Background: an optimization exercise with open tools, aiming at small area and a short achievable clock period. Do not read the settings as production practice.
At most, simulation tests tie the RTL to the original design; equivalence was not proved.
Not every run is shown, and edits may drop behaviour that the tests do not exercise.
The RTL of runs 3 to 11 was laid out without a check of its function.
Power and IR drop assume default switching activity.

==> design.v <==
module mul32_pipe(clk, rst, in_valid, a, b, out_valid, p);
  input clk, rst, in_valid;
  input [31:0] a, b;
  output out_valid;
  output [63:0] p;
  reg [2:0] vpipe;
  always @(posedge clk)
    if (rst) vpipe <= 3'd0;
    else vpipe <= {vpipe[1:0], in_valid};
  assign out_valid = vpipe[2];
  reg [305:0] rk1;
  reg [136:0] rk2;
  reg [63:0] rk3;
  wire n1 = b[1] & ~b[0];
  wire n2 = b[2] ^ b[1];
  wire n3 = (b[3] & ~b[2] & ~b[1]) | (~b[3] & b[2] & b[1]);
  wire n4 = b[4] ^ b[3];
  wire n5 = (b[5] & ~b[4] & ~b[3]) | (~b[5] & b[4] & b[3]);
  wire n6 = b[6] ^ b[5];
  wire n7 = (b[7] & ~b[6] & ~b[5]) | (~b[7] & b[6] & b[5]);
  wire n8 = b[8] ^ b[7];
  wire n9 = (b[9] & ~b[8] & ~b[7]) | (~b[9] & b[8] & b[7]);
  wire n10 = b[10] ^ b[9];
  wire n11 = (b[11] & ~b[10] & ~b[9]) | (~b[11] & b[10] & b[9]);
  wire n12 = b[12] ^ b[11];
  wire n13 = (b[13] & ~b[12] & ~b[11]) | (~b[13] & b[12] & b[11]);
  wire n14 = b[14] ^ b[13];
  wire n15 = (b[15] & ~b[14] & ~b[13]) | (~b[15] & b[14] & b[13]);
  wire n16 = b[16] ^ b[15];
  wire n17 = (b[17] & ~b[16] & ~b[15]) | (~b[17] & b[16] & b[15]);
  wire n18 = b[18] ^ b[17];
  wire n19 = (b[19] & ~b[18] & ~b[17]) | (~b[19] & b[18] & b[17]);
  wire n20 = b[20] ^ b[19];
  wire n21 = (b[21] & ~b[20] & ~b[19]) | (~b[21] & b[20] & b[19]);
  wire n22 = b[22] ^ b[21];
  wire n23 = (b[23] & ~b[22] & ~b[21]) | (~b[23] & b[22] & b[21]);
  wire n24 = b[24] ^ b[23];
  wire n25 = (b[25] & ~b[24] & ~b[23]) | (~b[25] & b[24] & b[23]);
  wire n26 = b[26] ^ b[25];
  wire n27 = (b[27] & ~b[26] & ~b[25]) | (~b[27] & b[26] & b[25]);
  wire n28 = b[28] ^ b[27];
  wire n29 = (b[29] & ~b[28] & ~b[27]) | (~b[29] & b[28] & b[27]);
  wire n30 = b[30] ^ b[29];
  wire n31 = (b[31] & ~b[30] & ~b[29]) | (~b[31] & b[30] & b[29]);
  wire n32 = ((b[0] & a[0])) ^ b[1];
  wire n33 = ((b[0] & a[1]) | (n1 & a[0])) ^ b[1];
  wire n34 = ((b[0] & a[2]) | (n1 & a[1])) ^ b[1];
  wire n35 = ((b[0] & a[3]) | (n1 & a[2])) ^ b[1];
  wire n36 = ((b[0] & a[4]) | (n1 & a[3])) ^ b[1];
  wire n37 = ((b[0] & a[5]) | (n1 & a[4])) ^ b[1];
  wire n38 = ((b[0] & a[6]) | (n1 & a[5])) ^ b[1];
  wire n39 = ((b[0] & a[7]) | (n1 & a[6])) ^ b[1];
  wire n40 = ((b[0] & a[8]) | (n1 & a[7])) ^ b[1];
  wire n41 = ((b[0] & a[9]) | (n1 & a[8])) ^ b[1];
  wire n42 = ((b[0] & a[10]) | (n1 & a[9])) ^ b[1];
  wire n43 = ((b[0] & a[11]) | (n1 & a[10])) ^ b[1];
  wire n44 = ((b[0] & a[12]) | (n1 & a[11])) ^ b[1];
  wire n45 = ((b[0] & a[13]) | (n1 & a[12])) ^ b[1];
  wire n46 = ((b[0] & a[14]) | (n1 & a[13])) ^ b[1];
  wire n47 = ((b[0] & a[15]) | (n1 & a[14])) ^ b[1];
  wire n48 = ((b[0] & a[16]) | (n1 & a[15])) ^ b[1];
  wire n49 = ((b[0] & a[17]) | (n1 & a[16])) ^ b[1];
  wire n50 = ((b[0] & a[18]) | (n1 & a[17])) ^ b[1];
  wire n51 = ((b[0] & a[19]) | (n1 & a[18])) ^ b[1];
  wire n52 = ((b[0] & a[20]) | (n1 & a[19])) ^ b[1];
  wire n53 = ((b[0] & a[21]) | (n1 & a[20])) ^ b[1];
  wire n54 = ((b[0] & a[22]) | (n1 & a[21])) ^ b[1];
  wire n55 = ((b[0] & a[23]) | (n1 & a[22])) ^ b[1];
  wire n56 = ((b[0] & a[24]) | (n1 & a[23])) ^ b[1];
  wire n57 = ((b[0] & a[25]) | (n1 & a[24])) ^ b[1];
  wire n58 = ((b[0] & a[26]) | (n1 & a[25])) ^ b[1];
  wire n59 = ((b[0] & a[27]) | (n1 & a[26])) ^ b[1];
  wire n60 = ((b[0] & a[28]) | (n1 & a[27])) ^ b[1];
  wire n61 = ((b[0] & a[29]) | (n1 & a[28])) ^ b[1];
  wire n62 = ((b[0] & a[30]) | (n1 & a[29])) ^ b[1];
  wire n63 = ((b[0] & a[31]) | (n1 & a[30])) ^ b[1];
  wire n64 = ((n1 & a[31])) ^ b[1];
  wire n65 = ~b[1];
  wire n66 = ((n2 & a[0])) ^ b[3];
  wire n67 = ((n2 & a[1]) | (n3 & a[0])) ^ b[3];
  wire n68 = ((n2 & a[2]) | (n3 & a[1])) ^ b[3];
  wire n69 = ((n2 & a[3]) | (n3 & a[2])) ^ b[3];
  wire n70 = ((n2 & a[4]) | (n3 & a[3])) ^ b[3];
  wire n71 = ((n2 & a[5]) | (n3 & a[4])) ^ b[3];
  wire n72 = ((n2 & a[6]) | (n3 & a[5])) ^ b[3];
  wire n73 = ((n2 & a[7]) | (n3 & a[6])) ^ b[3];
  wire n74 = ((n2 & a[8]) | (n3 & a[7])) ^ b[3];
  wire n75 = ((n2 & a[9]) | (n3 & a[8])) ^ b[3];
  wire n76 = ((n2 & a[10]) | (n3 & a[9])) ^ b[3];
  wire n77 = ((n2 & a[11]) | (n3 & a[10])) ^ b[3];
  wire n78 = ((n2 & a[12]) | (n3 & a[11])) ^ b[3];
  wire n79 = ((n2 & a[13]) | (n3 & a[12])) ^ b[3];
  wire n80 = ((n2 & a[14]) | (n3 & a[13])) ^ b[3];
  wire n81 = ((n2 & a[15]) | (n3 & a[14])) ^ b[3];
  wire n82 = ((n2 & a[16]) | (n3 & a[15])) ^ b[3];
  wire n83 = ((n2 & a[17]) | (n3 & a[16])) ^ b[3];
  wire n84 = ((n2 & a[18]) | (n3 & a[17])) ^ b[3];
  wire n85 = ((n2 & a[19]) | (n3 & a[18])) ^ b[3];
  wire n86 = ((n2 & a[20]) | (n3 & a[19])) ^ b[3];
  wire n87 = ((n2 & a[21]) | (n3 & a[20])) ^ b[3];
  wire n88 = ((n2 & a[22]) | (n3 & a[21])) ^ b[3];
  wire n89 = ((n2 & a[23]) | (n3 & a[22])) ^ b[3];
  wire n90 = ((n2 & a[24]) | (n3 & a[23])) ^ b[3];
  wire n91 = ((n2 & a[25]) | (n3 & a[24])) ^ b[3];
  wire n92 = ((n2 & a[26]) | (n3 & a[25])) ^ b[3];
  wire n93 = ((n2 & a[27]) | (n3 & a[26])) ^ b[3];
  wire n94 = ((n2 & a[28]) | (n3 & a[27])) ^ b[3];
  wire n95 = ((n2 & a[29]) | (n3 & a[28])) ^ b[3];
  wire n96 = ((n2 & a[30]) | (n3 & a[29])) ^ b[3];
  wire n97 = ((n2 & a[31]) | (n3 & a[30])) ^ b[3];
  wire n98 = ((n3 & a[31])) ^ b[3];
  wire n99 = ~b[3];
  wire n100 = ((n4 & a[0])) ^ b[5];
  wire n101 = ((n4 & a[1]) | (n5 & a[0])) ^ b[5];
  wire n102 = ((n4 & a[2]) | (n5 & a[1])) ^ b[5];
  wire n103 = ((n4 & a[3]) | (n5 & a[2])) ^ b[5];
  wire n104 = ((n4 & a[4]) | (n5 & a[3])) ^ b[5];
  wire n105 = ((n4 & a[5]) | (n5 & a[4])) ^ b[5];
  wire n106 = ((n4 & a[6]) | (n5 & a[5])) ^ b[5];
  wire n107 = ((n4 & a[7]) | (n5 & a[6])) ^ b[5];
  wire n108 = ((n4 & a[8]) | (n5 & a[7])) ^ b[5];
  wire n109 = ((n4 & a[9]) | (n5 & a[8])) ^ b[5];
  wire n110 = ((n4 & a[10]) | (n5 & a[9])) ^ b[5];
  wire n111 = ((n4 & a[11]) | (n5 & a[10])) ^ b[5];
  wire n112 = ((n4 & a[12]) | (n5 & a[11])) ^ b[5];
  wire n113 = ((n4 & a[13]) | (n5 & a[12])) ^ b[5];
  wire n114 = ((n4 & a[14]) | (n5 & a[13])) ^ b[5];
  wire n115 = ((n4 & a[15]) | (n5 & a[14])) ^ b[5];
  wire n116 = ((n4 & a[16]) | (n5 & a[15])) ^ b[5];
  wire n117 = ((n4 & a[17]) | (n5 & a[16])) ^ b[5];
  wire n118 = ((n4 & a[18]) | (n5 & a[17])) ^ b[5];
  wire n119 = ((n4 & a[19]) | (n5 & a[18])) ^ b[5];
  wire n120 = ((n4 & a[20]) | (n5 & a[19])) ^ b[5];
  wire n121 = ((n4 & a[21]) | (n5 & a[20])) ^ b[5];
  wire n122 = ((n4 & a[22]) | (n5 & a[21])) ^ b[5];
  wire n123 = ((n4 & a[23]) | (n5 & a[22])) ^ b[5];
  wire n124 = ((n4 & a[24]) | (n5 & a[23])) ^ b[5];
  wire n125 = ((n4 & a[25]) | (n5 & a[24])) ^ b[5];
  wire n126 = ((n4 & a[26]) | (n5 & a[25])) ^ b[5];
  wire n127 = ((n4 & a[27]) | (n5 & a[26])) ^ b[5];
  wire n128 = ((n4 & a[28]) | (n5 & a[27])) ^ b[5];
  wire n129 = ((n4 & a[29]) | (n5 & a[28])) ^ b[5];
  wire n130 = ((n4 & a[30]) | (n5 & a[29])) ^ b[5];
  wire n131 = ((n4 & a[31]) | (n5 & a[30])) ^ b[5];
  wire n132 = ((n5 & a[31])) ^ b[5];
  wire n133 = ~b[5];
  wire n134 = ((n6 & a[0])) ^ b[7];
  wire n135 = ((n6 & a[1]) | (n7 & a[0])) ^ b[7];
  wire n136 = ((n6 & a[2]) | (n7 & a[1])) ^ b[7];
  wire n137 = ((n6 & a[3]) | (n7 & a[2])) ^ b[7];
  wire n138 = ((n6 & a[4]) | (n7 & a[3])) ^ b[7];
  wire n139 = ((n6 & a[5]) | (n7 & a[4])) ^ b[7];
  wire n140 = ((n6 & a[6]) | (n7 & a[5])) ^ b[7];
  wire n141 = ((n6 & a[7]) | (n7 & a[6])) ^ b[7];
  wire n142 = ((n6 & a[8]) | (n7 & a[7])) ^ b[7];
  wire n143 = ((n6 & a[9]) | (n7 & a[8])) ^ b[7];
  wire n144 = ((n6 & a[10]) | (n7 & a[9])) ^ b[7];
  wire n145 = ((n6 & a[11]) | (n7 & a[10])) ^ b[7];
  wire n146 = ((n6 & a[12]) | (n7 & a[11])) ^ b[7];
  wire n147 = ((n6 & a[13]) | (n7 & a[12])) ^ b[7];
  wire n148 = ((n6 & a[14]) | (n7 & a[13])) ^ b[7];
  wire n149 = ((n6 & a[15]) | (n7 & a[14])) ^ b[7];
  wire n150 = ((n6 & a[16]) | (n7 & a[15])) ^ b[7];
  wire n151 = ((n6 & a[17]) | (n7 & a[16])) ^ b[7];
  wire n152 = ((n6 & a[18]) | (n7 & a[17])) ^ b[7];
  wire n153 = ((n6 & a[19]) | (n7 & a[18])) ^ b[7];
  wire n154 = ((n6 & a[20]) | (n7 & a[19])) ^ b[7];
  wire n155 = ((n6 & a[21]) | (n7 & a[20])) ^ b[7];
  wire n156 = ((n6 & a[22]) | (n7 & a[21])) ^ b[7];
  wire n157 = ((n6 & a[23]) | (n7 & a[22])) ^ b[7];
  wire n158 = ((n6 & a[24]) | (n7 & a[23])) ^ b[7];
  wire n159 = ((n6 & a[25]) | (n7 & a[24])) ^ b[7];
  wire n160 = ((n6 & a[26]) | (n7 & a[25])) ^ b[7];
  wire n161 = ((n6 & a[27]) | (n7 & a[26])) ^ b[7];
  wire n162 = ((n6 & a[28]) | (n7 & a[27])) ^ b[7];
  wire n163 = ((n6 & a[29]) | (n7 & a[28])) ^ b[7];
  wire n164 = ((n6 & a[30]) | (n7 & a[29])) ^ b[7];
  wire n165 = ((n6 & a[31]) | (n7 & a[30])) ^ b[7];
  wire n166 = ((n7 & a[31])) ^ b[7];
  wire n167 = ~b[7];
  wire n168 = ((n8 & a[0])) ^ b[9];
  wire n169 = ((n8 & a[1]) | (n9 & a[0])) ^ b[9];
  wire n170 = ((n8 & a[2]) | (n9 & a[1])) ^ b[9];
  wire n171 = ((n8 & a[3]) | (n9 & a[2])) ^ b[9];
  wire n172 = ((n8 & a[4]) | (n9 & a[3])) ^ b[9];
  wire n173 = ((n8 & a[5]) | (n9 & a[4])) ^ b[9];
  wire n174 = ((n8 & a[6]) | (n9 & a[5])) ^ b[9];
  wire n175 = ((n8 & a[7]) | (n9 & a[6])) ^ b[9];
  wire n176 = ((n8 & a[8]) | (n9 & a[7])) ^ b[9];
  wire n177 = ((n8 & a[9]) | (n9 & a[8])) ^ b[9];
  wire n178 = ((n8 & a[10]) | (n9 & a[9])) ^ b[9];
  wire n179 = ((n8 & a[11]) | (n9 & a[10])) ^ b[9];
  wire n180 = ((n8 & a[12]) | (n9 & a[11])) ^ b[9];
  wire n181 = ((n8 & a[13]) | (n9 & a[12])) ^ b[9];
  wire n182 = ((n8 & a[14]) | (n9 & a[13])) ^ b[9];
  wire n183 = ((n8 & a[15]) | (n9 & a[14])) ^ b[9];
  wire n184 = ((n8 & a[16]) | (n9 & a[15])) ^ b[9];
  wire n185 = ((n8 & a[17]) | (n9 & a[16])) ^ b[9];
  wire n186 = ((n8 & a[18]) | (n9 & a[17])) ^ b[9];
  wire n187 = ((n8 & a[19]) | (n9 & a[18])) ^ b[9];
  wire n188 = ((n8 & a[20]) | (n9 & a[19])) ^ b[9];
  wire n189 = ((n8 & a[21]) | (n9 & a[20])) ^ b[9];
  wire n190 = ((n8 & a[22]) | (n9 & a[21])) ^ b[9];
  wire n191 = ((n8 & a[23]) | (n9 & a[22])) ^ b[9];
  wire n192 = ((n8 & a[24]) | (n9 & a[23])) ^ b[9];
  wire n193 = ((n8 & a[25]) | (n9 & a[24])) ^ b[9];
  wire n194 = ((n8 & a[26]) | (n9 & a[25])) ^ b[9];
  wire n195 = ((n8 & a[27]) | (n9 & a[26])) ^ b[9];
  wire n196 = ((n8 & a[28]) | (n9 & a[27])) ^ b[9];
  wire n197 = ((n8 & a[29]) | (n9 & a[28])) ^ b[9];
  wire n198 = ((n8 & a[30]) | (n9 & a[29])) ^ b[9];
  wire n199 = ((n8 & a[31]) | (n9 & a[30])) ^ b[9];
  wire n200 = ((n9 & a[31])) ^ b[9];
  wire n201 = ~b[9];
  wire n202 = ((n10 & a[0])) ^ b[11];
  wire n203 = ((n10 & a[1]) | (n11 & a[0])) ^ b[11];
  wire n204 = ((n10 & a[2]) | (n11 & a[1])) ^ b[11];
  wire n205 = ((n10 & a[3]) | (n11 & a[2])) ^ b[11];
  wire n206 = ((n10 & a[4]) | (n11 & a[3])) ^ b[11];
  wire n207 = ((n10 & a[5]) | (n11 & a[4])) ^ b[11];
  wire n208 = ((n10 & a[6]) | (n11 & a[5])) ^ b[11];
  wire n209 = ((n10 & a[7]) | (n11 & a[6])) ^ b[11];
  wire n210 = ((n10 & a[8]) | (n11 & a[7])) ^ b[11];
  wire n211 = ((n10 & a[9]) | (n11 & a[8])) ^ b[11];
  wire n212 = ((n10 & a[10]) | (n11 & a[9])) ^ b[11];
  wire n213 = ((n10 & a[11]) | (n11 & a[10])) ^ b[11];
  wire n214 = ((n10 & a[12]) | (n11 & a[11])) ^ b[11];
  wire n215 = ((n10 & a[13]) | (n11 & a[12])) ^ b[11];
  wire n216 = ((n10 & a[14]) | (n11 & a[13])) ^ b[11];
  wire n217 = ((n10 & a[15]) | (n11 & a[14])) ^ b[11];
  wire n218 = ((n10 & a[16]) | (n11 & a[15])) ^ b[11];
  wire n219 = ((n10 & a[17]) | (n11 & a[16])) ^ b[11];
  wire n220 = ((n10 & a[18]) | (n11 & a[17])) ^ b[11];
  wire n221 = ((n10 & a[19]) | (n11 & a[18])) ^ b[11];
  wire n222 = ((n10 & a[20]) | (n11 & a[19])) ^ b[11];
  wire n223 = ((n10 & a[21]) | (n11 & a[20])) ^ b[11];
  wire n224 = ((n10 & a[22]) | (n11 & a[21])) ^ b[11];
  wire n225 = ((n10 & a[23]) | (n11 & a[22])) ^ b[11];
  wire n226 = ((n10 & a[24]) | (n11 & a[23])) ^ b[11];
  wire n227 = ((n10 & a[25]) | (n11 & a[24])) ^ b[11];
  wire n228 = ((n10 & a[26]) | (n11 & a[25])) ^ b[11];
  wire n229 = ((n10 & a[27]) | (n11 & a[26])) ^ b[11];
  wire n230 = ((n10 & a[28]) | (n11 & a[27])) ^ b[11];
  wire n231 = ((n10 & a[29]) | (n11 & a[28])) ^ b[11];
  wire n232 = ((n10 & a[30]) | (n11 & a[29])) ^ b[11];
  wire n233 = ((n10 & a[31]) | (n11 & a[30])) ^ b[11];
  wire n234 = ((n11 & a[31])) ^ b[11];
  wire n235 = ~b[11];
  wire n236 = ((n12 & a[0])) ^ b[13];
  wire n237 = ((n12 & a[1]) | (n13 & a[0])) ^ b[13];
  wire n238 = ((n12 & a[2]) | (n13 & a[1])) ^ b[13];
  wire n239 = ((n12 & a[3]) | (n13 & a[2])) ^ b[13];
  wire n240 = ((n12 & a[4]) | (n13 & a[3])) ^ b[13];
  wire n241 = ((n12 & a[5]) | (n13 & a[4])) ^ b[13];
  wire n242 = ((n12 & a[6]) | (n13 & a[5])) ^ b[13];
  wire n243 = ((n12 & a[7]) | (n13 & a[6])) ^ b[13];
  wire n244 = ((n12 & a[8]) | (n13 & a[7])) ^ b[13];
  wire n245 = ((n12 & a[9]) | (n13 & a[8])) ^ b[13];
  wire n246 = ((n12 & a[10]) | (n13 & a[9])) ^ b[13];
  wire n247 = ((n12 & a[11]) | (n13 & a[10])) ^ b[13];
  wire n248 = ((n12 & a[12]) | (n13 & a[11])) ^ b[13];
  wire n249 = ((n12 & a[13]) | (n13 & a[12])) ^ b[13];
  wire n250 = ((n12 & a[14]) | (n13 & a[13])) ^ b[13];
  wire n251 = ((n12 & a[15]) | (n13 & a[14])) ^ b[13];
  wire n252 = ((n12 & a[16]) | (n13 & a[15])) ^ b[13];
  wire n253 = ((n12 & a[17]) | (n13 & a[16])) ^ b[13];
  wire n254 = ((n12 & a[18]) | (n13 & a[17])) ^ b[13];
  wire n255 = ((n12 & a[19]) | (n13 & a[18])) ^ b[13];
  wire n256 = ((n12 & a[20]) | (n13 & a[19])) ^ b[13];
  wire n257 = ((n12 & a[21]) | (n13 & a[20])) ^ b[13];
  wire n258 = ((n12 & a[22]) | (n13 & a[21])) ^ b[13];
  wire n259 = ((n12 & a[23]) | (n13 & a[22])) ^ b[13];
  wire n260 = ((n12 & a[24]) | (n13 & a[23])) ^ b[13];
  wire n261 = ((n12 & a[25]) | (n13 & a[24])) ^ b[13];
  wire n262 = ((n12 & a[26]) | (n13 & a[25])) ^ b[13];
  wire n263 = ((n12 & a[27]) | (n13 & a[26])) ^ b[13];
  wire n264 = ((n12 & a[28]) | (n13 & a[27])) ^ b[13];
  wire n265 = ((n12 & a[29]) | (n13 & a[28])) ^ b[13];
  wire n266 = ((n12 & a[30]) | (n13 & a[29])) ^ b[13];
  wire n267 = ((n12 & a[31]) | (n13 & a[30])) ^ b[13];
  wire n268 = ((n13 & a[31])) ^ b[13];
  wire n269 = ~b[13];
  wire n270 = ((n14 & a[0])) ^ b[15];
  wire n271 = ((n14 & a[1]) | (n15 & a[0])) ^ b[15];
  wire n272 = ((n14 & a[2]) | (n15 & a[1])) ^ b[15];
  wire n273 = ((n14 & a[3]) | (n15 & a[2])) ^ b[15];
  wire n274 = ((n14 & a[4]) | (n15 & a[3])) ^ b[15];
  wire n275 = ((n14 & a[5]) | (n15 & a[4])) ^ b[15];
  wire n276 = ((n14 & a[6]) | (n15 & a[5])) ^ b[15];
  wire n277 = ((n14 & a[7]) | (n15 & a[6])) ^ b[15];
  wire n278 = ((n14 & a[8]) | (n15 & a[7])) ^ b[15];
  wire n279 = ((n14 & a[9]) | (n15 & a[8])) ^ b[15];
  wire n280 = ((n14 & a[10]) | (n15 & a[9])) ^ b[15];
  wire n281 = ((n14 & a[11]) | (n15 & a[10])) ^ b[15];
  wire n282 = ((n14 & a[12]) | (n15 & a[11])) ^ b[15];
  wire n283 = ((n14 & a[13]) | (n15 & a[12])) ^ b[15];
  wire n284 = ((n14 & a[14]) | (n15 & a[13])) ^ b[15];
  wire n285 = ((n14 & a[15]) | (n15 & a[14])) ^ b[15];
  wire n286 = ((n14 & a[16]) | (n15 & a[15])) ^ b[15];
  wire n287 = ((n14 & a[17]) | (n15 & a[16])) ^ b[15];
  wire n288 = ((n14 & a[18]) | (n15 & a[17])) ^ b[15];
  wire n289 = ((n14 & a[19]) | (n15 & a[18])) ^ b[15];
  wire n290 = ((n14 & a[20]) | (n15 & a[19])) ^ b[15];
  wire n291 = ((n14 & a[21]) | (n15 & a[20])) ^ b[15];
  wire n292 = ((n14 & a[22]) | (n15 & a[21])) ^ b[15];
  wire n293 = ((n14 & a[23]) | (n15 & a[22])) ^ b[15];
  wire n294 = ((n14 & a[24]) | (n15 & a[23])) ^ b[15];
  wire n295 = ((n14 & a[25]) | (n15 & a[24])) ^ b[15];
  wire n296 = ((n14 & a[26]) | (n15 & a[25])) ^ b[15];
  wire n297 = ((n14 & a[27]) | (n15 & a[26])) ^ b[15];
  wire n298 = ((n14 & a[28]) | (n15 & a[27])) ^ b[15];
  wire n299 = ((n14 & a[29]) | (n15 & a[28])) ^ b[15];
  wire n300 = ((n14 & a[30]) | (n15 & a[29])) ^ b[15];
  wire n301 = ((n14 & a[31]) | (n15 & a[30])) ^ b[15];
  wire n302 = ((n15 & a[31])) ^ b[15];
  wire n303 = ~b[15];
  wire n304 = ((n16 & a[0])) ^ b[17];
  wire n305 = ((n16 & a[1]) | (n17 & a[0])) ^ b[17];
  wire n306 = ((n16 & a[2]) | (n17 & a[1])) ^ b[17];
  wire n307 = ((n16 & a[3]) | (n17 & a[2])) ^ b[17];
  wire n308 = ((n16 & a[4]) | (n17 & a[3])) ^ b[17];
  wire n309 = ((n16 & a[5]) | (n17 & a[4])) ^ b[17];
  wire n310 = ((n16 & a[6]) | (n17 & a[5])) ^ b[17];
  wire n311 = ((n16 & a[7]) | (n17 & a[6])) ^ b[17];
  wire n312 = ((n16 & a[8]) | (n17 & a[7])) ^ b[17];
  wire n313 = ((n16 & a[9]) | (n17 & a[8])) ^ b[17];
  wire n314 = ((n16 & a[10]) | (n17 & a[9])) ^ b[17];
  wire n315 = ((n16 & a[11]) | (n17 & a[10])) ^ b[17];
  wire n316 = ((n16 & a[12]) | (n17 & a[11])) ^ b[17];
  wire n317 = ((n16 & a[13]) | (n17 & a[12])) ^ b[17];
  wire n318 = ((n16 & a[14]) | (n17 & a[13])) ^ b[17];
  wire n319 = ((n16 & a[15]) | (n17 & a[14])) ^ b[17];
  wire n320 = ((n16 & a[16]) | (n17 & a[15])) ^ b[17];
  wire n321 = ((n16 & a[17]) | (n17 & a[16])) ^ b[17];
  wire n322 = ((n16 & a[18]) | (n17 & a[17])) ^ b[17];
  wire n323 = ((n16 & a[19]) | (n17 & a[18])) ^ b[17];
  wire n324 = ((n16 & a[20]) | (n17 & a[19])) ^ b[17];
  wire n325 = ((n16 & a[21]) | (n17 & a[20])) ^ b[17];
  wire n326 = ((n16 & a[22]) | (n17 & a[21])) ^ b[17];
  wire n327 = ((n16 & a[23]) | (n17 & a[22])) ^ b[17];
  wire n328 = ((n16 & a[24]) | (n17 & a[23])) ^ b[17];
  wire n329 = ((n16 & a[25]) | (n17 & a[24])) ^ b[17];
  wire n330 = ((n16 & a[26]) | (n17 & a[25])) ^ b[17];
  wire n331 = ((n16 & a[27]) | (n17 & a[26])) ^ b[17];
  wire n332 = ((n16 & a[28]) | (n17 & a[27])) ^ b[17];
  wire n333 = ((n16 & a[29]) | (n17 & a[28])) ^ b[17];
  wire n334 = ((n16 & a[30]) | (n17 & a[29])) ^ b[17];
  wire n335 = ((n16 & a[31]) | (n17 & a[30])) ^ b[17];
  wire n336 = ((n17 & a[31])) ^ b[17];
  wire n337 = ~b[17];
  wire n338 = ((n18 & a[0])) ^ b[19];
  wire n339 = ((n18 & a[1]) | (n19 & a[0])) ^ b[19];
  wire n340 = ((n18 & a[2]) | (n19 & a[1])) ^ b[19];
  wire n341 = ((n18 & a[3]) | (n19 & a[2])) ^ b[19];
  wire n342 = ((n18 & a[4]) | (n19 & a[3])) ^ b[19];
  wire n343 = ((n18 & a[5]) | (n19 & a[4])) ^ b[19];
  wire n344 = ((n18 & a[6]) | (n19 & a[5])) ^ b[19];
  wire n345 = ((n18 & a[7]) | (n19 & a[6])) ^ b[19];
  wire n346 = ((n18 & a[8]) | (n19 & a[7])) ^ b[19];
  wire n347 = ((n18 & a[9]) | (n19 & a[8])) ^ b[19];
  wire n348 = ((n18 & a[10]) | (n19 & a[9])) ^ b[19];
  wire n349 = ((n18 & a[11]) | (n19 & a[10])) ^ b[19];
  wire n350 = ((n18 & a[12]) | (n19 & a[11])) ^ b[19];
  wire n351 = ((n18 & a[13]) | (n19 & a[12])) ^ b[19];
  wire n352 = ((n18 & a[14]) | (n19 & a[13])) ^ b[19];
  wire n353 = ((n18 & a[15]) | (n19 & a[14])) ^ b[19];
  wire n354 = ((n18 & a[16]) | (n19 & a[15])) ^ b[19];
  wire n355 = ((n18 & a[17]) | (n19 & a[16])) ^ b[19];
  wire n356 = ((n18 & a[18]) | (n19 & a[17])) ^ b[19];
  wire n357 = ((n18 & a[19]) | (n19 & a[18])) ^ b[19];
  wire n358 = ((n18 & a[20]) | (n19 & a[19])) ^ b[19];
  wire n359 = ((n18 & a[21]) | (n19 & a[20])) ^ b[19];
  wire n360 = ((n18 & a[22]) | (n19 & a[21])) ^ b[19];
  wire n361 = ((n18 & a[23]) | (n19 & a[22])) ^ b[19];
  wire n362 = ((n18 & a[24]) | (n19 & a[23])) ^ b[19];
  wire n363 = ((n18 & a[25]) | (n19 & a[24])) ^ b[19];
  wire n364 = ((n18 & a[26]) | (n19 & a[25])) ^ b[19];
  wire n365 = ((n18 & a[27]) | (n19 & a[26])) ^ b[19];
  wire n366 = ((n18 & a[28]) | (n19 & a[27])) ^ b[19];
  wire n367 = ((n18 & a[29]) | (n19 & a[28])) ^ b[19];
  wire n368 = ((n18 & a[30]) | (n19 & a[29])) ^ b[19];
  wire n369 = ((n18 & a[31]) | (n19 & a[30])) ^ b[19];
  wire n370 = ((n19 & a[31])) ^ b[19];
  wire n371 = ~b[19];
  wire n372 = ((n20 & a[0])) ^ b[21];
  wire n373 = ((n20 & a[1]) | (n21 & a[0])) ^ b[21];
  wire n374 = ((n20 & a[2]) | (n21 & a[1])) ^ b[21];
  wire n375 = ((n20 & a[3]) | (n21 & a[2])) ^ b[21];
  wire n376 = ((n20 & a[4]) | (n21 & a[3])) ^ b[21];
  wire n377 = ((n20 & a[5]) | (n21 & a[4])) ^ b[21];
  wire n378 = ((n20 & a[6]) | (n21 & a[5])) ^ b[21];
  wire n379 = ((n20 & a[7]) | (n21 & a[6])) ^ b[21];
  wire n380 = ((n20 & a[8]) | (n21 & a[7])) ^ b[21];
  wire n381 = ((n20 & a[9]) | (n21 & a[8])) ^ b[21];
  wire n382 = ((n20 & a[10]) | (n21 & a[9])) ^ b[21];
  wire n383 = ((n20 & a[11]) | (n21 & a[10])) ^ b[21];
  wire n384 = ((n20 & a[12]) | (n21 & a[11])) ^ b[21];
  wire n385 = ((n20 & a[13]) | (n21 & a[12])) ^ b[21];
  wire n386 = ((n20 & a[14]) | (n21 & a[13])) ^ b[21];
  wire n387 = ((n20 & a[15]) | (n21 & a[14])) ^ b[21];
  wire n388 = ((n20 & a[16]) | (n21 & a[15])) ^ b[21];
  wire n389 = ((n20 & a[17]) | (n21 & a[16])) ^ b[21];
  wire n390 = ((n20 & a[18]) | (n21 & a[17])) ^ b[21];
  wire n391 = ((n20 & a[19]) | (n21 & a[18])) ^ b[21];
  wire n392 = ((n20 & a[20]) | (n21 & a[19])) ^ b[21];
  wire n393 = ((n20 & a[21]) | (n21 & a[20])) ^ b[21];
  wire n394 = ((n20 & a[22]) | (n21 & a[21])) ^ b[21];
  wire n395 = ((n20 & a[23]) | (n21 & a[22])) ^ b[21];
  wire n396 = ((n20 & a[24]) | (n21 & a[23])) ^ b[21];
  wire n397 = ((n20 & a[25]) | (n21 & a[24])) ^ b[21];
  wire n398 = ((n20 & a[26]) | (n21 & a[25])) ^ b[21];
  wire n399 = ((n20 & a[27]) | (n21 & a[26])) ^ b[21];
  wire n400 = ((n20 & a[28]) | (n21 & a[27])) ^ b[21];
  wire n401 = ((n20 & a[29]) | (n21 & a[28])) ^ b[21];
  wire n402 = ((n20 & a[30]) | (n21 & a[29])) ^ b[21];
  wire n403 = ((n20 & a[31]) | (n21 & a[30])) ^ b[21];
  wire n404 = ((n21 & a[31])) ^ b[21];
  wire n405 = ~b[21];
  wire n406 = ((n22 & a[0])) ^ b[23];
  wire n407 = ((n22 & a[1]) | (n23 & a[0])) ^ b[23];
  wire n408 = ((n22 & a[2]) | (n23 & a[1])) ^ b[23];
  wire n409 = ((n22 & a[3]) | (n23 & a[2])) ^ b[23];
  wire n410 = ((n22 & a[4]) | (n23 & a[3])) ^ b[23];
  wire n411 = ((n22 & a[5]) | (n23 & a[4])) ^ b[23];
  wire n412 = ((n22 & a[6]) | (n23 & a[5])) ^ b[23];
  wire n413 = ((n22 & a[7]) | (n23 & a[6])) ^ b[23];
  wire n414 = ((n22 & a[8]) | (n23 & a[7])) ^ b[23];
  wire n415 = ((n22 & a[9]) | (n23 & a[8])) ^ b[23];
  wire n416 = ((n22 & a[10]) | (n23 & a[9])) ^ b[23];
  wire n417 = ((n22 & a[11]) | (n23 & a[10])) ^ b[23];
  wire n418 = ((n22 & a[12]) | (n23 & a[11])) ^ b[23];
  wire n419 = ((n22 & a[13]) | (n23 & a[12])) ^ b[23];
  wire n420 = ((n22 & a[14]) | (n23 & a[13])) ^ b[23];
  wire n421 = ((n22 & a[15]) | (n23 & a[14])) ^ b[23];
  wire n422 = ((n22 & a[16]) | (n23 & a[15])) ^ b[23];
  wire n423 = ((n22 & a[17]) | (n23 & a[16])) ^ b[23];
  wire n424 = ((n22 & a[18]) | (n23 & a[17])) ^ b[23];
  wire n425 = ((n22 & a[19]) | (n23 & a[18])) ^ b[23];
  wire n426 = ((n22 & a[20]) | (n23 & a[19])) ^ b[23];
  wire n427 = ((n22 & a[21]) | (n23 & a[20])) ^ b[23];
  wire n428 = ((n22 & a[22]) | (n23 & a[21])) ^ b[23];
  wire n429 = ((n22 & a[23]) | (n23 & a[22])) ^ b[23];
  wire n430 = ((n22 & a[24]) | (n23 & a[23])) ^ b[23];
  wire n431 = ((n22 & a[25]) | (n23 & a[24])) ^ b[23];
  wire n432 = ((n22 & a[26]) | (n23 & a[25])) ^ b[23];
  wire n433 = ((n22 & a[27]) | (n23 & a[26])) ^ b[23];
  wire n434 = ((n22 & a[28]) | (n23 & a[27])) ^ b[23];
  wire n435 = ((n22 & a[29]) | (n23 & a[28])) ^ b[23];
  wire n436 = ((n22 & a[30]) | (n23 & a[29])) ^ b[23];
  wire n437 = ((n22 & a[31]) | (n23 & a[30])) ^ b[23];
  wire n438 = ((n23 & a[31])) ^ b[23];
  wire n439 = ~b[23];
  wire n440 = ((n24 & a[0])) ^ b[25];
  wire n441 = ((n24 & a[1]) | (n25 & a[0])) ^ b[25];
  wire n442 = ((n24 & a[2]) | (n25 & a[1])) ^ b[25];
  wire n443 = ((n24 & a[3]) | (n25 & a[2])) ^ b[25];
  wire n444 = ((n24 & a[4]) | (n25 & a[3])) ^ b[25];
  wire n445 = ((n24 & a[5]) | (n25 & a[4])) ^ b[25];
  wire n446 = ((n24 & a[6]) | (n25 & a[5])) ^ b[25];
  wire n447 = ((n24 & a[7]) | (n25 & a[6])) ^ b[25];
  wire n448 = ((n24 & a[8]) | (n25 & a[7])) ^ b[25];
  wire n449 = ((n24 & a[9]) | (n25 & a[8])) ^ b[25];
  wire n450 = ((n24 & a[10]) | (n25 & a[9])) ^ b[25];
  wire n451 = ((n24 & a[11]) | (n25 & a[10])) ^ b[25];
  wire n452 = ((n24 & a[12]) | (n25 & a[11])) ^ b[25];
  wire n453 = ((n24 & a[13]) | (n25 & a[12])) ^ b[25];
  wire n454 = ((n24 & a[14]) | (n25 & a[13])) ^ b[25];
  wire n455 = ((n24 & a[15]) | (n25 & a[14])) ^ b[25];
  wire n456 = ((n24 & a[16]) | (n25 & a[15])) ^ b[25];
  wire n457 = ((n24 & a[17]) | (n25 & a[16])) ^ b[25];
  wire n458 = ((n24 & a[18]) | (n25 & a[17])) ^ b[25];
  wire n459 = ((n24 & a[19]) | (n25 & a[18])) ^ b[25];
  wire n460 = ((n24 & a[20]) | (n25 & a[19])) ^ b[25];
  wire n461 = ((n24 & a[21]) | (n25 & a[20])) ^ b[25];
  wire n462 = ((n24 & a[22]) | (n25 & a[21])) ^ b[25];
  wire n463 = ((n24 & a[23]) | (n25 & a[22])) ^ b[25];
  wire n464 = ((n24 & a[24]) | (n25 & a[23])) ^ b[25];
  wire n465 = ((n24 & a[25]) | (n25 & a[24])) ^ b[25];
  wire n466 = ((n24 & a[26]) | (n25 & a[25])) ^ b[25];
  wire n467 = ((n24 & a[27]) | (n25 & a[26])) ^ b[25];
  wire n468 = ((n24 & a[28]) | (n25 & a[27])) ^ b[25];
  wire n469 = ((n24 & a[29]) | (n25 & a[28])) ^ b[25];
  wire n470 = ((n24 & a[30]) | (n25 & a[29])) ^ b[25];
  wire n471 = ((n24 & a[31]) | (n25 & a[30])) ^ b[25];
  wire n472 = ((n25 & a[31])) ^ b[25];
  wire n473 = ~b[25];
  wire n474 = ((n26 & a[0])) ^ b[27];
  wire n475 = ((n26 & a[1]) | (n27 & a[0])) ^ b[27];
  wire n476 = ((n26 & a[2]) | (n27 & a[1])) ^ b[27];
  wire n477 = ((n26 & a[3]) | (n27 & a[2])) ^ b[27];
  wire n478 = ((n26 & a[4]) | (n27 & a[3])) ^ b[27];
  wire n479 = ((n26 & a[5]) | (n27 & a[4])) ^ b[27];
  wire n480 = ((n26 & a[6]) | (n27 & a[5])) ^ b[27];
  wire n481 = ((n26 & a[7]) | (n27 & a[6])) ^ b[27];
  wire n482 = ((n26 & a[8]) | (n27 & a[7])) ^ b[27];
  wire n483 = ((n26 & a[9]) | (n27 & a[8])) ^ b[27];
  wire n484 = ((n26 & a[10]) | (n27 & a[9])) ^ b[27];
  wire n485 = ((n26 & a[11]) | (n27 & a[10])) ^ b[27];
  wire n486 = ((n26 & a[12]) | (n27 & a[11])) ^ b[27];
  wire n487 = ((n26 & a[13]) | (n27 & a[12])) ^ b[27];
  wire n488 = ((n26 & a[14]) | (n27 & a[13])) ^ b[27];
  wire n489 = ((n26 & a[15]) | (n27 & a[14])) ^ b[27];
  wire n490 = ((n26 & a[16]) | (n27 & a[15])) ^ b[27];
  wire n491 = ((n26 & a[17]) | (n27 & a[16])) ^ b[27];
  wire n492 = ((n26 & a[18]) | (n27 & a[17])) ^ b[27];
  wire n493 = ((n26 & a[19]) | (n27 & a[18])) ^ b[27];
  wire n494 = ((n26 & a[20]) | (n27 & a[19])) ^ b[27];
  wire n495 = ((n26 & a[21]) | (n27 & a[20])) ^ b[27];
  wire n496 = ((n26 & a[22]) | (n27 & a[21])) ^ b[27];
  wire n497 = ((n26 & a[23]) | (n27 & a[22])) ^ b[27];
  wire n498 = ((n26 & a[24]) | (n27 & a[23])) ^ b[27];
  wire n499 = ((n26 & a[25]) | (n27 & a[24])) ^ b[27];
  wire n500 = ((n26 & a[26]) | (n27 & a[25])) ^ b[27];
  wire n501 = ((n26 & a[27]) | (n27 & a[26])) ^ b[27];
  wire n502 = ((n26 & a[28]) | (n27 & a[27])) ^ b[27];
  wire n503 = ((n26 & a[29]) | (n27 & a[28])) ^ b[27];
  wire n504 = ((n26 & a[30]) | (n27 & a[29])) ^ b[27];
  wire n505 = ((n26 & a[31]) | (n27 & a[30])) ^ b[27];
  wire n506 = ((n27 & a[31])) ^ b[27];
  wire n507 = ~b[27];
  wire n508 = ((n28 & a[0])) ^ b[29];
  wire n509 = ((n28 & a[1]) | (n29 & a[0])) ^ b[29];
  wire n510 = ((n28 & a[2]) | (n29 & a[1])) ^ b[29];
  wire n511 = ((n28 & a[3]) | (n29 & a[2])) ^ b[29];
  wire n512 = ((n28 & a[4]) | (n29 & a[3])) ^ b[29];
  wire n513 = ((n28 & a[5]) | (n29 & a[4])) ^ b[29];
  wire n514 = ((n28 & a[6]) | (n29 & a[5])) ^ b[29];
  wire n515 = ((n28 & a[7]) | (n29 & a[6])) ^ b[29];
  wire n516 = ((n28 & a[8]) | (n29 & a[7])) ^ b[29];
  wire n517 = ((n28 & a[9]) | (n29 & a[8])) ^ b[29];
  wire n518 = ((n28 & a[10]) | (n29 & a[9])) ^ b[29];
  wire n519 = ((n28 & a[11]) | (n29 & a[10])) ^ b[29];
  wire n520 = ((n28 & a[12]) | (n29 & a[11])) ^ b[29];
  wire n521 = ((n28 & a[13]) | (n29 & a[12])) ^ b[29];
  wire n522 = ((n28 & a[14]) | (n29 & a[13])) ^ b[29];
  wire n523 = ((n28 & a[15]) | (n29 & a[14])) ^ b[29];
  wire n524 = ((n28 & a[16]) | (n29 & a[15])) ^ b[29];
  wire n525 = ((n28 & a[17]) | (n29 & a[16])) ^ b[29];
  wire n526 = ((n28 & a[18]) | (n29 & a[17])) ^ b[29];
  wire n527 = ((n28 & a[19]) | (n29 & a[18])) ^ b[29];
  wire n528 = ((n28 & a[20]) | (n29 & a[19])) ^ b[29];
  wire n529 = ((n28 & a[21]) | (n29 & a[20])) ^ b[29];
  wire n530 = ((n28 & a[22]) | (n29 & a[21])) ^ b[29];
  wire n531 = ((n28 & a[23]) | (n29 & a[22])) ^ b[29];
  wire n532 = ((n28 & a[24]) | (n29 & a[23])) ^ b[29];
  wire n533 = ((n28 & a[25]) | (n29 & a[24])) ^ b[29];
  wire n534 = ((n28 & a[26]) | (n29 & a[25])) ^ b[29];
  wire n535 = ((n28 & a[27]) | (n29 & a[26])) ^ b[29];
  wire n536 = ((n28 & a[28]) | (n29 & a[27])) ^ b[29];
  wire n537 = ((n28 & a[29]) | (n29 & a[28])) ^ b[29];
  wire n538 = ((n28 & a[30]) | (n29 & a[29])) ^ b[29];
  wire n539 = ((n28 & a[31]) | (n29 & a[30])) ^ b[29];
  wire n540 = ((n29 & a[31])) ^ b[29];
  wire n541 = ~b[29];
  wire n542 = ((n30 & a[0])) ^ b[31];
  wire n543 = ((n30 & a[1]) | (n31 & a[0])) ^ b[31];
  wire n544 = ((n30 & a[2]) | (n31 & a[1])) ^ b[31];
  wire n545 = ((n30 & a[3]) | (n31 & a[2])) ^ b[31];
  wire n546 = ((n30 & a[4]) | (n31 & a[3])) ^ b[31];
  wire n547 = ((n30 & a[5]) | (n31 & a[4])) ^ b[31];
  wire n548 = ((n30 & a[6]) | (n31 & a[5])) ^ b[31];
  wire n549 = ((n30 & a[7]) | (n31 & a[6])) ^ b[31];
  wire n550 = ((n30 & a[8]) | (n31 & a[7])) ^ b[31];
  wire n551 = ((n30 & a[9]) | (n31 & a[8])) ^ b[31];
  wire n552 = ((n30 & a[10]) | (n31 & a[9])) ^ b[31];
  wire n553 = ((n30 & a[11]) | (n31 & a[10])) ^ b[31];
  wire n554 = ((n30 & a[12]) | (n31 & a[11])) ^ b[31];
  wire n555 = ((n30 & a[13]) | (n31 & a[12])) ^ b[31];
  wire n556 = ((n30 & a[14]) | (n31 & a[13])) ^ b[31];
  wire n557 = ((n30 & a[15]) | (n31 & a[14])) ^ b[31];
  wire n558 = ((n30 & a[16]) | (n31 & a[15])) ^ b[31];
  wire n559 = ((n30 & a[17]) | (n31 & a[16])) ^ b[31];
  wire n560 = ((n30 & a[18]) | (n31 & a[17])) ^ b[31];
  wire n561 = ((n30 & a[19]) | (n31 & a[18])) ^ b[31];
  wire n562 = ((n30 & a[20]) | (n31 & a[19])) ^ b[31];
  wire n563 = ((n30 & a[21]) | (n31 & a[20])) ^ b[31];
  wire n564 = ((n30 & a[22]) | (n31 & a[21])) ^ b[31];
  wire n565 = ((n30 & a[23]) | (n31 & a[22])) ^ b[31];
  wire n566 = ((n30 & a[24]) | (n31 & a[23])) ^ b[31];
  wire n567 = ((n30 & a[25]) | (n31 & a[24])) ^ b[31];
  wire n568 = ((n30 & a[26]) | (n31 & a[25])) ^ b[31];
  wire n569 = ((n30 & a[27]) | (n31 & a[26])) ^ b[31];
  wire n570 = ((n30 & a[28]) | (n31 & a[27])) ^ b[31];
  wire n571 = ((n30 & a[29]) | (n31 & a[28])) ^ b[31];
  wire n572 = ((n30 & a[30]) | (n31 & a[29])) ^ b[31];
  wire n573 = ((n30 & a[31]) | (n31 & a[30])) ^ b[31];
  wire n574 = ((n31 & a[31])) ^ b[31];
  wire n575 = ~b[31];
  wire n576 = a[0] & b[31];
  wire n577 = a[1] & b[31];
  wire n578 = a[2] & b[31];
  wire n579 = a[3] & b[31];
  wire n580 = a[4] & b[31];
  wire n581 = a[5] & b[31];
  wire n582 = a[6] & b[31];
  wire n583 = a[7] & b[31];
  wire n584 = a[8] & b[31];
  wire n585 = a[9] & b[31];
  wire n586 = a[10] & b[31];
  wire n587 = a[11] & b[31];
  wire n588 = a[12] & b[31];
  wire n589 = a[13] & b[31];
  wire n590 = a[14] & b[31];
  wire n591 = a[15] & b[31];
  wire n592 = a[16] & b[31];
  wire n593 = a[17] & b[31];
  wire n594 = a[18] & b[31];
  wire n595 = a[19] & b[31];
  wire n596 = a[20] & b[31];
  wire n597 = a[21] & b[31];
  wire n598 = a[22] & b[31];
  wire n599 = a[23] & b[31];
  wire n600 = a[24] & b[31];
  wire n601 = a[25] & b[31];
  wire n602 = a[26] & b[31];
  wire n603 = a[27] & b[31];
  wire n604 = a[28] & b[31];
  wire n605 = a[29] & b[31];
  wire n606 = a[30] & b[31];
  wire n607 = a[31] & b[31];
  wire fs608, fc608;
  mul_fa u608(n34, n66, b[3], fs608, fc608);
  wire fs609, fc609;
  mul_fa u609(n36, n68, n100, fs609, fc609);
  wire fs610, fc610;
  mul_fa u610(n37, n69, n101, fs610, fc610);
  wire fs611, fc611;
  mul_fa u611(n38, n70, n102, fs611, fc611);
  wire fs612, fc612;
  mul_fa u612(n39, n71, n103, fs612, fc612);
  wire fs613, fc613;
  mul_fa u613(n40, n72, n104, fs613, fc613);
  wire fs614, fc614;
  mul_fa u614(n136, n168, b[9], fs614, fc614);
  wire fs615, fc615;
  mul_fa u615(n41, n73, n105, fs615, fc615);
  wire fs616, fc616;
  mul_fa u616(n42, n74, n106, fs616, fc616);
  wire fs617, fc617;
  mul_fa u617(n138, n170, n202, fs617, fc617);
  wire fs618, fc618;
  mul_fa u618(n43, n75, n107, fs618, fc618);
  wire fs619, fc619;
  mul_fa u619(n139, n171, n203, fs619, fc619);
  wire fs620, fc620;
  mul_fa u620(n44, n76, n108, fs620, fc620);
  wire fs621, fc621;
  mul_fa u621(n140, n172, n204, fs621, fc621);
  wire fs622, fc622;
  mul_fa u622(n45, n77, n109, fs622, fc622);
  wire fs623, fc623;
  mul_fa u623(n141, n173, n205, fs623, fc623);
  wire fs624, fc624;
  mul_fa u624(n46, n78, n110, fs624, fc624);
  wire fs625, fc625;
  mul_fa u625(n142, n174, n206, fs625, fc625);
  wire fs626, fc626;
  mul_fa u626(n238, n270, b[15], fs626, fc626);
  wire fs627, fc627;
  mul_fa u627(n47, n79, n111, fs627, fc627);
  wire fs628, fc628;
  mul_fa u628(n143, n175, n207, fs628, fc628);
  wire fs629, fc629;
  mul_fa u629(n48, n80, n112, fs629, fc629);
  wire fs630, fc630;
  mul_fa u630(n144, n176, n208, fs630, fc630);
  wire fs631, fc631;
  mul_fa u631(n240, n272, n304, fs631, fc631);
  wire fs632, fc632;
  mul_fa u632(n49, n81, n113, fs632, fc632);
  wire fs633, fc633;
  mul_fa u633(n145, n177, n209, fs633, fc633);
  wire fs634, fc634;
  mul_fa u634(n241, n273, n305, fs634, fc634);
  wire fs635, fc635;
  mul_fa u635(n50, n82, n114, fs635, fc635);
  wire fs636, fc636;
  mul_fa u636(n146, n178, n210, fs636, fc636);
  wire fs637, fc637;
  mul_fa u637(n242, n274, n306, fs637, fc637);
  wire fs638, fc638;
  mul_fa u638(n51, n83, n115, fs638, fc638);
  wire fs639, fc639;
  mul_fa u639(n147, n179, n211, fs639, fc639);
  wire fs640, fc640;
  mul_fa u640(n243, n275, n307, fs640, fc640);
  wire fs641, fc641;
  mul_fa u641(n52, n84, n116, fs641, fc641);
  wire fs642, fc642;
  mul_fa u642(n148, n180, n212, fs642, fc642);
  wire fs643, fc643;
  mul_fa u643(n244, n276, n308, fs643, fc643);
  wire fs644, fc644;
  mul_fa u644(n340, n372, b[21], fs644, fc644);
  wire fs645, fc645;
  mul_fa u645(n53, n85, n117, fs645, fc645);
  wire fs646, fc646;
  mul_fa u646(n149, n181, n213, fs646, fc646);
  wire fs647, fc647;
  mul_fa u647(n245, n277, n309, fs647, fc647);
  wire fs648, fc648;
  mul_fa u648(n54, n86, n118, fs648, fc648);
  wire fs649, fc649;
  mul_fa u649(n150, n182, n214, fs649, fc649);
  wire fs650, fc650;
  mul_fa u650(n246, n278, n310, fs650, fc650);
  wire fs651, fc651;
  mul_fa u651(n342, n374, n406, fs651, fc651);
  wire fs652, fc652;
  mul_fa u652(n55, n87, n119, fs652, fc652);
  wire fs653, fc653;
  mul_fa u653(n151, n183, n215, fs653, fc653);
  wire fs654, fc654;
  mul_fa u654(n247, n279, n311, fs654, fc654);
  wire fs655, fc655;
  mul_fa u655(n343, n375, n407, fs655, fc655);
  wire fs656, fc656;
  mul_fa u656(n56, n88, n120, fs656, fc656);
  wire fs657, fc657;
  mul_fa u657(n152, n184, n216, fs657, fc657);
  wire fs658, fc658;
  mul_fa u658(n248, n280, n312, fs658, fc658);
  wire fs659, fc659;
  mul_fa u659(n344, n376, n408, fs659, fc659);
  wire fs660, fc660;
  mul_fa u660(n57, n89, n121, fs660, fc660);
  wire fs661, fc661;
  mul_fa u661(n153, n185, n217, fs661, fc661);
  wire fs662, fc662;
  mul_fa u662(n249, n281, n313, fs662, fc662);
  wire fs663, fc663;
  mul_fa u663(n345, n377, n409, fs663, fc663);
  wire fs664, fc664;
  mul_fa u664(n58, n90, n122, fs664, fc664);
  wire fs665, fc665;
  mul_fa u665(n154, n186, n218, fs665, fc665);
  wire fs666, fc666;
  mul_fa u666(n250, n282, n314, fs666, fc666);
  wire fs667, fc667;
  mul_fa u667(n346, n378, n410, fs667, fc667);
  wire fs668, fc668;
  mul_fa u668(n442, n474, b[27], fs668, fc668);
  wire fs669, fc669;
  mul_fa u669(n59, n91, n123, fs669, fc669);
  wire fs670, fc670;
  mul_fa u670(n155, n187, n219, fs670, fc670);
  wire fs671, fc671;
  mul_fa u671(n251, n283, n315, fs671, fc671);
  wire fs672, fc672;
  mul_fa u672(n347, n379, n411, fs672, fc672);
  wire fs673, fc673;
  mul_fa u673(n60, n92, n124, fs673, fc673);
  wire fs674, fc674;
  mul_fa u674(n156, n188, n220, fs674, fc674);
  wire fs675, fc675;
  mul_fa u675(n252, n284, n316, fs675, fc675);
  wire fs676, fc676;
  mul_fa u676(n348, n380, n412, fs676, fc676);
  wire fs677, fc677;
  mul_fa u677(n444, n476, n508, fs677, fc677);
  wire fs678, fc678;
  mul_fa u678(n61, n93, n125, fs678, fc678);
  wire fs679, fc679;
  mul_fa u679(n157, n189, n221, fs679, fc679);
  wire fs680, fc680;
  mul_fa u680(n253, n285, n317, fs680, fc680);
  wire fs681, fc681;
  mul_fa u681(n349, n381, n413, fs681, fc681);
  wire fs682, fc682;
  mul_fa u682(n445, n477, n509, fs682, fc682);
  wire fs683, fc683;
  mul_fa u683(n62, n94, n126, fs683, fc683);
  wire fs684, fc684;
  mul_fa u684(n158, n190, n222, fs684, fc684);
  wire fs685, fc685;
  mul_fa u685(n254, n286, n318, fs685, fc685);
  wire fs686, fc686;
  mul_fa u686(n350, n382, n414, fs686, fc686);
  wire fs687, fc687;
  mul_fa u687(n446, n478, n510, fs687, fc687);
  wire fs688, fc688;
  mul_fa u688(n63, n95, n127, fs688, fc688);
  wire fs689, fc689;
  mul_fa u689(n159, n191, n223, fs689, fc689);
  wire fs690, fc690;
  mul_fa u690(n255, n287, n319, fs690, fc690);
  wire fs691, fc691;
  mul_fa u691(n351, n383, n415, fs691, fc691);
  wire fs692, fc692;
  mul_fa u692(n447, n479, n511, fs692, fc692);
  wire fs693, fc693;
  mul_fa u693(n64, n96, n128, fs693, fc693);
  wire fs694, fc694;
  mul_fa u694(n160, n192, n224, fs694, fc694);
  wire fs695, fc695;
  mul_fa u695(n256, n288, n320, fs695, fc695);
  wire fs696, fc696;
  mul_fa u696(n352, n384, n416, fs696, fc696);
  wire fs697, fc697;
  mul_fa u697(n448, n480, n512, fs697, fc697);
  wire fs698, fc698;
  mul_fa u698(n65, n97, n129, fs698, fc698);
  wire fs699, fc699;
  mul_fa u699(n161, n193, n225, fs699, fc699);
  wire fs700, fc700;
  mul_fa u700(n257, n289, n321, fs700, fc700);
  wire fs701, fc701;
  mul_fa u701(n353, n385, n417, fs701, fc701);
  wire fs702, fc702;
  mul_fa u702(n449, n481, n513, fs702, fc702);
  wire fs703, fc703;
  mul_fa u703(n545, n577, 1'b1, fs703, fc703);
  wire fs704, fc704;
  mul_fa u704(n98, n130, n162, fs704, fc704);
  wire fs705, fc705;
  mul_fa u705(n194, n226, n258, fs705, fc705);
  wire fs706, fc706;
  mul_fa u706(n290, n322, n354, fs706, fc706);
  wire fs707, fc707;
  mul_fa u707(n386, n418, n450, fs707, fc707);
  wire fs708, fc708;
  mul_fa u708(n482, n514, n546, fs708, fc708);
  wire fs709, fc709;
  mul_fa u709(n99, n131, n163, fs709, fc709);
  wire fs710, fc710;
  mul_fa u710(n195, n227, n259, fs710, fc710);
  wire fs711, fc711;
  mul_fa u711(n291, n323, n355, fs711, fc711);
  wire fs712, fc712;
  mul_fa u712(n387, n419, n451, fs712, fc712);
  wire fs713, fc713;
  mul_fa u713(n483, n515, n547, fs713, fc713);
  wire fs714, fc714;
  mul_fa u714(n132, n164, n196, fs714, fc714);
  wire fs715, fc715;
  mul_fa u715(n228, n260, n292, fs715, fc715);
  wire fs716, fc716;
  mul_fa u716(n324, n356, n388, fs716, fc716);
  wire fs717, fc717;
  mul_fa u717(n420, n452, n484, fs717, fc717);
  wire fs718, fc718;
  mul_fa u718(n516, n548, n580, fs718, fc718);
  wire fs719, fc719;
  mul_fa u719(n133, n165, n197, fs719, fc719);
  wire fs720, fc720;
  mul_fa u720(n229, n261, n293, fs720, fc720);
  wire fs721, fc721;
  mul_fa u721(n325, n357, n389, fs721, fc721);
  wire fs722, fc722;
  mul_fa u722(n421, n453, n485, fs722, fc722);
  wire fs723, fc723;
  mul_fa u723(n517, n549, n581, fs723, fc723);
  wire fs724, fc724;
  mul_fa u724(n166, n198, n230, fs724, fc724);
  wire fs725, fc725;
  mul_fa u725(n262, n294, n326, fs725, fc725);
  wire fs726, fc726;
  mul_fa u726(n358, n390, n422, fs726, fc726);
  wire fs727, fc727;
  mul_fa u727(n454, n486, n518, fs727, fc727);
  wire fs728, fc728;
  mul_fa u728(n550, n582, 1'b1, fs728, fc728);
  wire fs729, fc729;
  mul_fa u729(n167, n199, n231, fs729, fc729);
  wire fs730, fc730;
  mul_fa u730(n263, n295, n327, fs730, fc730);
  wire fs731, fc731;
  mul_fa u731(n359, n391, n423, fs731, fc731);
  wire fs732, fc732;
  mul_fa u732(n455, n487, n519, fs732, fc732);
  wire fs733, fc733;
  mul_fa u733(n200, n232, n264, fs733, fc733);
  wire fs734, fc734;
  mul_fa u734(n296, n328, n360, fs734, fc734);
  wire fs735, fc735;
  mul_fa u735(n392, n424, n456, fs735, fc735);
  wire fs736, fc736;
  mul_fa u736(n488, n520, n552, fs736, fc736);
  wire fs737, fc737;
  mul_fa u737(n201, n233, n265, fs737, fc737);
  wire fs738, fc738;
  mul_fa u738(n297, n329, n361, fs738, fc738);
  wire fs739, fc739;
  mul_fa u739(n393, n425, n457, fs739, fc739);
  wire fs740, fc740;
  mul_fa u740(n489, n521, n553, fs740, fc740);
  wire fs741, fc741;
  mul_fa u741(n234, n266, n298, fs741, fc741);
  wire fs742, fc742;
  mul_fa u742(n330, n362, n394, fs742, fc742);
  wire fs743, fc743;
  mul_fa u743(n426, n458, n490, fs743, fc743);
  wire fs744, fc744;
  mul_fa u744(n522, n554, n586, fs744, fc744);
  wire fs745, fc745;
  mul_fa u745(n235, n267, n299, fs745, fc745);
  wire fs746, fc746;
  mul_fa u746(n331, n363, n395, fs746, fc746);
  wire fs747, fc747;
  mul_fa u747(n427, n459, n491, fs747, fc747);
  wire fs748, fc748;
  mul_fa u748(n523, n555, n587, fs748, fc748);
  wire fs749, fc749;
  mul_fa u749(n268, n300, n332, fs749, fc749);
  wire fs750, fc750;
  mul_fa u750(n364, n396, n428, fs750, fc750);
  wire fs751, fc751;
  mul_fa u751(n460, n492, n524, fs751, fc751);
  wire fs752, fc752;
  mul_fa u752(n556, n588, 1'b1, fs752, fc752);
  wire fs753, fc753;
  mul_fa u753(n269, n301, n333, fs753, fc753);
  wire fs754, fc754;
  mul_fa u754(n365, n397, n429, fs754, fc754);
  wire fs755, fc755;
  mul_fa u755(n461, n493, n525, fs755, fc755);
  wire fs756, fc756;
  mul_fa u756(n302, n334, n366, fs756, fc756);
  wire fs757, fc757;
  mul_fa u757(n398, n430, n462, fs757, fc757);
  wire fs758, fc758;
  mul_fa u758(n494, n526, n558, fs758, fc758);
  wire fs759, fc759;
  mul_fa u759(n303, n335, n367, fs759, fc759);
  wire fs760, fc760;
  mul_fa u760(n399, n431, n463, fs760, fc760);
  wire fs761, fc761;
  mul_fa u761(n495, n527, n559, fs761, fc761);
  wire fs762, fc762;
  mul_fa u762(n336, n368, n400, fs762, fc762);
  wire fs763, fc763;
  mul_fa u763(n432, n464, n496, fs763, fc763);
  wire fs764, fc764;
  mul_fa u764(n528, n560, n592, fs764, fc764);
  wire fs765, fc765;
  mul_fa u765(n337, n369, n401, fs765, fc765);
  wire fs766, fc766;
  mul_fa u766(n433, n465, n497, fs766, fc766);
  wire fs767, fc767;
  mul_fa u767(n529, n561, n593, fs767, fc767);
  wire fs768, fc768;
  mul_fa u768(n370, n402, n434, fs768, fc768);
  wire fs769, fc769;
  mul_fa u769(n466, n498, n530, fs769, fc769);
  wire fs770, fc770;
  mul_fa u770(n562, n594, 1'b1, fs770, fc770);
  wire fs771, fc771;
  mul_fa u771(n371, n403, n435, fs771, fc771);
  wire fs772, fc772;
  mul_fa u772(n467, n499, n531, fs772, fc772);
  wire fs773, fc773;
  mul_fa u773(n404, n436, n468, fs773, fc773);
  wire fs774, fc774;
  mul_fa u774(n500, n532, n564, fs774, fc774);
  wire fs775, fc775;
  mul_fa u775(n405, n437, n469, fs775, fc775);
  wire fs776, fc776;
  mul_fa u776(n501, n533, n565, fs776, fc776);
  wire fs777, fc777;
  mul_fa u777(n438, n470, n502, fs777, fc777);
  wire fs778, fc778;
  mul_fa u778(n534, n566, n598, fs778, fc778);
  wire fs779, fc779;
  mul_fa u779(n439, n471, n503, fs779, fc779);
  wire fs780, fc780;
  mul_fa u780(n535, n567, n599, fs780, fc780);
  wire fs781, fc781;
  mul_fa u781(n472, n504, n536, fs781, fc781);
  wire fs782, fc782;
  mul_fa u782(n568, n600, 1'b1, fs782, fc782);
  wire fs783, fc783;
  mul_fa u783(n473, n505, n537, fs783, fc783);
  wire fs784, fc784;
  mul_fa u784(n506, n538, n570, fs784, fc784);
  wire fs785, fc785;
  mul_fa u785(n507, n539, n571, fs785, fc785);
  wire fs786, fc786;
  mul_fa u786(n540, n572, n604, fs786, fc786);
  wire fs787, fc787;
  mul_fa u787(n541, n573, n605, fs787, fc787);
  wire fs788, fc788;
  mul_fa u788(n574, n606, 1'b1, fs788, fc788);
  wire fs789, fc789;
  mul_fa u789(n35, n67, fc608, fs789, fc789);
  wire fs790, fc790;
  mul_fa u790(n134, b[7], fc610, fs790, fc790);
  wire fs791, fc791;
  mul_fa u791(n135, fc611, fs612, fs791, fc791);
  wire fs792, fc792;
  mul_fa u792(fc612, fs613, fs614, fs792, fc792);
  wire fs793, fc793;
  mul_fa u793(n137, n169, fc613, fs793, fc793);
  wire fs794, fc794;
  mul_fa u794(b[11], fc615, fs616, fs794, fc794);
  wire fs795, fc795;
  mul_fa u795(fc616, fc617, fs618, fs795, fc795);
  wire fs796, fc796;
  mul_fa u796(n236, b[13], fc618, fs796, fc796);
  wire fs797, fc797;
  mul_fa u797(fc619, fs620, fs621, fs797, fc797);
  wire fs798, fc798;
  mul_fa u798(n237, fc620, fc621, fs798, fc798);
  wire fs799, fc799;
  mul_fa u799(fc622, fc623, fs624, fs799, fc799);
  wire fs800, fc800;
  mul_fa u800(n239, n271, fc624, fs800, fc800);
  wire fs801, fc801;
  mul_fa u801(fc625, fc626, fs627, fs801, fc801);
  wire fs802, fc802;
  mul_fa u802(b[17], fc627, fc628, fs802, fc802);
  wire fs803, fc803;
  mul_fa u803(fs629, fs630, fs631, fs803, fc803);
  wire fs804, fc804;
  mul_fa u804(fc629, fc630, fc631, fs804, fc804);
  wire fs805, fc805;
  mul_fa u805(fs632, fs633, fs634, fs805, fc805);
  wire fs806, fc806;
  mul_fa u806(n338, b[19], fc632, fs806, fc806);
  wire fs807, fc807;
  mul_fa u807(fc633, fc634, fs635, fs807, fc807);
  wire fs808, fc808;
  mul_fa u808(n339, fc635, fc636, fs808, fc808);
  wire fs809, fc809;
  mul_fa u809(fc637, fs638, fs639, fs809, fc809);
  wire fs810, fc810;
  mul_fa u810(fc638, fc639, fc640, fs810, fc810);
  wire fs811, fc811;
  mul_fa u811(fs641, fs642, fs643, fs811, fc811);
  wire fs812, fc812;
  mul_fa u812(n341, n373, fc641, fs812, fc812);
  wire fs813, fc813;
  mul_fa u813(fc642, fc643, fc644, fs813, fc813);
  wire fs814, fc814;
  mul_fa u814(fs645, fs646, fs647, fs814, fc814);
  wire fs815, fc815;
  mul_fa u815(b[23], fc645, fc646, fs815, fc815);
  wire fs816, fc816;
  mul_fa u816(fc647, fs648, fs649, fs816, fc816);
  wire fs817, fc817;
  mul_fa u817(fc648, fc649, fc650, fs817, fc817);
  wire fs818, fc818;
  mul_fa u818(fc651, fs652, fs653, fs818, fc818);
  wire fs819, fc819;
  mul_fa u819(n440, b[25], fc652, fs819, fc819);
  wire fs820, fc820;
  mul_fa u820(fc653, fc654, fc655, fs820, fc820);
  wire fs821, fc821;
  mul_fa u821(fs656, fs657, fs658, fs821, fc821);
  wire fs822, fc822;
  mul_fa u822(n441, fc656, fc657, fs822, fc822);
  wire fs823, fc823;
  mul_fa u823(fc658, fc659, fs660, fs823, fc823);
  wire fs824, fc824;
  mul_fa u824(fs661, fs662, fs663, fs824, fc824);
  wire fs825, fc825;
  mul_fa u825(fc660, fc661, fc662, fs825, fc825);
  wire fs826, fc826;
  mul_fa u826(fc663, fs664, fs665, fs826, fc826);
  wire fs827, fc827;
  mul_fa u827(fs666, fs667, fs668, fs827, fc827);
  wire fs828, fc828;
  mul_fa u828(n443, n475, fc664, fs828, fc828);
  wire fs829, fc829;
  mul_fa u829(fc665, fc666, fc667, fs829, fc829);
  wire fs830, fc830;
  mul_fa u830(fc668, fs669, fs670, fs830, fc830);
  wire fs831, fc831;
  mul_fa u831(b[29], fc669, fc670, fs831, fc831);
  wire fs832, fc832;
  mul_fa u832(fc671, fc672, fs673, fs832, fc832);
  wire fs833, fc833;
  mul_fa u833(fs674, fs675, fs676, fs833, fc833);
  wire fs834, fc834;
  mul_fa u834(fc673, fc674, fc675, fs834, fc834);
  wire fs835, fc835;
  mul_fa u835(fc676, fc677, fs678, fs835, fc835);
  wire fs836, fc836;
  mul_fa u836(fs679, fs680, fs681, fs836, fc836);
  wire fs837, fc837;
  mul_fa u837(n542, b[31], fc678, fs837, fc837);
  wire fs838, fc838;
  mul_fa u838(fc679, fc680, fc681, fs838, fc838);
  wire fs839, fc839;
  mul_fa u839(fc682, fs683, fs684, fs839, fc839);
  wire fs840, fc840;
  mul_fa u840(fs685, fs686, fs687, fs840, fc840);
  wire fs841, fc841;
  mul_fa u841(n543, fc683, fc684, fs841, fc841);
  wire fs842, fc842;
  mul_fa u842(fc685, fc686, fc687, fs842, fc842);
  wire fs843, fc843;
  mul_fa u843(fs688, fs689, fs690, fs843, fc843);
  wire fs844, fc844;
  mul_fa u844(n544, n576, fc688, fs844, fc844);
  wire fs845, fc845;
  mul_fa u845(fc689, fc690, fc691, fs845, fc845);
  wire fs846, fc846;
  mul_fa u846(fc692, fs693, fs694, fs846, fc846);
  wire fs847, fc847;
  mul_fa u847(fs695, fs696, fs697, fs847, fc847);
  wire fs848, fc848;
  mul_fa u848(fc693, fc694, fc695, fs848, fc848);
  wire fs849, fc849;
  mul_fa u849(fc696, fc697, fs698, fs849, fc849);
  wire fs850, fc850;
  mul_fa u850(fs699, fs700, fs701, fs850, fc850);
  wire fs851, fc851;
  mul_fa u851(n578, 1'b1, fc698, fs851, fc851);
  wire fs852, fc852;
  mul_fa u852(fc699, fc700, fc701, fs852, fc852);
  wire fs853, fc853;
  mul_fa u853(fc702, fc703, fs704, fs853, fc853);
  wire fs854, fc854;
  mul_fa u854(fs705, fs706, fs707, fs854, fc854);
  wire fs855, fc855;
  mul_fa u855(n579, fc704, fc705, fs855, fc855);
  wire fs856, fc856;
  mul_fa u856(fc706, fc707, fc708, fs856, fc856);
  wire fs857, fc857;
  mul_fa u857(fs709, fs710, fs711, fs857, fc857);
  wire fs858, fc858;
  mul_fa u858(1'b1, fc709, fc710, fs858, fc858);
  wire fs859, fc859;
  mul_fa u859(fc711, fc712, fc713, fs859, fc859);
  wire fs860, fc860;
  mul_fa u860(fs714, fs715, fs716, fs860, fc860);
  wire fs861, fc861;
  mul_fa u861(fc714, fc715, fc716, fs861, fc861);
  wire fs862, fc862;
  mul_fa u862(fc717, fc718, fs719, fs862, fc862);
  wire fs863, fc863;
  mul_fa u863(fs720, fs721, fs722, fs863, fc863);
  wire fs864, fc864;
  mul_fa u864(fc719, fc720, fc721, fs864, fc864);
  wire fs865, fc865;
  mul_fa u865(fc722, fc723, fs724, fs865, fc865);
  wire fs866, fc866;
  mul_fa u866(fs725, fs726, fs727, fs866, fc866);
  wire fs867, fc867;
  mul_fa u867(n551, n583, fc724, fs867, fc867);
  wire fs868, fc868;
  mul_fa u868(fc725, fc726, fc727, fs868, fc868);
  wire fs869, fc869;
  mul_fa u869(fc728, fs729, fs730, fs869, fc869);
  wire fs870, fc870;
  mul_fa u870(n584, 1'b1, fc729, fs870, fc870);
  wire fs871, fc871;
  mul_fa u871(fc730, fc731, fc732, fs871, fc871);
  wire fs872, fc872;
  mul_fa u872(fs733, fs734, fs735, fs872, fc872);
  wire fs873, fc873;
  mul_fa u873(n585, fc733, fc734, fs873, fc873);
  wire fs874, fc874;
  mul_fa u874(fc735, fc736, fs737, fs874, fc874);
  wire fs875, fc875;
  mul_fa u875(fs738, fs739, fs740, fs875, fc875);
  wire fs876, fc876;
  mul_fa u876(1'b1, fc737, fc738, fs876, fc876);
  wire fs877, fc877;
  mul_fa u877(fc739, fc740, fs741, fs877, fc877);
  wire fs878, fc878;
  mul_fa u878(fs742, fs743, fs744, fs878, fc878);
  wire fs879, fc879;
  mul_fa u879(fc741, fc742, fc743, fs879, fc879);
  wire fs880, fc880;
  mul_fa u880(fc744, fs745, fs746, fs880, fc880);
  wire fs881, fc881;
  mul_fa u881(fc745, fc746, fc747, fs881, fc881);
  wire fs882, fc882;
  mul_fa u882(fc748, fs749, fs750, fs882, fc882);
  wire fs883, fc883;
  mul_fa u883(n557, n589, fc749, fs883, fc883);
  wire fs884, fc884;
  mul_fa u884(fc750, fc751, fc752, fs884, fc884);
  wire fs885, fc885;
  mul_fa u885(fs753, fs754, fs755, fs885, fc885);
  wire fs886, fc886;
  mul_fa u886(n590, 1'b1, fc753, fs886, fc886);
  wire fs887, fc887;
  mul_fa u887(fc754, fc755, fs756, fs887, fc887);
  wire fs888, fc888;
  mul_fa u888(n591, fc756, fc757, fs888, fc888);
  wire fs889, fc889;
  mul_fa u889(fc758, fs759, fs760, fs889, fc889);
  wire fs890, fc890;
  mul_fa u890(1'b1, fc759, fc760, fs890, fc890);
  wire fs891, fc891;
  mul_fa u891(fc761, fs762, fs763, fs891, fc891);
  wire fs892, fc892;
  mul_fa u892(fc762, fc763, fc764, fs892, fc892);
  wire fs893, fc893;
  mul_fa u893(fs765, fs766, fs767, fs893, fc893);
  wire fs894, fc894;
  mul_fa u894(fc765, fc766, fc767, fs894, fc894);
  wire fs895, fc895;
  mul_fa u895(fs768, fs769, fs770, fs895, fc895);
  wire fs896, fc896;
  mul_fa u896(n563, n595, fc768, fs896, fc896);
  wire fs897, fc897;
  mul_fa u897(fc769, fc770, fs771, fs897, fc897);
  wire fs898, fc898;
  mul_fa u898(n596, 1'b1, fc771, fs898, fc898);
  wire fs899, fc899;
  mul_fa u899(fc772, fs773, fs774, fs899, fc899);
  wire fs900, fc900;
  mul_fa u900(n597, fc773, fc774, fs900, fc900);
  wire fs901, fc901;
  mul_fa u901(1'b1, fc775, fc776, fs901, fc901);
  wire fs902, fc902;
  mul_fa u902(fc777, fc778, fs779, fs902, fc902);
  wire fs903, fc903;
  mul_fa u903(fc779, fc780, fs781, fs903, fc903);
  wire fs904, fc904;
  mul_fa u904(n569, n601, fc781, fs904, fc904);
  wire fs905, fc905;
  mul_fa u905(n602, 1'b1, fc783, fs905, fc905);
  wire fs906, fc906;
  mul_fa u906(n603, fc784, fs785, fs906, fc906);
  wire fs907, fc907;
  mul_fa u907(1'b1, fc785, fs786, fs907, fc907);
  wire fs908, fc908;
  mul_fa u908(n575, n607, fc788, fs908, fc908);
  wire fs909, fc909;
  mul_fa u909(rk1[5], rk1[6], rk1[7], fs909, fc909);
  wire fs910, fc910;
  mul_fa u910(rk1[16], rk1[17], rk1[18], fs910, fc910);
  wire fs911, fc911;
  mul_fa u911(rk1[20], rk1[21], rk1[22], fs911, fc911);
  wire fs912, fc912;
  mul_fa u912(rk1[23], rk1[24], rk1[25], fs912, fc912);
  wire fs913, fc913;
  mul_fa u913(rk1[26], rk1[27], rk1[28], fs913, fc913);
  wire fs914, fc914;
  mul_fa u914(rk1[29], rk1[30], rk1[31], fs914, fc914);
  wire fs915, fc915;
  mul_fa u915(rk1[34], rk1[35], rk1[36], fs915, fc915);
  wire fs916, fc916;
  mul_fa u916(rk1[38], rk1[39], rk1[40], fs916, fc916);
  wire fs917, fc917;
  mul_fa u917(rk1[42], rk1[43], rk1[44], fs917, fc917);
  wire fs918, fc918;
  mul_fa u918(rk1[46], rk1[47], rk1[48], fs918, fc918);
  wire fs919, fc919;
  mul_fa u919(rk1[50], rk1[51], rk1[52], fs919, fc919);
  wire fs920, fc920;
  mul_fa u920(rk1[53], rk1[54], rk1[55], fs920, fc920);
  wire fs921, fc921;
  mul_fa u921(rk1[56], rk1[57], rk1[58], fs921, fc921);
  wire fs922, fc922;
  mul_fa u922(rk1[61], rk1[62], rk1[63], fs922, fc922);
  wire fs923, fc923;
  mul_fa u923(rk1[66], rk1[67], rk1[68], fs923, fc923);
  wire fs924, fc924;
  mul_fa u924(rk1[71], rk1[72], rk1[73], fs924, fc924);
  wire fs925, fc925;
  mul_fa u925(rk1[74], rk1[75], rk1[76], fs925, fc925);
  wire fs926, fc926;
  mul_fa u926(rk1[78], rk1[79], rk1[80], fs926, fc926);
  wire fs927, fc927;
  mul_fa u927(rk1[81], rk1[82], rk1[83], fs927, fc927);
  wire fs928, fc928;
  mul_fa u928(rk1[84], rk1[85], rk1[86], fs928, fc928);
  wire fs929, fc929;
  mul_fa u929(rk1[87], rk1[88], rk1[89], fs929, fc929);
  wire fs930, fc930;
  mul_fa u930(rk1[90], rk1[91], rk1[92], fs930, fc930);
  wire fs931, fc931;
  mul_fa u931(rk1[93], rk1[94], rk1[95], fs931, fc931);
  wire fs932, fc932;
  mul_fa u932(rk1[96], rk1[97], rk1[98], fs932, fc932);
  wire fs933, fc933;
  mul_fa u933(rk1[99], rk1[100], rk1[101], fs933, fc933);
  wire fs934, fc934;
  mul_fa u934(rk1[102], rk1[103], rk1[104], fs934, fc934);
  wire fs935, fc935;
  mul_fa u935(rk1[105], rk1[106], rk1[107], fs935, fc935);
  wire fs936, fc936;
  mul_fa u936(rk1[110], rk1[111], rk1[112], fs936, fc936);
  wire fs937, fc937;
  mul_fa u937(rk1[113], rk1[114], rk1[115], fs937, fc937);
  wire fs938, fc938;
  mul_fa u938(rk1[117], rk1[118], rk1[119], fs938, fc938);
  wire fs939, fc939;
  mul_fa u939(rk1[120], rk1[121], rk1[122], fs939, fc939);
  wire fs940, fc940;
  mul_fa u940(rk1[124], rk1[125], rk1[126], fs940, fc940);
  wire fs941, fc941;
  mul_fa u941(rk1[127], rk1[128], rk1[129], fs941, fc941);
  wire fs942, fc942;
  mul_fa u942(rk1[131], rk1[132], rk1[133], fs942, fc942);
  wire fs943, fc943;
  mul_fa u943(rk1[134], rk1[135], rk1[136], fs943, fc943);
  wire fs944, fc944;
  mul_fa u944(rk1[137], rk1[138], rk1[139], fs944, fc944);
  wire fs945, fc945;
  mul_fa u945(rk1[140], rk1[141], rk1[142], fs945, fc945);
  wire fs946, fc946;
  mul_fa u946(rk1[143], rk1[144], rk1[145], fs946, fc946);
  wire fs947, fc947;
  mul_fa u947(rk1[147], rk1[148], rk1[149], fs947, fc947);
  wire fs948, fc948;
  mul_fa u948(rk1[150], rk1[151], rk1[152], fs948, fc948);
  wire fs949, fc949;
  mul_fa u949(rk1[153], rk1[154], rk1[155], fs949, fc949);
  wire fs950, fc950;
  mul_fa u950(rk1[156], rk1[157], rk1[158], fs950, fc950);
  wire fs951, fc951;
  mul_fa u951(rk1[159], rk1[160], rk1[161], fs951, fc951);
  wire hs952, hc952;
  mul_ha u952(rk1[162], rk1[163], hs952, hc952);
  wire fs953, fc953;
  mul_fa u953(rk1[164], rk1[165], rk1[166], fs953, fc953);
  wire fs954, fc954;
  mul_fa u954(rk1[167], rk1[168], rk1[169], fs954, fc954);
  wire fs955, fc955;
  mul_fa u955(rk1[170], rk1[171], rk1[172], fs955, fc955);
  wire fs956, fc956;
  mul_fa u956(rk1[173], rk1[174], rk1[175], fs956, fc956);
  wire fs957, fc957;
  mul_fa u957(rk1[176], rk1[177], rk1[178], fs957, fc957);
  wire hs958, hc958;
  mul_ha u958(rk1[179], rk1[180], hs958, hc958);
  wire fs959, fc959;
  mul_fa u959(rk1[181], rk1[182], rk1[183], fs959, fc959);
  wire fs960, fc960;
  mul_fa u960(rk1[184], rk1[185], rk1[186], fs960, fc960);
  wire fs961, fc961;
  mul_fa u961(rk1[188], rk1[189], rk1[190], fs961, fc961);
  wire fs962, fc962;
  mul_fa u962(rk1[191], rk1[192], rk1[193], fs962, fc962);
  wire fs963, fc963;
  mul_fa u963(rk1[195], rk1[196], rk1[197], fs963, fc963);
  wire fs964, fc964;
  mul_fa u964(rk1[198], rk1[199], rk1[200], fs964, fc964);
  wire fs965, fc965;
  mul_fa u965(rk1[203], rk1[204], rk1[205], fs965, fc965);
  wire fs966, fc966;
  mul_fa u966(rk1[206], rk1[207], rk1[208], fs966, fc966);
  wire fs967, fc967;
  mul_fa u967(rk1[210], rk1[211], rk1[212], fs967, fc967);
  wire fs968, fc968;
  mul_fa u968(rk1[213], rk1[214], rk1[215], fs968, fc968);
  wire fs969, fc969;
  mul_fa u969(rk1[216], rk1[217], rk1[218], fs969, fc969);
  wire fs970, fc970;
  mul_fa u970(rk1[219], rk1[220], rk1[221], fs970, fc970);
  wire fs971, fc971;
  mul_fa u971(rk1[222], rk1[223], rk1[224], fs971, fc971);
  wire fs972, fc972;
  mul_fa u972(rk1[225], rk1[226], rk1[227], fs972, fc972);
  wire fs973, fc973;
  mul_fa u973(rk1[229], rk1[230], rk1[231], fs973, fc973);
  wire fs974, fc974;
  mul_fa u974(rk1[232], rk1[233], rk1[234], fs974, fc974);
  wire fs975, fc975;
  mul_fa u975(rk1[235], rk1[236], rk1[237], fs975, fc975);
  wire fs976, fc976;
  mul_fa u976(rk1[240], rk1[241], rk1[242], fs976, fc976);
  wire fs977, fc977;
  mul_fa u977(rk1[243], rk1[244], rk1[245], fs977, fc977);
  wire fs978, fc978;
  mul_fa u978(rk1[247], rk1[248], rk1[249], fs978, fc978);
  wire fs979, fc979;
  mul_fa u979(rk1[252], rk1[253], rk1[254], fs979, fc979);
  wire fs980, fc980;
  mul_fa u980(rk1[257], rk1[258], rk1[259], fs980, fc980);
  wire fs981, fc981;
  mul_fa u981(rk1[261], rk1[262], rk1[263], fs981, fc981);
  wire fs982, fc982;
  mul_fa u982(rk1[265], rk1[266], rk1[267], fs982, fc982);
  wire fs983, fc983;
  mul_fa u983(rk1[270], rk1[271], rk1[272], fs983, fc983);
  wire fs984, fc984;
  mul_fa u984(rk1[274], rk1[275], rk1[276], fs984, fc984);
  wire fs985, fc985;
  mul_fa u985(rk1[279], rk1[280], rk1[281], fs985, fc985);
  wire fs986, fc986;
  mul_fa u986(rk1[283], rk1[284], rk1[285], fs986, fc986);
  wire fs987, fc987;
  mul_fa u987(rk1[286], rk1[287], rk1[288], fs987, fc987);
  wire fs988, fc988;
  mul_fa u988(rk1[289], rk1[290], rk1[291], fs988, fc988);
  wire fs989, fc989;
  mul_fa u989(rk1[293], rk1[294], rk1[295], fs989, fc989);
  wire fs990, fc990;
  mul_fa u990(rk1[300], rk1[301], rk1[302], fs990, fc990);
  wire fs991, fc991;
  mul_fa u991(rk1[8], rk1[9], fc909, fs991, fc991);
  wire fs992, fc992;
  mul_fa u992(rk1[32], rk1[33], fc913, fs992, fc992);
  wire fs993, fc993;
  mul_fa u993(rk1[37], fc914, fs915, fs993, fc993);
  wire fs994, fc994;
  mul_fa u994(rk1[41], fc915, fs916, fs994, fc994);
  wire fs995, fc995;
  mul_fa u995(rk1[45], fc916, fs917, fs995, fc995);
  wire fs996, fc996;
  mul_fa u996(rk1[49], fc917, fs918, fs996, fc996);
  wire fs997, fc997;
  mul_fa u997(fc918, fs919, fs920, fs997, fc997);
  wire fs998, fc998;
  mul_fa u998(rk1[59], rk1[60], fc919, fs998, fc998);
  wire fs999, fc999;
  mul_fa u999(rk1[64], rk1[65], fc921, fs999, fc999);
  wire fs1000, fc1000;
  mul_fa u1000(rk1[69], rk1[70], fc922, fs1000, fc1000);
  wire fs1001, fc1001;
  mul_fa u1001(rk1[77], fc923, fs924, fs1001, fc1001);
  wire fs1002, fc1002;
  mul_fa u1002(fc924, fc925, fs926, fs1002, fc1002);
  wire fs1003, fc1003;
  mul_fa u1003(fc926, fc927, fs928, fs1003, fc1003);
  wire fs1004, fc1004;
  mul_fa u1004(fc928, fc929, fs930, fs1004, fc1004);
  wire fs1005, fc1005;
  mul_fa u1005(fc930, fc931, fs932, fs1005, fc1005);
  wire fs1006, fc1006;
  mul_fa u1006(rk1[108], rk1[109], fc932, fs1006, fc1006);
  wire fs1007, fc1007;
  mul_fa u1007(fc933, fs934, fs935, fs1007, fc1007);
  wire fs1008, fc1008;
  mul_fa u1008(rk1[116], fc934, fc935, fs1008, fc1008);
  wire hs1009, hc1009;
  mul_ha u1009(fs936, fs937, hs1009, hc1009);
  wire fs1010, fc1010;
  mul_fa u1010(rk1[123], fc936, fc937, fs1010, fc1010);
  wire hs1011, hc1011;
  mul_ha u1011(fs938, fs939, hs1011, hc1011);
  wire fs1012, fc1012;
  mul_fa u1012(rk1[130], fc938, fc939, fs1012, fc1012);
  wire hs1013, hc1013;
  mul_ha u1013(fs940, fs941, hs1013, hc1013);
  wire fs1014, fc1014;
  mul_fa u1014(fc940, fc941, fs942, fs1014, fc1014);
  wire hs1015, hc1015;
  mul_ha u1015(fs943, fs944, hs1015, hc1015);
  wire fs1016, fc1016;
  mul_fa u1016(rk1[146], fc942, fc943, fs1016, fc1016);
  wire fs1017, fc1017;
  mul_fa u1017(fc944, fs945, fs946, fs1017, fc1017);
  wire fs1018, fc1018;
  mul_fa u1018(fc945, fc946, fs947, fs1018, fc1018);
  wire hs1019, hc1019;
  mul_ha u1019(fs948, fs949, hs1019, hc1019);
  wire fs1020, fc1020;
  mul_fa u1020(hs952, fc947, fc948, fs1020, fc1020);
  wire fs1021, fc1021;
  mul_fa u1021(fc949, fs950, fs951, fs1021, fc1021);
  wire fs1022, fc1022;
  mul_fa u1022(hc952, fc950, fc951, fs1022, fc1022);
  wire fs1023, fc1023;
  mul_fa u1023(fs953, fs954, fs955, fs1023, fc1023);
  wire fs1024, fc1024;
  mul_fa u1024(hs958, fc953, fc954, fs1024, fc1024);
  wire fs1025, fc1025;
  mul_fa u1025(fc955, fs956, fs957, fs1025, fc1025);
  wire fs1026, fc1026;
  mul_fa u1026(rk1[187], hc958, fc956, fs1026, fc1026);
  wire fs1027, fc1027;
  mul_fa u1027(fc957, fs959, fs960, fs1027, fc1027);
  wire fs1028, fc1028;
  mul_fa u1028(rk1[194], fc959, fc960, fs1028, fc1028);
  wire hs1029, hc1029;
  mul_ha u1029(fs961, fs962, hs1029, hc1029);
  wire fs1030, fc1030;
  mul_fa u1030(rk1[201], rk1[202], fc961, fs1030, fc1030);
  wire fs1031, fc1031;
  mul_fa u1031(fc962, fs963, fs964, fs1031, fc1031);
  wire fs1032, fc1032;
  mul_fa u1032(rk1[209], fc963, fc964, fs1032, fc1032);
  wire hs1033, hc1033;
  mul_ha u1033(fs965, fs966, hs1033, hc1033);
  wire fs1034, fc1034;
  mul_fa u1034(fc965, fc966, fs967, fs1034, fc1034);
  wire fs1035, fc1035;
  mul_fa u1035(fc967, fc968, fs969, fs1035, fc1035);
  wire fs1036, fc1036;
  mul_fa u1036(rk1[228], fc969, fc970, fs1036, fc1036);
  wire fs1037, fc1037;
  mul_fa u1037(fc971, fc972, fs973, fs1037, fc1037);
  wire fs1038, fc1038;
  mul_fa u1038(rk1[238], rk1[239], fc973, fs1038, fc1038);
  wire fs1039, fc1039;
  mul_fa u1039(rk1[246], fc975, fs976, fs1039, fc1039);
  wire fs1040, fc1040;
  mul_fa u1040(rk1[250], rk1[251], fc976, fs1040, fc1040);
  wire fs1041, fc1041;
  mul_fa u1041(rk1[255], rk1[256], fc978, fs1041, fc1041);
  wire fs1042, fc1042;
  mul_fa u1042(rk1[260], fc979, fs980, fs1042, fc1042);
  wire fs1043, fc1043;
  mul_fa u1043(rk1[264], fc980, fs981, fs1043, fc1043);
  wire fs1044, fc1044;
  mul_fa u1044(rk1[268], rk1[269], fc981, fs1044, fc1044);
  wire fs1045, fc1045;
  mul_fa u1045(rk1[273], fc982, fs983, fs1045, fc1045);
  wire fs1046, fc1046;
  mul_fa u1046(rk1[277], rk1[278], fc983, fs1046, fc1046);
  wire fs1047, fc1047;
  mul_fa u1047(rk1[282], fc984, fs985, fs1047, fc1047);
  wire fs1048, fc1048;
  mul_fa u1048(rk1[292], fc987, fs988, fs1048, fc1048);
  wire fs1049, fc1049;
  mul_fa u1049(rk1[296], rk1[297], fc989, fs1049, fc1049);
  wire fs1050, fc1050;
  mul_fa u1050(rk1[303], rk1[304], fc990, fs1050, fc1050);
  wire fs1051, fc1051;
  mul_fa u1051(rk1[10], rk1[11], fc991, fs1051, fc1051);
  wire fs1052, fc1052;
  mul_fa u1052(fc920, fs921, fc997, fs1052, fc1052);
  wire fs1053, fc1053;
  mul_fa u1053(fs922, fc998, fs999, fs1053, fc1053);
  wire fs1054, fc1054;
  mul_fa u1054(fs923, fc999, fs1000, fs1054, fc1054);
  wire fs1055, fc1055;
  mul_fa u1055(fs925, fc1000, fs1001, fs1055, fc1055);
  wire fs1056, fc1056;
  mul_fa u1056(fs927, fc1001, fs1002, fs1056, fc1056);
  wire fs1057, fc1057;
  mul_fa u1057(fs929, fc1002, fs1003, fs1057, fc1057);
  wire fs1058, fc1058;
  mul_fa u1058(fs931, fc1003, fs1004, fs1058, fc1058);
  wire fs1059, fc1059;
  mul_fa u1059(fs933, fc1004, fs1005, fs1059, fc1059);
  wire fs1060, fc1060;
  mul_fa u1060(fc1005, fs1006, fs1007, fs1060, fc1060);
  wire fs1061, fc1061;
  mul_fa u1061(fc1006, hs1009, fc1007, fs1061, fc1061);
  wire fs1062, fc1062;
  mul_fa u1062(hc1009, fc1008, hs1011, fs1062, fc1062);
  wire fs1063, fc1063;
  mul_fa u1063(hc1011, fc1010, hs1013, fs1063, fc1063);
  wire fs1064, fc1064;
  mul_fa u1064(hc1013, fc1012, hs1015, fs1064, fc1064);
  wire fs1065, fc1065;
  mul_fa u1065(hc1015, fc1014, fs1016, fs1065, fc1065);
  wire fs1066, fc1066;
  mul_fa u1066(fc1016, hs1019, fc1017, fs1066, fc1066);
  wire fs1067, fc1067;
  mul_fa u1067(hc1019, fc1018, fs1020, fs1067, fc1067);
  wire fs1068, fc1068;
  mul_fa u1068(fc1020, fc1021, fs1022, fs1068, fc1068);
  wire fs1069, fc1069;
  mul_fa u1069(fc1022, fc1023, fs1024, fs1069, fc1069);
  wire fs1070, fc1070;
  mul_fa u1070(fc1024, fc1025, fs1026, fs1070, fc1070);
  wire fs1071, fc1071;
  mul_fa u1071(fc1026, hs1029, fc1027, fs1071, fc1071);
  wire fs1072, fc1072;
  mul_fa u1072(hc1029, fc1028, fs1030, fs1072, fc1072);
  wire fs1073, fc1073;
  mul_fa u1073(fc1030, hs1033, fc1031, fs1073, fc1073);
  wire fs1074, fc1074;
  mul_fa u1074(fs968, hc1033, fc1032, fs1074, fc1074);
  wire fs1075, fc1075;
  mul_fa u1075(fs970, fc1034, fs1035, fs1075, fc1075);
  wire fs1076, fc1076;
  mul_fa u1076(fs971, fs972, fc1035, fs1076, fc1076);
  wire fs1077, fc1077;
  mul_fa u1077(fs974, fc1036, fs1037, fs1077, fc1077);
  wire fs1078, fc1078;
  mul_fa u1078(fc974, fs975, fc1037, fs1078, fc1078);
  wire fs1079, fc1079;
  mul_fa u1079(fs977, fc1038, fs1039, fs1079, fc1079);
  wire fs1080, fc1080;
  mul_fa u1080(fc977, fs978, fc1039, fs1080, fc1080);
  wire fs1081, fc1081;
  mul_fa u1081(fs979, fc1040, fs1041, fs1081, fc1081);
  wire fs1082, fc1082;
  mul_fa u1082(fs982, fc1043, fs1044, fs1082, fc1082);
  wire fs1083, fc1083;
  mul_fa u1083(fs984, fc1045, fs1046, fs1083, fc1083);
  wire fs1084, fc1084;
  mul_fa u1084(fc985, fs986, fc1047, fs1084, fc1084);
  wire fs1085, fc1085;
  mul_fa u1085(fc988, fs989, fc1048, fs1085, fc1085);
  wire fs1086, fc1086;
  mul_fa u1086(rk1[298], rk1[299], fc1049, fs1086, fc1086);
  wire fs1087, fc1087;
  mul_fa u1087(rk2[8], rk2[9], rk2[10], fs1087, fc1087);
  wire hs1088, hc1088;
  mul_ha u1088(rk2[11], rk2[12], hs1088, hc1088);
  wire hs1089, hc1089;
  mul_ha u1089(rk2[13], rk2[14], hs1089, hc1089);
  wire hs1090, hc1090;
  mul_ha u1090(rk2[15], rk2[16], hs1090, hc1090);
  wire hs1091, hc1091;
  mul_ha u1091(rk2[17], rk2[18], hs1091, hc1091);
  wire hs1092, hc1092;
  mul_ha u1092(rk2[19], rk2[20], hs1092, hc1092);
  wire hs1093, hc1093;
  mul_ha u1093(rk2[21], rk2[22], hs1093, hc1093);
  wire hs1094, hc1094;
  mul_ha u1094(rk2[23], rk2[24], hs1094, hc1094);
  wire hs1095, hc1095;
  mul_ha u1095(rk2[25], rk2[26], hs1095, hc1095);
  wire hs1096, hc1096;
  mul_ha u1096(rk2[27], rk2[28], hs1096, hc1096);
  wire hs1097, hc1097;
  mul_ha u1097(rk2[29], rk2[30], hs1097, hc1097);
  wire hs1098, hc1098;
  mul_ha u1098(rk2[31], rk2[32], hs1098, hc1098);
  wire hs1099, hc1099;
  mul_ha u1099(rk2[33], rk2[34], hs1099, hc1099);
  wire hs1100, hc1100;
  mul_ha u1100(rk2[35], rk2[36], hs1100, hc1100);
  wire hs1101, hc1101;
  mul_ha u1101(rk2[37], rk2[38], hs1101, hc1101);
  wire hs1102, hc1102;
  mul_ha u1102(rk2[39], rk2[40], hs1102, hc1102);
  wire hs1103, hc1103;
  mul_ha u1103(rk2[41], rk2[42], hs1103, hc1103);
  wire hs1104, hc1104;
  mul_ha u1104(rk2[43], rk2[44], hs1104, hc1104);
  wire hs1105, hc1105;
  mul_ha u1105(rk2[45], rk2[46], hs1105, hc1105);
  wire hs1106, hc1106;
  mul_ha u1106(rk2[47], rk2[48], hs1106, hc1106);
  wire hs1107, hc1107;
  mul_ha u1107(rk2[49], rk2[50], hs1107, hc1107);
  wire fs1108, fc1108;
  mul_fa u1108(rk2[51], rk2[52], rk2[53], fs1108, fc1108);
  wire fs1109, fc1109;
  mul_fa u1109(rk2[54], rk2[55], rk2[56], fs1109, fc1109);
  wire fs1110, fc1110;
  mul_fa u1110(rk2[57], rk2[58], rk2[59], fs1110, fc1110);
  wire fs1111, fc1111;
  mul_fa u1111(rk2[60], rk2[61], rk2[62], fs1111, fc1111);
  wire fs1112, fc1112;
  mul_fa u1112(rk2[63], rk2[64], rk2[65], fs1112, fc1112);
  wire fs1113, fc1113;
  mul_fa u1113(rk2[66], rk2[67], rk2[68], fs1113, fc1113);
  wire fs1114, fc1114;
  mul_fa u1114(rk2[69], rk2[70], rk2[71], fs1114, fc1114);
  wire fs1115, fc1115;
  mul_fa u1115(rk2[72], rk2[73], rk2[74], fs1115, fc1115);
  wire fs1116, fc1116;
  mul_fa u1116(rk2[75], rk2[76], rk2[77], fs1116, fc1116);
  wire fs1117, fc1117;
  mul_fa u1117(rk2[78], rk2[79], rk2[80], fs1117, fc1117);
  wire fs1118, fc1118;
  mul_fa u1118(rk2[81], rk2[82], rk2[83], fs1118, fc1118);
  wire fs1119, fc1119;
  mul_fa u1119(rk2[84], rk2[85], rk2[86], fs1119, fc1119);
  wire fs1120, fc1120;
  mul_fa u1120(rk2[87], rk2[88], rk2[89], fs1120, fc1120);
  wire fs1121, fc1121;
  mul_fa u1121(rk2[90], rk2[91], rk2[92], fs1121, fc1121);
  wire hs1122, hc1122;
  mul_ha u1122(rk2[93], rk2[94], hs1122, hc1122);
  wire fs1123, fc1123;
  mul_fa u1123(rk2[95], rk2[96], rk2[97], fs1123, fc1123);
  wire hs1124, hc1124;
  mul_ha u1124(rk2[98], rk2[99], hs1124, hc1124);
  wire fs1125, fc1125;
  mul_fa u1125(rk2[100], rk2[101], rk2[102], fs1125, fc1125);
  wire hs1126, hc1126;
  mul_ha u1126(rk2[103], rk2[104], hs1126, hc1126);
  wire fs1127, fc1127;
  mul_fa u1127(rk2[105], rk2[106], rk2[107], fs1127, fc1127);
  wire hs1128, hc1128;
  mul_ha u1128(rk2[108], rk2[109], hs1128, hc1128);
  wire fs1129, fc1129;
  mul_fa u1129(rk2[110], rk2[111], rk2[112], fs1129, fc1129);
  wire hs1130, hc1130;
  mul_ha u1130(rk2[113], rk2[114], hs1130, hc1130);
  wire fs1131, fc1131;
  mul_fa u1131(rk2[116], rk2[117], rk2[118], fs1131, fc1131);
  wire fs1132, fc1132;
  mul_fa u1132(rk2[120], rk2[121], rk2[122], fs1132, fc1132);
  wire fs1133, fc1133;
  mul_fa u1133(rk2[124], rk2[125], rk2[126], fs1133, fc1133);
  wire [64:0] s1134;
  assign s1134 = {rk2[135], rk2[134], rk2[132], rk2[131], rk2[129], rk2[128], fc1133, fs1133, fc1132, fs1132, fc1131, fs1131, hc1130, fc1129, hc1128, fc1127, hc1126, fc1125, hc1124, fc1123, hc1122, fc1121, fc1120, fc1119, fc1118, fc1117, fc1116, fc1115, fc1114, fc1113, fc1112, fc1111, fc1110, fc1109, fc1108, hc1107, hc1106, hc1105, hc1104, hc1103, hc1102, hc1101, hc1100, hc1099, hc1098, hc1097, hc1096, hc1095, hc1094, hc1093, hc1092, hc1091, hc1090, hc1089, hc1088, fc1087, fs1087, rk2[7], rk2[6], rk2[5], rk2[4], rk2[3], rk2[2], rk2[0]} + {rk2[136], 1'b0, rk2[133], 1'b0, rk2[130], 1'b0, rk2[127], 1'b0, rk2[123], 1'b0, rk2[119], 1'b0, rk2[115], hs1130, fs1129, hs1128, fs1127, hs1126, fs1125, hs1124, fs1123, hs1122, fs1121, fs1120, fs1119, fs1118, fs1117, fs1116, fs1115, fs1114, fs1113, fs1112, fs1111, fs1110, fs1109, fs1108, hs1107, hs1106, hs1105, hs1104, hs1103, hs1102, hs1101, hs1100, hs1099, hs1098, hs1097, hs1096, hs1095, hs1094, hs1093, hs1092, hs1091, hs1090, hs1089, hs1088, 1'b0, 1'b0, 1'b0, 1'b0, 1'b0, 1'b0, 1'b0, rk2[1]} + 1'b0;
  always @(posedge clk) rk1 <= {fs908, fs788, fc787, fs787, fc786, fc907, fs907, fc906, fs906, fc905, fs784, fs905, fc904, fs783, fc782, fs904, fc903, fs782, fs903, fc902, fs780, fs902, fc901, fs778, fs777, fs901, fc900, fs776, fs775, fs900, fc899, fc898, fs899, fs898, fc897, fc896, fs772, fs897, fs896, fc895, fc894, fs895, fs894, fc893, fc892, fs893, fs892, fc891, fc890, fs764, fs891, fs890, fc889, fc888, fs761, fs889, fs888, fc887, fc886, fs758, fs757, fs887, fs886, fc885, fc884, fc883, fs885, fs884, fs883, fc882, fc881, fs752, fs751, fs882, fs881, fc880, fc879, fs748, fs747, fs880, fs879, fc878, fc877, fc876, fs878, fs877, fs876, fc875, fc874, fc873, fs875, fs874, fs873, fc872, fc871, fc870, fs736, fs872, fs871, fs870, fc869, fc868, fc867, fs732, fs731, fs869, fs868, fs867, fc866, fc865, fc864, fs728, fs866, fs865, fs864, fc863, fc862, fc861, fs723, fs863, fs862, fs861, fc860, fc859, fc858, fs718, fs717, fs860, fs859, fs858, fc857, fc856, fc855, fs713, fs712, fs857, fs856, fs855, fc854, fc853, fc852, fc851, fs708, fs854, fs853, fs852, fs851, fc850, fc849, fc848, fs703, fs702, fs850, fs849, fs848, fc847, fc846, fc845, fc844, fs847, fs846, fs845, fs844, fc843, fc842, fc841, fs692, fs691, fs843, fs842, fs841, fc840, fc839, fc838, fc837, fs840, fs839, fs838, fs837, fc836, fc835, fc834, fs682, fs836, fs835, fs834, fc833, fc832, fc831, fs677, fs833, fs832, fs831, fc830, fc829, fc828, fs672, fs671, fs830, fs829, fs828, fc827, fc826, fc825, fs827, fs826, fs825, fc824, fc823, fc822, fs824, fs823, fs822, fc821, fc820, fc819, fs659, fs821, fs820, fs819, fc818, fc817, fs655, fs654, fs818, fs817, fc816, fc815, fs651, fs650, fs816, fs815, fc814, fc813, fc812, fs814, fs813, fs812, fc811, fc810, fs644, fs811, fs810, fc809, fc808, fs640, fs809, fs808, fc807, fc806, fs637, fs636, fs807, fs806, fc805, fc804, fs805, fs804, fc803, fc802, fs803, fs802, fc801, fc800, fs628, fs801, fs800, fc799, fs626, fs625, fs799, fc798, fs623, fs622, fs798, fc797, fc796, fs797, fs796, fc795, fs619, fs795, fc794, fs617, fs794, fc793, fs615, fc614, fs793, fc792, fs792, fc791, fs791, fc790, fs611, fs790, fs610, fc609, fs609, b[5], fc789, fs789, fs608, n33, b[1], n32};
  always @(posedge clk) rk2 <= {fc1050, rk1[305], fs1050, fs990, fc1086, fs1086, fs1049, fc1085, fs1085, fs1048, fs987, fc986, fc1084, fs1084, fs1047, fc1046, fc1083, fs1083, fs1045, fc1044, fc1082, fs1082, fs1043, fc1042, fs1042, fc1041, fc1081, fs1081, fc1080, fs1040, fs1080, fc1079, fs1079, fc1078, fs1038, fs1078, fc1077, fs1077, fc1076, fs1036, fs1076, fc1075, fs1075, fc1074, fs1034, fs1074, fc1073, fs1032, fs1073, fc1072, fs1031, fs1072, fc1071, fs1028, fs1071, fc1070, fs1027, fs1070, fc1069, fs1025, fs1069, fc1068, fs1023, fs1068, fc1067, fs1021, fs1067, fc1066, fs1018, fs1066, fc1065, fs1017, fs1065, fc1064, fs1014, fs1064, fc1063, fs1012, fs1063, fc1062, fs1010, fs1062, fc1061, fs1008, fs1061, fc1060, fs1060, fc1059, fs1059, fc1058, fs1058, fc1057, fs1057, fc1056, fs1056, fc1055, fs1055, fc1054, fs1054, fc1053, fs1053, fc1052, fs998, fs1052, fs997, fc996, fs996, fc995, fs995, fc994, fs994, fc993, fs993, fc992, fs992, fs914, fs913, fc912, fs912, fc911, fs911, fc910, fs910, rk1[19], rk1[15], rk1[14], rk1[13], rk1[12], fc1051, fs1051, fs991, fs909, rk1[4], rk1[3], rk1[2], rk1[1], rk1[0]};
  always @(posedge clk) rk3 <= {s1134[63], s1134[62], s1134[61], s1134[60], s1134[59], s1134[58], s1134[57], s1134[56], s1134[55], s1134[54], s1134[53], s1134[52], s1134[51], s1134[50], s1134[49], s1134[48], s1134[47], s1134[46], s1134[45], s1134[44], s1134[43], s1134[42], s1134[41], s1134[40], s1134[39], s1134[38], s1134[37], s1134[36], s1134[35], s1134[34], s1134[33], s1134[32], s1134[31], s1134[30], s1134[29], s1134[28], s1134[27], s1134[26], s1134[25], s1134[24], s1134[23], s1134[22], s1134[21], s1134[20], s1134[19], s1134[18], s1134[17], s1134[16], s1134[15], s1134[14], s1134[13], s1134[12], s1134[11], s1134[10], s1134[9], s1134[8], s1134[7], s1134[6], s1134[5], s1134[4], s1134[3], s1134[2], s1134[1], s1134[0]};
  assign p = {rk3[63], rk3[62], rk3[61], rk3[60], rk3[59], rk3[58], rk3[57], rk3[56], rk3[55], rk3[54], rk3[53], rk3[52], rk3[51], rk3[50], rk3[49], rk3[48], rk3[47], rk3[46], rk3[45], rk3[44], rk3[43], rk3[42], rk3[41], rk3[40], rk3[39], rk3[38], rk3[37], rk3[36], rk3[35], rk3[34], rk3[33], rk3[32], rk3[31], rk3[30], rk3[29], rk3[28], rk3[27], rk3[26], rk3[25], rk3[24], rk3[23], rk3[22], rk3[21], rk3[20], rk3[19], rk3[18], rk3[17], rk3[16], rk3[15], rk3[14], rk3[13], rk3[12], rk3[11], rk3[10], rk3[9], rk3[8], rk3[7], rk3[6], rk3[5], rk3[4], rk3[3], rk3[2], rk3[1], rk3[0]};
endmodule
module mul_fa(x, y, z, s, c);
  input x, y, z;
  output s, c;
  assign s = x ^ y ^ z;
  assign c = (x & y) | (y & z) | (x & z);
endmodule
module mul_xor2(x, y, s);
  input x, y;
  output s;
  assign s = x ^ y;
endmodule
module mul_maj3(x, y, z, c);
  input x, y, z;
  output c;
  assign c = (x & y) | (y & z) | (x & z);
endmodule
module mul_ha(x, y, s, c);
  input x, y;
  output s, c;
  assign s = x ^ y;
  assign c = x & y;
endmodule
==> flow/run.sh <==
#!/bin/bash
# Own layout flow: the standard ORFS flow (standard.sh), unchanged except that the
# port buffers that global placement inserts on every input and output use a plain buffer
# (buf_4) instead of the delay cell buffer_ports picks by default.
set -euo pipefail
export BUFFER_PORTS_ARGS="-buffer_cell sky130_fd_sc_hd__buf_4"
bash standard.sh finish > standard_flow.log 2>&1
==> standard.sh <==
#!/bin/bash
# synth_recipe.tcl (not shown) runs the flow's synth.tcl, then flattens the netlist and writes it again
# the make line also repeats each setting of config.mk as NAME=value (left out here)
make -C /OpenROAD-flow-scripts/flow DESIGN_CONFIG=/design/flow/config.mk WORK_HOME=/design/flow/orfs CLKGATE_MAP_FILE= SYNTH_SCRIPT=/design/flow/synth_recipe.tcl "${@:-finish}"
==> config.mk <==
export PLATFORM = sky130hd
export DESIGN_NAME = mul32_pipe
export DESIGN_NICKNAME = mul32_pipe
export VERILOG_FILES = /design/flow/design.v
export SDC_FILE = /design/flow/constraint.sdc
export NUM_CORES = 4
export LEC_CHECK = 0
export ABC_AREA = 1
export CAP_MARGIN = 20
export CORE_MARGIN = 2
export CORE_UTILIZATION = 40
export SLEW_MARGIN = 20
export SYNTH_HIERARCHICAL = 1
==> constraint.sdc <==
create_clock -name core_clock -period 2.5 [get_ports {clk}]
set_input_delay 0.5000 -clock core_clock [delete_from_list [all_inputs] [get_ports {clk}]]
set_output_delay 0.5000 -clock core_clock [all_outputs]
set_load 0.01 [all_outputs]
run_1/class_map.png
Drawn at 2 px/µm.
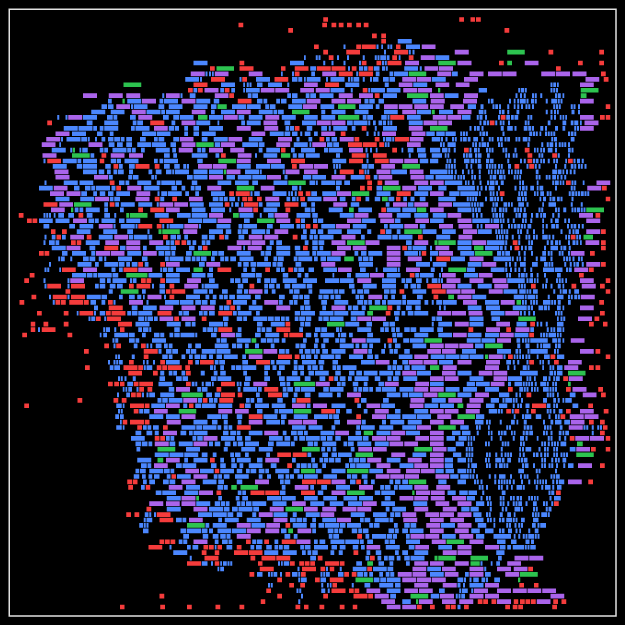
Key: red = remaining buffers and delay cells [cells 471]; blue = remaining logic cells [cells 2,950]; green = clock drivers and dummy loads [cells 106]; purple = registers [cells 510]

run_1/layers.png
Drawn at 1 px/µm. Two of the layers only.
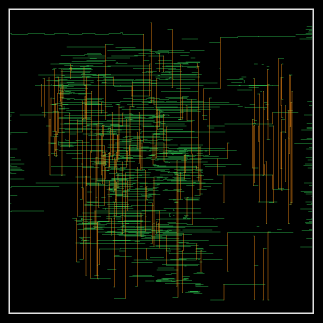
Key: green = M3 [wire length 12,800 µm]; orange = M4 [wire length 6,950 µm]

==> metrics.md, run 1 <==
| Metric | Value |
|---|---|
| Status | finished clean |
| Nets | approximately 4,600 |
| CP Data Required Time | 3.02 ns |
| Clock share of power | 13.1% |
| Hold_sp | rst |
| P per Cell Area | 1550 nW/µm² |
| Final setup violation count | 0 |
| Commonest non-fill, non-tap cell in the layout | nand2_1 |
| Detailed Route Iter0 Violations | about 2,900 |
| Remaining DRCs | 0 |
| # IOs | about 130 |
| Fin cells | about 5,200 |
| First-pass GRT wire length | around 190,000 µm |
| Worst path cell trace | fa_2 > ha_2 > nand2_2 > inv_1 > a21oi_2 > nand2_1 > a21oi_2 > buf_4 > nand3_1 > nand2_1 > nand2_1 |
| Slowest CP cell | fa_2 |
| Synth Flop Type | dfxtp_1 |
| Layout cells sized above 1 | roughly a fifth |
| Critical Path AT | 2.95 ns |
| Flops & latches, synth | 510 |
| Met2 Use GR | 43.0% |
| Crit path to | rk3[48]$_DFF_P_ |
| Launch point of the worst reg-to-reg path | rk2[106]$_DFF_P_ |
| HP Class | input port to flop |
| GRT met3 Usage | under 10% |
| Flop-to-flop setup slack | 0.07 ns |
| P&R area growth vs syn | 21.2% |
| Routed met2 length | between 50,000 and 60,000 µm |
| WHS Endpoint | vpipe[2]$_SDFF_PP0_ |
| Fmax | between 400 and 500 MHz |
| Leakage | about 20 nW |
| Die X | between 300 and 400 µm |
| Crit start category | flop |
| First-pass DRT Iterations | 6 |
| Die Ht | between 300 and 400 µm |
| Min Hold Slack | ~0.036 ns |
| Placement Rows | 109 |
| Placed Cells | slightly above 5,000 |
| GR peak layer | met2 |
| Most numerous cell on the critical path | nand2_1 |
| Vias | around 28,000 |
| Area post-placement | 40,900 µm² |
| Hpwl dp | roughly 95,000 µm |
| Post-Synth XOR/XNOR Area | a little over an eighth |
| Htree depth | 2 |
| EDFF count, synth | 0 |
| Met3 wire length | approximately 13,000 µm |
| GRT Util Overall | between 20% and 30% |
| Period utilization | a little over nine tenths |
| Setup repair after global routing missed its margin | true |
| Largest net degree at the start of global routing | 37 |
| Max IR drop VDD | between 1000 and 1500 µV |
| CTS buffer count | 57 |
| Post-CTS Hold Fix Bufs | 0 |
| Post-synth ARST share | 0% |
| Int Pwr | roughly 0.035 W |
| Max cap viols | 0 |
| Syn_area_per_cell | 9.62 µm² |
| WL/cell | around 24 µm |
| M1 wire length | 50,200 µm |
| GP Congestion | around 0.96 |
| DR vias/cell | about 5.4 |
| Slew margin rel. | between 50 and 60% |
| Die footprint | about 90,000 µm² |
| Clk sinks | 510 |
| Ant. Diodes | 0 |
| Compound-Gate Fraction of Synth Area | 10.4% |
| Vias in the first global route | between 20,000 and 30,000 |
| Power share of the combinational group | ~65% |
| CP Capture Type | flop |
| Final Cell Area | between 40,000 and 50,000 µm² |
| Initial antenna violation count | 2 |
| M1 GR Usage | between 30% and 40% |
| Setup Slack @ Placement | -0.307 ns |
| FF-to-FF path depth | 11 |
| Slew of the pin with the lowest slew margin | around 0.6 ns |
| Post-Route WL | 126,000 µm |
| Fin Clk Skew | 0.0167 ns |
| Root Buffer | clkbuf_16 |
| Sequential area share after synthesis | 28.6% |
| Post-Synthesis Cells | 3,706 |
| Ys Warns | 7 |
| Sw Share | 47.6% |
| Post-synthesis adder-cell area fraction | 30.6% |
| Main combinational cell family by area after synthesis | adder cells |
| Crit path largest cell delay | 0.65 ns |
| Max-slew violations | 0 |
| Highest metal used | met4 |
| Worst-path clk slew | approximately 0.06 ns |
| Switching Power | 0.0320 W |
| Core area | between 80,000 and 90,000 µm² |
| Synth unique cells | 36 |
| Simple-Gate Fraction of Synth Area | under 10% |
| CP max FO | 4 |
| Launch point of the worst path | rk2[106]$_DFF_P_ |
| Hold depth | 2 |
| GR Overflow Total | 0 |
| CTS tree | done |
| Critical path class | flop to flop |
| Final hold vios | 0 |
| Clk buf depth | 3 |
run_1/m2.png
Drawn at 2 px/µm.
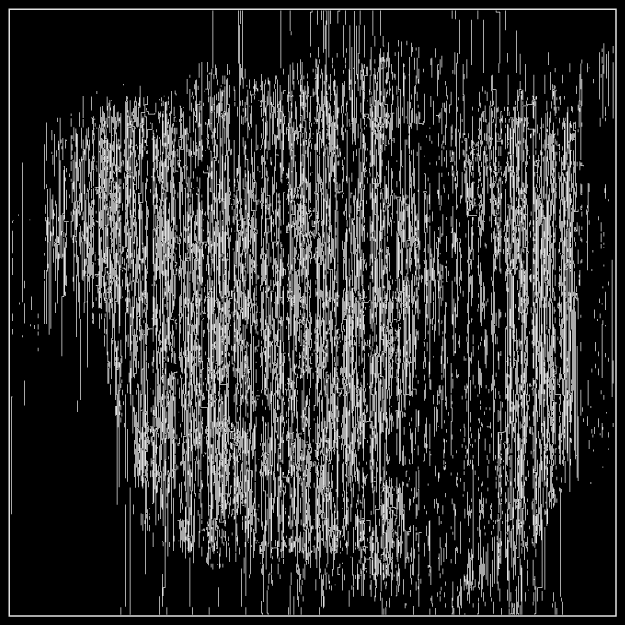
The longest straight run is 122 µm. The layer holds 44% of the routed length.

run_1/critical_path.png
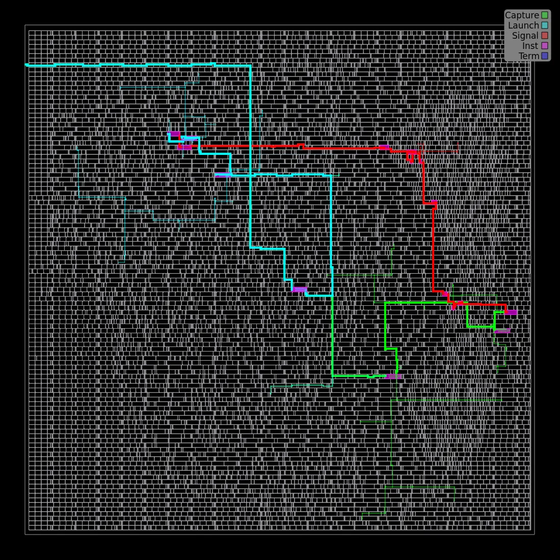
Setup TNS Final: 0 ns
utilization after layout: 48.9%
Final min period: 2.43 ns
final setup margin: 0.0746 ns

-- run 1: registers in the layout, summed over array words and instances (netlist names) --
signal and cells:
rk1 306, rk3 64, rk2 137, vpipe 3
-- run 1: modules after synthesis (local to each module, per instance) --
module | flip-flops and latches | cells inside | copies in the design | cell area (µm²)
mul32_pipe | 510 | 3180 | 1 | 25400
mul_fa | 0 | 1 | 492 | 20.0
mul_ha | 0 | 1 | 34 | 12.5
-- run 1: synth_stat cells, types with 3 or more instances --
cell type / instances / area [µm²]
nor2_4: 6 / 67.6
buf_1: 49 / 184
o21bai_1: 11 / 82.6
nor3_1: 4 / 20.0
nor2_1: 141 / 529
nor3_2: 3 / 30.0
a21o_1: 3 / 22.5
nand2_1: 563 / 2110
ha_1: 85 / 1060
a21oi_2: 14 / 123
fa_1: 492 / 9850
nand3_2: 6 / 60.1
clkbuf_1: 99 / 372
nor2_2: 17 / 106
o21ai_0: 28 / 140
nand3_1: 58 / 290
nand4_1: 17 / 106
nand2_2: 19 / 119
inv_1: 345 / 1290
inv_2: 31 / 116
buf_4: 13 / 97.6
o22ai_1: 496 / 3100
a21oi_1: 39 / 195
xnor2_1: 4 / 35.0
buf_2: 100 / 500
xor2_1: 542 / 4750
dfxtp_1: 510 / 10200
-- run 1: what timing repair did --
action,CTS,global route
endpoints found under the setup margin,4,25
buffers inserted,0,3
resized for setup,4,70
pin swaps,0,8
-- run 1: layout make-up --
type	instances	area [µm²]
fillers	8134	45100
inverters	378	1420
repair buffers	471	4840
multi-input cells	2572	23300
clock buffers	76	1610
flip-flops and latches	510	10200
well taps	1165	1460
clock inverters	30	365
-- run 1: power by group through the flow --
stage | Combinational [W] | Sequential (W) | Clock (W)
after floorplan | 0.0241 | 0.0146 | 0
after global placement | 0.0404 | 0.0149 | 0
after detailed placement | 0.0408 | 0.0150 | 0
after CTS | 0.0412 | 0.0148 | 0.00894
after global routing | 0.0480 | 0.0152 | 0.00926
final | 0.0436 | 0.0148 | 0.00880
-- run 1: worst max-delay path: cells and delay by family (launching register included) --
kind,cells,cell delay [ns]
DFF,1,0.32
buffers and inverters,2,0.21
AOI/OAI and AO/OA,2,0.35
and+or+nand+nor,5,0.44
adders and majority gates,2,0.99
run_1/port_trees.png
Drawn at 1 px/µm.
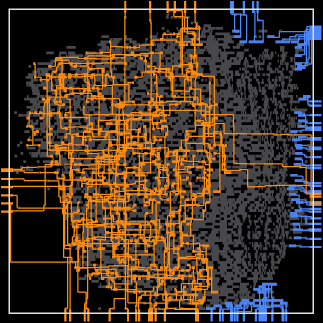

==> inputs of run 2 (changes only) <==
--- a/config.mk
+++ b/config.mk
@@ -8,6 +8,7 @@
 export ABC_AREA = 1
 export CAP_MARGIN = 20
 export CORE_MARGIN = 2
-export CORE_UTILIZATION = 40
+export CORE_UTILIZATION = 55
+export GPL_TIMING_DRIVEN = 0
 export SLEW_MARGIN = 20
 export SYNTH_HIERARCHICAL = 1
run_2/port_trees.png
Drawn at 1.5 px/µm.
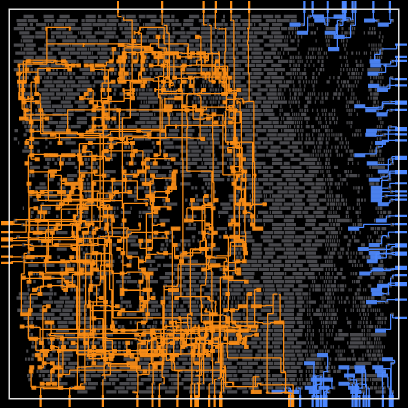
Key: blue = p [bits 64, direction output, edge 34 east, 20 south, 10 north, end cells 64, buffers 64, wire 1,090 µm]; orange = b [bits 32, direction input, edge 18 south, 8 west, 6 north, end cells 636, buffers 100, wire 12,000 µm]

run_2/m2.png
Drawn at 2 px/µm.
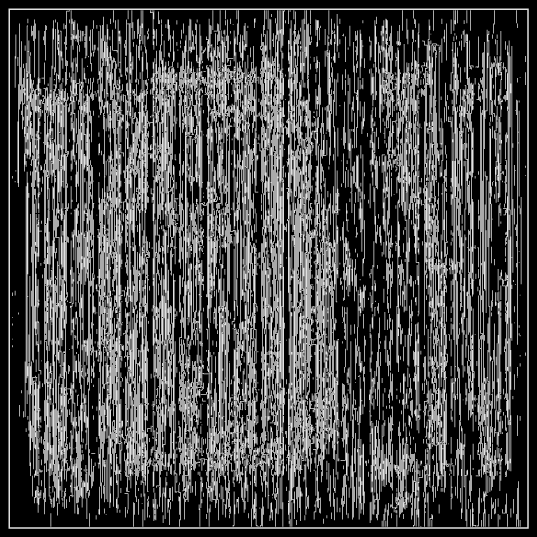
The layer holds 44% of the routed length. The layer carries 59.9 mm of wire.

run_2/layers.png
Drawn at 1.5 px/µm. Two of the layers only.
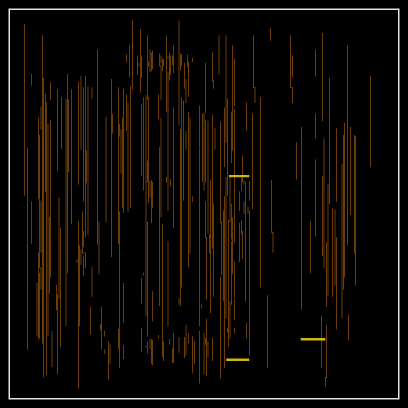
Key: yellow = M5 [wire length 40.5 µm]; orange = M4 [wire length 10,900 µm]

==> metrics.md, run 2 <==
| Metric | Value |
|---|---|
| Crit start category | input port |
| Most numerous cell on the critical path | fa_1 |
| Nets | ~4,600 |
| Placed Cells | between 4,000 and 5,000 |
| CTS buffer count | 52 |
| DR vias/cell | between 6 and 7 |
| First-pass DRT Iterations | 9 |
| Ys Warns | 7 |
| GRT met3 Usage | 13.3% |
| Min Hold Slack | about 0.034 ns |
| Max-slew violations | 0 |
| Hold depth | 2 |
| Flops & latches, synth | 510 |
| Critical path class | input port to flop |
| Fin cells | around 4,800 |
| Sequential area share after synthesis | between 20% and 30% |
| Post-synth top cells | 563 x nand2_1, 542 x xor2_1, 510 x dfxtp_1 |
| Vias in the first global route | around 29,000 |
| Highest metal used | met5 |
| CP top delay family | adder cells |
| Vias | approximately 29,000 |
| CP Data Required Time | roughly 3.0 ns |
| Hold_sp | rst |
| P&R area growth vs syn | 14.5% |
| CP Capture Type | flop |
| GP Congestion | roughly 1.1 |
| Layout check failures | setup timing |
| # IOs | 132 |
| Core area | approximately 64,000 µm² |
| Slew margin rel. | between 20% and 30% |
| GR peak layer | met2 |
| Die Ht | ~260 µm |
| CTS tree | done |
| M1 wire length | ~50,000 µm |
| Fmax | slightly below 400 MHz |
| Max IR drop VDD | 919 µV |
| Placement Rows | slightly above 90 |
| Commonest non-fill, non-tap cell in the layout | nand2_1 |
| GRT Util Overall | 40.8% |
| Post-Route WL | 138,000 µm |
| Final Cell Area | 40,800 µm² |
| Yosys top cell area share | between 20 and 30% |
| Clk buf depth | 3 |
| Routed met2 length | approximately 60,000 µm |
| Slowest CP cell | fa_1 |
| First-pass GRT wire length | between 150,000 and 200,000 µm |
| Synth Flop Type | dfxtp_1 |
| Layout cells sized above 1 | approximately 17% |
| Post-Synthesis Cells | 3,706 |
| Final setup margin | -0.0529 ns |
| WL/cell | roughly 29 µm |
| Fin Clk Skew | ~0.02 ns |
| Area post-placement | about 38,000 µm² |
| Top flop regs | rk1 (306), rk2 (137), rk3 (64) |
| Top reg by flops | rk1 |
| Setup repair after global routing missed its margin | true |
| Max reg flops | around 300 |
| Top cell type by total area after synthesis | dfxtp_1 |
| Remaining DRCs | 0 |
| Setup Slack @ Placement | -1.05 ns |
| Status | failed layout checks |
| EDFF count, synth | 0 |
| Final setup violation count | 20 |
| P per Cell Area | 1650 nW/µm² |
| Largest net degree at the start of global routing | 16 |
run 2: per-module statistics from Yosys, one instance, submodules excluded:
module,flops+latches,area [µm²],cells,times used
mul32_pipe,510,25400,3180,1
mul_fa,0,20.0,1,492
mul_ha,0,12.5,1,34
run 2: where the power goes:
group	total, W	internal (W)	switching, W	leakage [nW]
clock network	0.00859	0.00515	0.00344	0.918
registers	0.0148	0.0127	0.00204	4.30
logic	0.0441	0.0165	0.0275	13.2
run 2: how the worst max path moves through the flow:
stage	from	endpoint	cells after the start
after floorplan	b[13]	rk1[115]$_DFF_P_	9
after global placement	b[0]	rk1[75]$_DFF_P_	7
after detailed placement	b[0]	rk1[75]$_DFF_P_	7
after CTS	b[1]	rk1[114]$_DFF_P_	10
after global routing	rk2[58]$_DFF_P_	rk3[48]$_DFF_P_	13
final	b[0]	rk1[75]$_DFF_P_	8
run 2: worst register-to-register path, cell delays in order, from the launching register on:
cell     delay (ns)
dfxtp_1        0.32
fa_2           0.57
ha_4           0.35
nand2_1        0.15
nor2_4         0.19
nand2_1        0.13
nor2_2         0.22
nand3_1        0.16
nand4_1        0.14
nand2_1        0.07
run 2: timing repair:
action / 4_1_cts / 5_1_grt
gates cloned: 0 / 0
hold buffers: 1 / 1
endpoints found under the hold margin: 1 / 1
setup endpoints to repair: 155 / 108
buffers inserted: 5 / 11
pin swaps: 2 / 28
resized for setup: 106 / 202
run 2: cell families (layout without fill, tap and decap cells):
logic type / count (synthesis) / in the layout / share of synthesized area (%)
AO/OA/AOI/OAI: 596 / 596 / 10.4
other: 1 / 17 / 0.0105
adder cells (fa/ha/maj): 577 / 577 / 30.6
XOR/XNOR: 546 / 546 / 13.4
flip-flops: 510 / 510 / 28.6
AND/OR/NAND/NOR: 837 / 837 / 9.74
buffers and inverters: 639 / 881 / 7.21
run 2: layout make-up:
| type | instances | area, µm² | share of cell area [%] |
|---|---|---|---|
| buffer | 260 | 1360 | 3.32 |
| tap | 855 | 1070 | 2.62 |
| inverter | 378 | 1430 | 3.49 |
| antenna | 1 | 2.50 | 0.00613 |
| clock inverter | 23 | 447 | 1.09 |
| multi-input combinational | 2572 | 23800 | 58.2 |
| sequential | 510 | 10200 | 25.0 |
| clock buffer | 73 | 1460 | 3.57 |
| timing repair buffer | 147 | 1110 | 2.71 |
run_2/class_map.png
Drawn at 2 px/µm.
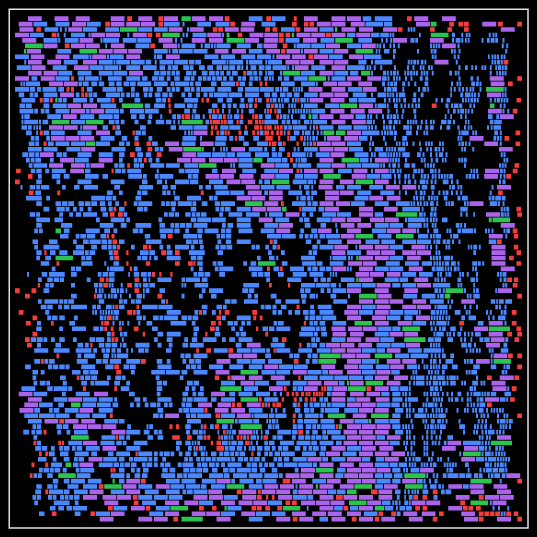

==> inputs of run 3 (changes only) <==
--- a/design.v
+++ b/design.v
@@ -3,14 +3,15 @@
   input [31:0] a, b;
   output out_valid;
   output [63:0] p;
-  reg [2:0] vpipe;
+  reg [3:0] vpipe;
   always @(posedge clk)
-    if (rst) vpipe <= 3'd0;
-    else vpipe <= {vpipe[1:0], in_valid};
-  assign out_valid = vpipe[2];
+    if (rst) vpipe <= 4'd0;
+    else vpipe <= {vpipe[2:0], in_valid};
+  assign out_valid = vpipe[3];
   reg [305:0] rk1;
   reg [136:0] rk2;
-  reg [63:0] rk3;
+  reg [92:0] rk3;
+  reg [63:0] rk4;
   wire n1 = b[1] & ~b[0];
   wire n2 = b[2] ^ b[1];
   wire n3 = (b[3] & ~b[2] & ~b[1]) | (~b[3] & b[2] & b[1]);
@@ -619,53 +620,53 @@
   wire n606 = a[30] & b[31];
   wire n607 = a[31] & b[31];
   wire fs608, fc608;
-  mul_fa u608(n34, n66, b[3], fs608, fc608);
+  mul_fa u608(b[3], n34, n66, fs608, fc608);
   wire fs609, fc609;
-  mul_fa u609(n36, n68, n100, fs609, fc609);
+  mul_fa u609(b[5], n36, n68, fs609, fc609);
   wire fs610, fc610;
   mul_fa u610(n37, n69, n101, fs610, fc610);
   wire fs611, fc611;
-  mul_fa u611(n38, n70, n102, fs611, fc611);
+  mul_fa u611(b[7], n38, n70, fs611, fc611);
   wire fs612, fc612;
   mul_fa u612(n39, n71, n103, fs612, fc612);
   wire fs613, fc613;
-  mul_fa u613(n40, n72, n104, fs613, fc613);
+  mul_fa u613(b[9], n40, n72, fs613, fc613);
   wire fs614, fc614;
-  mul_fa u614(n136, n168, b[9], fs614, fc614);
+  mul_fa u614(n104, n136, n168, fs614, fc614);
   wire fs615, fc615;
   mul_fa u615(n41, n73, n105, fs615, fc615);
   wire fs616, fc616;
-  mul_fa u616(n42, n74, n106, fs616, fc616);
+  mul_fa u616(b[11], n42, n74, fs616, fc616);
   wire fs617, fc617;
-  mul_fa u617(n138, n170, n202, fs617, fc617);
+  mul_fa u617(n106, n138, n170, fs617, fc617);
   wire fs618, fc618;
   mul_fa u618(n43, n75, n107, fs618, fc618);
   wire fs619, fc619;
   mul_fa u619(n139, n171, n203, fs619, fc619);
   wire fs620, fc620;
-  mul_fa u620(n44, n76, n108, fs620, fc620);
+  mul_fa u620(b[13], n44, n76, fs620, fc620);
   wire fs621, fc621;
-  mul_fa u621(n140, n172, n204, fs621, fc621);
+  mul_fa u621(n108, n140, n172, fs621, fc621);
   wire fs622, fc622;
   mul_fa u622(n45, n77, n109, fs622, fc622);
   wire fs623, fc623;
   mul_fa u623(n141, n173, n205, fs623, fc623);
   wire fs624, fc624;
-  mul_fa u624(n46, n78, n110, fs624, fc624);
+  mul_fa u624(b[15], n46, n78, fs624, fc624);
   wire fs625, fc625;
-  mul_fa u625(n142, n174, n206, fs625, fc625);
+  mul_fa u625(n110, n142, n174, fs625, fc625);
   wire fs626, fc626;
-  mul_fa u626(n238, n270, b[15], fs626, fc626);
+  mul_fa u626(n206, n238, n270, fs626, fc626);
   wire fs627, fc627;
   mul_fa u627(n47, n79, n111, fs627, fc627);
   wire fs628, fc628;
   mul_fa u628(n143, n175, n207, fs628, fc628);
   wire fs629, fc629;
-  mul_fa u629(n48, n80, n112, fs629, fc629);
+  mul_fa u629(b[17], n48, n80, fs629, fc629);
   wire fs630, fc630;
-  mul_fa u630(n144, n176, n208, fs630, fc630);
+  mul_fa u630(n112, n144, n176, fs630, fc630);
   wire fs631, fc631;
-  mul_fa u631(n240, n272, n304, fs631, fc631);
+  mul_fa u631(n208, n240, n272, fs631, fc631);
   wire fs632, fc632;
   mul_fa u632(n49, n81, n113, fs632, fc632);
   wire fs633, fc633;
@@ -673,11 +674,11 @@
   wire fs634, fc634;
   mul_fa u634(n241, n273, n305, fs634, fc634);
   wire fs635, fc635;
-  mul_fa u635(n50, n82, n114, fs635, fc635);
+  mul_fa u635(b[19], n50, n82, fs635, fc635);
   wire fs636, fc636;
-  mul_fa u636(n146, n178, n210, fs636, fc636);
+  mul_fa u636(n114, n146, n178, fs636, fc636);
   wire fs637, fc637;
-  mul_fa u637(n242, n274, n306, fs637, fc637);
+  mul_fa u637(n210, n242, n274, fs637, fc637);
   wire fs638, fc638;
   mul_fa u638(n51, n83, n115, fs638, fc638);
   wire fs639, fc639;
@@ -685,13 +686,13 @@
   wire fs640, fc640;
   mul_fa u640(n243, n275, n307, fs640, fc640);
   wire fs641, fc641;
-  mul_fa u641(n52, n84, n116, fs641, fc641);
+  mul_fa u641(b[21], n52, n84, fs641, fc641);
   wire fs642, fc642;
-  mul_fa u642(n148, n180, n212, fs642, fc642);
+  mul_fa u642(n116, n148, n180, fs642, fc642);
   wire fs643, fc643;
-  mul_fa u643(n244, n276, n308, fs643, fc643);
+  mul_fa u643(n212, n244, n276, fs643, fc643);
   wire fs644, fc644;
-  mul_fa u644(n340, n372, b[21], fs644, fc644);
+  mul_fa u644(n308, n340, n372, fs644, fc644);
   wire fs645, fc645;
   mul_fa u645(n53, n85, n117, fs645, fc645);
   wire fs646, fc646;
@@ -699,13 +700,13 @@
   wire fs647, fc647;
   mul_fa u647(n245, n277, n309, fs647, fc647);
   wire fs648, fc648;
-  mul_fa u648(n54, n86, n118, fs648, fc648);
+  mul_fa u648(b[23], n54, n86, fs648, fc648);
   wire fs649, fc649;
-  mul_fa u649(n150, n182, n214, fs649, fc649);
+  mul_fa u649(n118, n150, n182, fs649, fc649);
   wire fs650, fc650;
-  mul_fa u650(n246, n278, n310, fs650, fc650);
+  mul_fa u650(n214, n246, n278, fs650, fc650);
   wire fs651, fc651;
-  mul_fa u651(n342, n374, n406, fs651, fc651);
+  mul_fa u651(n310, n342, n374, fs651, fc651);
   wire fs652, fc652;
   mul_fa u652(n55, n87, n119, fs652, fc652);
   wire fs653, fc653;
@@ -715,13 +716,13 @@
   wire fs655, fc655;
   mul_fa u655(n343, n375, n407, fs655, fc655);
   wire fs656, fc656;
-  mul_fa u656(n56, n88, n120, fs656, fc656);
+  mul_fa u656(b[25], n56, n88, fs656, fc656);
   wire fs657, fc657;
-  mul_fa u657(n152, n184, n216, fs657, fc657);
+  mul_fa u657(n120, n152, n184, fs657, fc657);
   wire fs658, fc658;
-  mul_fa u658(n248, n280, n312, fs658, fc658);
+  mul_fa u658(n216, n248, n280, fs658, fc658);
   wire fs659, fc659;
-  mul_fa u659(n344, n376, n408, fs659, fc659);
+  mul_fa u659(n312, n344, n376, fs659, fc659);
   wire fs660, fc660;
   mul_fa u660(n57, n89, n121, fs660, fc660);
   wire fs661, fc661;
@@ -731,15 +732,15 @@
   wire fs663, fc663;
   mul_fa u663(n345, n377, n409, fs663, fc663);
   wire fs664, fc664;
-  mul_fa u664(n58, n90, n122, fs664, fc664);
+  mul_fa u664(b[27], n58, n90, fs664, fc664);
   wire fs665, fc665;
-  mul_fa u665(n154, n186, n218, fs665, fc665);
+  mul_fa u665(n122, n154, n186, fs665, fc665);
   wire fs666, fc666;
-  mul_fa u666(n250, n282, n314, fs666, fc666);
+  mul_fa u666(n218, n250, n282, fs666, fc666);
   wire fs667, fc667;
-  mul_fa u667(n346, n378, n410, fs667, fc667);
+  mul_fa u667(n314, n346, n378, fs667, fc667);
   wire fs668, fc668;
-  mul_fa u668(n442, n474, b[27], fs668, fc668);
+  mul_fa u668(n410, n442, n474, fs668, fc668);
   wire fs669, fc669;
   mul_fa u669(n59, n91, n123, fs669, fc669);
   wire fs670, fc670;
@@ -749,15 +750,15 @@
   wire fs672, fc672;
   mul_fa u672(n347, n379, n411, fs672, fc672);
   wire fs673, fc673;
-  mul_fa u673(n60, n92, n124, fs673, fc673);
+  mul_fa u673(b[29], n60, n92, fs673, fc673);
   wire fs674, fc674;
-  mul_fa u674(n156, n188, n220, fs674, fc674);
+  mul_fa u674(n124, n156, n188, fs674, fc674);
   wire fs675, fc675;
-  mul_fa u675(n252, n284, n316, fs675, fc675);
+  mul_fa u675(n220, n252, n284, fs675, fc675);
   wire fs676, fc676;
-  mul_fa u676(n348, n380, n412, fs676, fc676);
+  mul_fa u676(n316, n348, n380, fs676, fc676);
   wire fs677, fc677;
-  mul_fa u677(n444, n476, n508, fs677, fc677);
+  mul_fa u677(n412, n444, n476, fs677, fc677);
   wire fs678, fc678;
   mul_fa u678(n61, n93, n125, fs678, fc678);
   wire fs679, fc679;
@@ -769,15 +770,15 @@
   wire fs682, fc682;
   mul_fa u682(n445, n477, n509, fs682, fc682);
   wire fs683, fc683;
-  mul_fa u683(n62, n94, n126, fs683, fc683);
+  mul_fa u683(b[31], n62, n94, fs683, fc683);
   wire fs684, fc684;
-  mul_fa u684(n158, n190, n222, fs684, fc684);
+  mul_fa u684(n126, n158, n190, fs684, fc684);
   wire fs685, fc685;
-  mul_fa u685(n254, n286, n318, fs685, fc685);
+  mul_fa u685(n222, n254, n286, fs685, fc685);
   wire fs686, fc686;
-  mul_fa u686(n350, n382, n414, fs686, fc686);
+  mul_fa u686(n318, n350, n382, fs686, fc686);
   wire fs687, fc687;
-  mul_fa u687(n446, n478, n510, fs687, fc687);
+  mul_fa u687(n414, n446, n478, fs687, fc687);
   wire fs688, fc688;
   mul_fa u688(n63, n95, n127, fs688, fc688);
   wire fs689, fc689;
@@ -983,7 +984,7 @@
   wire fs789, fc789;
   mul_fa u789(n35, n67, fc608, fs789, fc789);
   wire fs790, fc790;
-  mul_fa u790(n134, b[7], fc610, fs790, fc790);
+  mul_fa u790(n102, n134, fc610, fs790, fc790);
   wire fs791, fc791;
   mul_fa u791(n135, fc611, fs612, fs791, fc791);
   wire fs792, fc792;
@@ -991,11 +992,11 @@
   wire fs793, fc793;
   mul_fa u793(n137, n169, fc613, fs793, fc793);
   wire fs794, fc794;
-  mul_fa u794(b[11], fc615, fs616, fs794, fc794);
+  mul_fa u794(n202, fc615, fs616, fs794, fc794);
   wire fs795, fc795;
   mul_fa u795(fc616, fc617, fs618, fs795, fc795);
   wire fs796, fc796;
-  mul_fa u796(n236, b[13], fc618, fs796, fc796);
+  mul_fa u796(n204, n236, fc618, fs796, fc796);
   wire fs797, fc797;
   mul_fa u797(fc619, fs620, fs621, fs797, fc797);
   wire fs798, fc798;
@@ -1007,7 +1008,7 @@
   wire fs801, fc801;
   mul_fa u801(fc625, fc626, fs627, fs801, fc801);
   wire fs802, fc802;
-  mul_fa u802(b[17], fc627, fc628, fs802, fc802);
+  mul_fa u802(n304, fc627, fc628, fs802, fc802);
   wire fs803, fc803;
   mul_fa u803(fs629, fs630, fs631, fs803, fc803);
   wire fs804, fc804;
@@ -1015,7 +1016,7 @@
   wire fs805, fc805;
   mul_fa u805(fs632, fs633, fs634, fs805, fc805);
   wire fs806, fc806;
-  mul_fa u806(n338, b[19], fc632, fs806, fc806);
+  mul_fa u806(n306, n338, fc632, fs806, fc806);
   wire fs807, fc807;
   mul_fa u807(fc633, fc634, fs635, fs807, fc807);
   wire fs808, fc808;
@@ -1033,7 +1034,7 @@
   wire fs814, fc814;
   mul_fa u814(fs645, fs646, fs647, fs814, fc814);
   wire fs815, fc815;
-  mul_fa u815(b[23], fc645, fc646, fs815, fc815);
+  mul_fa u815(n406, fc645, fc646, fs815, fc815);
   wire fs816, fc816;
   mul_fa u816(fc647, fs648, fs649, fs816, fc816);
   wire fs817, fc817;
@@ -1041,7 +1042,7 @@
   wire fs818, fc818;
   mul_fa u818(fc651, fs652, fs653, fs818, fc818);
   wire fs819, fc819;
-  mul_fa u819(n440, b[25], fc652, fs819, fc819);
+  mul_fa u819(n408, n440, fc652, fs819, fc819);
   wire fs820, fc820;
   mul_fa u820(fc653, fc654, fc655, fs820, fc820);
   wire fs821, fc821;
@@ -1065,7 +1066,7 @@
   wire fs830, fc830;
   mul_fa u830(fc668, fs669, fs670, fs830, fc830);
   wire fs831, fc831;
-  mul_fa u831(b[29], fc669, fc670, fs831, fc831);
+  mul_fa u831(n508, fc669, fc670, fs831, fc831);
   wire fs832, fc832;
   mul_fa u832(fc671, fc672, fs673, fs832, fc832);
   wire fs833, fc833;
@@ -1077,7 +1078,7 @@
   wire fs836, fc836;
   mul_fa u836(fs679, fs680, fs681, fs836, fc836);
   wire fs837, fc837;
-  mul_fa u837(n542, b[31], fc678, fs837, fc837);
+  mul_fa u837(n510, n542, fc678, fs837, fc837);
   wire fs838, fc838;
   mul_fa u838(fc679, fc680, fc681, fs838, fc838);
   wire fs839, fc839;
@@ -1525,17 +1526,17 @@
   wire fs1060, fc1060;
   mul_fa u1060(fc1005, fs1006, fs1007, fs1060, fc1060);
   wire fs1061, fc1061;
-  mul_fa u1061(fc1006, hs1009, fc1007, fs1061, fc1061);
+  mul_fa u1061(hs1009, fc1006, fc1007, fs1061, fc1061);
   wire fs1062, fc1062;
-  mul_fa u1062(hc1009, fc1008, hs1011, fs1062, fc1062);
+  mul_fa u1062(hc1009, hs1011, fc1008, fs1062, fc1062);
   wire fs1063, fc1063;
-  mul_fa u1063(hc1011, fc1010, hs1013, fs1063, fc1063);
+  mul_fa u1063(hc1011, hs1013, fc1010, fs1063, fc1063);
   wire fs1064, fc1064;
-  mul_fa u1064(hc1013, fc1012, hs1015, fs1064, fc1064);
+  mul_fa u1064(hc1013, hs1015, fc1012, fs1064, fc1064);
   wire fs1065, fc1065;
   mul_fa u1065(hc1015, fc1014, fs1016, fs1065, fc1065);
   wire fs1066, fc1066;
-  mul_fa u1066(fc1016, hs1019, fc1017, fs1066, fc1066);
+  mul_fa u1066(hs1019, fc1016, fc1017, fs1066, fc1066);
   wire fs1067, fc1067;
   mul_fa u1067(hc1019, fc1018, fs1020, fs1067, fc1067);
   wire fs1068, fc1068;
@@ -1545,11 +1546,11 @@
   wire fs1070, fc1070;
   mul_fa u1070(fc1024, fc1025, fs1026, fs1070, fc1070);
   wire fs1071, fc1071;
-  mul_fa u1071(fc1026, hs1029, fc1027, fs1071, fc1071);
+  mul_fa u1071(hs1029, fc1026, fc1027, fs1071, fc1071);
   wire fs1072, fc1072;
   mul_fa u1072(hc1029, fc1028, fs1030, fs1072, fc1072);
   wire fs1073, fc1073;
-  mul_fa u1073(fc1030, hs1033, fc1031, fs1073, fc1073);
+  mul_fa u1073(hs1033, fc1030, fc1031, fs1073, fc1073);
   wire fs1074, fc1074;
   mul_fa u1074(fs968, hc1033, fc1032, fs1074, fc1074);
   wire fs1075, fc1075;
@@ -1670,12 +1671,15 @@
   mul_fa u1132(rk2[120], rk2[121], rk2[122], fs1132, fc1132);
   wire fs1133, fc1133;
   mul_fa u1133(rk2[124], rk2[125], rk2[126], fs1133, fc1133);
-  wire [64:0] s1134;
-  assign s1134 = {rk2[135], rk2[134], rk2[132], rk2[131], rk2[129], rk2[128], fc1133, fs1133, fc1132, fs1132, fc1131, fs1131, hc1130, fc1129, hc1128, fc1127, hc1126, fc1125, hc1124, fc1123, hc1122, fc1121, fc1120, fc1119, fc1118, fc1117, fc1116, fc1115, fc1114, fc1113, fc1112, fc1111, fc1110, fc1109, fc1108, hc1107, hc1106, hc1105, hc1104, hc1103, hc1102, hc1101, hc1100, hc1099, hc1098, hc1097, hc1096, hc1095, hc1094, hc1093, hc1092, hc1091, hc1090, hc1089, hc1088, fc1087, fs1087, rk2[7], rk2[6], rk2[5], rk2[4], rk2[3], rk2[2], rk2[0]} + {rk2[136], 1'b0, rk2[133], 1'b0, rk2[130], 1'b0, rk2[127], 1'b0, rk2[123], 1'b0, rk2[119], 1'b0, rk2[115], hs1130, fs1129, hs1128, fs1127, hs1126, fs1125, hs1124, fs1123, hs1122, fs1121, fs1120, fs1119, fs1118, fs1117, fs1116, fs1115, fs1114, fs1113, fs1112, fs1111, fs1110, fs1109, fs1108, hs1107, hs1106, hs1105, hs1104, hs1103, hs1102, hs1101, hs1100, hs1099, hs1098, hs1097, hs1096, hs1095, hs1094, hs1093, hs1092, hs1091, hs1090, hs1089, hs1088, 1'b0, 1'b0, 1'b0, 1'b0, 1'b0, 1'b0, 1'b0, rk2[1]} + 1'b0;
-  always @(posedge clk) rk1 <= {fs908, fs788, fc787, fs787, fc786, fc907, fs907, fc906, fs906, fc905, fs784, fs905, fc904, fs783, fc782, fs904, fc903, fs782, fs903, fc902, fs780, fs902, fc901, fs778, fs777, fs901, fc900, fs776, fs775, fs900, fc899, fc898, fs899, fs898, fc897, fc896, fs772, fs897, fs896, fc895, fc894, fs895, fs894, fc893, fc892, fs893, fs892, fc891, fc890, fs764, fs891, fs890, fc889, fc888, fs761, fs889, fs888, fc887, fc886, fs758, fs757, fs887, fs886, fc885, fc884, fc883, fs885, fs884, fs883, fc882, fc881, fs752, fs751, fs882, fs881, fc880, fc879, fs748, fs747, fs880, fs879, fc878, fc877, fc876, fs878, fs877, fs876, fc875, fc874, fc873, fs875, fs874, fs873, fc872, fc871, fc870, fs736, fs872, fs871, fs870, fc869, fc868, fc867, fs732, fs731, fs869, fs868, fs867, fc866, fc865, fc864, fs728, fs866, fs865, fs864, fc863, fc862, fc861, fs723, fs863, fs862, fs861, fc860, fc859, fc858, fs718, fs717, fs860, fs859, fs858, fc857, fc856, fc855, fs713, fs712, fs857, fs856, fs855, fc854, fc853, fc852, fc851, fs708, fs854, fs853, fs852, fs851, fc850, fc849, fc848, fs703, fs702, fs850, fs849, fs848, fc847, fc846, fc845, fc844, fs847, fs846, fs845, fs844, fc843, fc842, fc841, fs692, fs691, fs843, fs842, fs841, fc840, fc839, fc838, fc837, fs840, fs839, fs838, fs837, fc836, fc835, fc834, fs682, fs836, fs835, fs834, fc833, fc832, fc831, fs677, fs833, fs832, fs831, fc830, fc829, fc828, fs672, fs671, fs830, fs829, fs828, fc827, fc826, fc825, fs827, fs826, fs825, fc824, fc823, fc822, fs824, fs823, fs822, fc821, fc820, fc819, fs659, fs821, fs820, fs819, fc818, fc817, fs655, fs654, fs818, fs817, fc816, fc815, fs651, fs650, fs816, fs815, fc814, fc813, fc812, fs814, fs813, fs812, fc811, fc810, fs644, fs811, fs810, fc809, fc808, fs640, fs809, fs808, fc807, fc806, fs637, fs636, fs807, fs806, fc805, fc804, fs805, fs804, fc803, fc802, fs803, fs802, fc801, fc800, fs628, fs801, fs800, fc799, fs626, fs625, fs799, fc798, fs623, fs622, fs798, fc797, fc796, fs797, fs796, fc795, fs619, fs795, fc794, fs617, fs794, fc793, fs615, fc614, fs793, fc792, fs792, fc791, fs791, fc790, fs611, fs790, fs610, fc609, fs609, b[5], fc789, fs789, fs608, n33, b[1], n32};
+  wire [30:0] s1134;
+  assign s1134 = {fc1108, hc1107, hc1106, hc1105, hc1104, hc1103, hc1102, hc1101, hc1100, hc1099, hc1098, hc1097, hc1096, hc1095, hc1094, hc1093, hc1092, hc1091, hc1090, hc1089, hc1088, fc1087, fs1087, rk2[7], rk2[6], rk2[5], rk2[4], rk2[3], rk2[2], rk2[0]} + {fs1109, fs1108, hs1107, hs1106, hs1105, hs1104, hs1103, hs1102, hs1101, hs1100, hs1099, hs1098, hs1097, hs1096, hs1095, hs1094, hs1093, hs1092, hs1091, hs1090, hs1089, hs1088, 1'b0, 1'b0, 1'b0, 1'b0, 1'b0, 1'b0, 1'b0, rk2[1]} + 1'b0;
+  wire [34:0] s1135;
+  assign s1135 = {rk3[60], rk3[59], rk3[57], rk3[56], rk3[54], rk3[53], rk3[51], rk3[50], rk3[48], rk3[47], rk3[45], rk3[44], rk3[42], rk3[40], rk3[38], rk3[36], rk3[34], rk3[32], rk3[30], rk3[28], rk3[26], rk3[24], rk3[22], rk3[20], rk3[18], rk3[16], rk3[14], rk3[12], rk3[10], rk3[8], rk3[6], rk3[4], rk3[2], rk3[0]} + {rk3[61], 1'b0, rk3[58], 1'b0, rk3[55], 1'b0, rk3[52], 1'b0, rk3[49], 1'b0, rk3[46], 1'b0, rk3[43], rk3[41], rk3[39], rk3[37], rk3[35], rk3[33], rk3[31], rk3[29], rk3[27], rk3[25], rk3[23], rk3[21], rk3[19], rk3[17], rk3[15], rk3[13], rk3[11], rk3[9], rk3[7], rk3[5], rk3[3], rk3[1]} + rk3[92];
+  always @(posedge clk) rk1 <= {fs908, fs788, fc787, fs787, fc786, fc907, fs907, fc906, fs906, fc905, fs784, fs905, fc904, fs783, fc782, fs904, fc903, fs782, fs903, fc902, fs780, fs902, fc901, fs778, fs777, fs901, fc900, fs776, fs775, fs900, fc899, fc898, fs899, fs898, fc897, fc896, fs772, fs897, fs896, fc895, fc894, fs895, fs894, fc893, fc892, fs893, fs892, fc891, fc890, fs764, fs891, fs890, fc889, fc888, fs761, fs889, fs888, fc887, fc886, fs758, fs757, fs887, fs886, fc885, fc884, fc883, fs885, fs884, fs883, fc882, fc881, fs752, fs751, fs882, fs881, fc880, fc879, fs748, fs747, fs880, fs879, fc878, fc877, fc876, fs878, fs877, fs876, fc875, fc874, fc873, fs875, fs874, fs873, fc872, fc871, fc870, fs736, fs872, fs871, fs870, fc869, fc868, fc867, fs732, fs731, fs869, fs868, fs867, fc866, fc865, fc864, fs728, fs866, fs865, fs864, fc863, fc862, fc861, fs723, fs863, fs862, fs861, fc860, fc859, fc858, fs718, fs717, fs860, fs859, fs858, fc857, fc856, fc855, fs713, fs712, fs857, fs856, fs855, fc854, fc853, fc852, fc851, fs708, fs854, fs853, fs852, fs851, fc850, fc849, fc848, fs703, fs702, fs850, fs849, fs848, fc847, fc846, fc845, fc844, fs847, fs846, fs845, fs844, fc843, fc842, fc841, fs692, fs691, fs843, fs842, fs841, fc840, fc839, fc838, fc837, fs840, fs839, fs838, fs837, fc836, fc835, fc834, fs682, fs836, fs835, fs834, fc833, fc832, fc831, fs677, fs833, fs832, fs831, fc830, fc829, fc828, fs672, fs671, fs830, fs829, fs828, fc827, fc826, fc825, fs827, fs826, fs825, fc824, fc823, fc822, fs824, fs823, fs822, fc821, fc820, fc819, fs659, fs821, fs820, fs819, fc818, fc817, fs655, fs654, fs818, fs817, fc816, fc815, fs651, fs650, fs816, fs815, fc814, fc813, fc812, fs814, fs813, fs812, fc811, fc810, fs644, fs811, fs810, fc809, fc808, fs640, fs809, fs808, fc807, fc806, fs637, fs636, fs807, fs806, fc805, fc804, fs805, fs804, fc803, fc802, fs803, fs802, fc801, fc800, fs628, fs801, fs800, fc799, fs626, fs625, fs799, fc798, fs623, fs622, fs798, fc797, fc796, fs797, fs796, fc795, fs619, fs795, fc794, fs617, fs794, fc793, fs615, fc614, fs793, fc792, fs792, fc791, fs791, fc790, fs611, fs790, fs610, fc609, fs609, n100, fc789, fs789, fs608, n33, n32, b[1]};
   always @(posedge clk) rk2 <= {fc1050, rk1[305], fs1050, fs990, fc1086, fs1086, fs1049, fc1085, fs1085, fs1048, fs987, fc986, fc1084, fs1084, fs1047, fc1046, fc1083, fs1083, fs1045, fc1044, fc1082, fs1082, fs1043, fc1042, fs1042, fc1041, fc1081, fs1081, fc1080, fs1040, fs1080, fc1079, fs1079, fc1078, fs1038, fs1078, fc1077, fs1077, fc1076, fs1036, fs1076, fc1075, fs1075, fc1074, fs1034, fs1074, fc1073, fs1032, fs1073, fc1072, fs1031, fs1072, fc1071, fs1028, fs1071, fc1070, fs1027, fs1070, fc1069, fs1025, fs1069, fc1068, fs1023, fs1068, fc1067, fs1021, fs1067, fc1066, fs1018, fs1066, fc1065, fs1017, fs1065, fc1064, fs1014, fs1064, fc1063, fs1012, fs1063, fc1062, fs1010, fs1062, fc1061, fs1008, fs1061, fc1060, fs1060, fc1059, fs1059, fc1058, fs1058, fc1057, fs1057, fc1056, fs1056, fc1055, fs1055, fc1054, fs1054, fc1053, fs1053, fc1052, fs998, fs1052, fs997, fc996, fs996, fc995, fs995, fc994, fs994, fc993, fs993, fc992, fs992, fs914, fs913, fc912, fs912, fc911, fs911, fc910, fs910, rk1[19], rk1[15], rk1[14], rk1[13], rk1[12], fc1051, fs1051, fs991, fs909, rk1[4], rk1[3], rk1[2], rk1[1], rk1[0]};
-  always @(posedge clk) rk3 <= {s1134[63], s1134[62], s1134[61], s1134[60], s1134[59], s1134[58], s1134[57], s1134[56], s1134[55], s1134[54], s1134[53], s1134[52], s1134[51], s1134[50], s1134[49], s1134[48], s1134[47], s1134[46], s1134[45], s1134[44], s1134[43], s1134[42], s1134[41], s1134[40], s1134[39], s1134[38], s1134[37], s1134[36], s1134[35], s1134[34], s1134[33], s1134[32], s1134[31], s1134[30], s1134[29], s1134[28], s1134[27], s1134[26], s1134[25], s1134[24], s1134[23], s1134[22], s1134[21], s1134[20], s1134[19], s1134[18], s1134[17], s1134[16], s1134[15], s1134[14], s1134[13], s1134[12], s1134[11], s1134[10], s1134[9], s1134[8], s1134[7], s1134[6], s1134[5], s1134[4], s1134[3], s1134[2], s1134[1], s1134[0]};
-  assign p = {rk3[63], rk3[62], rk3[61], rk3[60], rk3[59], rk3[58], rk3[57], rk3[56], rk3[55], rk3[54], rk3[53], rk3[52], rk3[51], rk3[50], rk3[49], rk3[48], rk3[47], rk3[46], rk3[45], rk3[44], rk3[43], rk3[42], rk3[41], rk3[40], rk3[39], rk3[38], rk3[37], rk3[36], rk3[35], rk3[34], rk3[33], rk3[32], rk3[31], rk3[30], rk3[29], rk3[28], rk3[27], rk3[26], rk3[25], rk3[24], rk3[23], rk3[22], rk3[21], rk3[20], rk3[19], rk3[18], rk3[17], rk3[16], rk3[15], rk3[14], rk3[13], rk3[12], rk3[11], rk3[10], rk3[9], rk3[8], rk3[7], rk3[6], rk3[5], rk3[4], rk3[3], rk3[2], rk3[1], rk3[0]};
+  always @(posedge clk) rk3 <= {s1134[30], s1134[29], s1134[28], s1134[27], s1134[26], s1134[25], s1134[24], s1134[23], s1134[22], s1134[21], s1134[20], s1134[19], s1134[18], s1134[17], s1134[16], s1134[15], s1134[14], s1134[13], s1134[12], s1134[11], s1134[10], s1134[9], s1134[8], s1134[7], s1134[6], s1134[5], s1134[4], s1134[3], s1134[2], s1134[1], s1134[0], rk2[136], rk2[135], rk2[134], rk2[133], rk2[132], rk2[131], rk2[130], rk2[129], rk2[128], rk2[127], fc1133, fs1133, rk2[123], fc1132, fs1132, rk2[119], fc1131, fs1131, rk2[115], hc1130, hs1130, fc1129, fs1129, hc1128, hs1128, fc1127, fs1127, hc1126, hs1126, fc1125, fs1125, hc1124, hs1124, fc1123, fs1123, hc1122, hs1122, fc1121, fs1121, fc1120, fs1120, fc1119, fs1119, fc1118, fs1118, fc1117, fs1117, fc1116, fs1116, fc1115, fs1115, fc1114, fs1114, fc1113, fs1113, fc1112, fs1112, fc1111, fs1111, fc1110, fs1110, fc1109};
+  always @(posedge clk) rk4 <= {s1135[33], s1135[32], s1135[31], s1135[30], s1135[29], s1135[28], s1135[27], s1135[26], s1135[25], s1135[24], s1135[23], s1135[22], s1135[21], s1135[20], s1135[19], s1135[18], s1135[17], s1135[16], s1135[15], s1135[14], s1135[13], s1135[12], s1135[11], s1135[10], s1135[9], s1135[8], s1135[7], s1135[6], s1135[5], s1135[4], s1135[3], s1135[2], s1135[1], s1135[0], rk3[91], rk3[90], rk3[89], rk3[88], rk3[87], rk3[86], rk3[85], rk3[84], rk3[83], rk3[82], rk3[81], rk3[80], rk3[79], rk3[78], rk3[77], rk3[76], rk3[75], rk3[74], rk3[73], rk3[72], rk3[71], rk3[70], rk3[69], rk3[68], rk3[67], rk3[66], rk3[65], rk3[64], rk3[63], rk3[62]};
+  assign p = {rk4[63], rk4[62], rk4[61], rk4[60], rk4[59], rk4[58], rk4[57], rk4[56], rk4[55], rk4[54], rk4[53], rk4[52], rk4[51], rk4[50], rk4[49], rk4[48], rk4[47], rk4[46], rk4[45], rk4[44], rk4[43], rk4[42], rk4[41], rk4[40], rk4[39], rk4[38], rk4[37], rk4[36], rk4[35], rk4[34], rk4[33], rk4[32], rk4[31], rk4[30], rk4[29], rk4[28], rk4[27], rk4[26], rk4[25], rk4[24], rk4[23], rk4[22], rk4[21], rk4[20], rk4[19], rk4[18], rk4[17], rk4[16], rk4[15], rk4[14], rk4[13], rk4[12], rk4[11], rk4[10], rk4[9], rk4[8], rk4[7], rk4[6], rk4[5], rk4[4], rk4[3], rk4[2], rk4[1], rk4[0]};
 endmodule
 module mul_fa(x, y, z, s, c);
   input x, y, z;
@@ -1693,6 +1697,12 @@
   output c;
   assign c = (x & y) | (y & z) | (x & z);
 endmodule
+module mul_enc(b1, b0, bm, one, two);
+  input b1, b0, bm;
+  output one, two;
+  assign one = b0 ^ bm;
+  assign two = (b1 & ~b0 & ~bm) | (~b1 & b0 & bm);
+endmodule
 module mul_ha(x, y, s, c);
   input x, y;
   output s, c;
--- a/config.mk
+++ b/config.mk
@@ -8,7 +8,6 @@
 export ABC_AREA = 1
 export CAP_MARGIN = 20
 export CORE_MARGIN = 2
-export CORE_UTILIZATION = 55
-export GPL_TIMING_DRIVEN = 0
+export CORE_UTILIZATION = 40
 export SLEW_MARGIN = 20
 export SYNTH_HIERARCHICAL = 1
run_3/class_map.png
Drawn at 2 px/µm.
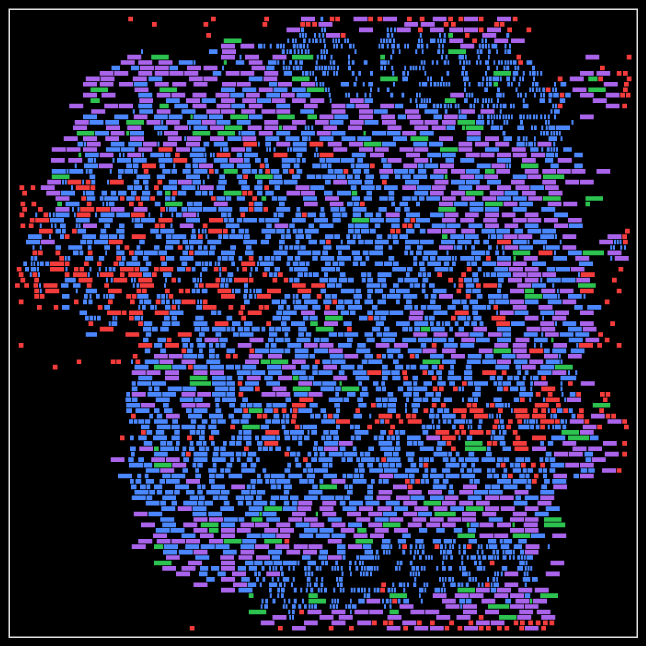
Key: red = remaining buffers and delay cells [cells 468]; blue = remaining logic cells [cells 2,585]; purple = registers [cells 604]; green = clock drivers and dummy loads [cells 125]

run_3/critical_path.png
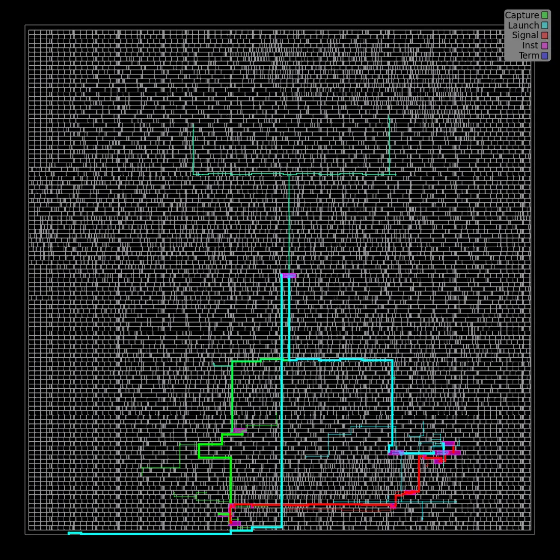
fin cells: 5,049
Final min period: 2.37 ns
utilization after layout: 47.9%

==> metrics.md, run 3 <==
| Metric | Value |
|---|---|
| DR vias/cell | about 5.2 |
| Root Buffer | clkbuf_16 |
| Status | finished clean |
| HP Class | input port to flop |
| Most frequent cell after synthesis | dfxtp_1 |
| Fill cells | approximately 8,600 |
| Met2 Use GR | 35.6% |
| Initial core utilization | 40.3% |
| First-pass GRT wire length | about 170,000 µm |
| GP Congestion | between 0.9 and 1 |
| Final setup margin | around 0.13 ns |
| CP Data Required Time | about 3 ns |
| Flops & latches, synth | just over 600 |
| Area post-placement | between 40,000 and 50,000 µm² |
| CTS tree | done |
| GR Overflow Total | 0 |
| Critical Path AT | between 2 and 3 ns |
| Max-slew violations | 0 |
| Crit start category | flop |
| Fmax | about 420 MHz |
| Vias in the first global route | approximately 27,000 |
| GRT met3 Usage | between 5 and 6% |
| Max IR drop VDD | ~650 µV |
| Post-detailed-route count of antenna-violating nets | 0 |
| GR peak layer | met2 |
| Clk sinks | 604 |
| Slew of the pin with the lowest slew margin | 0.681 ns |
| Die X | ~310 µm |
| Nets | 4,373 |
| Max cap viols | 0 |
| # IOs | approximately 130 |
| Placed Cells | 4,921 |
| WL/cell | between 20 and 25 µm |
| Commonest non-fill, non-tap cell in the layout | dfxtp_1 |
| Final Cell Area | 45,500 µm² |
| Final setup violation count | 0 |
| CTS buffer count | 69 |
| M1 GR Usage | 33.0% |
| M1 wire length | 50,400 µm |
| Post-Synthesis Cells | around 3,400 |
| Synth unique cells | 38 |
| Hpwl dp | approximately 86,000 µm |
| GRT Util Overall | roughly a quarter |
| Yosys top cell area share | between 30% and 40% |
| Largest net degree at the start of global routing | 47 |
| Most area-consuming cells after synthesis | dfxtp_1 32%, fa_1 26%, xor2_1 12% |
| Setup TNS Final | 0 ns |
| Core area | 94,900 µm² |
| Highest metal used | met4 |
| Ys Warns | 7 |
| Syn_area_per_cell | approximately 11 µm² |
| CP Capture Type | flop |
| Die Ht | 313 µm |
| Synth Flop Type | dfxtp_1 |
| Critical path class | flop to flop |
| I/O Buffers | approximately 130 |
| Final Power | 0.0572 W |
| Max reg flops | ~310 |
| Initial antenna violation count | 3 |
| Vias | approximately 26,000 |
| Worst-path clk slew | ~0.06 ns |
| Period utilization | about 95% |
| Post-Route WL | 114,000 µm |
| Fin Clk Skew | 0.0262 ns |
| Top reg by flops | rk1 |
| Top flop regs | rk1 (306), rk2 (137), rk3 (93) |
| CP max FO | 4 |
| P per Cell Area | between 1000 and 1500 nW/µm² |
| Slew margin rel. | between 50% and 60% |
| Worst skew pair latency | about 0.64 ns |
| Leakage | just under 20 nW |
| Min Hold Slack | ~0.049 ns |
| Post-Syn Area | approximately 38,000 µm² |
| Clk buf depth | 3 |
| EDFF count, synth | 0 |
| Layout cells sized above 1 | between 20% and 30% |
| Post-synth top cells | 604 x dfxtp_1, 541 x xor2_1, 494 x fa_1 |
| Final hold vios | 0 |
| Setup repair after global routing missed its margin | false |
| Met3 wire length | around 10000 µm |
| Most frequent cells in the layout | 604 x dfxtp_1, 541 x xor2_1, 493 x fa_1 |
| Routed met2 length | slightly above 50,000 µm |
| Setup Slack @ Placement | -0.238 ns |
| Htree depth | 3 |
| Remaining DRCs | 0 |
| Die footprint | 98,100 µm² |
| First-pass DRT Iterations | 5 |
| P&R area growth vs syn | 18.9% |
| Detailed Route Iter0 Violations | roughly 2,200 |
| Post-synth ARST share | 0% |
| Placement Rows | around 110 |
| Top cell type by total area after synthesis | dfxtp_1 |
| Sequential area share after synthesis | 31.6% |
run_3/layers.png
Drawn at 1 px/µm. Two of the layers only.
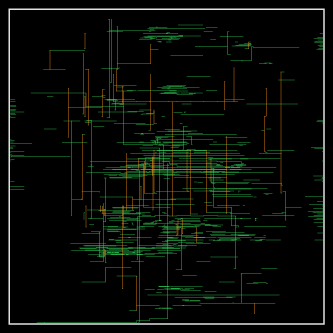
Key: orange = M4 [wire length 3,000 µm]; green = M3 [wire length 9,990 µm]

-- run 3: cell count changes after synthesis, moves of 18 or more --
cell and delta:
o22ai_1 -243, o22ai_2 +243, nand2_1 -225, inv_1 -114, dfxtp_1 +94, clkbuf_1 -65, nor2_1 -63, buf_6 +51
o21ai_0 +27, nor2_2 +25, buf_2 -20, a21oi_1 +18
-- run 3: final timing paths --
check	from	end	slack, ns	cells after the start
max	rk2[9]$_DFF_P_	rk3[90]$_DFF_P_	0.13	11
min	rst	vpipe[0]$_SDFF_PP0_	0.05	2
max reg2reg	rk2[9]$_DFF_P_	rk3[90]$_DFF_P_	0.13	11
min reg2reg	rk1[4]$_DFF_P_	rk2[4]$_DFF_P_	0.32	0
-- run 3: worst max-delay path: stages (launching register included) --
cell	delay, ns
dfxtp_1	0.31
fa_1	0.42
ha_1	0.23
a21oi_1	0.26
buf_4	0.16
nor2_1	0.03
nor2_1	0.32
o21ai_2	0.22
nand2_1	0.14
nand3_1	0.07
nand2_1	0.06
nand2_1	0.04
-- run 3: cell type report --
cell class / instances / area, µm² / share of cell area, %
well taps: 1265 / 1580 / 3.48
clock inverters: 33 / 484 / 1.06
inverters: 250 / 938 / 2.06
multi-input cells: 2335 / 23700 / 52.2
repair buffers: 468 / 4680 / 10.3
diodes: 2 / 5.00 / 0.0110
flip-flops and latches: 604 / 12100 / 26.6
clock buffers: 92 / 1960 / 4.32
-- run 3: cells by family (layout without fill, tap and decap cells) --
kind of cell	Yosys count	after routing	synth area share, %
XOR/XNOR	546	546	12.5
AO/OA/AOI/OAI	631	631	14.2
buffers and inverters	511	843	6.57
other	1	18	0.00981
AND/OR/NAND/NOR	564	564	6.50
adder cells (fa/ha/maj)	578	578	28.6
flip-flops	604	604	31.6
-- run 3: per-module statistics from Yosys (local to each module, per instance) --
| module | flip-flops and latches | copies in the design |
|---|---|---|
| mul_fa | 0 | 492 |
| mul32_pipe | 604 | 1 |
| mul_ha | 0 | 34 |
-- run 3: what timing repair did --
item | 4_1_cts | 5_1_grt
endpoints found under the setup margin | 5 | 6
endpoints found under the hold margin | 1 | 0
buffers inserted | 0 | 0
hold buffers | 1 | 0
gates resized for setup | 1 | 6
-- run 3: report_power, final --
part	internal, W	switching (W)	leakage (nW)
registers	0.0150	0.00228	5.09
logic	0.0121	0.0172	13.6
clock network	0.00645	0.00428	1.18
total	0.0335	0.0237	19.8
run_3/port_trees.png
Drawn at 1 px/µm.
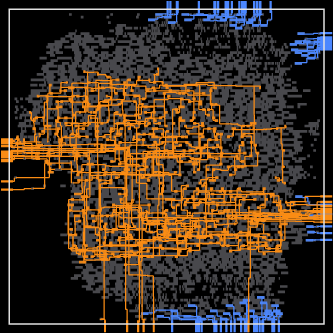

==> inputs of run 4 (changes only) <==
--- a/config.mk
+++ b/config.mk
@@ -9,5 +9,6 @@
 export CAP_MARGIN = 20
 export CORE_MARGIN = 2
 export CORE_UTILIZATION = 40
+export SETUP_SLACK_MARGIN = 0.3
 export SLEW_MARGIN = 20
 export SYNTH_HIERARCHICAL = 1
run_4/port_trees.png
Drawn at 1 px/µm.
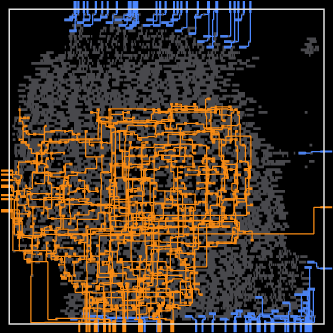
Key: blue = p [bits 64, direction output, edge 33 north, 29 south, 2 east, end cells 64, buffers 64, wire 1,420 µm]; orange = b [bits 32, direction input, edge 22 south, 9 west, 1 east, end cells 636, buffers 76, wire 12,500 µm]

run_4/m2.png
Drawn at 2 px/µm.
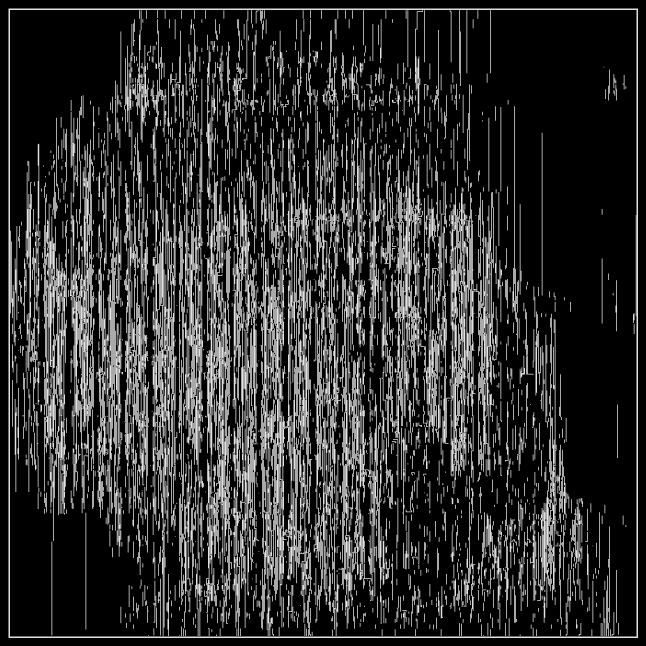
The wires run mostly vertical. The layer holds 46% of the routed length. 3,828 nets have wire on it. The longest straight run is 88.7 µm.

==> metrics.md, run 4 <==
| Metric | Value |
|---|---|
| Most numerous cell on the critical path | buf_4 |
| GP Congestion | just over 0.9 |
| Nets | 4,455 |
| Most frequent cell after synthesis | dfxtp_1 |
| I/O Buffers | around 130 |
| Setup Slack @ Placement | -0.311 ns |
| Post-CTS Hold Fix Bufs | 0 |
| First-pass GRT wire length | about 180,000 µm |
| Max IR drop VDD | between 600 and 700 µV |
| Commonest non-fill, non-tap cell in the layout | dfxtp_1 |
| Remaining DRCs | 0 |
| Vias | approximately 27,000 |
| Period utilization | roughly 87% |
| Clk sinks | 604 |
| Power share of the combinational group | a little over half |
| Core area | around 95,000 µm² |
| Fin Clk Skew | approximately 0.028 ns |
| Syn_area_per_cell | between 10 and 15 µm² |
| Top reg by flops | rk1 |
| Sw Share | 41.3% |
| Root Buffer | clkbuf_16 |
| Max-slew violations | 0 |
| Worst skew pair latency | 0.64 ns |
| Post-detailed-route count of antenna-violating nets | 0 |
| CP max FO | 6 |
| GR Overflow Total | 0 |
| Final min period | 2.17 ns |
| Post-synth top cells | 604 x dfxtp_1, 541 x xor2_1, 494 x fa_1 |
| Final setup violation count | 0 |
| Post-synthesis adder-cell area fraction | between 20% and 30% |
| Sequential area share after synthesis | roughly a third |
| # IOs | 132 |
| Top flop regs | rk1 (306), rk2 (137), rk3 (93) |
| Main combinational cell family by area after synthesis | adder cells |
| Largest net degree at the start of global routing | between 40 and 50 |
| Post-Synthesis Cells | about 3,400 |
| Simple-Gate Fraction of Synth Area | ~6.5% |
| Detailed Route Iter0 Violations | 2,109 |
| Die Ht | approximately 310 µm |
| Final hold vios | 0 |
| Die footprint | between 90,000 and 100,000 µm² |
| Setup repair after global routing missed its margin | true |
| Flops & latches, synth | between 600 and 700 |
| Post-Synth XOR/XNOR Area | approximately an eighth |
| DR vias/cell | approximately 5.2 |
| Buf/Inv on CP | 3 |
| Fmax | ~460 MHz |
| Yosys top cell area share | between 30% and 40% |
| Post-Syn Area | 38,200 µm² |
| Htree depth | 3 |
| CP Capture Type | flop |
| Leakage | between 20 and 25 nW |
| GRT Util Overall | between 20% and 30% |
| Switching Power | 0.0242 W |
| Clk buf depth | 3 |
| Top cell type by total area after synthesis | dfxtp_1 |
| Crit path largest cell delay | roughly 0.53 ns |
| HP Class | input port to flop |
| CTS buffer count | 70 |
| CP Data Required Time | 3.02 ns |
| CP top delay family | adder cells |
| Slew of the pin with the lowest slew margin | roughly 0.62 ns |
| CTS tree | done |
| Max cap viols | 0 |
| Synth unique cells | 38 |
| Status | finished clean |
| Post-synth ARST share | 0% |
| Worst-path clk slew | about 0.060 ns |
| Synth Flop Type | dfxtp_1 |
| Initial antenna violation count | 3 |
| Critical path class | input port to flop |
| Placement Rows | between 100 and 150 |
| Min Hold Slack | just over 0.04 ns |
| Vias in the first global route | approximately 28,000 |
| Initial core utilization | between 40% and 50% |
| Critical Path AT | around 2.7 ns |
| Ys Warns | 7 |
| Sequential Power Share | 29.4% |
| First-pass DRT Iterations | 5 |
| Die X | about 310 µm |
| Crit start category | input port |
| Most area-consuming cells after synthesis | dfxtp_1 32%, fa_1 26%, xor2_1 12% |
| Hpwl dp | 92,400 µm |
| Worst path cell trace | buf_4 > nand2_4 > nor2_2 > a21oi_4 > buf_4 > buf_4 > o22ai_2 > xor2_1 > fa_2 > fa_1 |
| Int Pwr | between 0.03 and 0.04 W |
| Post-Route WL | ~120,000 µm |
| Slowest CP cell | fa_2 |
| P per Cell Area | 1240 nW/µm² |
| Clock share of power | a little under a fifth |
run_4/critical_path.png
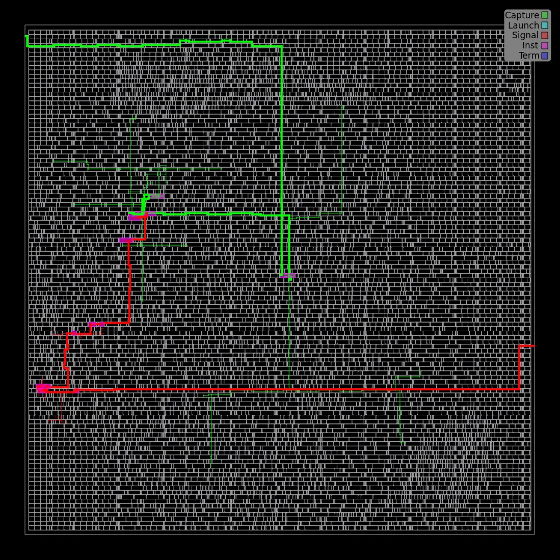
utilization after layout: 50.0%
final setup margin: 0.327 ns

[run 4: cell counts after synthesis]
No cell type changed its count.
[run 4: cells by family after synthesis]
family,after synthesis
buf+inv,511
simple gates,564
flops,604
compound gates,631
fa+ha+maj,578
xor+xnor,546
other cells,1
[run 4: what timing repair did]
| item | CTS | global route |
|---|---|---|
| setup buffers | 1 | 5 |
| endpoints found under the hold margin | 0 | 0 |
| gates cloned | 0 | 0 |
| setup endpoints to repair | 18 | 22 |
| pin swaps | 3 | 13 |
| resized for setup | 20 | 47 |
[run 4: layout make-up]
| type | count | area (µm²) |
|---|---|---|
| tap | 1265 | 1580 |
| clock inverter | 38 | 470 |
| antenna | 1 | 2.50 |
| multi-input combinational | 2335 | 24900 |
| inverter | 250 | 938 |
| timing repair buffer | 549 | 5530 |
| clock buffer | 88 | 1940 |
| fill | 8471 | 47500 |
| sequential | 604 | 12100 |
[run 4: per-layer routing]
metal  vias to the layer above  share of wire [%]  GRT usage [%]
li1                      11989                  -              -
met1                     13543                 42           32.2
met2                      1063                 46           39.2
met3                       270                7.3           5.03
met4                         2                5.4           12.5
met5                         -              0.011              0
[run 4: per-module statistics from Yosys, one instance, submodules excluded]
module | cell area [µm²] | cells inside
mul32_pipe | 28000 | 2909
mul_ha | 12.5 | 1
mul_fa | 20.0 | 1
[run 4: power groups by stage]
stage	Combinational (W)	Sequential [W]	Clock [W]
2_1_floorplan	0.0183	0.0170	0
3_3_place_gp	0.0298	0.0174	0
3_5_place_dp	0.0302	0.0175	0
4_1_cts	0.0306	0.0173	0.0110
5_1_grt	0.0347	0.0177	0.0114
6_report	0.0306	0.0172	0.0107
[run 4: path summary, 6_finish.rpt]
| kind | start | to | slack, ns | cells past startpoint |
|---|---|---|---|---|
| max reg2reg | rk2[34]$_DFF_P_ | rk3[92]$_DFF_P_ | 0.37 | 8 |
| max | b[23] | rk1[260]$_DFF_P_ | 0.33 | 10 |
| min reg2reg | rk2[133]$_DFF_P_ | rk3[58]$_DFF_P_ | 0.32 | 0 |
| min | b[1] | rk1[0]$_DFF_P_ | 0.04 | 1 |
[run 4: per-stage QoR]
stage               total power, W  cells  setup TNS (ns)  cell area [µm²]
detailed placement          0.0476   4997          -24.64            44700
global placement            0.0471   4997          -21.47            44700
finish                      0.0586   5130               0            47400
global route                0.0638   5129               0            47400
CTS                         0.0588   5124               0            47200
floorplan                   0.0354   3450               0            39600
run_4/class_map.png
Drawn at 2 px/µm.
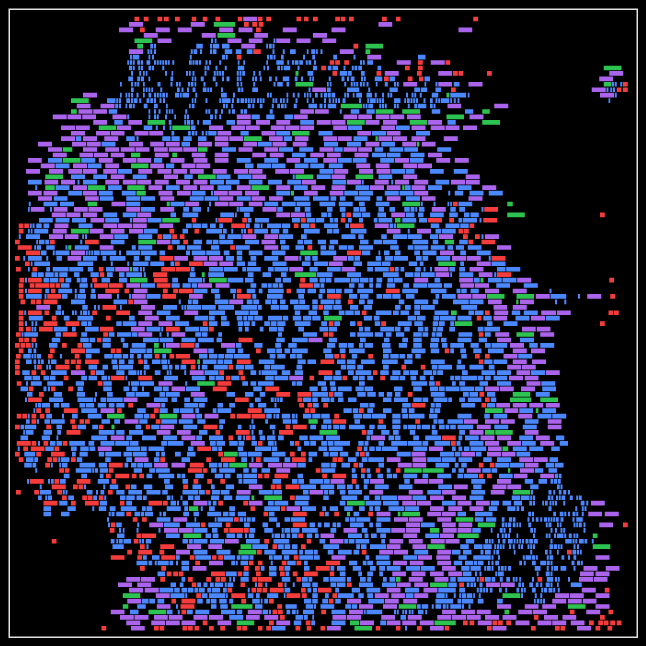

==> run 5: too many edits to list; what changed since run 4 <==
design.v: 1711 -> 2040 lines; modules unchanged: 4
  mul32_pipe: edited, 1683 -> 2018 lines
  removed: mul_enc
--- a/config.mk
+++ b/config.mk
@@ -10,5 +10,4 @@
 export CORE_MARGIN = 2
 export CORE_UTILIZATION = 40
-export SETUP_SLACK_MARGIN = 0.3
 export SLEW_MARGIN = 20
 export SYNTH_HIERARCHICAL = 1
run_5/class_map.png
Drawn at 2 px/µm.
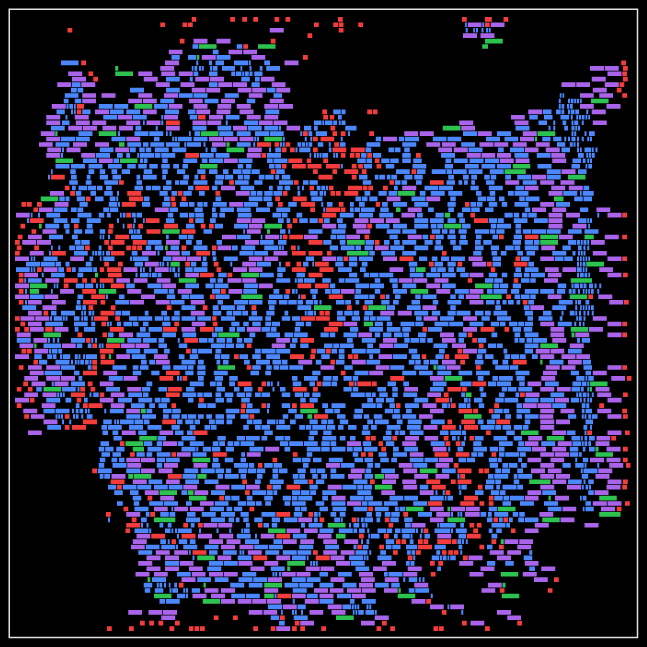
Key: red = remaining buffers and delay cells [cells 535]; purple = registers [cells 604]; green = clock drivers and dummy loads [cells 125]; blue = remaining logic cells [cells 2,224]

run_5/port_trees.png
Drawn at 1 px/µm.
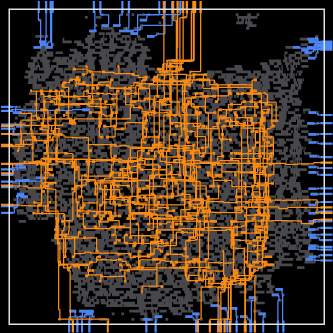
Key: blue = p [bits 64, direction output, edge 26 east, 16 south, 12 north, 10 west, end cells 64, buffers 64, wire 1,240 µm]; orange = b [bits 32, direction input, edge 11 south, 9 north, 8 west, 4 east, end cells 636, buffers 75, wire 14,500 µm]

run_5/layers.png
Drawn at 1 px/µm. Two of the layers only.
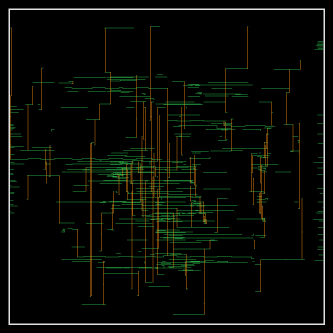
Key: orange = M4 [wire length 3,800 µm]; green = M3 [wire length 6,520 µm]

==> metrics.md, run 5 <==
| Metric | Value |
|---|---|
| Area post-placement | between 40,000 and 50,000 µm² |
| Worst-path clk slew | approximately 0.060 ns |
| Top reg by flops | rk1 |
| CP top delay family | adder cells |
| GRT Util Overall | a little under a quarter |
| First-pass GRT wire length | about 170,000 µm |
| Die X | between 300 and 400 µm |
| Post-Route WL | ~110,000 µm |
| Most area-consuming cells after synthesis | dfxtp_1 32%, fa_1 26%, o22ai_2 14% |
| CP max FO | 3 |
| Crit path to | rk4[50]$_DFF_P_ |
| Crit path depth | 14 |
| Final hold vios | 0 |
| Synth Flop Type | dfxtp_1 |
| P per Cell Area | around 1200 nW/µm² |
| Initial antenna violation count | 1 |
| FF-to-FF path depth | 14 |
| CP Data Required Time | approximately 3 ns |
| Worst skew pair latency | 0.65 ns |
| HP Class | input port to flop |
| Commonest non-fill, non-tap cell in the layout | dfxtp_1 |
| Fill cells | ~8,400 |
| Layout cells sized above 1 | about a third |
| Sequential cell area | ~12,000 µm² |
| Sequential area share after synthesis | roughly a third |
| Htree depth | 3 |
| Flops & latches, synth | approximately 600 |
| Top flop regs | rk1 (306), rk2 (137), rk3 (93) |
| Vias in the first global route | around 27,000 |
| Final setup violation count | 2 |
| Final Cell Area | 46,500 µm² |
| Worst path cell trace | inv_2 > fa_2 > fa_2 > inv_2 > nand2_2 > nand2_4 > nand3_4 > nand2_8 > nand2_4 > nand2_4 > buf_6 > inv_4 > o21bai_4 > fa_1 |
| First-pass DRT Iterations | 6 |
| Reg2Reg Capture Point | rk4[50]$_DFF_P_ |
| Setup repair after global routing missed its margin | true |
| Post-Syn Area | 38,300 µm² |
| Die Ht | between 300 and 400 µm |
| WHS Endpoint | vpipe[0]$_SDFF_PP0_ |
| Post-synth top cells | 604 x dfxtp_1, 530 x xor2_1, 506 x fa_1 |
| Crit path largest cell delay | around 0.42 ns |
| Buf/Inv on CP | 4 |
| Ys Warns | 7 |
| Status | failed layout checks |
| CP Capture Type | flop |
| Vias | 24,373 |
| Slew margin rel. | a little over half |
| Post-Synthesis Cells | between 3,000 and 4,000 |
| Slew of the pin with the lowest slew margin | 0.687 ns |
| Post-detailed-route count of antenna-violating nets | 0 |
| Multi-input logic area | ~24,000 µm² |
| GR Overflow Total | 0 |
| EDFF count, synth | 0 |
| CTS buffer count | 71 |
| Hold depth | 3 |
| Die footprint | 98,200 µm² |
| Remaining DRCs | 0 |
| Core area | about 95,000 µm² |
| Most frequent cell after synthesis | dfxtp_1 |
| Critical path class | flop to flop |
| # IOs | about 130 |
| Placement Rows | 113 |
| Synth unique cells | about 40 |
| Largest net degree at the start of global routing | between 40 and 50 |
| GP Congestion | approximately 0.85 |
| Fin Clk Skew | between 0.03 and 0.04 ns |
| Flop-to-flop setup slack | -0.01 ns |
| CTS tree | done |
| DR vias/cell | approximately 5 |
| Clk buf depth | 3 |
| P&R area growth vs syn | 21.3% |
| WL/cell | 23.3 µm |
| Layout check failures | setup timing |
| Setup Slack @ Placement | -0.335 ns |
| Top cell type by total area after synthesis | dfxtp_1 |
| Max IR drop VDD | between 800 and 900 µV |
| Max-slew violations | 0 |
| Most numerous cell on the critical path | nand2_4 |
| Post-synth ARST share | 0% |
| Fmax | about 400 MHz |
| Root Buffer | clkbuf_16 |
| Hpwl dp | around 80,000 µm |
| Nets | roughly 4,100 |
| Hold_sp | in_valid |
| Launch point of the worst reg-to-reg path | rk3[92]$_DFF_P_ |
| Initial core utilization | just over 40% |
| Max reg flops | about 300 |
| Leakage | approximately 20 nW |
| Yosys top cell area share | 31.6% |
| Final min period | between 2 and 3 ns |
| Period utilization | 100% |
| Launch point of the worst path | rk3[92]$_DFF_P_ |
| I/O Buffers | around 130 |
| Clk sinks | ~600 |
| Max cap viols | 0 |
| Critical Path AT | a little over 3 ns |
| Final setup margin | -0.0110 ns |
| Syn_area_per_cell | between 10 and 15 µm² |
| Ant. Diodes | 0 |
| Crit start category | flop |
| Most frequent cells in the layout | 603 x dfxtp_1, 530 x xor2_1, 503 x fa_1 |
| Detailed Route Iter0 Violations | ~1,700 |
| Slowest CP cell | fa_1 |
==> run 5: cell count changes in the layout (fill, tap and decap cells not counted), moves of 12 or more <==
cell	change
o22ai_1	-106
fa_2	-110
o21ai_0	-32
nand4_1	-16
a21oi_1	-31
nor2_1	-44
fa_1	+122
o22ai_2	+106
buf_4	-32
buf_12	+15
inv_1	-65
nand2_4	-12
nand3_1	-15
nand2_1	-150
==> run 5: cell type report <==
| class | instances | area share, % |
|---|---|---|
| flip-flops and latches | 604 | 26.0 |
| repair buffers | 535 | 12.1 |
| inverters | 188 | 1.52 |
| clock buffers | 92 | 4.25 |
| well taps | 1265 | 3.41 |
| clock inverters | 33 | 0.926 |
| multi-input cells | 2036 | 51.8 |
==> run 5: power by group <==
part	switching [W]	total, W	internal (W)
combinational	0.0141	0.0259	0.0118
sequential	0.00216	0.0171	0.0150
clock	0.00423	0.0107	0.00652
==> run 5: layer usage <==
metal / vias up / track usage (%) / share of wire, % / routed length [µm]
met5: - / 0 / 0 / 0
met4: 0 / 7.84 / 3.4 / 3800
met3: 229 / 4.28 / 5.9 / 6520
met2: 780 / 38.6 / 49 / 53700
met1: 12572 / 30.0 / 42 / 46600
li1: 10792 / - / - / -
==> run 5: kinds of logic (layout without fill, tap and decap cells) <==
group,count (synthesis),after routing,share of synthesized area (%)
buffers and inverters,450,848,6.29
other,1,16,0.00979
adder cells (fa/ha/maj),597,597,29.4
AO/OA/AOI/OAI,576,576,16.6
XOR/XNOR,539,539,12.3
AND/OR/NAND/NOR,308,308,3.75
flip-flops,604,604,31.6
==> run 5: per-stage QoR <==
stage                     hold WS (ns)  power [W]  cells  TNS, ns  utilization (%)
after floorplan                  0.310     0.0331   3090   -0.282                -
after global placement           0.310     0.0425   4624   -30.88             46.2
after detailed placement         0.312     0.0430   4624   -34.84             46.2
after CTS                       0.0238     0.0545   4751   -0.537             48.9
after global routing            0.0657     0.0586   4753   -0.887             49.0
final                           0.0533     0.0537   4753  -0.0140             49.0
==> run 5: repair_timing <==
action	4_1_cts	5_1_grt
hold endpoints to repair	3	0
endpoints found under the setup margin	24	22
gates resized for setup	31	14
hold buffers	1	0
pin swaps	8	12
setup buffers	1	2
==> run 5: worst min-delay path, stage by stage <==
cell,delay [ns]
buf_4,0.07
inv_1,0.03
nor2_1,0.06
run_5/m2.png
Drawn at 2 px/µm.
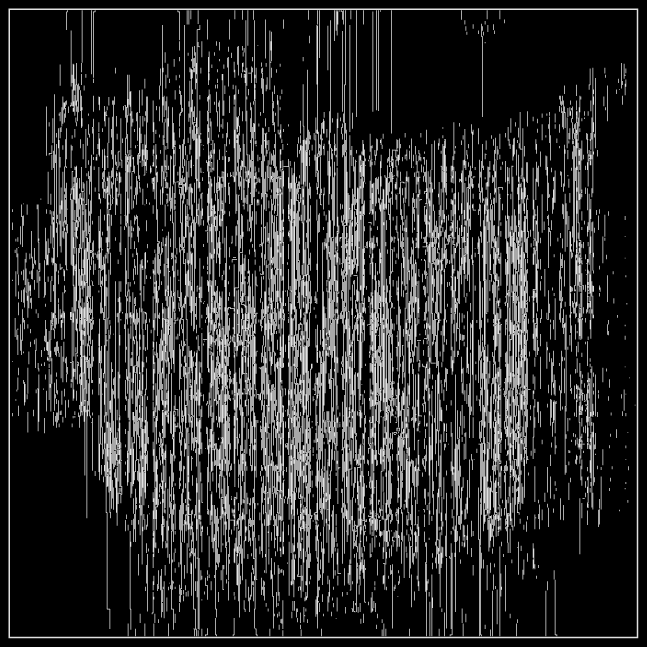

==> run 6: too many edits to list; what changed since run 5 <==
design.v: 2040 -> 2009 lines; modules unchanged: 4
  mul32_pipe: edited, 2018 -> 1987 lines
run_6/m2.png
Drawn at 2 px/µm.
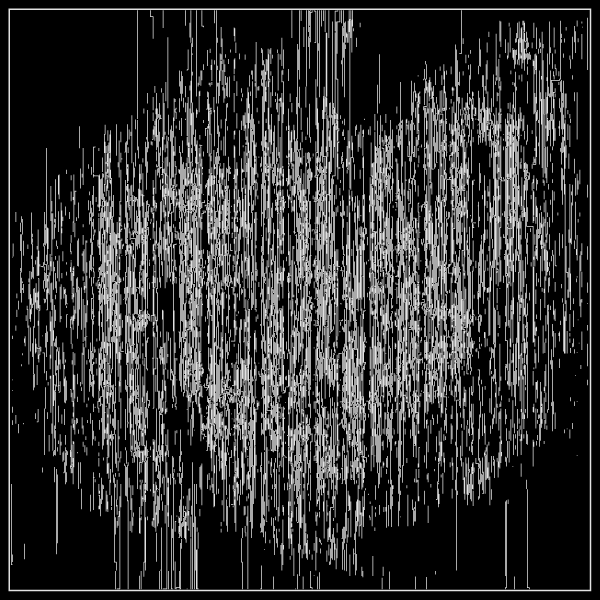
3,409 nets have wire on it. The wires run mostly vertical.

run_6/critical_path.png
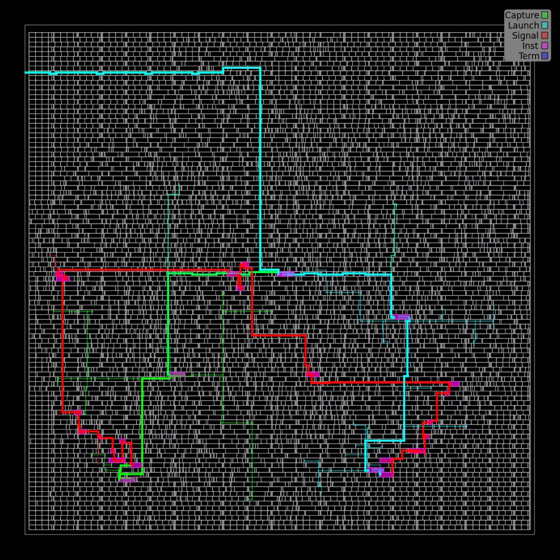
fin cells: 4,333
Final min period: 2.99 ns
Setup TNS Final: -13.08 ns
final setup margin: -0.492 ns
utilization after layout: 51.0%

run_6/layers.png
Drawn at 1 px/µm. Two of the layers only.
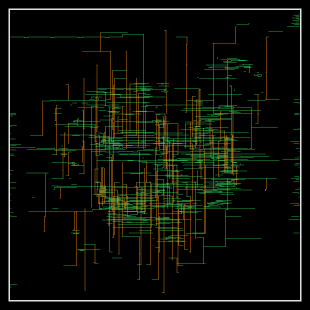
Key: orange = M4 [wire length 5,820 µm]; green = M3 [wire length 9,610 µm]

==> metrics.md, run 6 <==
| Metric | Value |
|---|---|
| Nets | 3,899 |
| Sequential area share after synthesis | approximately 31% |
| Max reg flops | between 300 and 400 |
| Vias in the first global route | roughly 27,000 |
| Layout cells sized above 1 | about a quarter |
| Final Cell Area | 41,100 µm² |
| Critical Path AT | ~3.5 ns |
| Setup repair after global routing missed its margin | true |
| Clock share of power | between 10% and 20% |
| Placement Rows | around 100 |
| Most frequent cell after synthesis | xor2_1 |
| CTS buffer count | 59 |
| Worst-path clk slew | 0.06 ns |
| Worst skew pair latency | 0.64 ns |
| Most frequent cells in the layout | 536 x xor2_1, 505 x dfxtp_1, 499 x fa_1 |
| Die Ht | 290 µm |
| Most area-consuming cells after synthesis | fa_1 31%, dfxtp_1 31%, xor2_1 14% |
| Crit path depth | 18 |
| Top flop regs | rk1 (306), rk2 (137), rk3 (64) |
| Post-synth ARST share | 0% |
| Detailed Route Iter0 Violations | roughly 2,400 |
| Initial core utilization | around 41% |
| Post-detailed-route count of antenna-violating nets | 0 |
| Most numerous cell on the critical path | nand2_4 |
| Die X | about 290 µm |
| Final setup violation count | 39 |
| Syn_area_per_cell | between 10 and 15 µm² |
| Period utilization | 120% |
| Setup Slack @ Placement | -0.615 ns |
| Ys Warns | 7 |
| CP max FO | 3 |
| Vias | around 24,000 |
| Post-Syn Area | approximately 33,000 µm² |
| Yosys top cell area share | 31.5% |
| FF-to-FF path depth | 18 |
| Top reg by flops | rk1 |
| Max IR drop VDD | ~1000 µV |
| Root Buffer | clkbuf_16 |
| Top cell type by total area after synthesis | fa_1 |
| Final Power | about 0.057 W |
| Reg2Reg Capture Point | rk3[63]$_DFF_P_ |
| DR vias/cell | ~5.6 |
| Core area | about 80,000 µm² |
| Sw Share | 39.6% |
| Die footprint | about 84,000 µm² |
| Hpwl dp | roughly 76,000 µm |
| Crit path to | rk3[63]$_DFF_P_ |
| Max cap viols | 0 |
| CP Capture Type | flop |
| Hold depth | 3 |
| Post-Synthesis Cells | approximately 2,900 |
| HP Class | input port to flop |
| EDFF count, synth | 0 |
| Status | failed layout checks |
| Ant. Diodes | 0 |
| Crit start category | flop |
| GRT Util Overall | between 20% and 30% |
| Fin Clk Skew | 0.0226 ns |
| Post-synth top cells | 537 x xor2_1, 514 x fa_1, 510 x dfxtp_1 |
| Crit path largest cell delay | roughly 0.6 ns |
| Min Hold Slack | between 0.07 and 0.08 ns |
| WL/cell | ~25 µm |
| Remaining DRCs | 0 |
| First-pass GRT wire length | 164,000 µm |
| Int Pwr | around 0.034 W |
| Clk buf depth | 3 |
| Clk sinks | 510 |
| CTS tree | done |
| Final setup margin | -0.492 ns |
| Slowest CP cell | fa_1 |
| Flop-to-flop setup slack | -0.49 ns |
| Sequential Power Share | a little over a quarter |
| Critical path class | flop to flop |
| Initial antenna violation count | 0 |
| Commonest non-fill, non-tap cell in the layout | xor2_1 |
| Largest net degree at the start of global routing | 42 |
| CP top delay family | adder cells |
| Area post-placement | 38,500 µm² |
| Synth unique cells | 36 |
| Htree depth | 2 |
| Worst path cell trace | fa_1 > ha_4 > a21o_1 > nor2_2 > nand2_2 > a21oi_4 > nand2_8 > buf_6 > nand2_4 > nand2_8 > nand2_4 > nand2_8 > nand2_4 > nand2_4 > nand2_2 > nand2_2 > ha_4 > xnor2_1 |
| Synth Flop Type | dfxtp_1 |
| CP Data Required Time | between 3 and 4 ns |
| Power share of the combinational group | about 58% |
| Buf/Inv on CP | 1 |
| Final hold vios | 0 |
| P per Cell Area | between 1000 and 1500 nW/µm² |
| Layout check failures | setup timing |
| GR Overflow Total | 0 |
| Post-Route WL | approximately 110,000 µm |
| Leakage | ~18 nW |
| Launch point of the worst reg-to-reg path | rk2[60]$_DFF_P_ |
| Flops & latches, synth | 510 |
| P&R area growth vs syn | 25.8% |
| GP Congestion | 0.905 |
| Launch point of the worst path | rk2[60]$_DFF_P_ |
| Fmax | around 330 MHz |
| # IOs | 132 |
| Placed Cells | ~4,200 |
| First-pass DRT Iterations | 5 |
| Max-slew violations | 0 |
| Switching Power | between 0.02 and 0.025 W |
| I/O Buffers | approximately 130 |
## run 6: cell types whose count changed after synthesis, moves of 34 or more
cell,before,now
o22ai_1,76,496
o22ai_2,420,0
clkbuf_1,21,159
dfxtp_1,604,510
buf_6,61,0
buf_4,39,0
nor2_2,38,0
buf_2,93,59
## run 6: final cells by class
class,count,area [µm²]
Clock buffer,82,1670
Inverter,158,596
Multi-Input combinational cell,1986,22100
Fill cell,7043,39500
Clock inverter,28,369
Sequential cell,510,10200
Tap cell,1060,1330
Timing Repair Buffer,509,4850
## run 6: worst min-delay path by stage
stage / start / end / slack [ns]
finish: in_valid / vpipe[0]$_SDFF_PP0_ / 0.08
global route: in_valid / vpipe[0]$_SDFF_PP0_ / 0.08
CTS: in_valid / vpipe[0]$_SDFF_PP0_ / 0.04
detailed placement: rk1[12]$_DFF_P_ / rk2[9]$_DFF_P_ / 0.31
global placement: rk1[15]$_DFF_P_ / rk2[12]$_DFF_P_ / 0.31
floorplan: rk1[0]$_DFF_P_ / rk2[0]$_DFF_P_ / 0.31
## run 6: repair_timing
action / 4_1_cts / 5_1_grt
endpoints found under the hold margin: 1 / 0
setup endpoints to repair: 46 / 40
pin swaps: 46 / 26
setup buffers: 7 / 5
resized for setup: 70 / 34
hold buffers: 1 / 0
## run 6: kinds of logic (layout without fill, tap and decap cells)
kind of cell,Yosys count,count (layout),synth area share (%)
simple gates,255,255,3.33
other cells,1,16,0.0115
compound gates,563,563,10.7
flops,510,510,31.2
xor+xnor,544,544,14.6
buf+inv,419,777,5.04
fa+ha+maj,608,608,35.1
## run 6: power groups by stage
stage / clock (W) / sequential (W) / combinational (W)
after detailed placement: 0 / 0.0149 / 0.0308
final: 0.00909 / 0.0147 / 0.0329
after floorplan: 0 / 0.0146 / 0.0178
after global placement: 0 / 0.0148 / 0.0297
after global routing: 0.00957 / 0.0152 / 0.0369
after CTS: 0.00925 / 0.0148 / 0.0327
## run 6: modules after synthesis, one instance, submodules excluded
module	times used	cell area, µm²	cells
mul_ha	34	12.5	1
mul32_pipe	1	22400	2374
mul_fa	492	20.0	1
## run 6: layer usage
metal | share of wire (%) | wire length, µm | global-route usage [%]
met1 | 38 | 40800 | 32.3
met2 | 48 | 51200 | 42.2
met3 | 8.9 | 9610 | 5.07
met4 | 5.4 | 5820 | 12.5
met5 | 0 | 0 | 0
run_6/class_map.png
Drawn at 2 px/µm.
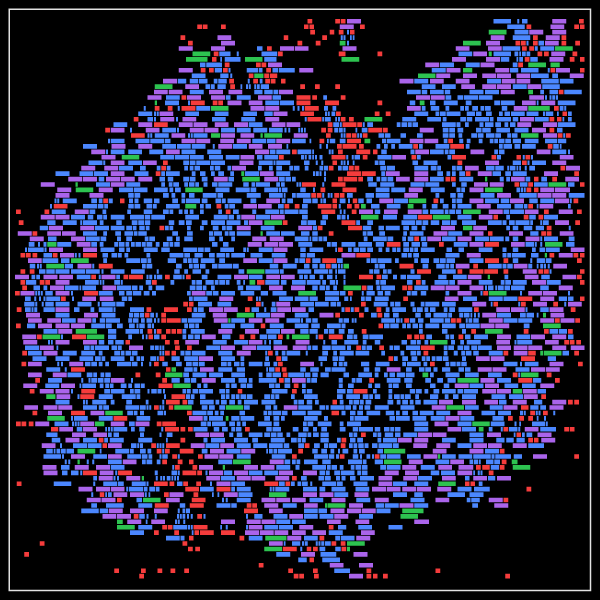

--- run 7: outline of the changes from run 6 ---
design.v: 2009 -> 2153 lines; modules unchanged: 4
  mul32_pipe: edited, 1987 -> 2131 lines
run_7/class_map.png
Drawn at 2 px/µm.
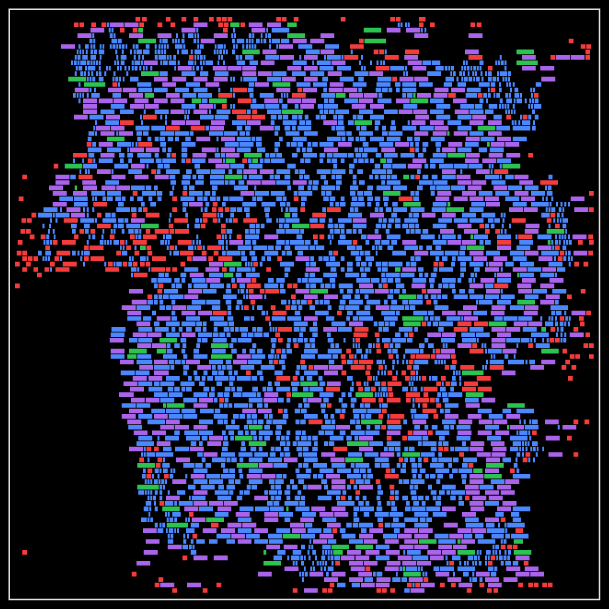
Key: blue = remaining logic cells [cells 2,480]; red = remaining buffers and delay cells [cells 446]; green = clock drivers and dummy loads [cells 105]; purple = registers [cells 510]

run_7/m2.png
Drawn at 2 px/µm.
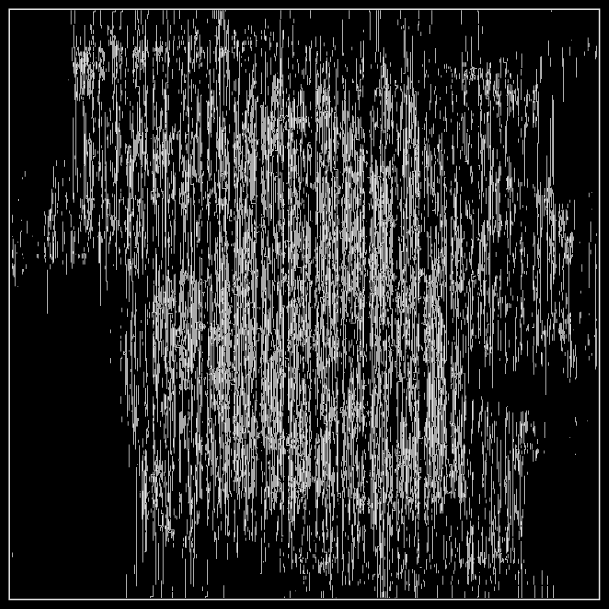
The layer carries 47.9 mm of wire. 3,528 nets have wire on it. The wires run mostly vertical. The longest straight run is 76.7 µm. The layer holds 45% of the routed length.

==> metrics.md, run 7 <==
| Metric | Value |
|---|---|
| Largest net degree at the start of global routing | 37 |
| Syn_area_per_cell | a little over 10 µm² |
| P per Cell Area | 1430 nW/µm² |
| CTS tree | done |
| Max-slew violations | 0 |
| Top cell type by total area after synthesis | dfxtp_1 |
| Worst path cell trace | ha_1 > ha_4 > nand2_1 > nor2_2 > inv_1 > nor2_1 > nand2_1 > nand3_4 > nand2_4 > nand2_8 > inv_4 > fa_2 > inv_2 |
| # IOs | 132 |
| Setup repair after global routing missed its margin | true |
| Setup bufs post-CTS | 0 |
| Slew margin rel. | about half |
| Highest metal used | met5 |
| Crit start category | flop |
| Sequential area share after synthesis | a little under a third |
| Initial core utilization | around two fifths |
| Top flop regs | rk1 (306), rk2 (137), rk3 (64) |
| Int Pwr | roughly 0.034 W |
| Synth Flop Type | dfxtp_1 |
| Placed Cells | 4,511 |
| Buf/Inv on CP | 3 |
| Fin Clk Skew | around 0.031 ns |
| Hold depth | 3 |
| Remaining DRCs | 0 |
| CP top delay family | adder cells |
| Launch point of the worst reg-to-reg path | rk2[21]$_DFF_P_ |
| Sequential Power Share | between 20 and 25% |
| Clk sinks | 510 |
| Hold_sp | in_valid |
| M1 wire length | roughly 43,000 µm |
| Die footprint | a little under 90,000 µm² |
| Most frequent cells in the layout | 527 x xor2_1, 507 x dfxtp_1, 491 x fa_1 |
| Most frequent cell after synthesis | xor2_1 |
| Ys Warns | 7 |
| Switching Power | 0.0250 W |
| GP Congestion | 0.919 |
| WHS Endpoint | vpipe[0]$_SDFF_PP0_ |
| Post-Synthesis Cells | about 3,200 |
| Yosys top cell area share | between 30% and 40% |
| First-pass DRT Iterations | 5 |
| Max IR drop VDD | approximately 860 µV |
| Fmax | between 400 and 500 MHz |
| Worst-path clk slew | 0.06 ns |
| P&R area growth vs syn | 22.8% |
| Detailed Route Iter0 Violations | ~2,400 |
| Post-CTS Hold Fix Bufs | 1 |
| Htree depth | 2 |
| Sw Share | 42.3% |
| GR Overflow Total | 0 |
| CTS buffer count | 57 |
| Placement Rows | about 110 |
| HP Class | input port to flop |
| Die X | approximately 290 µm |
| Post-synth top cells | 527 x xor2_1, 510 x dfxtp_1, 496 x o22ai_1 |
| CP Data Required Time | 3.04 ns |
| Launch point of the worst path | rk2[21]$_DFF_P_ |
| Vias in the first global route | between 20,000 and 30,000 |
| Hpwl dp | ~75,000 µm |
| I/O Buffers | ~130 |
| Reg2Reg Capture Point | rk3[32]$_DFF_P_ |
| Flops & latches, synth | 510 |
| Most area-consuming cells after synthesis | dfxtp_1 30%, fa_1 29%, xor2_1 14% |
| WL/cell | about 23 µm |
| CP Capture Type | flop |
| Most numerous cell on the critical path | nand2_1 |
| Power share of the combinational group | 58.9% |
| Initial antenna violation count | 8 |
| Worst skew pair latency | ~0.64 ns |
| GRT Util Overall | between 20 and 25% |
| EDFF count, synth | 0 |
| Post-synth ARST share | 0% |
| Status | finished clean |
| Vias | ~25,000 |
| Max cap viols | 0 |
| First-pass GRT wire length | between 150,000 and 200,000 µm |
| Clock share of power | 16.2% |
| Post-detailed-route count of antenna-violating nets | 0 |
| Nets | a little over 4,000 |
| Final setup violation count | 0 |
| Flop-to-flop setup slack | just over 0.03 ns |
| Slew of the pin with the lowest slew margin | approximately 0.72 ns |
| Top reg by flops | rk1 |
| Post-Route WL | roughly 110,000 µm |
| Period utilization | about 99% |
| Routed met2 length | between 40,000 and 50,000 µm |
| Critical Path AT | roughly 3.0 ns |
| Critical path class | flop to flop |
| Met3 wire length | 11,200 µm |
| Slowest CP cell | fa_2 |
| Die Ht | approximately 290 µm |
| Final min period | between 2 and 2.5 ns |
| FF-to-FF path depth | 13 |
| Final hold vios | 0 |
| Min Hold Slack | 0.0756 ns |
| Fin cells | around 4,600 |
| Max reg flops | about 310 |
| CP max FO | 4 |
| Crit path largest cell delay | 0.52 ns |
| DR vias/cell | between 5 and 6 |
| Layout cells sized above 1 | roughly 20% |
| Post-CTS Resized | 9 |
| Commonest non-fill, non-tap cell in the layout | xor2_1 |
| Clk buf depth | 3 |
| Core area | between 80,000 and 90,000 µm² |
| Post-Syn Area | roughly 34,000 µm² |
| Final Power | a little under 0.06 W |
| Root Buffer | clkbuf_16 |
| Leakage | 18.3 nW |
| Synth unique cells | 39 |
run_7/port_trees.png
Drawn at 1 px/µm.
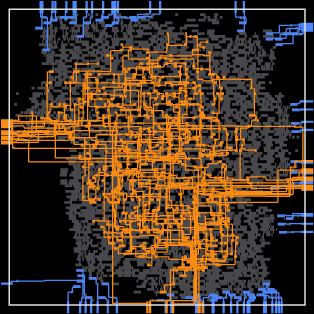
Key: blue = p [bits 64, direction output, edge 27 south, 18 east, 18 north, 1 west, end cells 64, buffers 64, wire 1,210 µm]; orange = b [bits 32, direction input, edge 14 west, 11 east, 7 south, end cells 636, buffers 77, wire 14,200 µm]

[run 7: changes by cell type after synthesis, sizes merged, moves of 23 or more]
cell / previous run / this run
buf: 102 / 125
inv: 157 / 229
a21oi: 27 / 71
nand3: 13 / 46
nor2: 64 / 105
nand2: 167 / 352
[run 7: stage by stage]
stage	setup slack (ns)	cell area (µm²)	utilization, %	TNS, ns
floorplan	-0.0199	34300	-	-0.501
CTS	0.00357	40900	48.9	0
detailed placement	-0.242	38700	46.3	-32.54
global placement	-0.220	38700	46.3	-29.17
finish	0.0305	41400	49.5	0
global route	-0.0603	41400	49.5	-0.225
[run 7: area by class of cell]
cell class,instances,area [µm²]
Antenna cell,2,5.00
Clock buffer,76,1620
Clock inverter,29,513
Fill cell,7565,42200
Inverter,230,866
Multi-Input combinational cell,2250,22400
Sequential cell,510,10200
Tap cell,1080,1350
Timing Repair Buffer,446,4480
[run 7: power groups by stage]
stage / clock network, W / logic, W / registers (W)
global placement: 0 / 0.0316 / 0.0149
CTS: 0.00974 / 0.0326 / 0.0148
global route: 0.0101 / 0.0396 / 0.0151
detailed placement: 0 / 0.0322 / 0.0149
finish: 0.00954 / 0.0348 / 0.0147
floorplan: 0 / 0.0204 / 0.0146
[run 7: logic make-up (layout without fill, tap and decap cells)]
logic type / Yosys count / in the layout / synth area share, %
AND/OR/NAND/NOR: 518 / 518 / 6.32
other: 1 / 18 / 0.0111
XOR/XNOR: 533 / 533 / 13.8
AO/OA/AOI/OAI: 601 / 601 / 11.0
adder cells (fa/ha/maj): 582 / 582 / 32.6
flip-flops: 510 / 510 / 30.3
buffers and inverters: 497 / 781 / 5.94
[run 7: layer usage]
layer  vias up  global-route usage [%]
met5         -                   0.397
met1     12660                    32.7
met2      1326                    38.3
li1      11103                       -
met4        10                    9.06
met3       272                    7.26
[run 7: per-module statistics from Yosys (local to each module, per instance)]
module / cell area, µm² / flops+latches / copies in the design / cells inside
mul32_pipe: 23400 / 510 / 1 / 2716
mul_fa: 20.0 / 0 / 492 / 1
mul_ha: 12.5 / 0 / 34 / 1
[run 7: worst max-delay path by stage]
stage / endpoint / cells after the start
finish: rk3[32]$_DFF_P_ / 13
global route: rk3[32]$_DFF_P_ / 13
CTS: rk3[33]$_DFF_P_ / 11
detailed placement: rk1[214]$_DFF_P_ / 9
global placement: rk1[81]$_DFF_P_ / 9
floorplan: rk1[88]$_DFF_P_ / 9
run_7/critical_path.png
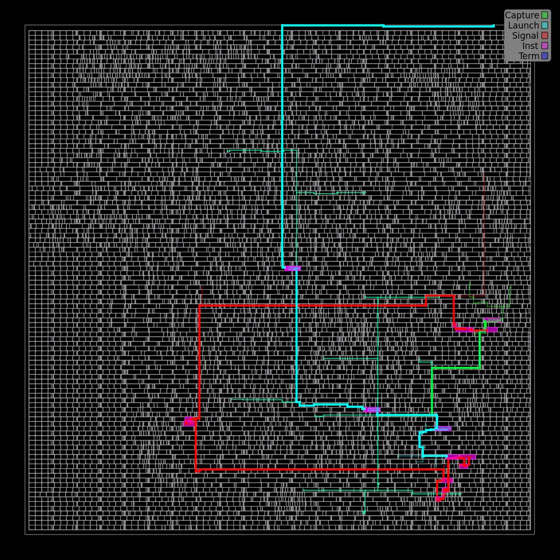

==> inputs of run 8 (changes only) <==
--- a/config.mk
+++ b/config.mk
@@ -9,5 +9,6 @@
 export CAP_MARGIN = 20
 export CORE_MARGIN = 2
 export CORE_UTILIZATION = 40
+export GPL_TIMING_DRIVEN = 0
 export SLEW_MARGIN = 20
 export SYNTH_HIERARCHICAL = 1
run_8/critical_path.png
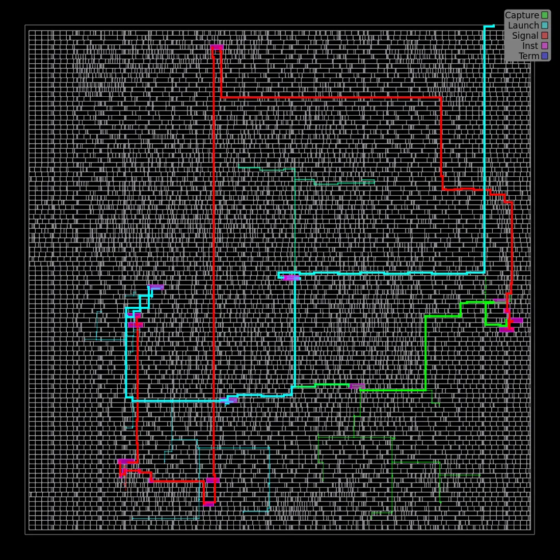
Setup TNS Final: -1.09 ns
utilization after layout: 48.3%
fin cells: 4,612

run_8/layers.png
Drawn at 1 px/µm. Two of the layers only.
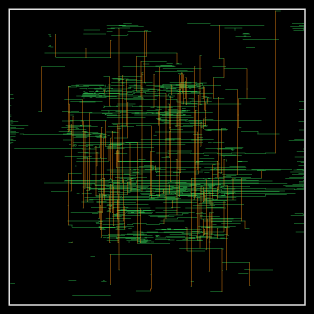
Key: green = M3 [wire length 12,300 µm]; orange = M4 [wire length 5,370 µm]

==> metrics.md, run 8 <==
| Metric | Value |
|---|---|
| Status | failed layout checks |
| Layout check failures | setup timing |
| Die X | between 200 and 300 µm |
| CP Capture Type | flop |
| Clock buf/inv share | between 5 and 6% |
| Flops & latches, synth | 510 |
| CTS buffer count | 56 |
| M1 GR Usage | between 30% and 40% |
| Non-CTS buffers | between 400 and 500 |
| Fin Clk Skew | a little over 0.02 ns |
| Final hold vios | 0 |
| Initial antenna violation count | 3 |
| Final min period | 2.61 ns |
| Post-Syn Area | around 34,000 µm² |
| CLK BUF | 78 |
| Worst path cell trace | fa_2 > ha_4 > inv_2 > o21bai_1 > nor2_1 > nand2_2 > a21oi_4 > nand2_8 > buf_12 > clkinv_4 > fa_2 > inv_1 |
| Vias in the first global route | ~26,000 |
| Core area | roughly 84,000 µm² |
| Top cell type by total area after synthesis | dfxtp_1 |
| Min Hold Slack | 0.0565 ns |
| Fill cells | between 7,000 and 8,000 |
| I/O Buffers | roughly 130 |
| Period utilization | 104% |
| Multi-input combinational area share | 56.7% |
| Detailed Route Iter0 Violations | roughly 2,800 |
| P&R area growth vs syn | 19.7% |
| Ant. Diodes | 2 |
| CP max FO | 5 |
| Leakage | 17.6 nW |
| Top reg by flops | rk1 |
| Largest class | multi-input combinational cells |
| Layout cells sized above 1 | 19.9% |
| Number of tapcells | roughly 1,100 |
| CP top delay family | adder cells |
| Most frequent cells in the layout | 511 x xor2_1, 505 x dfxtp_1, 487 x fa_1 |
| Multi-input logic area | around 23,000 µm² |
| Most frequent cell after synthesis | xor2_1 |
| Post-synth top cells | 527 x xor2_1, 510 x dfxtp_1, 496 x o22ai_1 |
| Slowest CP cell | fa_2 |
| Clk sinks | between 500 and 600 |
| Top flop regs | rk1 (306), rk2 (137), rk3 (64) |
| Buffering overhead | 7.47% |
| Placement Rows | 106 |
| Most numerous cell on the critical path | fa_2 |
| Worst skew pair latency | between 0.6 and 0.7 ns |
| Most area-consuming cells after synthesis | dfxtp_1 30%, fa_1 29%, xor2_1 14% |
| Post-Route WL | 117,000 µm |
| Final setup violation count | 35 |
| Buf/Inv on CP | 4 |
| Final Power | approximately 0.06 W |
| Sequential cell area | just over 10,000 µm² |
| GR peak layer | met2 |
| Clk buf depth | 3 |
| HP Class | input port to flop |
| P per Cell Area | about 1500 nW/µm² |
| Final setup margin | -0.111 ns |
| CTS tree | done |
| FF-to-FF path depth | 12 |
| Post-synth ARST share | 0% |
| Critical path class | flop to flop |
| Die Ht | between 200 and 300 µm |
| Ys Warns | 7 |
| DR vias/cell | about 5.6 |
| Htree depth | 2 |
run_8/m2.png
Drawn at 2 px/µm.
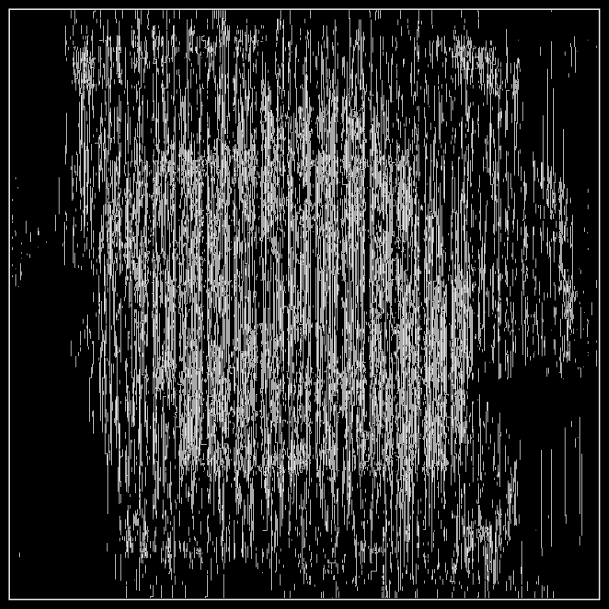
The layer carries 52.0 mm of wire. The longest straight run is 141 µm.

[run 8: cell count changes in the layout (fill, tap and decap cells not counted), moves of 14 or more]
cell / change
buf_1: +18
buf_12: -83
buf_2: +20
buf_4: -133
buf_6: +14
clkbuf_1: +66
clkbuf_2: +58
clkbuf_4: +21
nor2_1: -15
o22ai_1: -19
o22ai_2: +17
xor2_1: -16
xor2_2: +16
[run 8: logic make-up (layout without fill, tap and decap cells)]
kind of cell	after synthesis	count (layout)	synth area share, %
AO/OA/AOI/OAI	601	601	11.0
AND/OR/NAND/NOR	518	518	6.32
buffers and inverters	497	770	5.94
other	1	18	0.0111
flip-flops	510	510	30.3
XOR/XNOR	533	533	13.8
adder cells (fa/ha/maj)	582	582	32.6
[run 8: final timing paths]
path | from | end | slack [ns]
max | rk2[61]$_DFF_P_ | rk3[32]$_DFF_P_ | -0.11
min | rst | vpipe[1]$_SDFF_PP0_ | 0.06
max reg2reg | rk2[61]$_DFF_P_ | rk3[32]$_DFF_P_ | -0.11
min reg2reg | rk1[14]$_DFF_P_ | rk2[11]$_DFF_P_ | 0.33
[run 8: timing repair]
action	in CTS	in global routing
hold buffers	0	0
gates resized for setup	124	249
buffers inserted	9	28
endpoints found under the setup margin	128	146
pin swaps	26	47
gates cloned	1	3
[run 8: layer usage]
metal | vias to the layer above | wire [µm]
met2 | 1434 | 52000
met3 | 293 | 12300
met5 | - | 0
met4 | 0 | 5370
li1 | 11069 | -
met1 | 12829 | 47200
[run 8: Yosys stat by module (local to each module, per instance)]
module	cell area (µm²)	copies in the design
mul32_pipe	23400	1
mul_fa	20.0	492
mul_ha	12.5	34
[run 8: power breakdown]
part / total [W] / internal [W] / switching [W] / leakage (nW)
combinational: 0.0366 / 0.0158 / 0.0208 / 12.3
clock: 0.00886 / 0.00550 / 0.00336 / 0.980
sequential: 0.0145 / 0.0127 / 0.00178 / 4.30
[run 8: through the flow]
step / setup TNS, ns / area, µm² / std cells
after CTS: -1.16 / 39300 / 4579
after global routing: -3.79 / 40400 / 4610
after floorplan: -0.501 / 34300 / 3257
final: -1.09 / 40400 / 4612
after detailed placement: -163.46 / 36700 / 4466
after global placement: -162.72 / 36700 / 4466
run_8/class_map.png
Drawn at 2 px/µm.
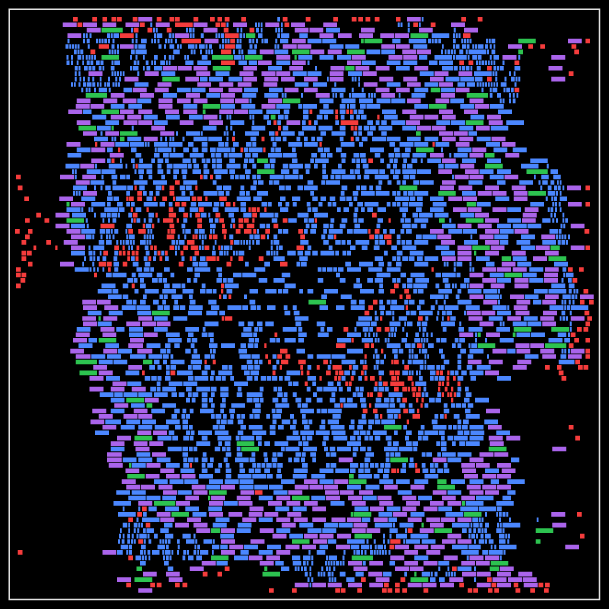

==> inputs of run 9 (changes only) <==
--- a/config.mk
+++ b/config.mk
@@ -9,6 +9,6 @@
 export CAP_MARGIN = 20
 export CORE_MARGIN = 2
 export CORE_UTILIZATION = 40
-export GPL_TIMING_DRIVEN = 0
+export SETUP_SLACK_MARGIN = 0.25
 export SLEW_MARGIN = 20
 export SYNTH_HIERARCHICAL = 1
run_9/class_map.png
Drawn at 2 px/µm.
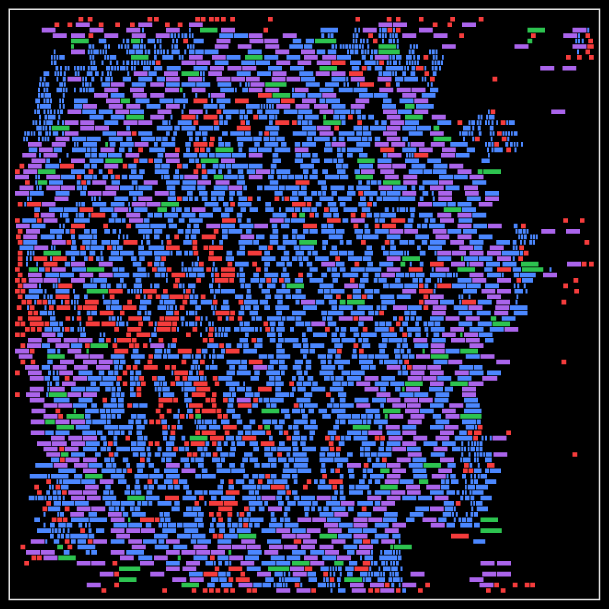
Key: red = remaining buffers and delay cells [cells 549]; purple = registers [cells 510]; blue = remaining logic cells [cells 2,481]; green = clock drivers and dummy loads [cells 105]

run_9/port_trees.png
Drawn at 1 px/µm.
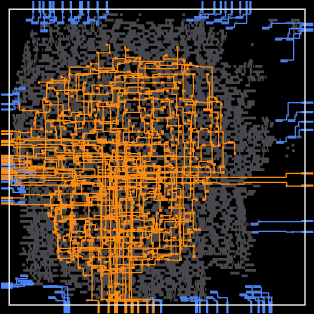
Key: blue = p [bits 64, direction output, edge 21 north, 18 south, 15 west, 10 east, end cells 64, buffers 64, wire 1,340 µm]; orange = b [bits 32, direction input, edge 18 west, 12 south, 2 east, end cells 636, buffers 73, wire 13,200 µm]

==> metrics.md, run 9 <==
| Metric | Value |
|---|---|
| Status | finished clean |
| Final setup violation count | 0 |
| Area post-placement | slightly above 40,000 µm² |
| Met2 Use GR | approximately two fifths |
| P&R area growth vs syn | 30.3% |
| Crit start category | flop |
| Post-synth ARST share | 0% |
| Final hold vios | 0 |
| CP Capture Type | flop |
| Most frequent cells in the layout | 523 x xor2_1, 505 x dfxtp_1, 458 x fa_1 |
| I/O Buffers | between 100 and 150 |
| Worst-path clk slew | ~0.060 ns |
| Post-Route WL | between 100,000 and 150,000 µm |
| Syn_area_per_cell | just over 10 µm² |
| Slew of the pin with the lowest slew margin | approximately 0.57 ns |
| CP max FO | 30 |
| Nets | 4,249 |
| Leakage | roughly 19 nW |
| Htree depth | 2 |
| CP Data Required Time | between 3 and 4 ns |
| Max-slew violations | 0 |
| Synth unique cells | 39 |
| Flops & latches, synth | around 500 |
| FF-to-FF path depth | 14 |
| # IOs | approximately 130 |
| Slew margin rel. | between 60 and 70% |
| Post-synth top cells | 527 x xor2_1, 510 x dfxtp_1, 496 x o22ai_1 |
| Final Cell Area | approximately 44,000 µm² |
| Hold depth | 3 |
| Core area | 83,600 µm² |
| Critical Path AT | 2.95 ns |
| Top reg by flops | rk1 |
| Sequential area share after synthesis | a little under a third |
| GR Overflow Total | 0 |
| Root Buffer | clkbuf_16 |
| GRT met3 Usage | between 4 and 5% |
| Clk sinks | 510 |
| DR vias/cell | 5.31 |
| Hpwl dp | roughly 80,000 µm |
| Post-Syn Area | 33,700 µm² |
| Clk buf depth | 3 |
| Largest net degree at the start of global routing | 41 |
| Vias | 25,103 |
| Placement Rows | roughly 110 |
| GP Congestion | 0.941 |
| Highest metal used | met5 |
| Fill cells | between 7,000 and 8,000 |
| Most frequent cell after synthesis | xor2_1 |
| Commonest non-fill, non-tap cell in the layout | xor2_1 |
| GRT Util Overall | approximately a quarter |
| Initial core utilization | between 40% and 50% |
| Remaining DRCs | 0 |
| First-pass DRT Iterations | 5 |
| Ys Warns | 7 |
| Yosys top cell area share | a little under a third |
| CTS tree | done |
| M1 wire length | approximately 46,000 µm |
| Sequential cell area | roughly 10,000 µm² |
| CTS buffer count | between 50 and 60 |
| Routed met2 length | 49,000 µm |
| GR peak layer | met2 |
| Top flop regs | rk1 (306), rk2 (137), rk3 (64) |
| Detailed Route Iter0 Violations | 1,827 |
| Min Hold Slack | roughly 0.066 ns |
| P per Cell Area | between 1000 and 1500 nW/µm² |
| Critical path class | flop to flop |
| Post-detailed-route count of antenna-violating nets | 0 |
| Final min period | roughly 2.4 ns |
| Max cap viols | 0 |
| Most area-consuming cells after synthesis | dfxtp_1 30%, fa_1 29%, xor2_1 14% |
| WL/cell | ~22 µm |
| Die X | 294 µm |
| Max IR drop VDD | slightly below 900 µV |
| First-pass GRT wire length | between 150,000 and 200,000 µm |
| Max reg flops | approximately 310 |
| Setup repair after global routing missed its margin | true |
| Layout cells sized above 1 | 31.2% |
| Fmax | 410 MHz |
| Period utilization | between 90% and 100% |
| EDFF count, synth | 0 |
| Multi-input logic area | 24,000 µm² |
| Setup TNS Final | 0 ns |
| HP Class | input port to flop |
| Vias in the first global route | approximately 26,000 |
| Met3 wire length | around 7600 µm |
| Die Ht | just under 300 µm |
| Top cell type by total area after synthesis | dfxtp_1 |
| Post-Synthesis Cells | between 3,000 and 4,000 |
| Synth Flop Type | dfxtp_1 |
| Die footprint | about 87,000 µm² |
| M1 GR Usage | 34.2% |
| Fin Clk Skew | roughly 0.025 ns |
| Initial antenna violation count | 4 |
| Worst skew pair latency | roughly 0.64 ns |
run_9/m2.png
Drawn at 2 px/µm.
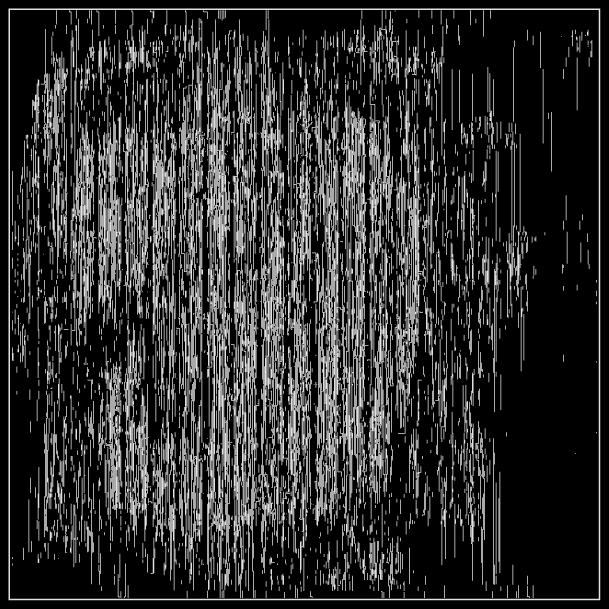
The wires run mostly vertical. 3,580 nets have wire on it. The layer carries 49.0 mm of wire. The longest straight run is 96.0 µm.

==> run 9: critical path, cell delays in order (launching register included) <==
cell and delay [ns]:
dfxtp_2 0.32, fa_1 0.59, ha_4 0.23, buf_6 0.12, inv_4 0.04, o21bai_1 0.05, nor2_1 0.13, nand2_1 0.09
a21oi_2 0.15, nand2_4 0.10, buf_12 0.18, nand2_1 0.11, nand2_1 0.06, nand2_1 0.07, nand2_1 0.06
==> run 9: modules after synthesis (local to each module, per instance) <==
module	cells inside	area [µm²]	times used	flip-flops and latches
mul_ha	1	12.5	34	0
mul_fa	1	20.0	492	0
mul32_pipe	2716	23400	1	510
==> run 9: path summary, 6_finish.rpt <==
path,startpoint,endpoint,slack [ns]
setup / recovery,rk2[60]$_DFF_P_,rk3[51]$_DFF_P_,0.06
hold / removal,in_valid,vpipe[0]$_SDFF_PP0_,0.07
setup reg to reg,rk2[60]$_DFF_P_,rk3[51]$_DFF_P_,0.06
hold reg to reg,rk1[14]$_DFF_P_,rk2[11]$_DFF_P_,0.33
==> run 9: metrics by stage <==
step,std cells,worst slack (ns),power [W],util [%]
floorplan,3257,0.0404,0.0355,-
global placement,4601,-0.300,0.0463,49.0
detailed placement,4601,-0.329,0.0470,49.0
CTS,4712,0.0293,0.0579,51.9
global route,4725,-0.0990,0.0655,52.6
finish,4726,0.0623,0.0594,52.6
==> run 9: final cells by class <==
cell class	instances	area share, %
Timing Repair Buffer	549	12.3
Sequential cell	510	23.3
Clock inverter	28	0.923
Antenna cell	1	0.00570
Tap cell	1080	3.08
Multi-Input combinational cell	2251	54.7
Clock buffer	77	3.77
Inverter	230	1.97
==> run 9: repair_timing <==
| item | 4_1_cts | 5_1_grt |
|---|---|---|
| hold endpoints to repair | 3 | 0 |
| gates cloned | 1 | 1 |
| hold buffers | 1 | 0 |
| setup buffers | 4 | 12 |
| gates resized for setup | 53 | 103 |
| setup endpoints to repair | 48 | 43 |
| pin swaps | 17 | 30 |
==> run 9: cells by family after synthesis <==
| group | share of synthesized area, % |
|---|---|
| AO/OA/AOI/OAI | 11.0 |
| adder cells (fa/ha/maj) | 32.6 |
| XOR/XNOR | 13.8 |
| AND/OR/NAND/NOR | 6.32 |
| flip-flops | 30.3 |
| buffers and inverters | 5.94 |
| other | 0.0111 |
==> run 9: where the power goes <==
part	internal, W	switching (W)
clock	0.00558	0.00362
combinational	0.0162	0.0193
sequential	0.0127	0.00202
run_9/layers.png
Drawn at 1 px/µm. Two of the layers only.
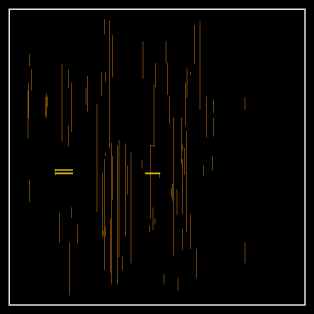

==> inputs of run 10 (changes only) <==
--- a/config.mk
+++ b/config.mk
@@ -6,9 +6,8 @@
 export NUM_CORES = 4
 export LEC_CHECK = 0
 export ABC_AREA = 1
-export CAP_MARGIN = 20
+export CAP_MARGIN = 5
 export CORE_MARGIN = 2
 export CORE_UTILIZATION = 40
-export SETUP_SLACK_MARGIN = 0.25
-export SLEW_MARGIN = 20
+export SLEW_MARGIN = 5
 export SYNTH_HIERARCHICAL = 1
run_10/layers.png
Drawn at 1 px/µm. Two of the layers only.
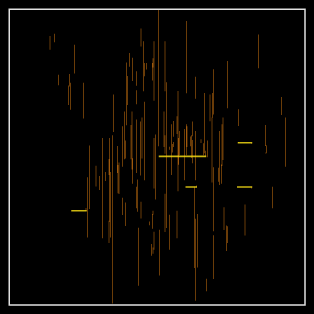
Key: yellow = M5 [wire length 96.6 µm]; orange = M4 [wire length 4,180 µm]

==> metrics.md, run 10 <==
| Metric | Value |
|---|---|
| Die Ht | between 200 and 300 µm |
| Status | finished clean |
| Leakage | around 18 nW |
| Post-synth top cells | 527 x xor2_1, 510 x dfxtp_1, 496 x o22ai_1 |
| Largest net degree at the start of global routing | 37 |
| Period utilization | a little under 100% |
| Area post-placement | ~39,000 µm² |
| Setup repair after global routing missed its margin | true |
| Flop-to-flop setup slack | 0.03 ns |
| Commonest non-fill, non-tap cell in the layout | xor2_1 |
| Yosys top cell area share | ~30% |
| Max-slew violations | 0 |
| Clock share of power | 16.2% |
| Most frequent cells in the layout | 527 x xor2_1, 507 x dfxtp_1, 491 x fa_1 |
| Final setup violation count | 0 |
| Setup Slack @ Placement | -0.242 ns |
| Fmax | 405 MHz |
| Slew margin rel. | roughly 52% |
| I/O Buffers | 131 |
| CP Capture Type | flop |
| Post-Route WL | ~110,000 µm |
| Met3 wire length | 11,200 µm |
| Sw Share | around 42% |
| Worst-path clk slew | roughly 0.060 ns |
| WL/cell | around 23 µm |
| EDFF count, synth | 0 |
| Launch point of the worst path | rk2[21]$_DFF_P_ |
| Vias in the first global route | 26,501 |
| HP Class | input port to flop |
| Final hold vios | 0 |
| Post-detailed-route count of antenna-violating nets | 0 |
| Root Buffer | clkbuf_16 |
| Most frequent cell after synthesis | xor2_1 |
| # IOs | roughly 130 |
| First-pass DRT Iterations | 5 |
| M1 wire length | about 43,000 µm |
| Most area-consuming cells after synthesis | dfxtp_1 30%, fa_1 29%, xor2_1 14% |
| Crit start category | flop |
| P per Cell Area | about 1400 nW/µm² |
| CP max FO | 4 |
| P&R area growth vs syn | 22.8% |
| Routed met2 length | 47,900 µm |
| Clk sinks | 510 |
| Hold_sp | in_valid |
| Die X | slightly below 300 µm |
| GRT Util Overall | approximately a quarter |
| Ys Warns | 7 |
| First-pass GRT wire length | 161,000 µm |
| Vias | between 20,000 and 30,000 |
| Synth Flop Type | dfxtp_1 |
| Syn_area_per_cell | slightly above 10 µm² |
| Max IR drop VDD | between 800 and 900 µV |
| CTS tree | done |
| Fin Clk Skew | just over 0.03 ns |
| GR Overflow Total | 0 |
| CTS buffer count | 57 |
| Critical Path AT | ~3.0 ns |
| Post-Syn Area | 33,700 µm² |
| Top cell type by total area after synthesis | dfxtp_1 |
| Min Hold Slack | 0.0756 ns |
| Initial core utilization | between 40 and 50% |
| Slew of the pin with the lowest slew margin | 0.721 ns |
| Critical path class | flop to flop |
| Top reg by flops | rk1 |
| Core area | around 84,000 µm² |
| Synth unique cells | 39 |
| Max cap viols | 0 |
| CP Data Required Time | 3.04 ns |
| Final min period | around 2.5 ns |
| Highest metal used | met5 |
| Layout cells sized above 1 | 20.4% |
| Nets | 4,144 |
| Top flop regs | rk1 (306), rk2 (137), rk3 (64) |
| Sequential area share after synthesis | 30.3% |
| Flops & latches, synth | 510 |
| Worst skew pair latency | ~0.64 ns |
| Placement Rows | around 110 |
| Sequential Power Share | roughly 25% |
| Int Pwr | about 0.034 W |
| Power share of the combinational group | slightly below 60% |
| Post-synth ARST share | 0% |
| GP Congestion | slightly above 0.9 |
| Max reg flops | around 310 |
| Final Cell Area | between 40,000 and 50,000 µm² |
| Launch point of the worst reg-to-reg path | rk2[21]$_DFF_P_ |
| Clk buf depth | 3 |
| Initial antenna violation count | 8 |
| DR vias/cell | 5.49 |
| Htree depth | 2 |
| Switching Power | approximately 0.025 W |
| Post-Synthesis Cells | 3,242 |
| Remaining DRCs | 0 |
| Die footprint | just under 90,000 µm² |
| Final setup margin | approximately 0.031 ns |
| Hpwl dp | roughly 75,000 µm |
| Detailed Route Iter0 Violations | between 2,000 and 2,500 |
run 10: power groups by stage:
stage | combinational, W | clock, W | sequential [W]
CTS | 0.0326 | 0.00974 | 0.0148
detailed placement | 0.0322 | 0 | 0.0149
global route | 0.0396 | 0.0101 | 0.0151
finish | 0.0348 | 0.00954 | 0.0147
global placement | 0.0316 | 0 | 0.0149
floorplan | 0.0204 | 0 | 0.0146
run 10: layout make-up:
class / count / area, µm²
Multi-Input combinational cell: 2250 / 22400
Inverter: 230 / 866
Clock inverter: 29 / 513
Antenna cell: 2 / 5.00
Tap cell: 1080 / 1350
Fill cell: 7565 / 42200
Clock buffer: 76 / 1620
Timing Repair Buffer: 446 / 4480
Sequential cell: 510 / 10200
run 10: final timing paths:
check,endpoint,depth (start not counted)
min,vpipe[0]$_SDFF_PP0_,3
min reg2reg,rk2[0]$_DFF_P_,0
max,rk3[32]$_DFF_P_,13
max reg2reg,rk3[32]$_DFF_P_,13
run 10: critical path, cell delays in order, from the launching register on:
cell and delay, ns:
dfxtp_1 0.30, ha_1 0.33, ha_4 0.29, nand2_1 0.07
nor2_2 0.12, inv_1 0.05, nor2_1 0.09, nand2_1 0.09
nand3_4 0.18, nand2_4 0.09, nand2_8 0.17, inv_4 0.04
fa_2 0.52, inv_2 0.03
run 10: per-layer routing:
layer	vias to the layer above	GRT usage, %
li1	11103	-
met3	272	7.26
met2	1326	38.3
met4	10	9.06
met5	-	0.397
met1	12660	32.7
run 10: timing repair:
item,4_1_cts,5_1_grt
hold buffers,1,0
gates cloned,0,1
pin swaps,2,19
resized for setup,9,90
setup endpoints to repair,36,37
hold endpoints to repair,1,0
setup buffers,0,3
run 10: per-module statistics from Yosys (local to each module, per instance):
module | copies in the design | cells
mul_ha | 34 | 1
mul_fa | 492 | 1
mul32_pipe | 1 | 2716
run 10: cells by family after synthesis:
| family | synth area share, % |
|---|---|
| DFF | 30.3 |
| and+or+nand+nor | 6.32 |
| xor gates and xnor gates | 13.8 |
| adders and majority gates | 32.6 |
| other | 0.0111 |
| buffers and inverters | 5.94 |
| AOI/OAI and AO/OA | 11.0 |
run 10: metrics by stage:
stage               std cells  util [%]  TNS, ns  power, W
global route             4623      49.5   -0.225    0.0648
floorplan                3257         -   -0.501    0.0350
finish                   4623      49.5        0    0.0591
global placement         4511      46.3   -29.17    0.0465
CTS                      4617      48.9        0    0.0571
detailed placement       4511      46.3   -32.54    0.0470
==> run 11: too many edits to list; what changed since run 10 <==
design.v: 2153 -> 2227 lines; modules unchanged: 4
  mul32_pipe: edited, 2131 -> 2194 lines
  mul_ao21: new, 5 lines
  mul_enc: new, 6 lines
==> module mul_ao21 as of run 11 <==
module mul_ao21(g, p, c, y);
  input g, p, c;
  output y;
  assign y = g | (p & c);
endmodule
==> module mul_enc as of run 11 <==
module mul_enc(b1, b0, bm, one, two);
  input b1, b0, bm;
  output one, two;
  assign one = b0 ^ bm;
  assign two = (b1 & ~b0 & ~bm) | (~b1 & b0 & bm);
endmodule
--- a/config.mk
+++ b/config.mk
@@ -7,7 +7,7 @@
 export LEC_CHECK = 0
 export ABC_AREA = 1
-export CAP_MARGIN = 5
+export CAP_MARGIN = 20
 export CORE_MARGIN = 2
 export CORE_UTILIZATION = 40
-export SLEW_MARGIN = 5
+export SLEW_MARGIN = 20
 export SYNTH_HIERARCHICAL = 1
run_11/port_trees.png
Drawn at 1 px/µm.
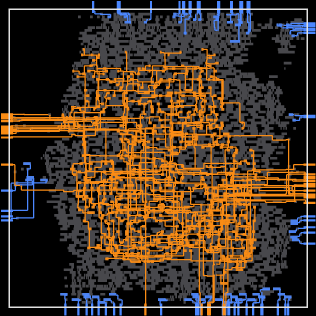
Key: orange = b [bits 32, direction input, edge 13 west, 13 east, 6 south, end cells 636, buffers 76, wire 13,600 µm]; blue = p [bits 64, direction output, edge 27 south, 20 north, 13 east, 4 west, end cells 64, buffers 64, wire 1,180 µm]

run_11/m2.png
Drawn at 2 px/µm.
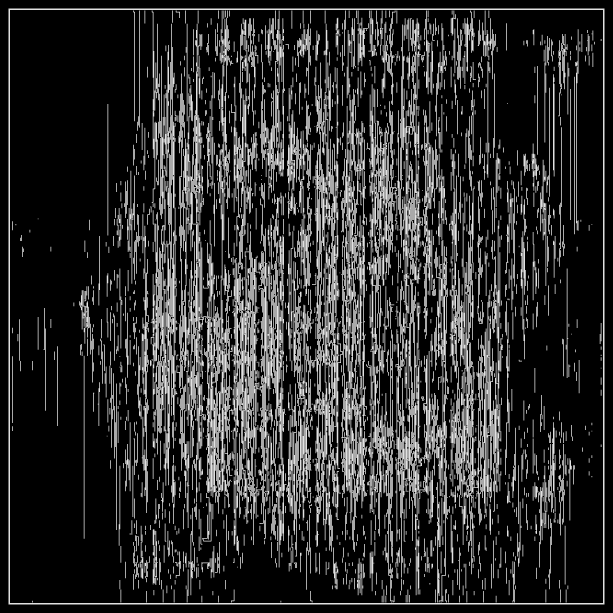
The layer holds 46% of the routed length. The layer carries 48.4 mm of wire. The wires run mostly vertical. The longest straight run is 91.5 µm. 3,427 nets have wire on it.

==> metrics.md, run 11 <==
| Metric | Value |
|---|---|
| Status | failed layout checks |
| Layout check failures | setup timing |
| Post-Synthesis Cells | between 3,000 and 4,000 |
| Vias in the first global route | 25,802 |
| Initial antenna violation count | 6 |
| Clk buf depth | 3 |
| Worst-path clk slew | approximately 0.07 ns |
| Launch point of the worst path | rk3[48]$_DFF_P_ |
| Multi-input combinational area share | approximately 54% |
| Slew margin rel. | between 50% and 60% |
| First-pass GRT wire length | about 160,000 µm |
| Period utilization | 107% |
| Setup TNS Final | -2.11 ns |
| I/O Buffers | 131 |
| Layout cells sized above 1 | 22.0% |
| Final Cell Area | slightly above 40,000 µm² |
| WL/cell | 22.5 µm |
| CP max FO | 4 |
| Die footprint | 87,900 µm² |
| Vias | between 20,000 and 25,000 |
| Max reg flops | between 300 and 400 |
| Yosys top cell area share | 29.9% |
| CLK BUF | between 60 and 70 |
| Top cell type by total area after synthesis | dfxtp_1 |
| Ant. Diodes | 3 |
| Number of tapcells | 1,144 |
| Flops & latches, synth | approximately 510 |
| Fin Clk Skew | 0.0257 ns |
| CTS buffer count | 57 |
| Clk sinks | between 500 and 600 |
| Fin cells | 4,626 |
| P per Cell Area | 1340 nW/µm² |
| Slew of the pin with the lowest slew margin | 0.707 ns |
| Die Ht | just under 300 µm |
| First-pass DRT Iterations | 5 |
| Multi-input logic area | 22,300 µm² |
| Post-CTS Resized | 85 |
| Flop-to-flop setup slack | -0.07 ns |
| Die X | ~300 µm |
| Max cap viols | 0 |
| CP Data Required Time | ~2 ns |
| CTS tree | done |
| FF-to-FF path depth | 11 |
| Post-Route WL | approximately 100,000 µm |
| Buffering overhead | 11.1% |
| Commonest non-fill, non-tap cell in the layout | xor2_1 |
| Root Buffer | clkbuf_16 |
| Remaining DRCs | 0 |
| Synth Flop Type | dfxtp_1 |
| Worst skew pair latency | about 0.65 ns |
| Min Hold Slack | between 0.06 and 0.07 ns |
| Placement Rows | ~110 |
| Multi-input gates | between 2,000 and 2,500 |
| Post-Syn Area | about 34,000 µm² |
| Most area-consuming cells after synthesis | dfxtp_1 30%, fa_1 29%, xor2_1 14% |
| Final setup violation count | 32 |
| Initial core utilization | between 40% and 50% |
| Post-synth ARST share | 0% |
| Top flop regs | rk1 (306), rk2 (137), rk3 (65) |
| Nets | just over 4,000 |
| Syn_area_per_cell | around 11 µm² |
| Crit path to | p[63] |
| Fraction of area in registers | 24.7% |
| Area post-placement | approximately 38,000 µm² |
| Most frequent cells in the layout | 549 x xor2_1, 493 x fa_1, 489 x dfxtp_1 |
| Fmax | roughly 370 MHz |
| Setup Slack @ Placement | -0.275 ns |
| # IOs | 132 |
| Hpwl dp | approximately 74,000 µm |
| Ys Warns | 7 |
| Launch point of the worst reg-to-reg path | rk2[76]$_DFF_P_ |
| Sequential area share after synthesis | between 20% and 30% |
| Core area | 85,000 µm² |
| Post-synth top cells | 549 x xor2_1, 511 x dfxtp_1, 499 x fa_1 |
| Final min period | approximately 2.7 ns |
| Sequential cell area | between 10,000 and 15,000 µm² |
| Detailed Route Iter0 Violations | 2,102 |
| Reg2Reg Capture Point | rk3[44]$_DFF_P_ |
| Top reg by flops | rk1 |
| Final setup margin | -0.167 ns |
| Post-detailed-route count of antenna-violating nets | 0 |
| Setup repair after global routing missed its margin | true |
| Post-CTS Hold Fix Bufs | 1 |
| Largest class | multi-input combinational cells |
run_11/class_map.png
Drawn at 2 px/µm.
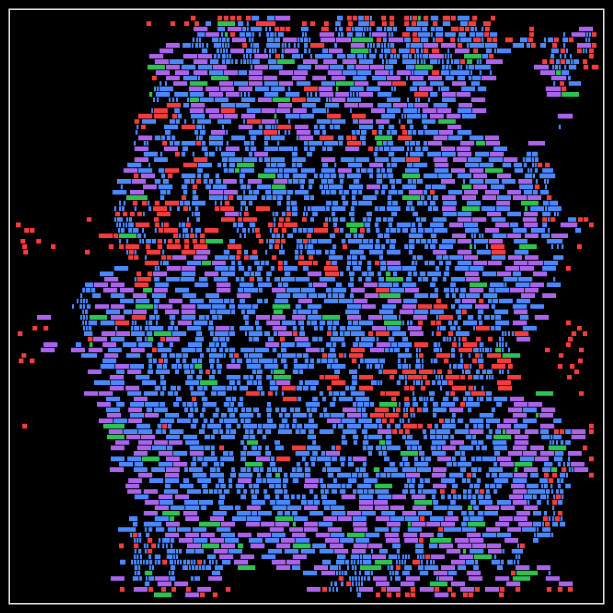
Key: red = remaining buffers and delay cells [cells 450]; blue = remaining logic cells [cells 2,412]; green = clock drivers and dummy loads [cells 106]; purple = registers [cells 511]

-- run 11: changes by cell type in the layout (fill, tap and decap cells not counted), moves of 13 or more --
cell / before / now
dfxtp_1: 507 / 489
nor2_2: 18 / 34
nand2_1: 314 / 228
dfxtp_2: 3 / 18
nand2_4: 6 / 21
ha_4: 21 / 5
o22ai_1: 460 / 476
nor2_1: 82 / 62
inv_1: 219 / 204
xor2_1: 527 / 549
nand3_1: 45 / 32
ha_1: 66 / 82
o22ai_2: 36 / 20
-- run 11: worst max-delay path, cell delays in order (launching register included) --
cell	delay, ns
dfxtp_2	0.36
nand2_4	0.08
nor2_4	0.15
nand2_2	0.08
nor3_4	0.21
nand3_4	0.16
nor3_4	0.16
xor2_1	0.17
buf_4	0.14
-- run 11: kinds of logic (layout without fill, tap and decap cells) --
family	Yosys count	count (layout)	share of synthesized area [%]
compound gates	576	576	10.5
xor+xnor	566	566	14.5
fa+ha+maj	587	587	32.4
flops	511	511	29.9
other cells	1	19	0.0110
buf+inv	552	781	7.23
simple gates	442	442	5.48
-- run 11: per-layer routing --
layer | routed length (µm) | vias to the layer above | global-route usage (%) | part of all wire [%]
met5 | 41 | - | 0 | 0.039
met4 | 3990 | 6 | 9.05 | 3.8
met3 | 10100 | 268 | 5.87 | 9.7
met2 | 48400 | 1247 | 38.1 | 46
met1 | 41700 | 12306 | 31.6 | 40
li1 | - | 10893 | - | -
-- run 11: power by group --
group | total, W | internal (W) | leakage, nW | switching, W
clock network | 0.00913 | 0.00532 | 0.998 | 0.00381
logic | 0.0315 | 0.0145 | 13.0 | 0.0170
registers | 0.0149 | 0.0128 | 4.31 | 0.00212
total | 0.0555 | 0.0326 | 18.4 | 0.0229
-- run 11: worst min path at each step --
stage          depth (start not counted)                   to            start  slack (ns)
5_1_grt                                3  vpipe[0]$_SDFF_PP0_         in_valid        0.06
4_1_cts                                3  vpipe[0]$_SDFF_PP0_         in_valid        0.03
2_1_floorplan                          0       rk2[0]$_DFF_P_   rk1[0]$_DFF_P_        0.31
3_5_place_dp                           0       rk2[9]$_DFF_P_  rk1[12]$_DFF_P_        0.31
6_report                               3  vpipe[0]$_SDFF_PP0_         in_valid        0.06
3_3_place_gp                           0       rk2[9]$_DFF_P_  rk1[12]$_DFF_P_        0.31

==> screenshots <==
Critical path on the layout.
shot_01.png
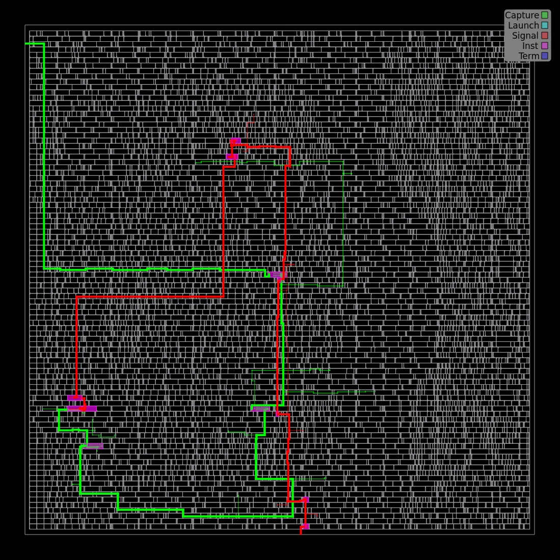
shot_02.png
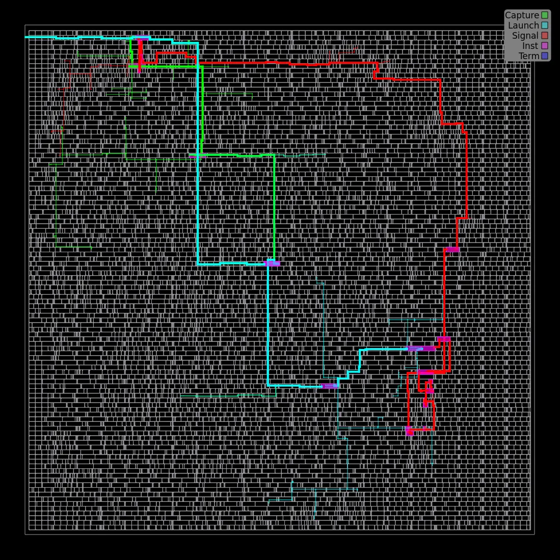
shot_02.png comes from run 9.
shot_01.png comes from run 2.

## separate check: timing with driven ports
The flow's constraints put no driver on any port. The routed layouts listed below were extracted and timed again, unchanged, in two steps.
Step 1: set_driving_cell puts a clkbuf_16 on clk and a buf_2 on each other input, an assumption about the parent block.
Step 2 adds t to the input delays and takes it off the output delays; t is the mean of the earliest and latest rising clock arrival at the registers after step 1. Input paths then give back, and output paths get back, about the clock's delay inside the block.
Three values: ideal ports, drivers, drivers and shift; two values: the first two.
run | t, ns | setup WS [ns] | hold slack, ns | worst data-port slew with drivers (ns)
run 1 | 0.696 | 0.075 / 0.075 / -0.403 | 0.036 / -0.004 / 0.326 | 0.14
run 2 | 0.695 | -0.053 / -0.011 / -0.706 | 0.034 / -0.007 / 0.312 | 0.07
run 3 | 0.693 | 0.126 / 0.126 / -0.355 | 0.049 / 0.010 / 0.315 | 0.15
run 4 | 0.700 | 0.327 / 0.107 / -0.592 | 0.041 / -0.003 / 0.318 | 0.30
run 5 | 0.705 | -0.011 / -0.011 / -0.336 | 0.053 / 0.013 / 0.320 | 0.16
run 6 | 0.690 | -0.492 / -0.492 / -0.492 | 0.075 / 0.044 / 0.323 | 0.13
run 7 | 0.687 | 0.031 / 0.031 / -0.390 | 0.076 / 0.042 / 0.307 | 0.17
run 8 | 0.678 | -0.111 / -0.111 / -0.723 | 0.056 / 0.016 / 0.326 | 0.05
run 9 | 0.698 | 0.062 / 0.062 / -0.351 | 0.066 / 0.024 / 0.326 | 0.16
run 10 | 0.687 | 0.031 / 0.031 / -0.390 | 0.076 / 0.042 / 0.307 | 0.17
run 11 | 0.698 | -0.167 / -0.232 / -0.398 | 0.064 / 0.024 / 0.326 | 0.16
With both steps, setup timing fails in 6 of these runs, where it was met with ideal ports. For run 4, which loses most, drivers alone change the setup slack by -0.220 ns; drivers and shift together by -0.919 ns.
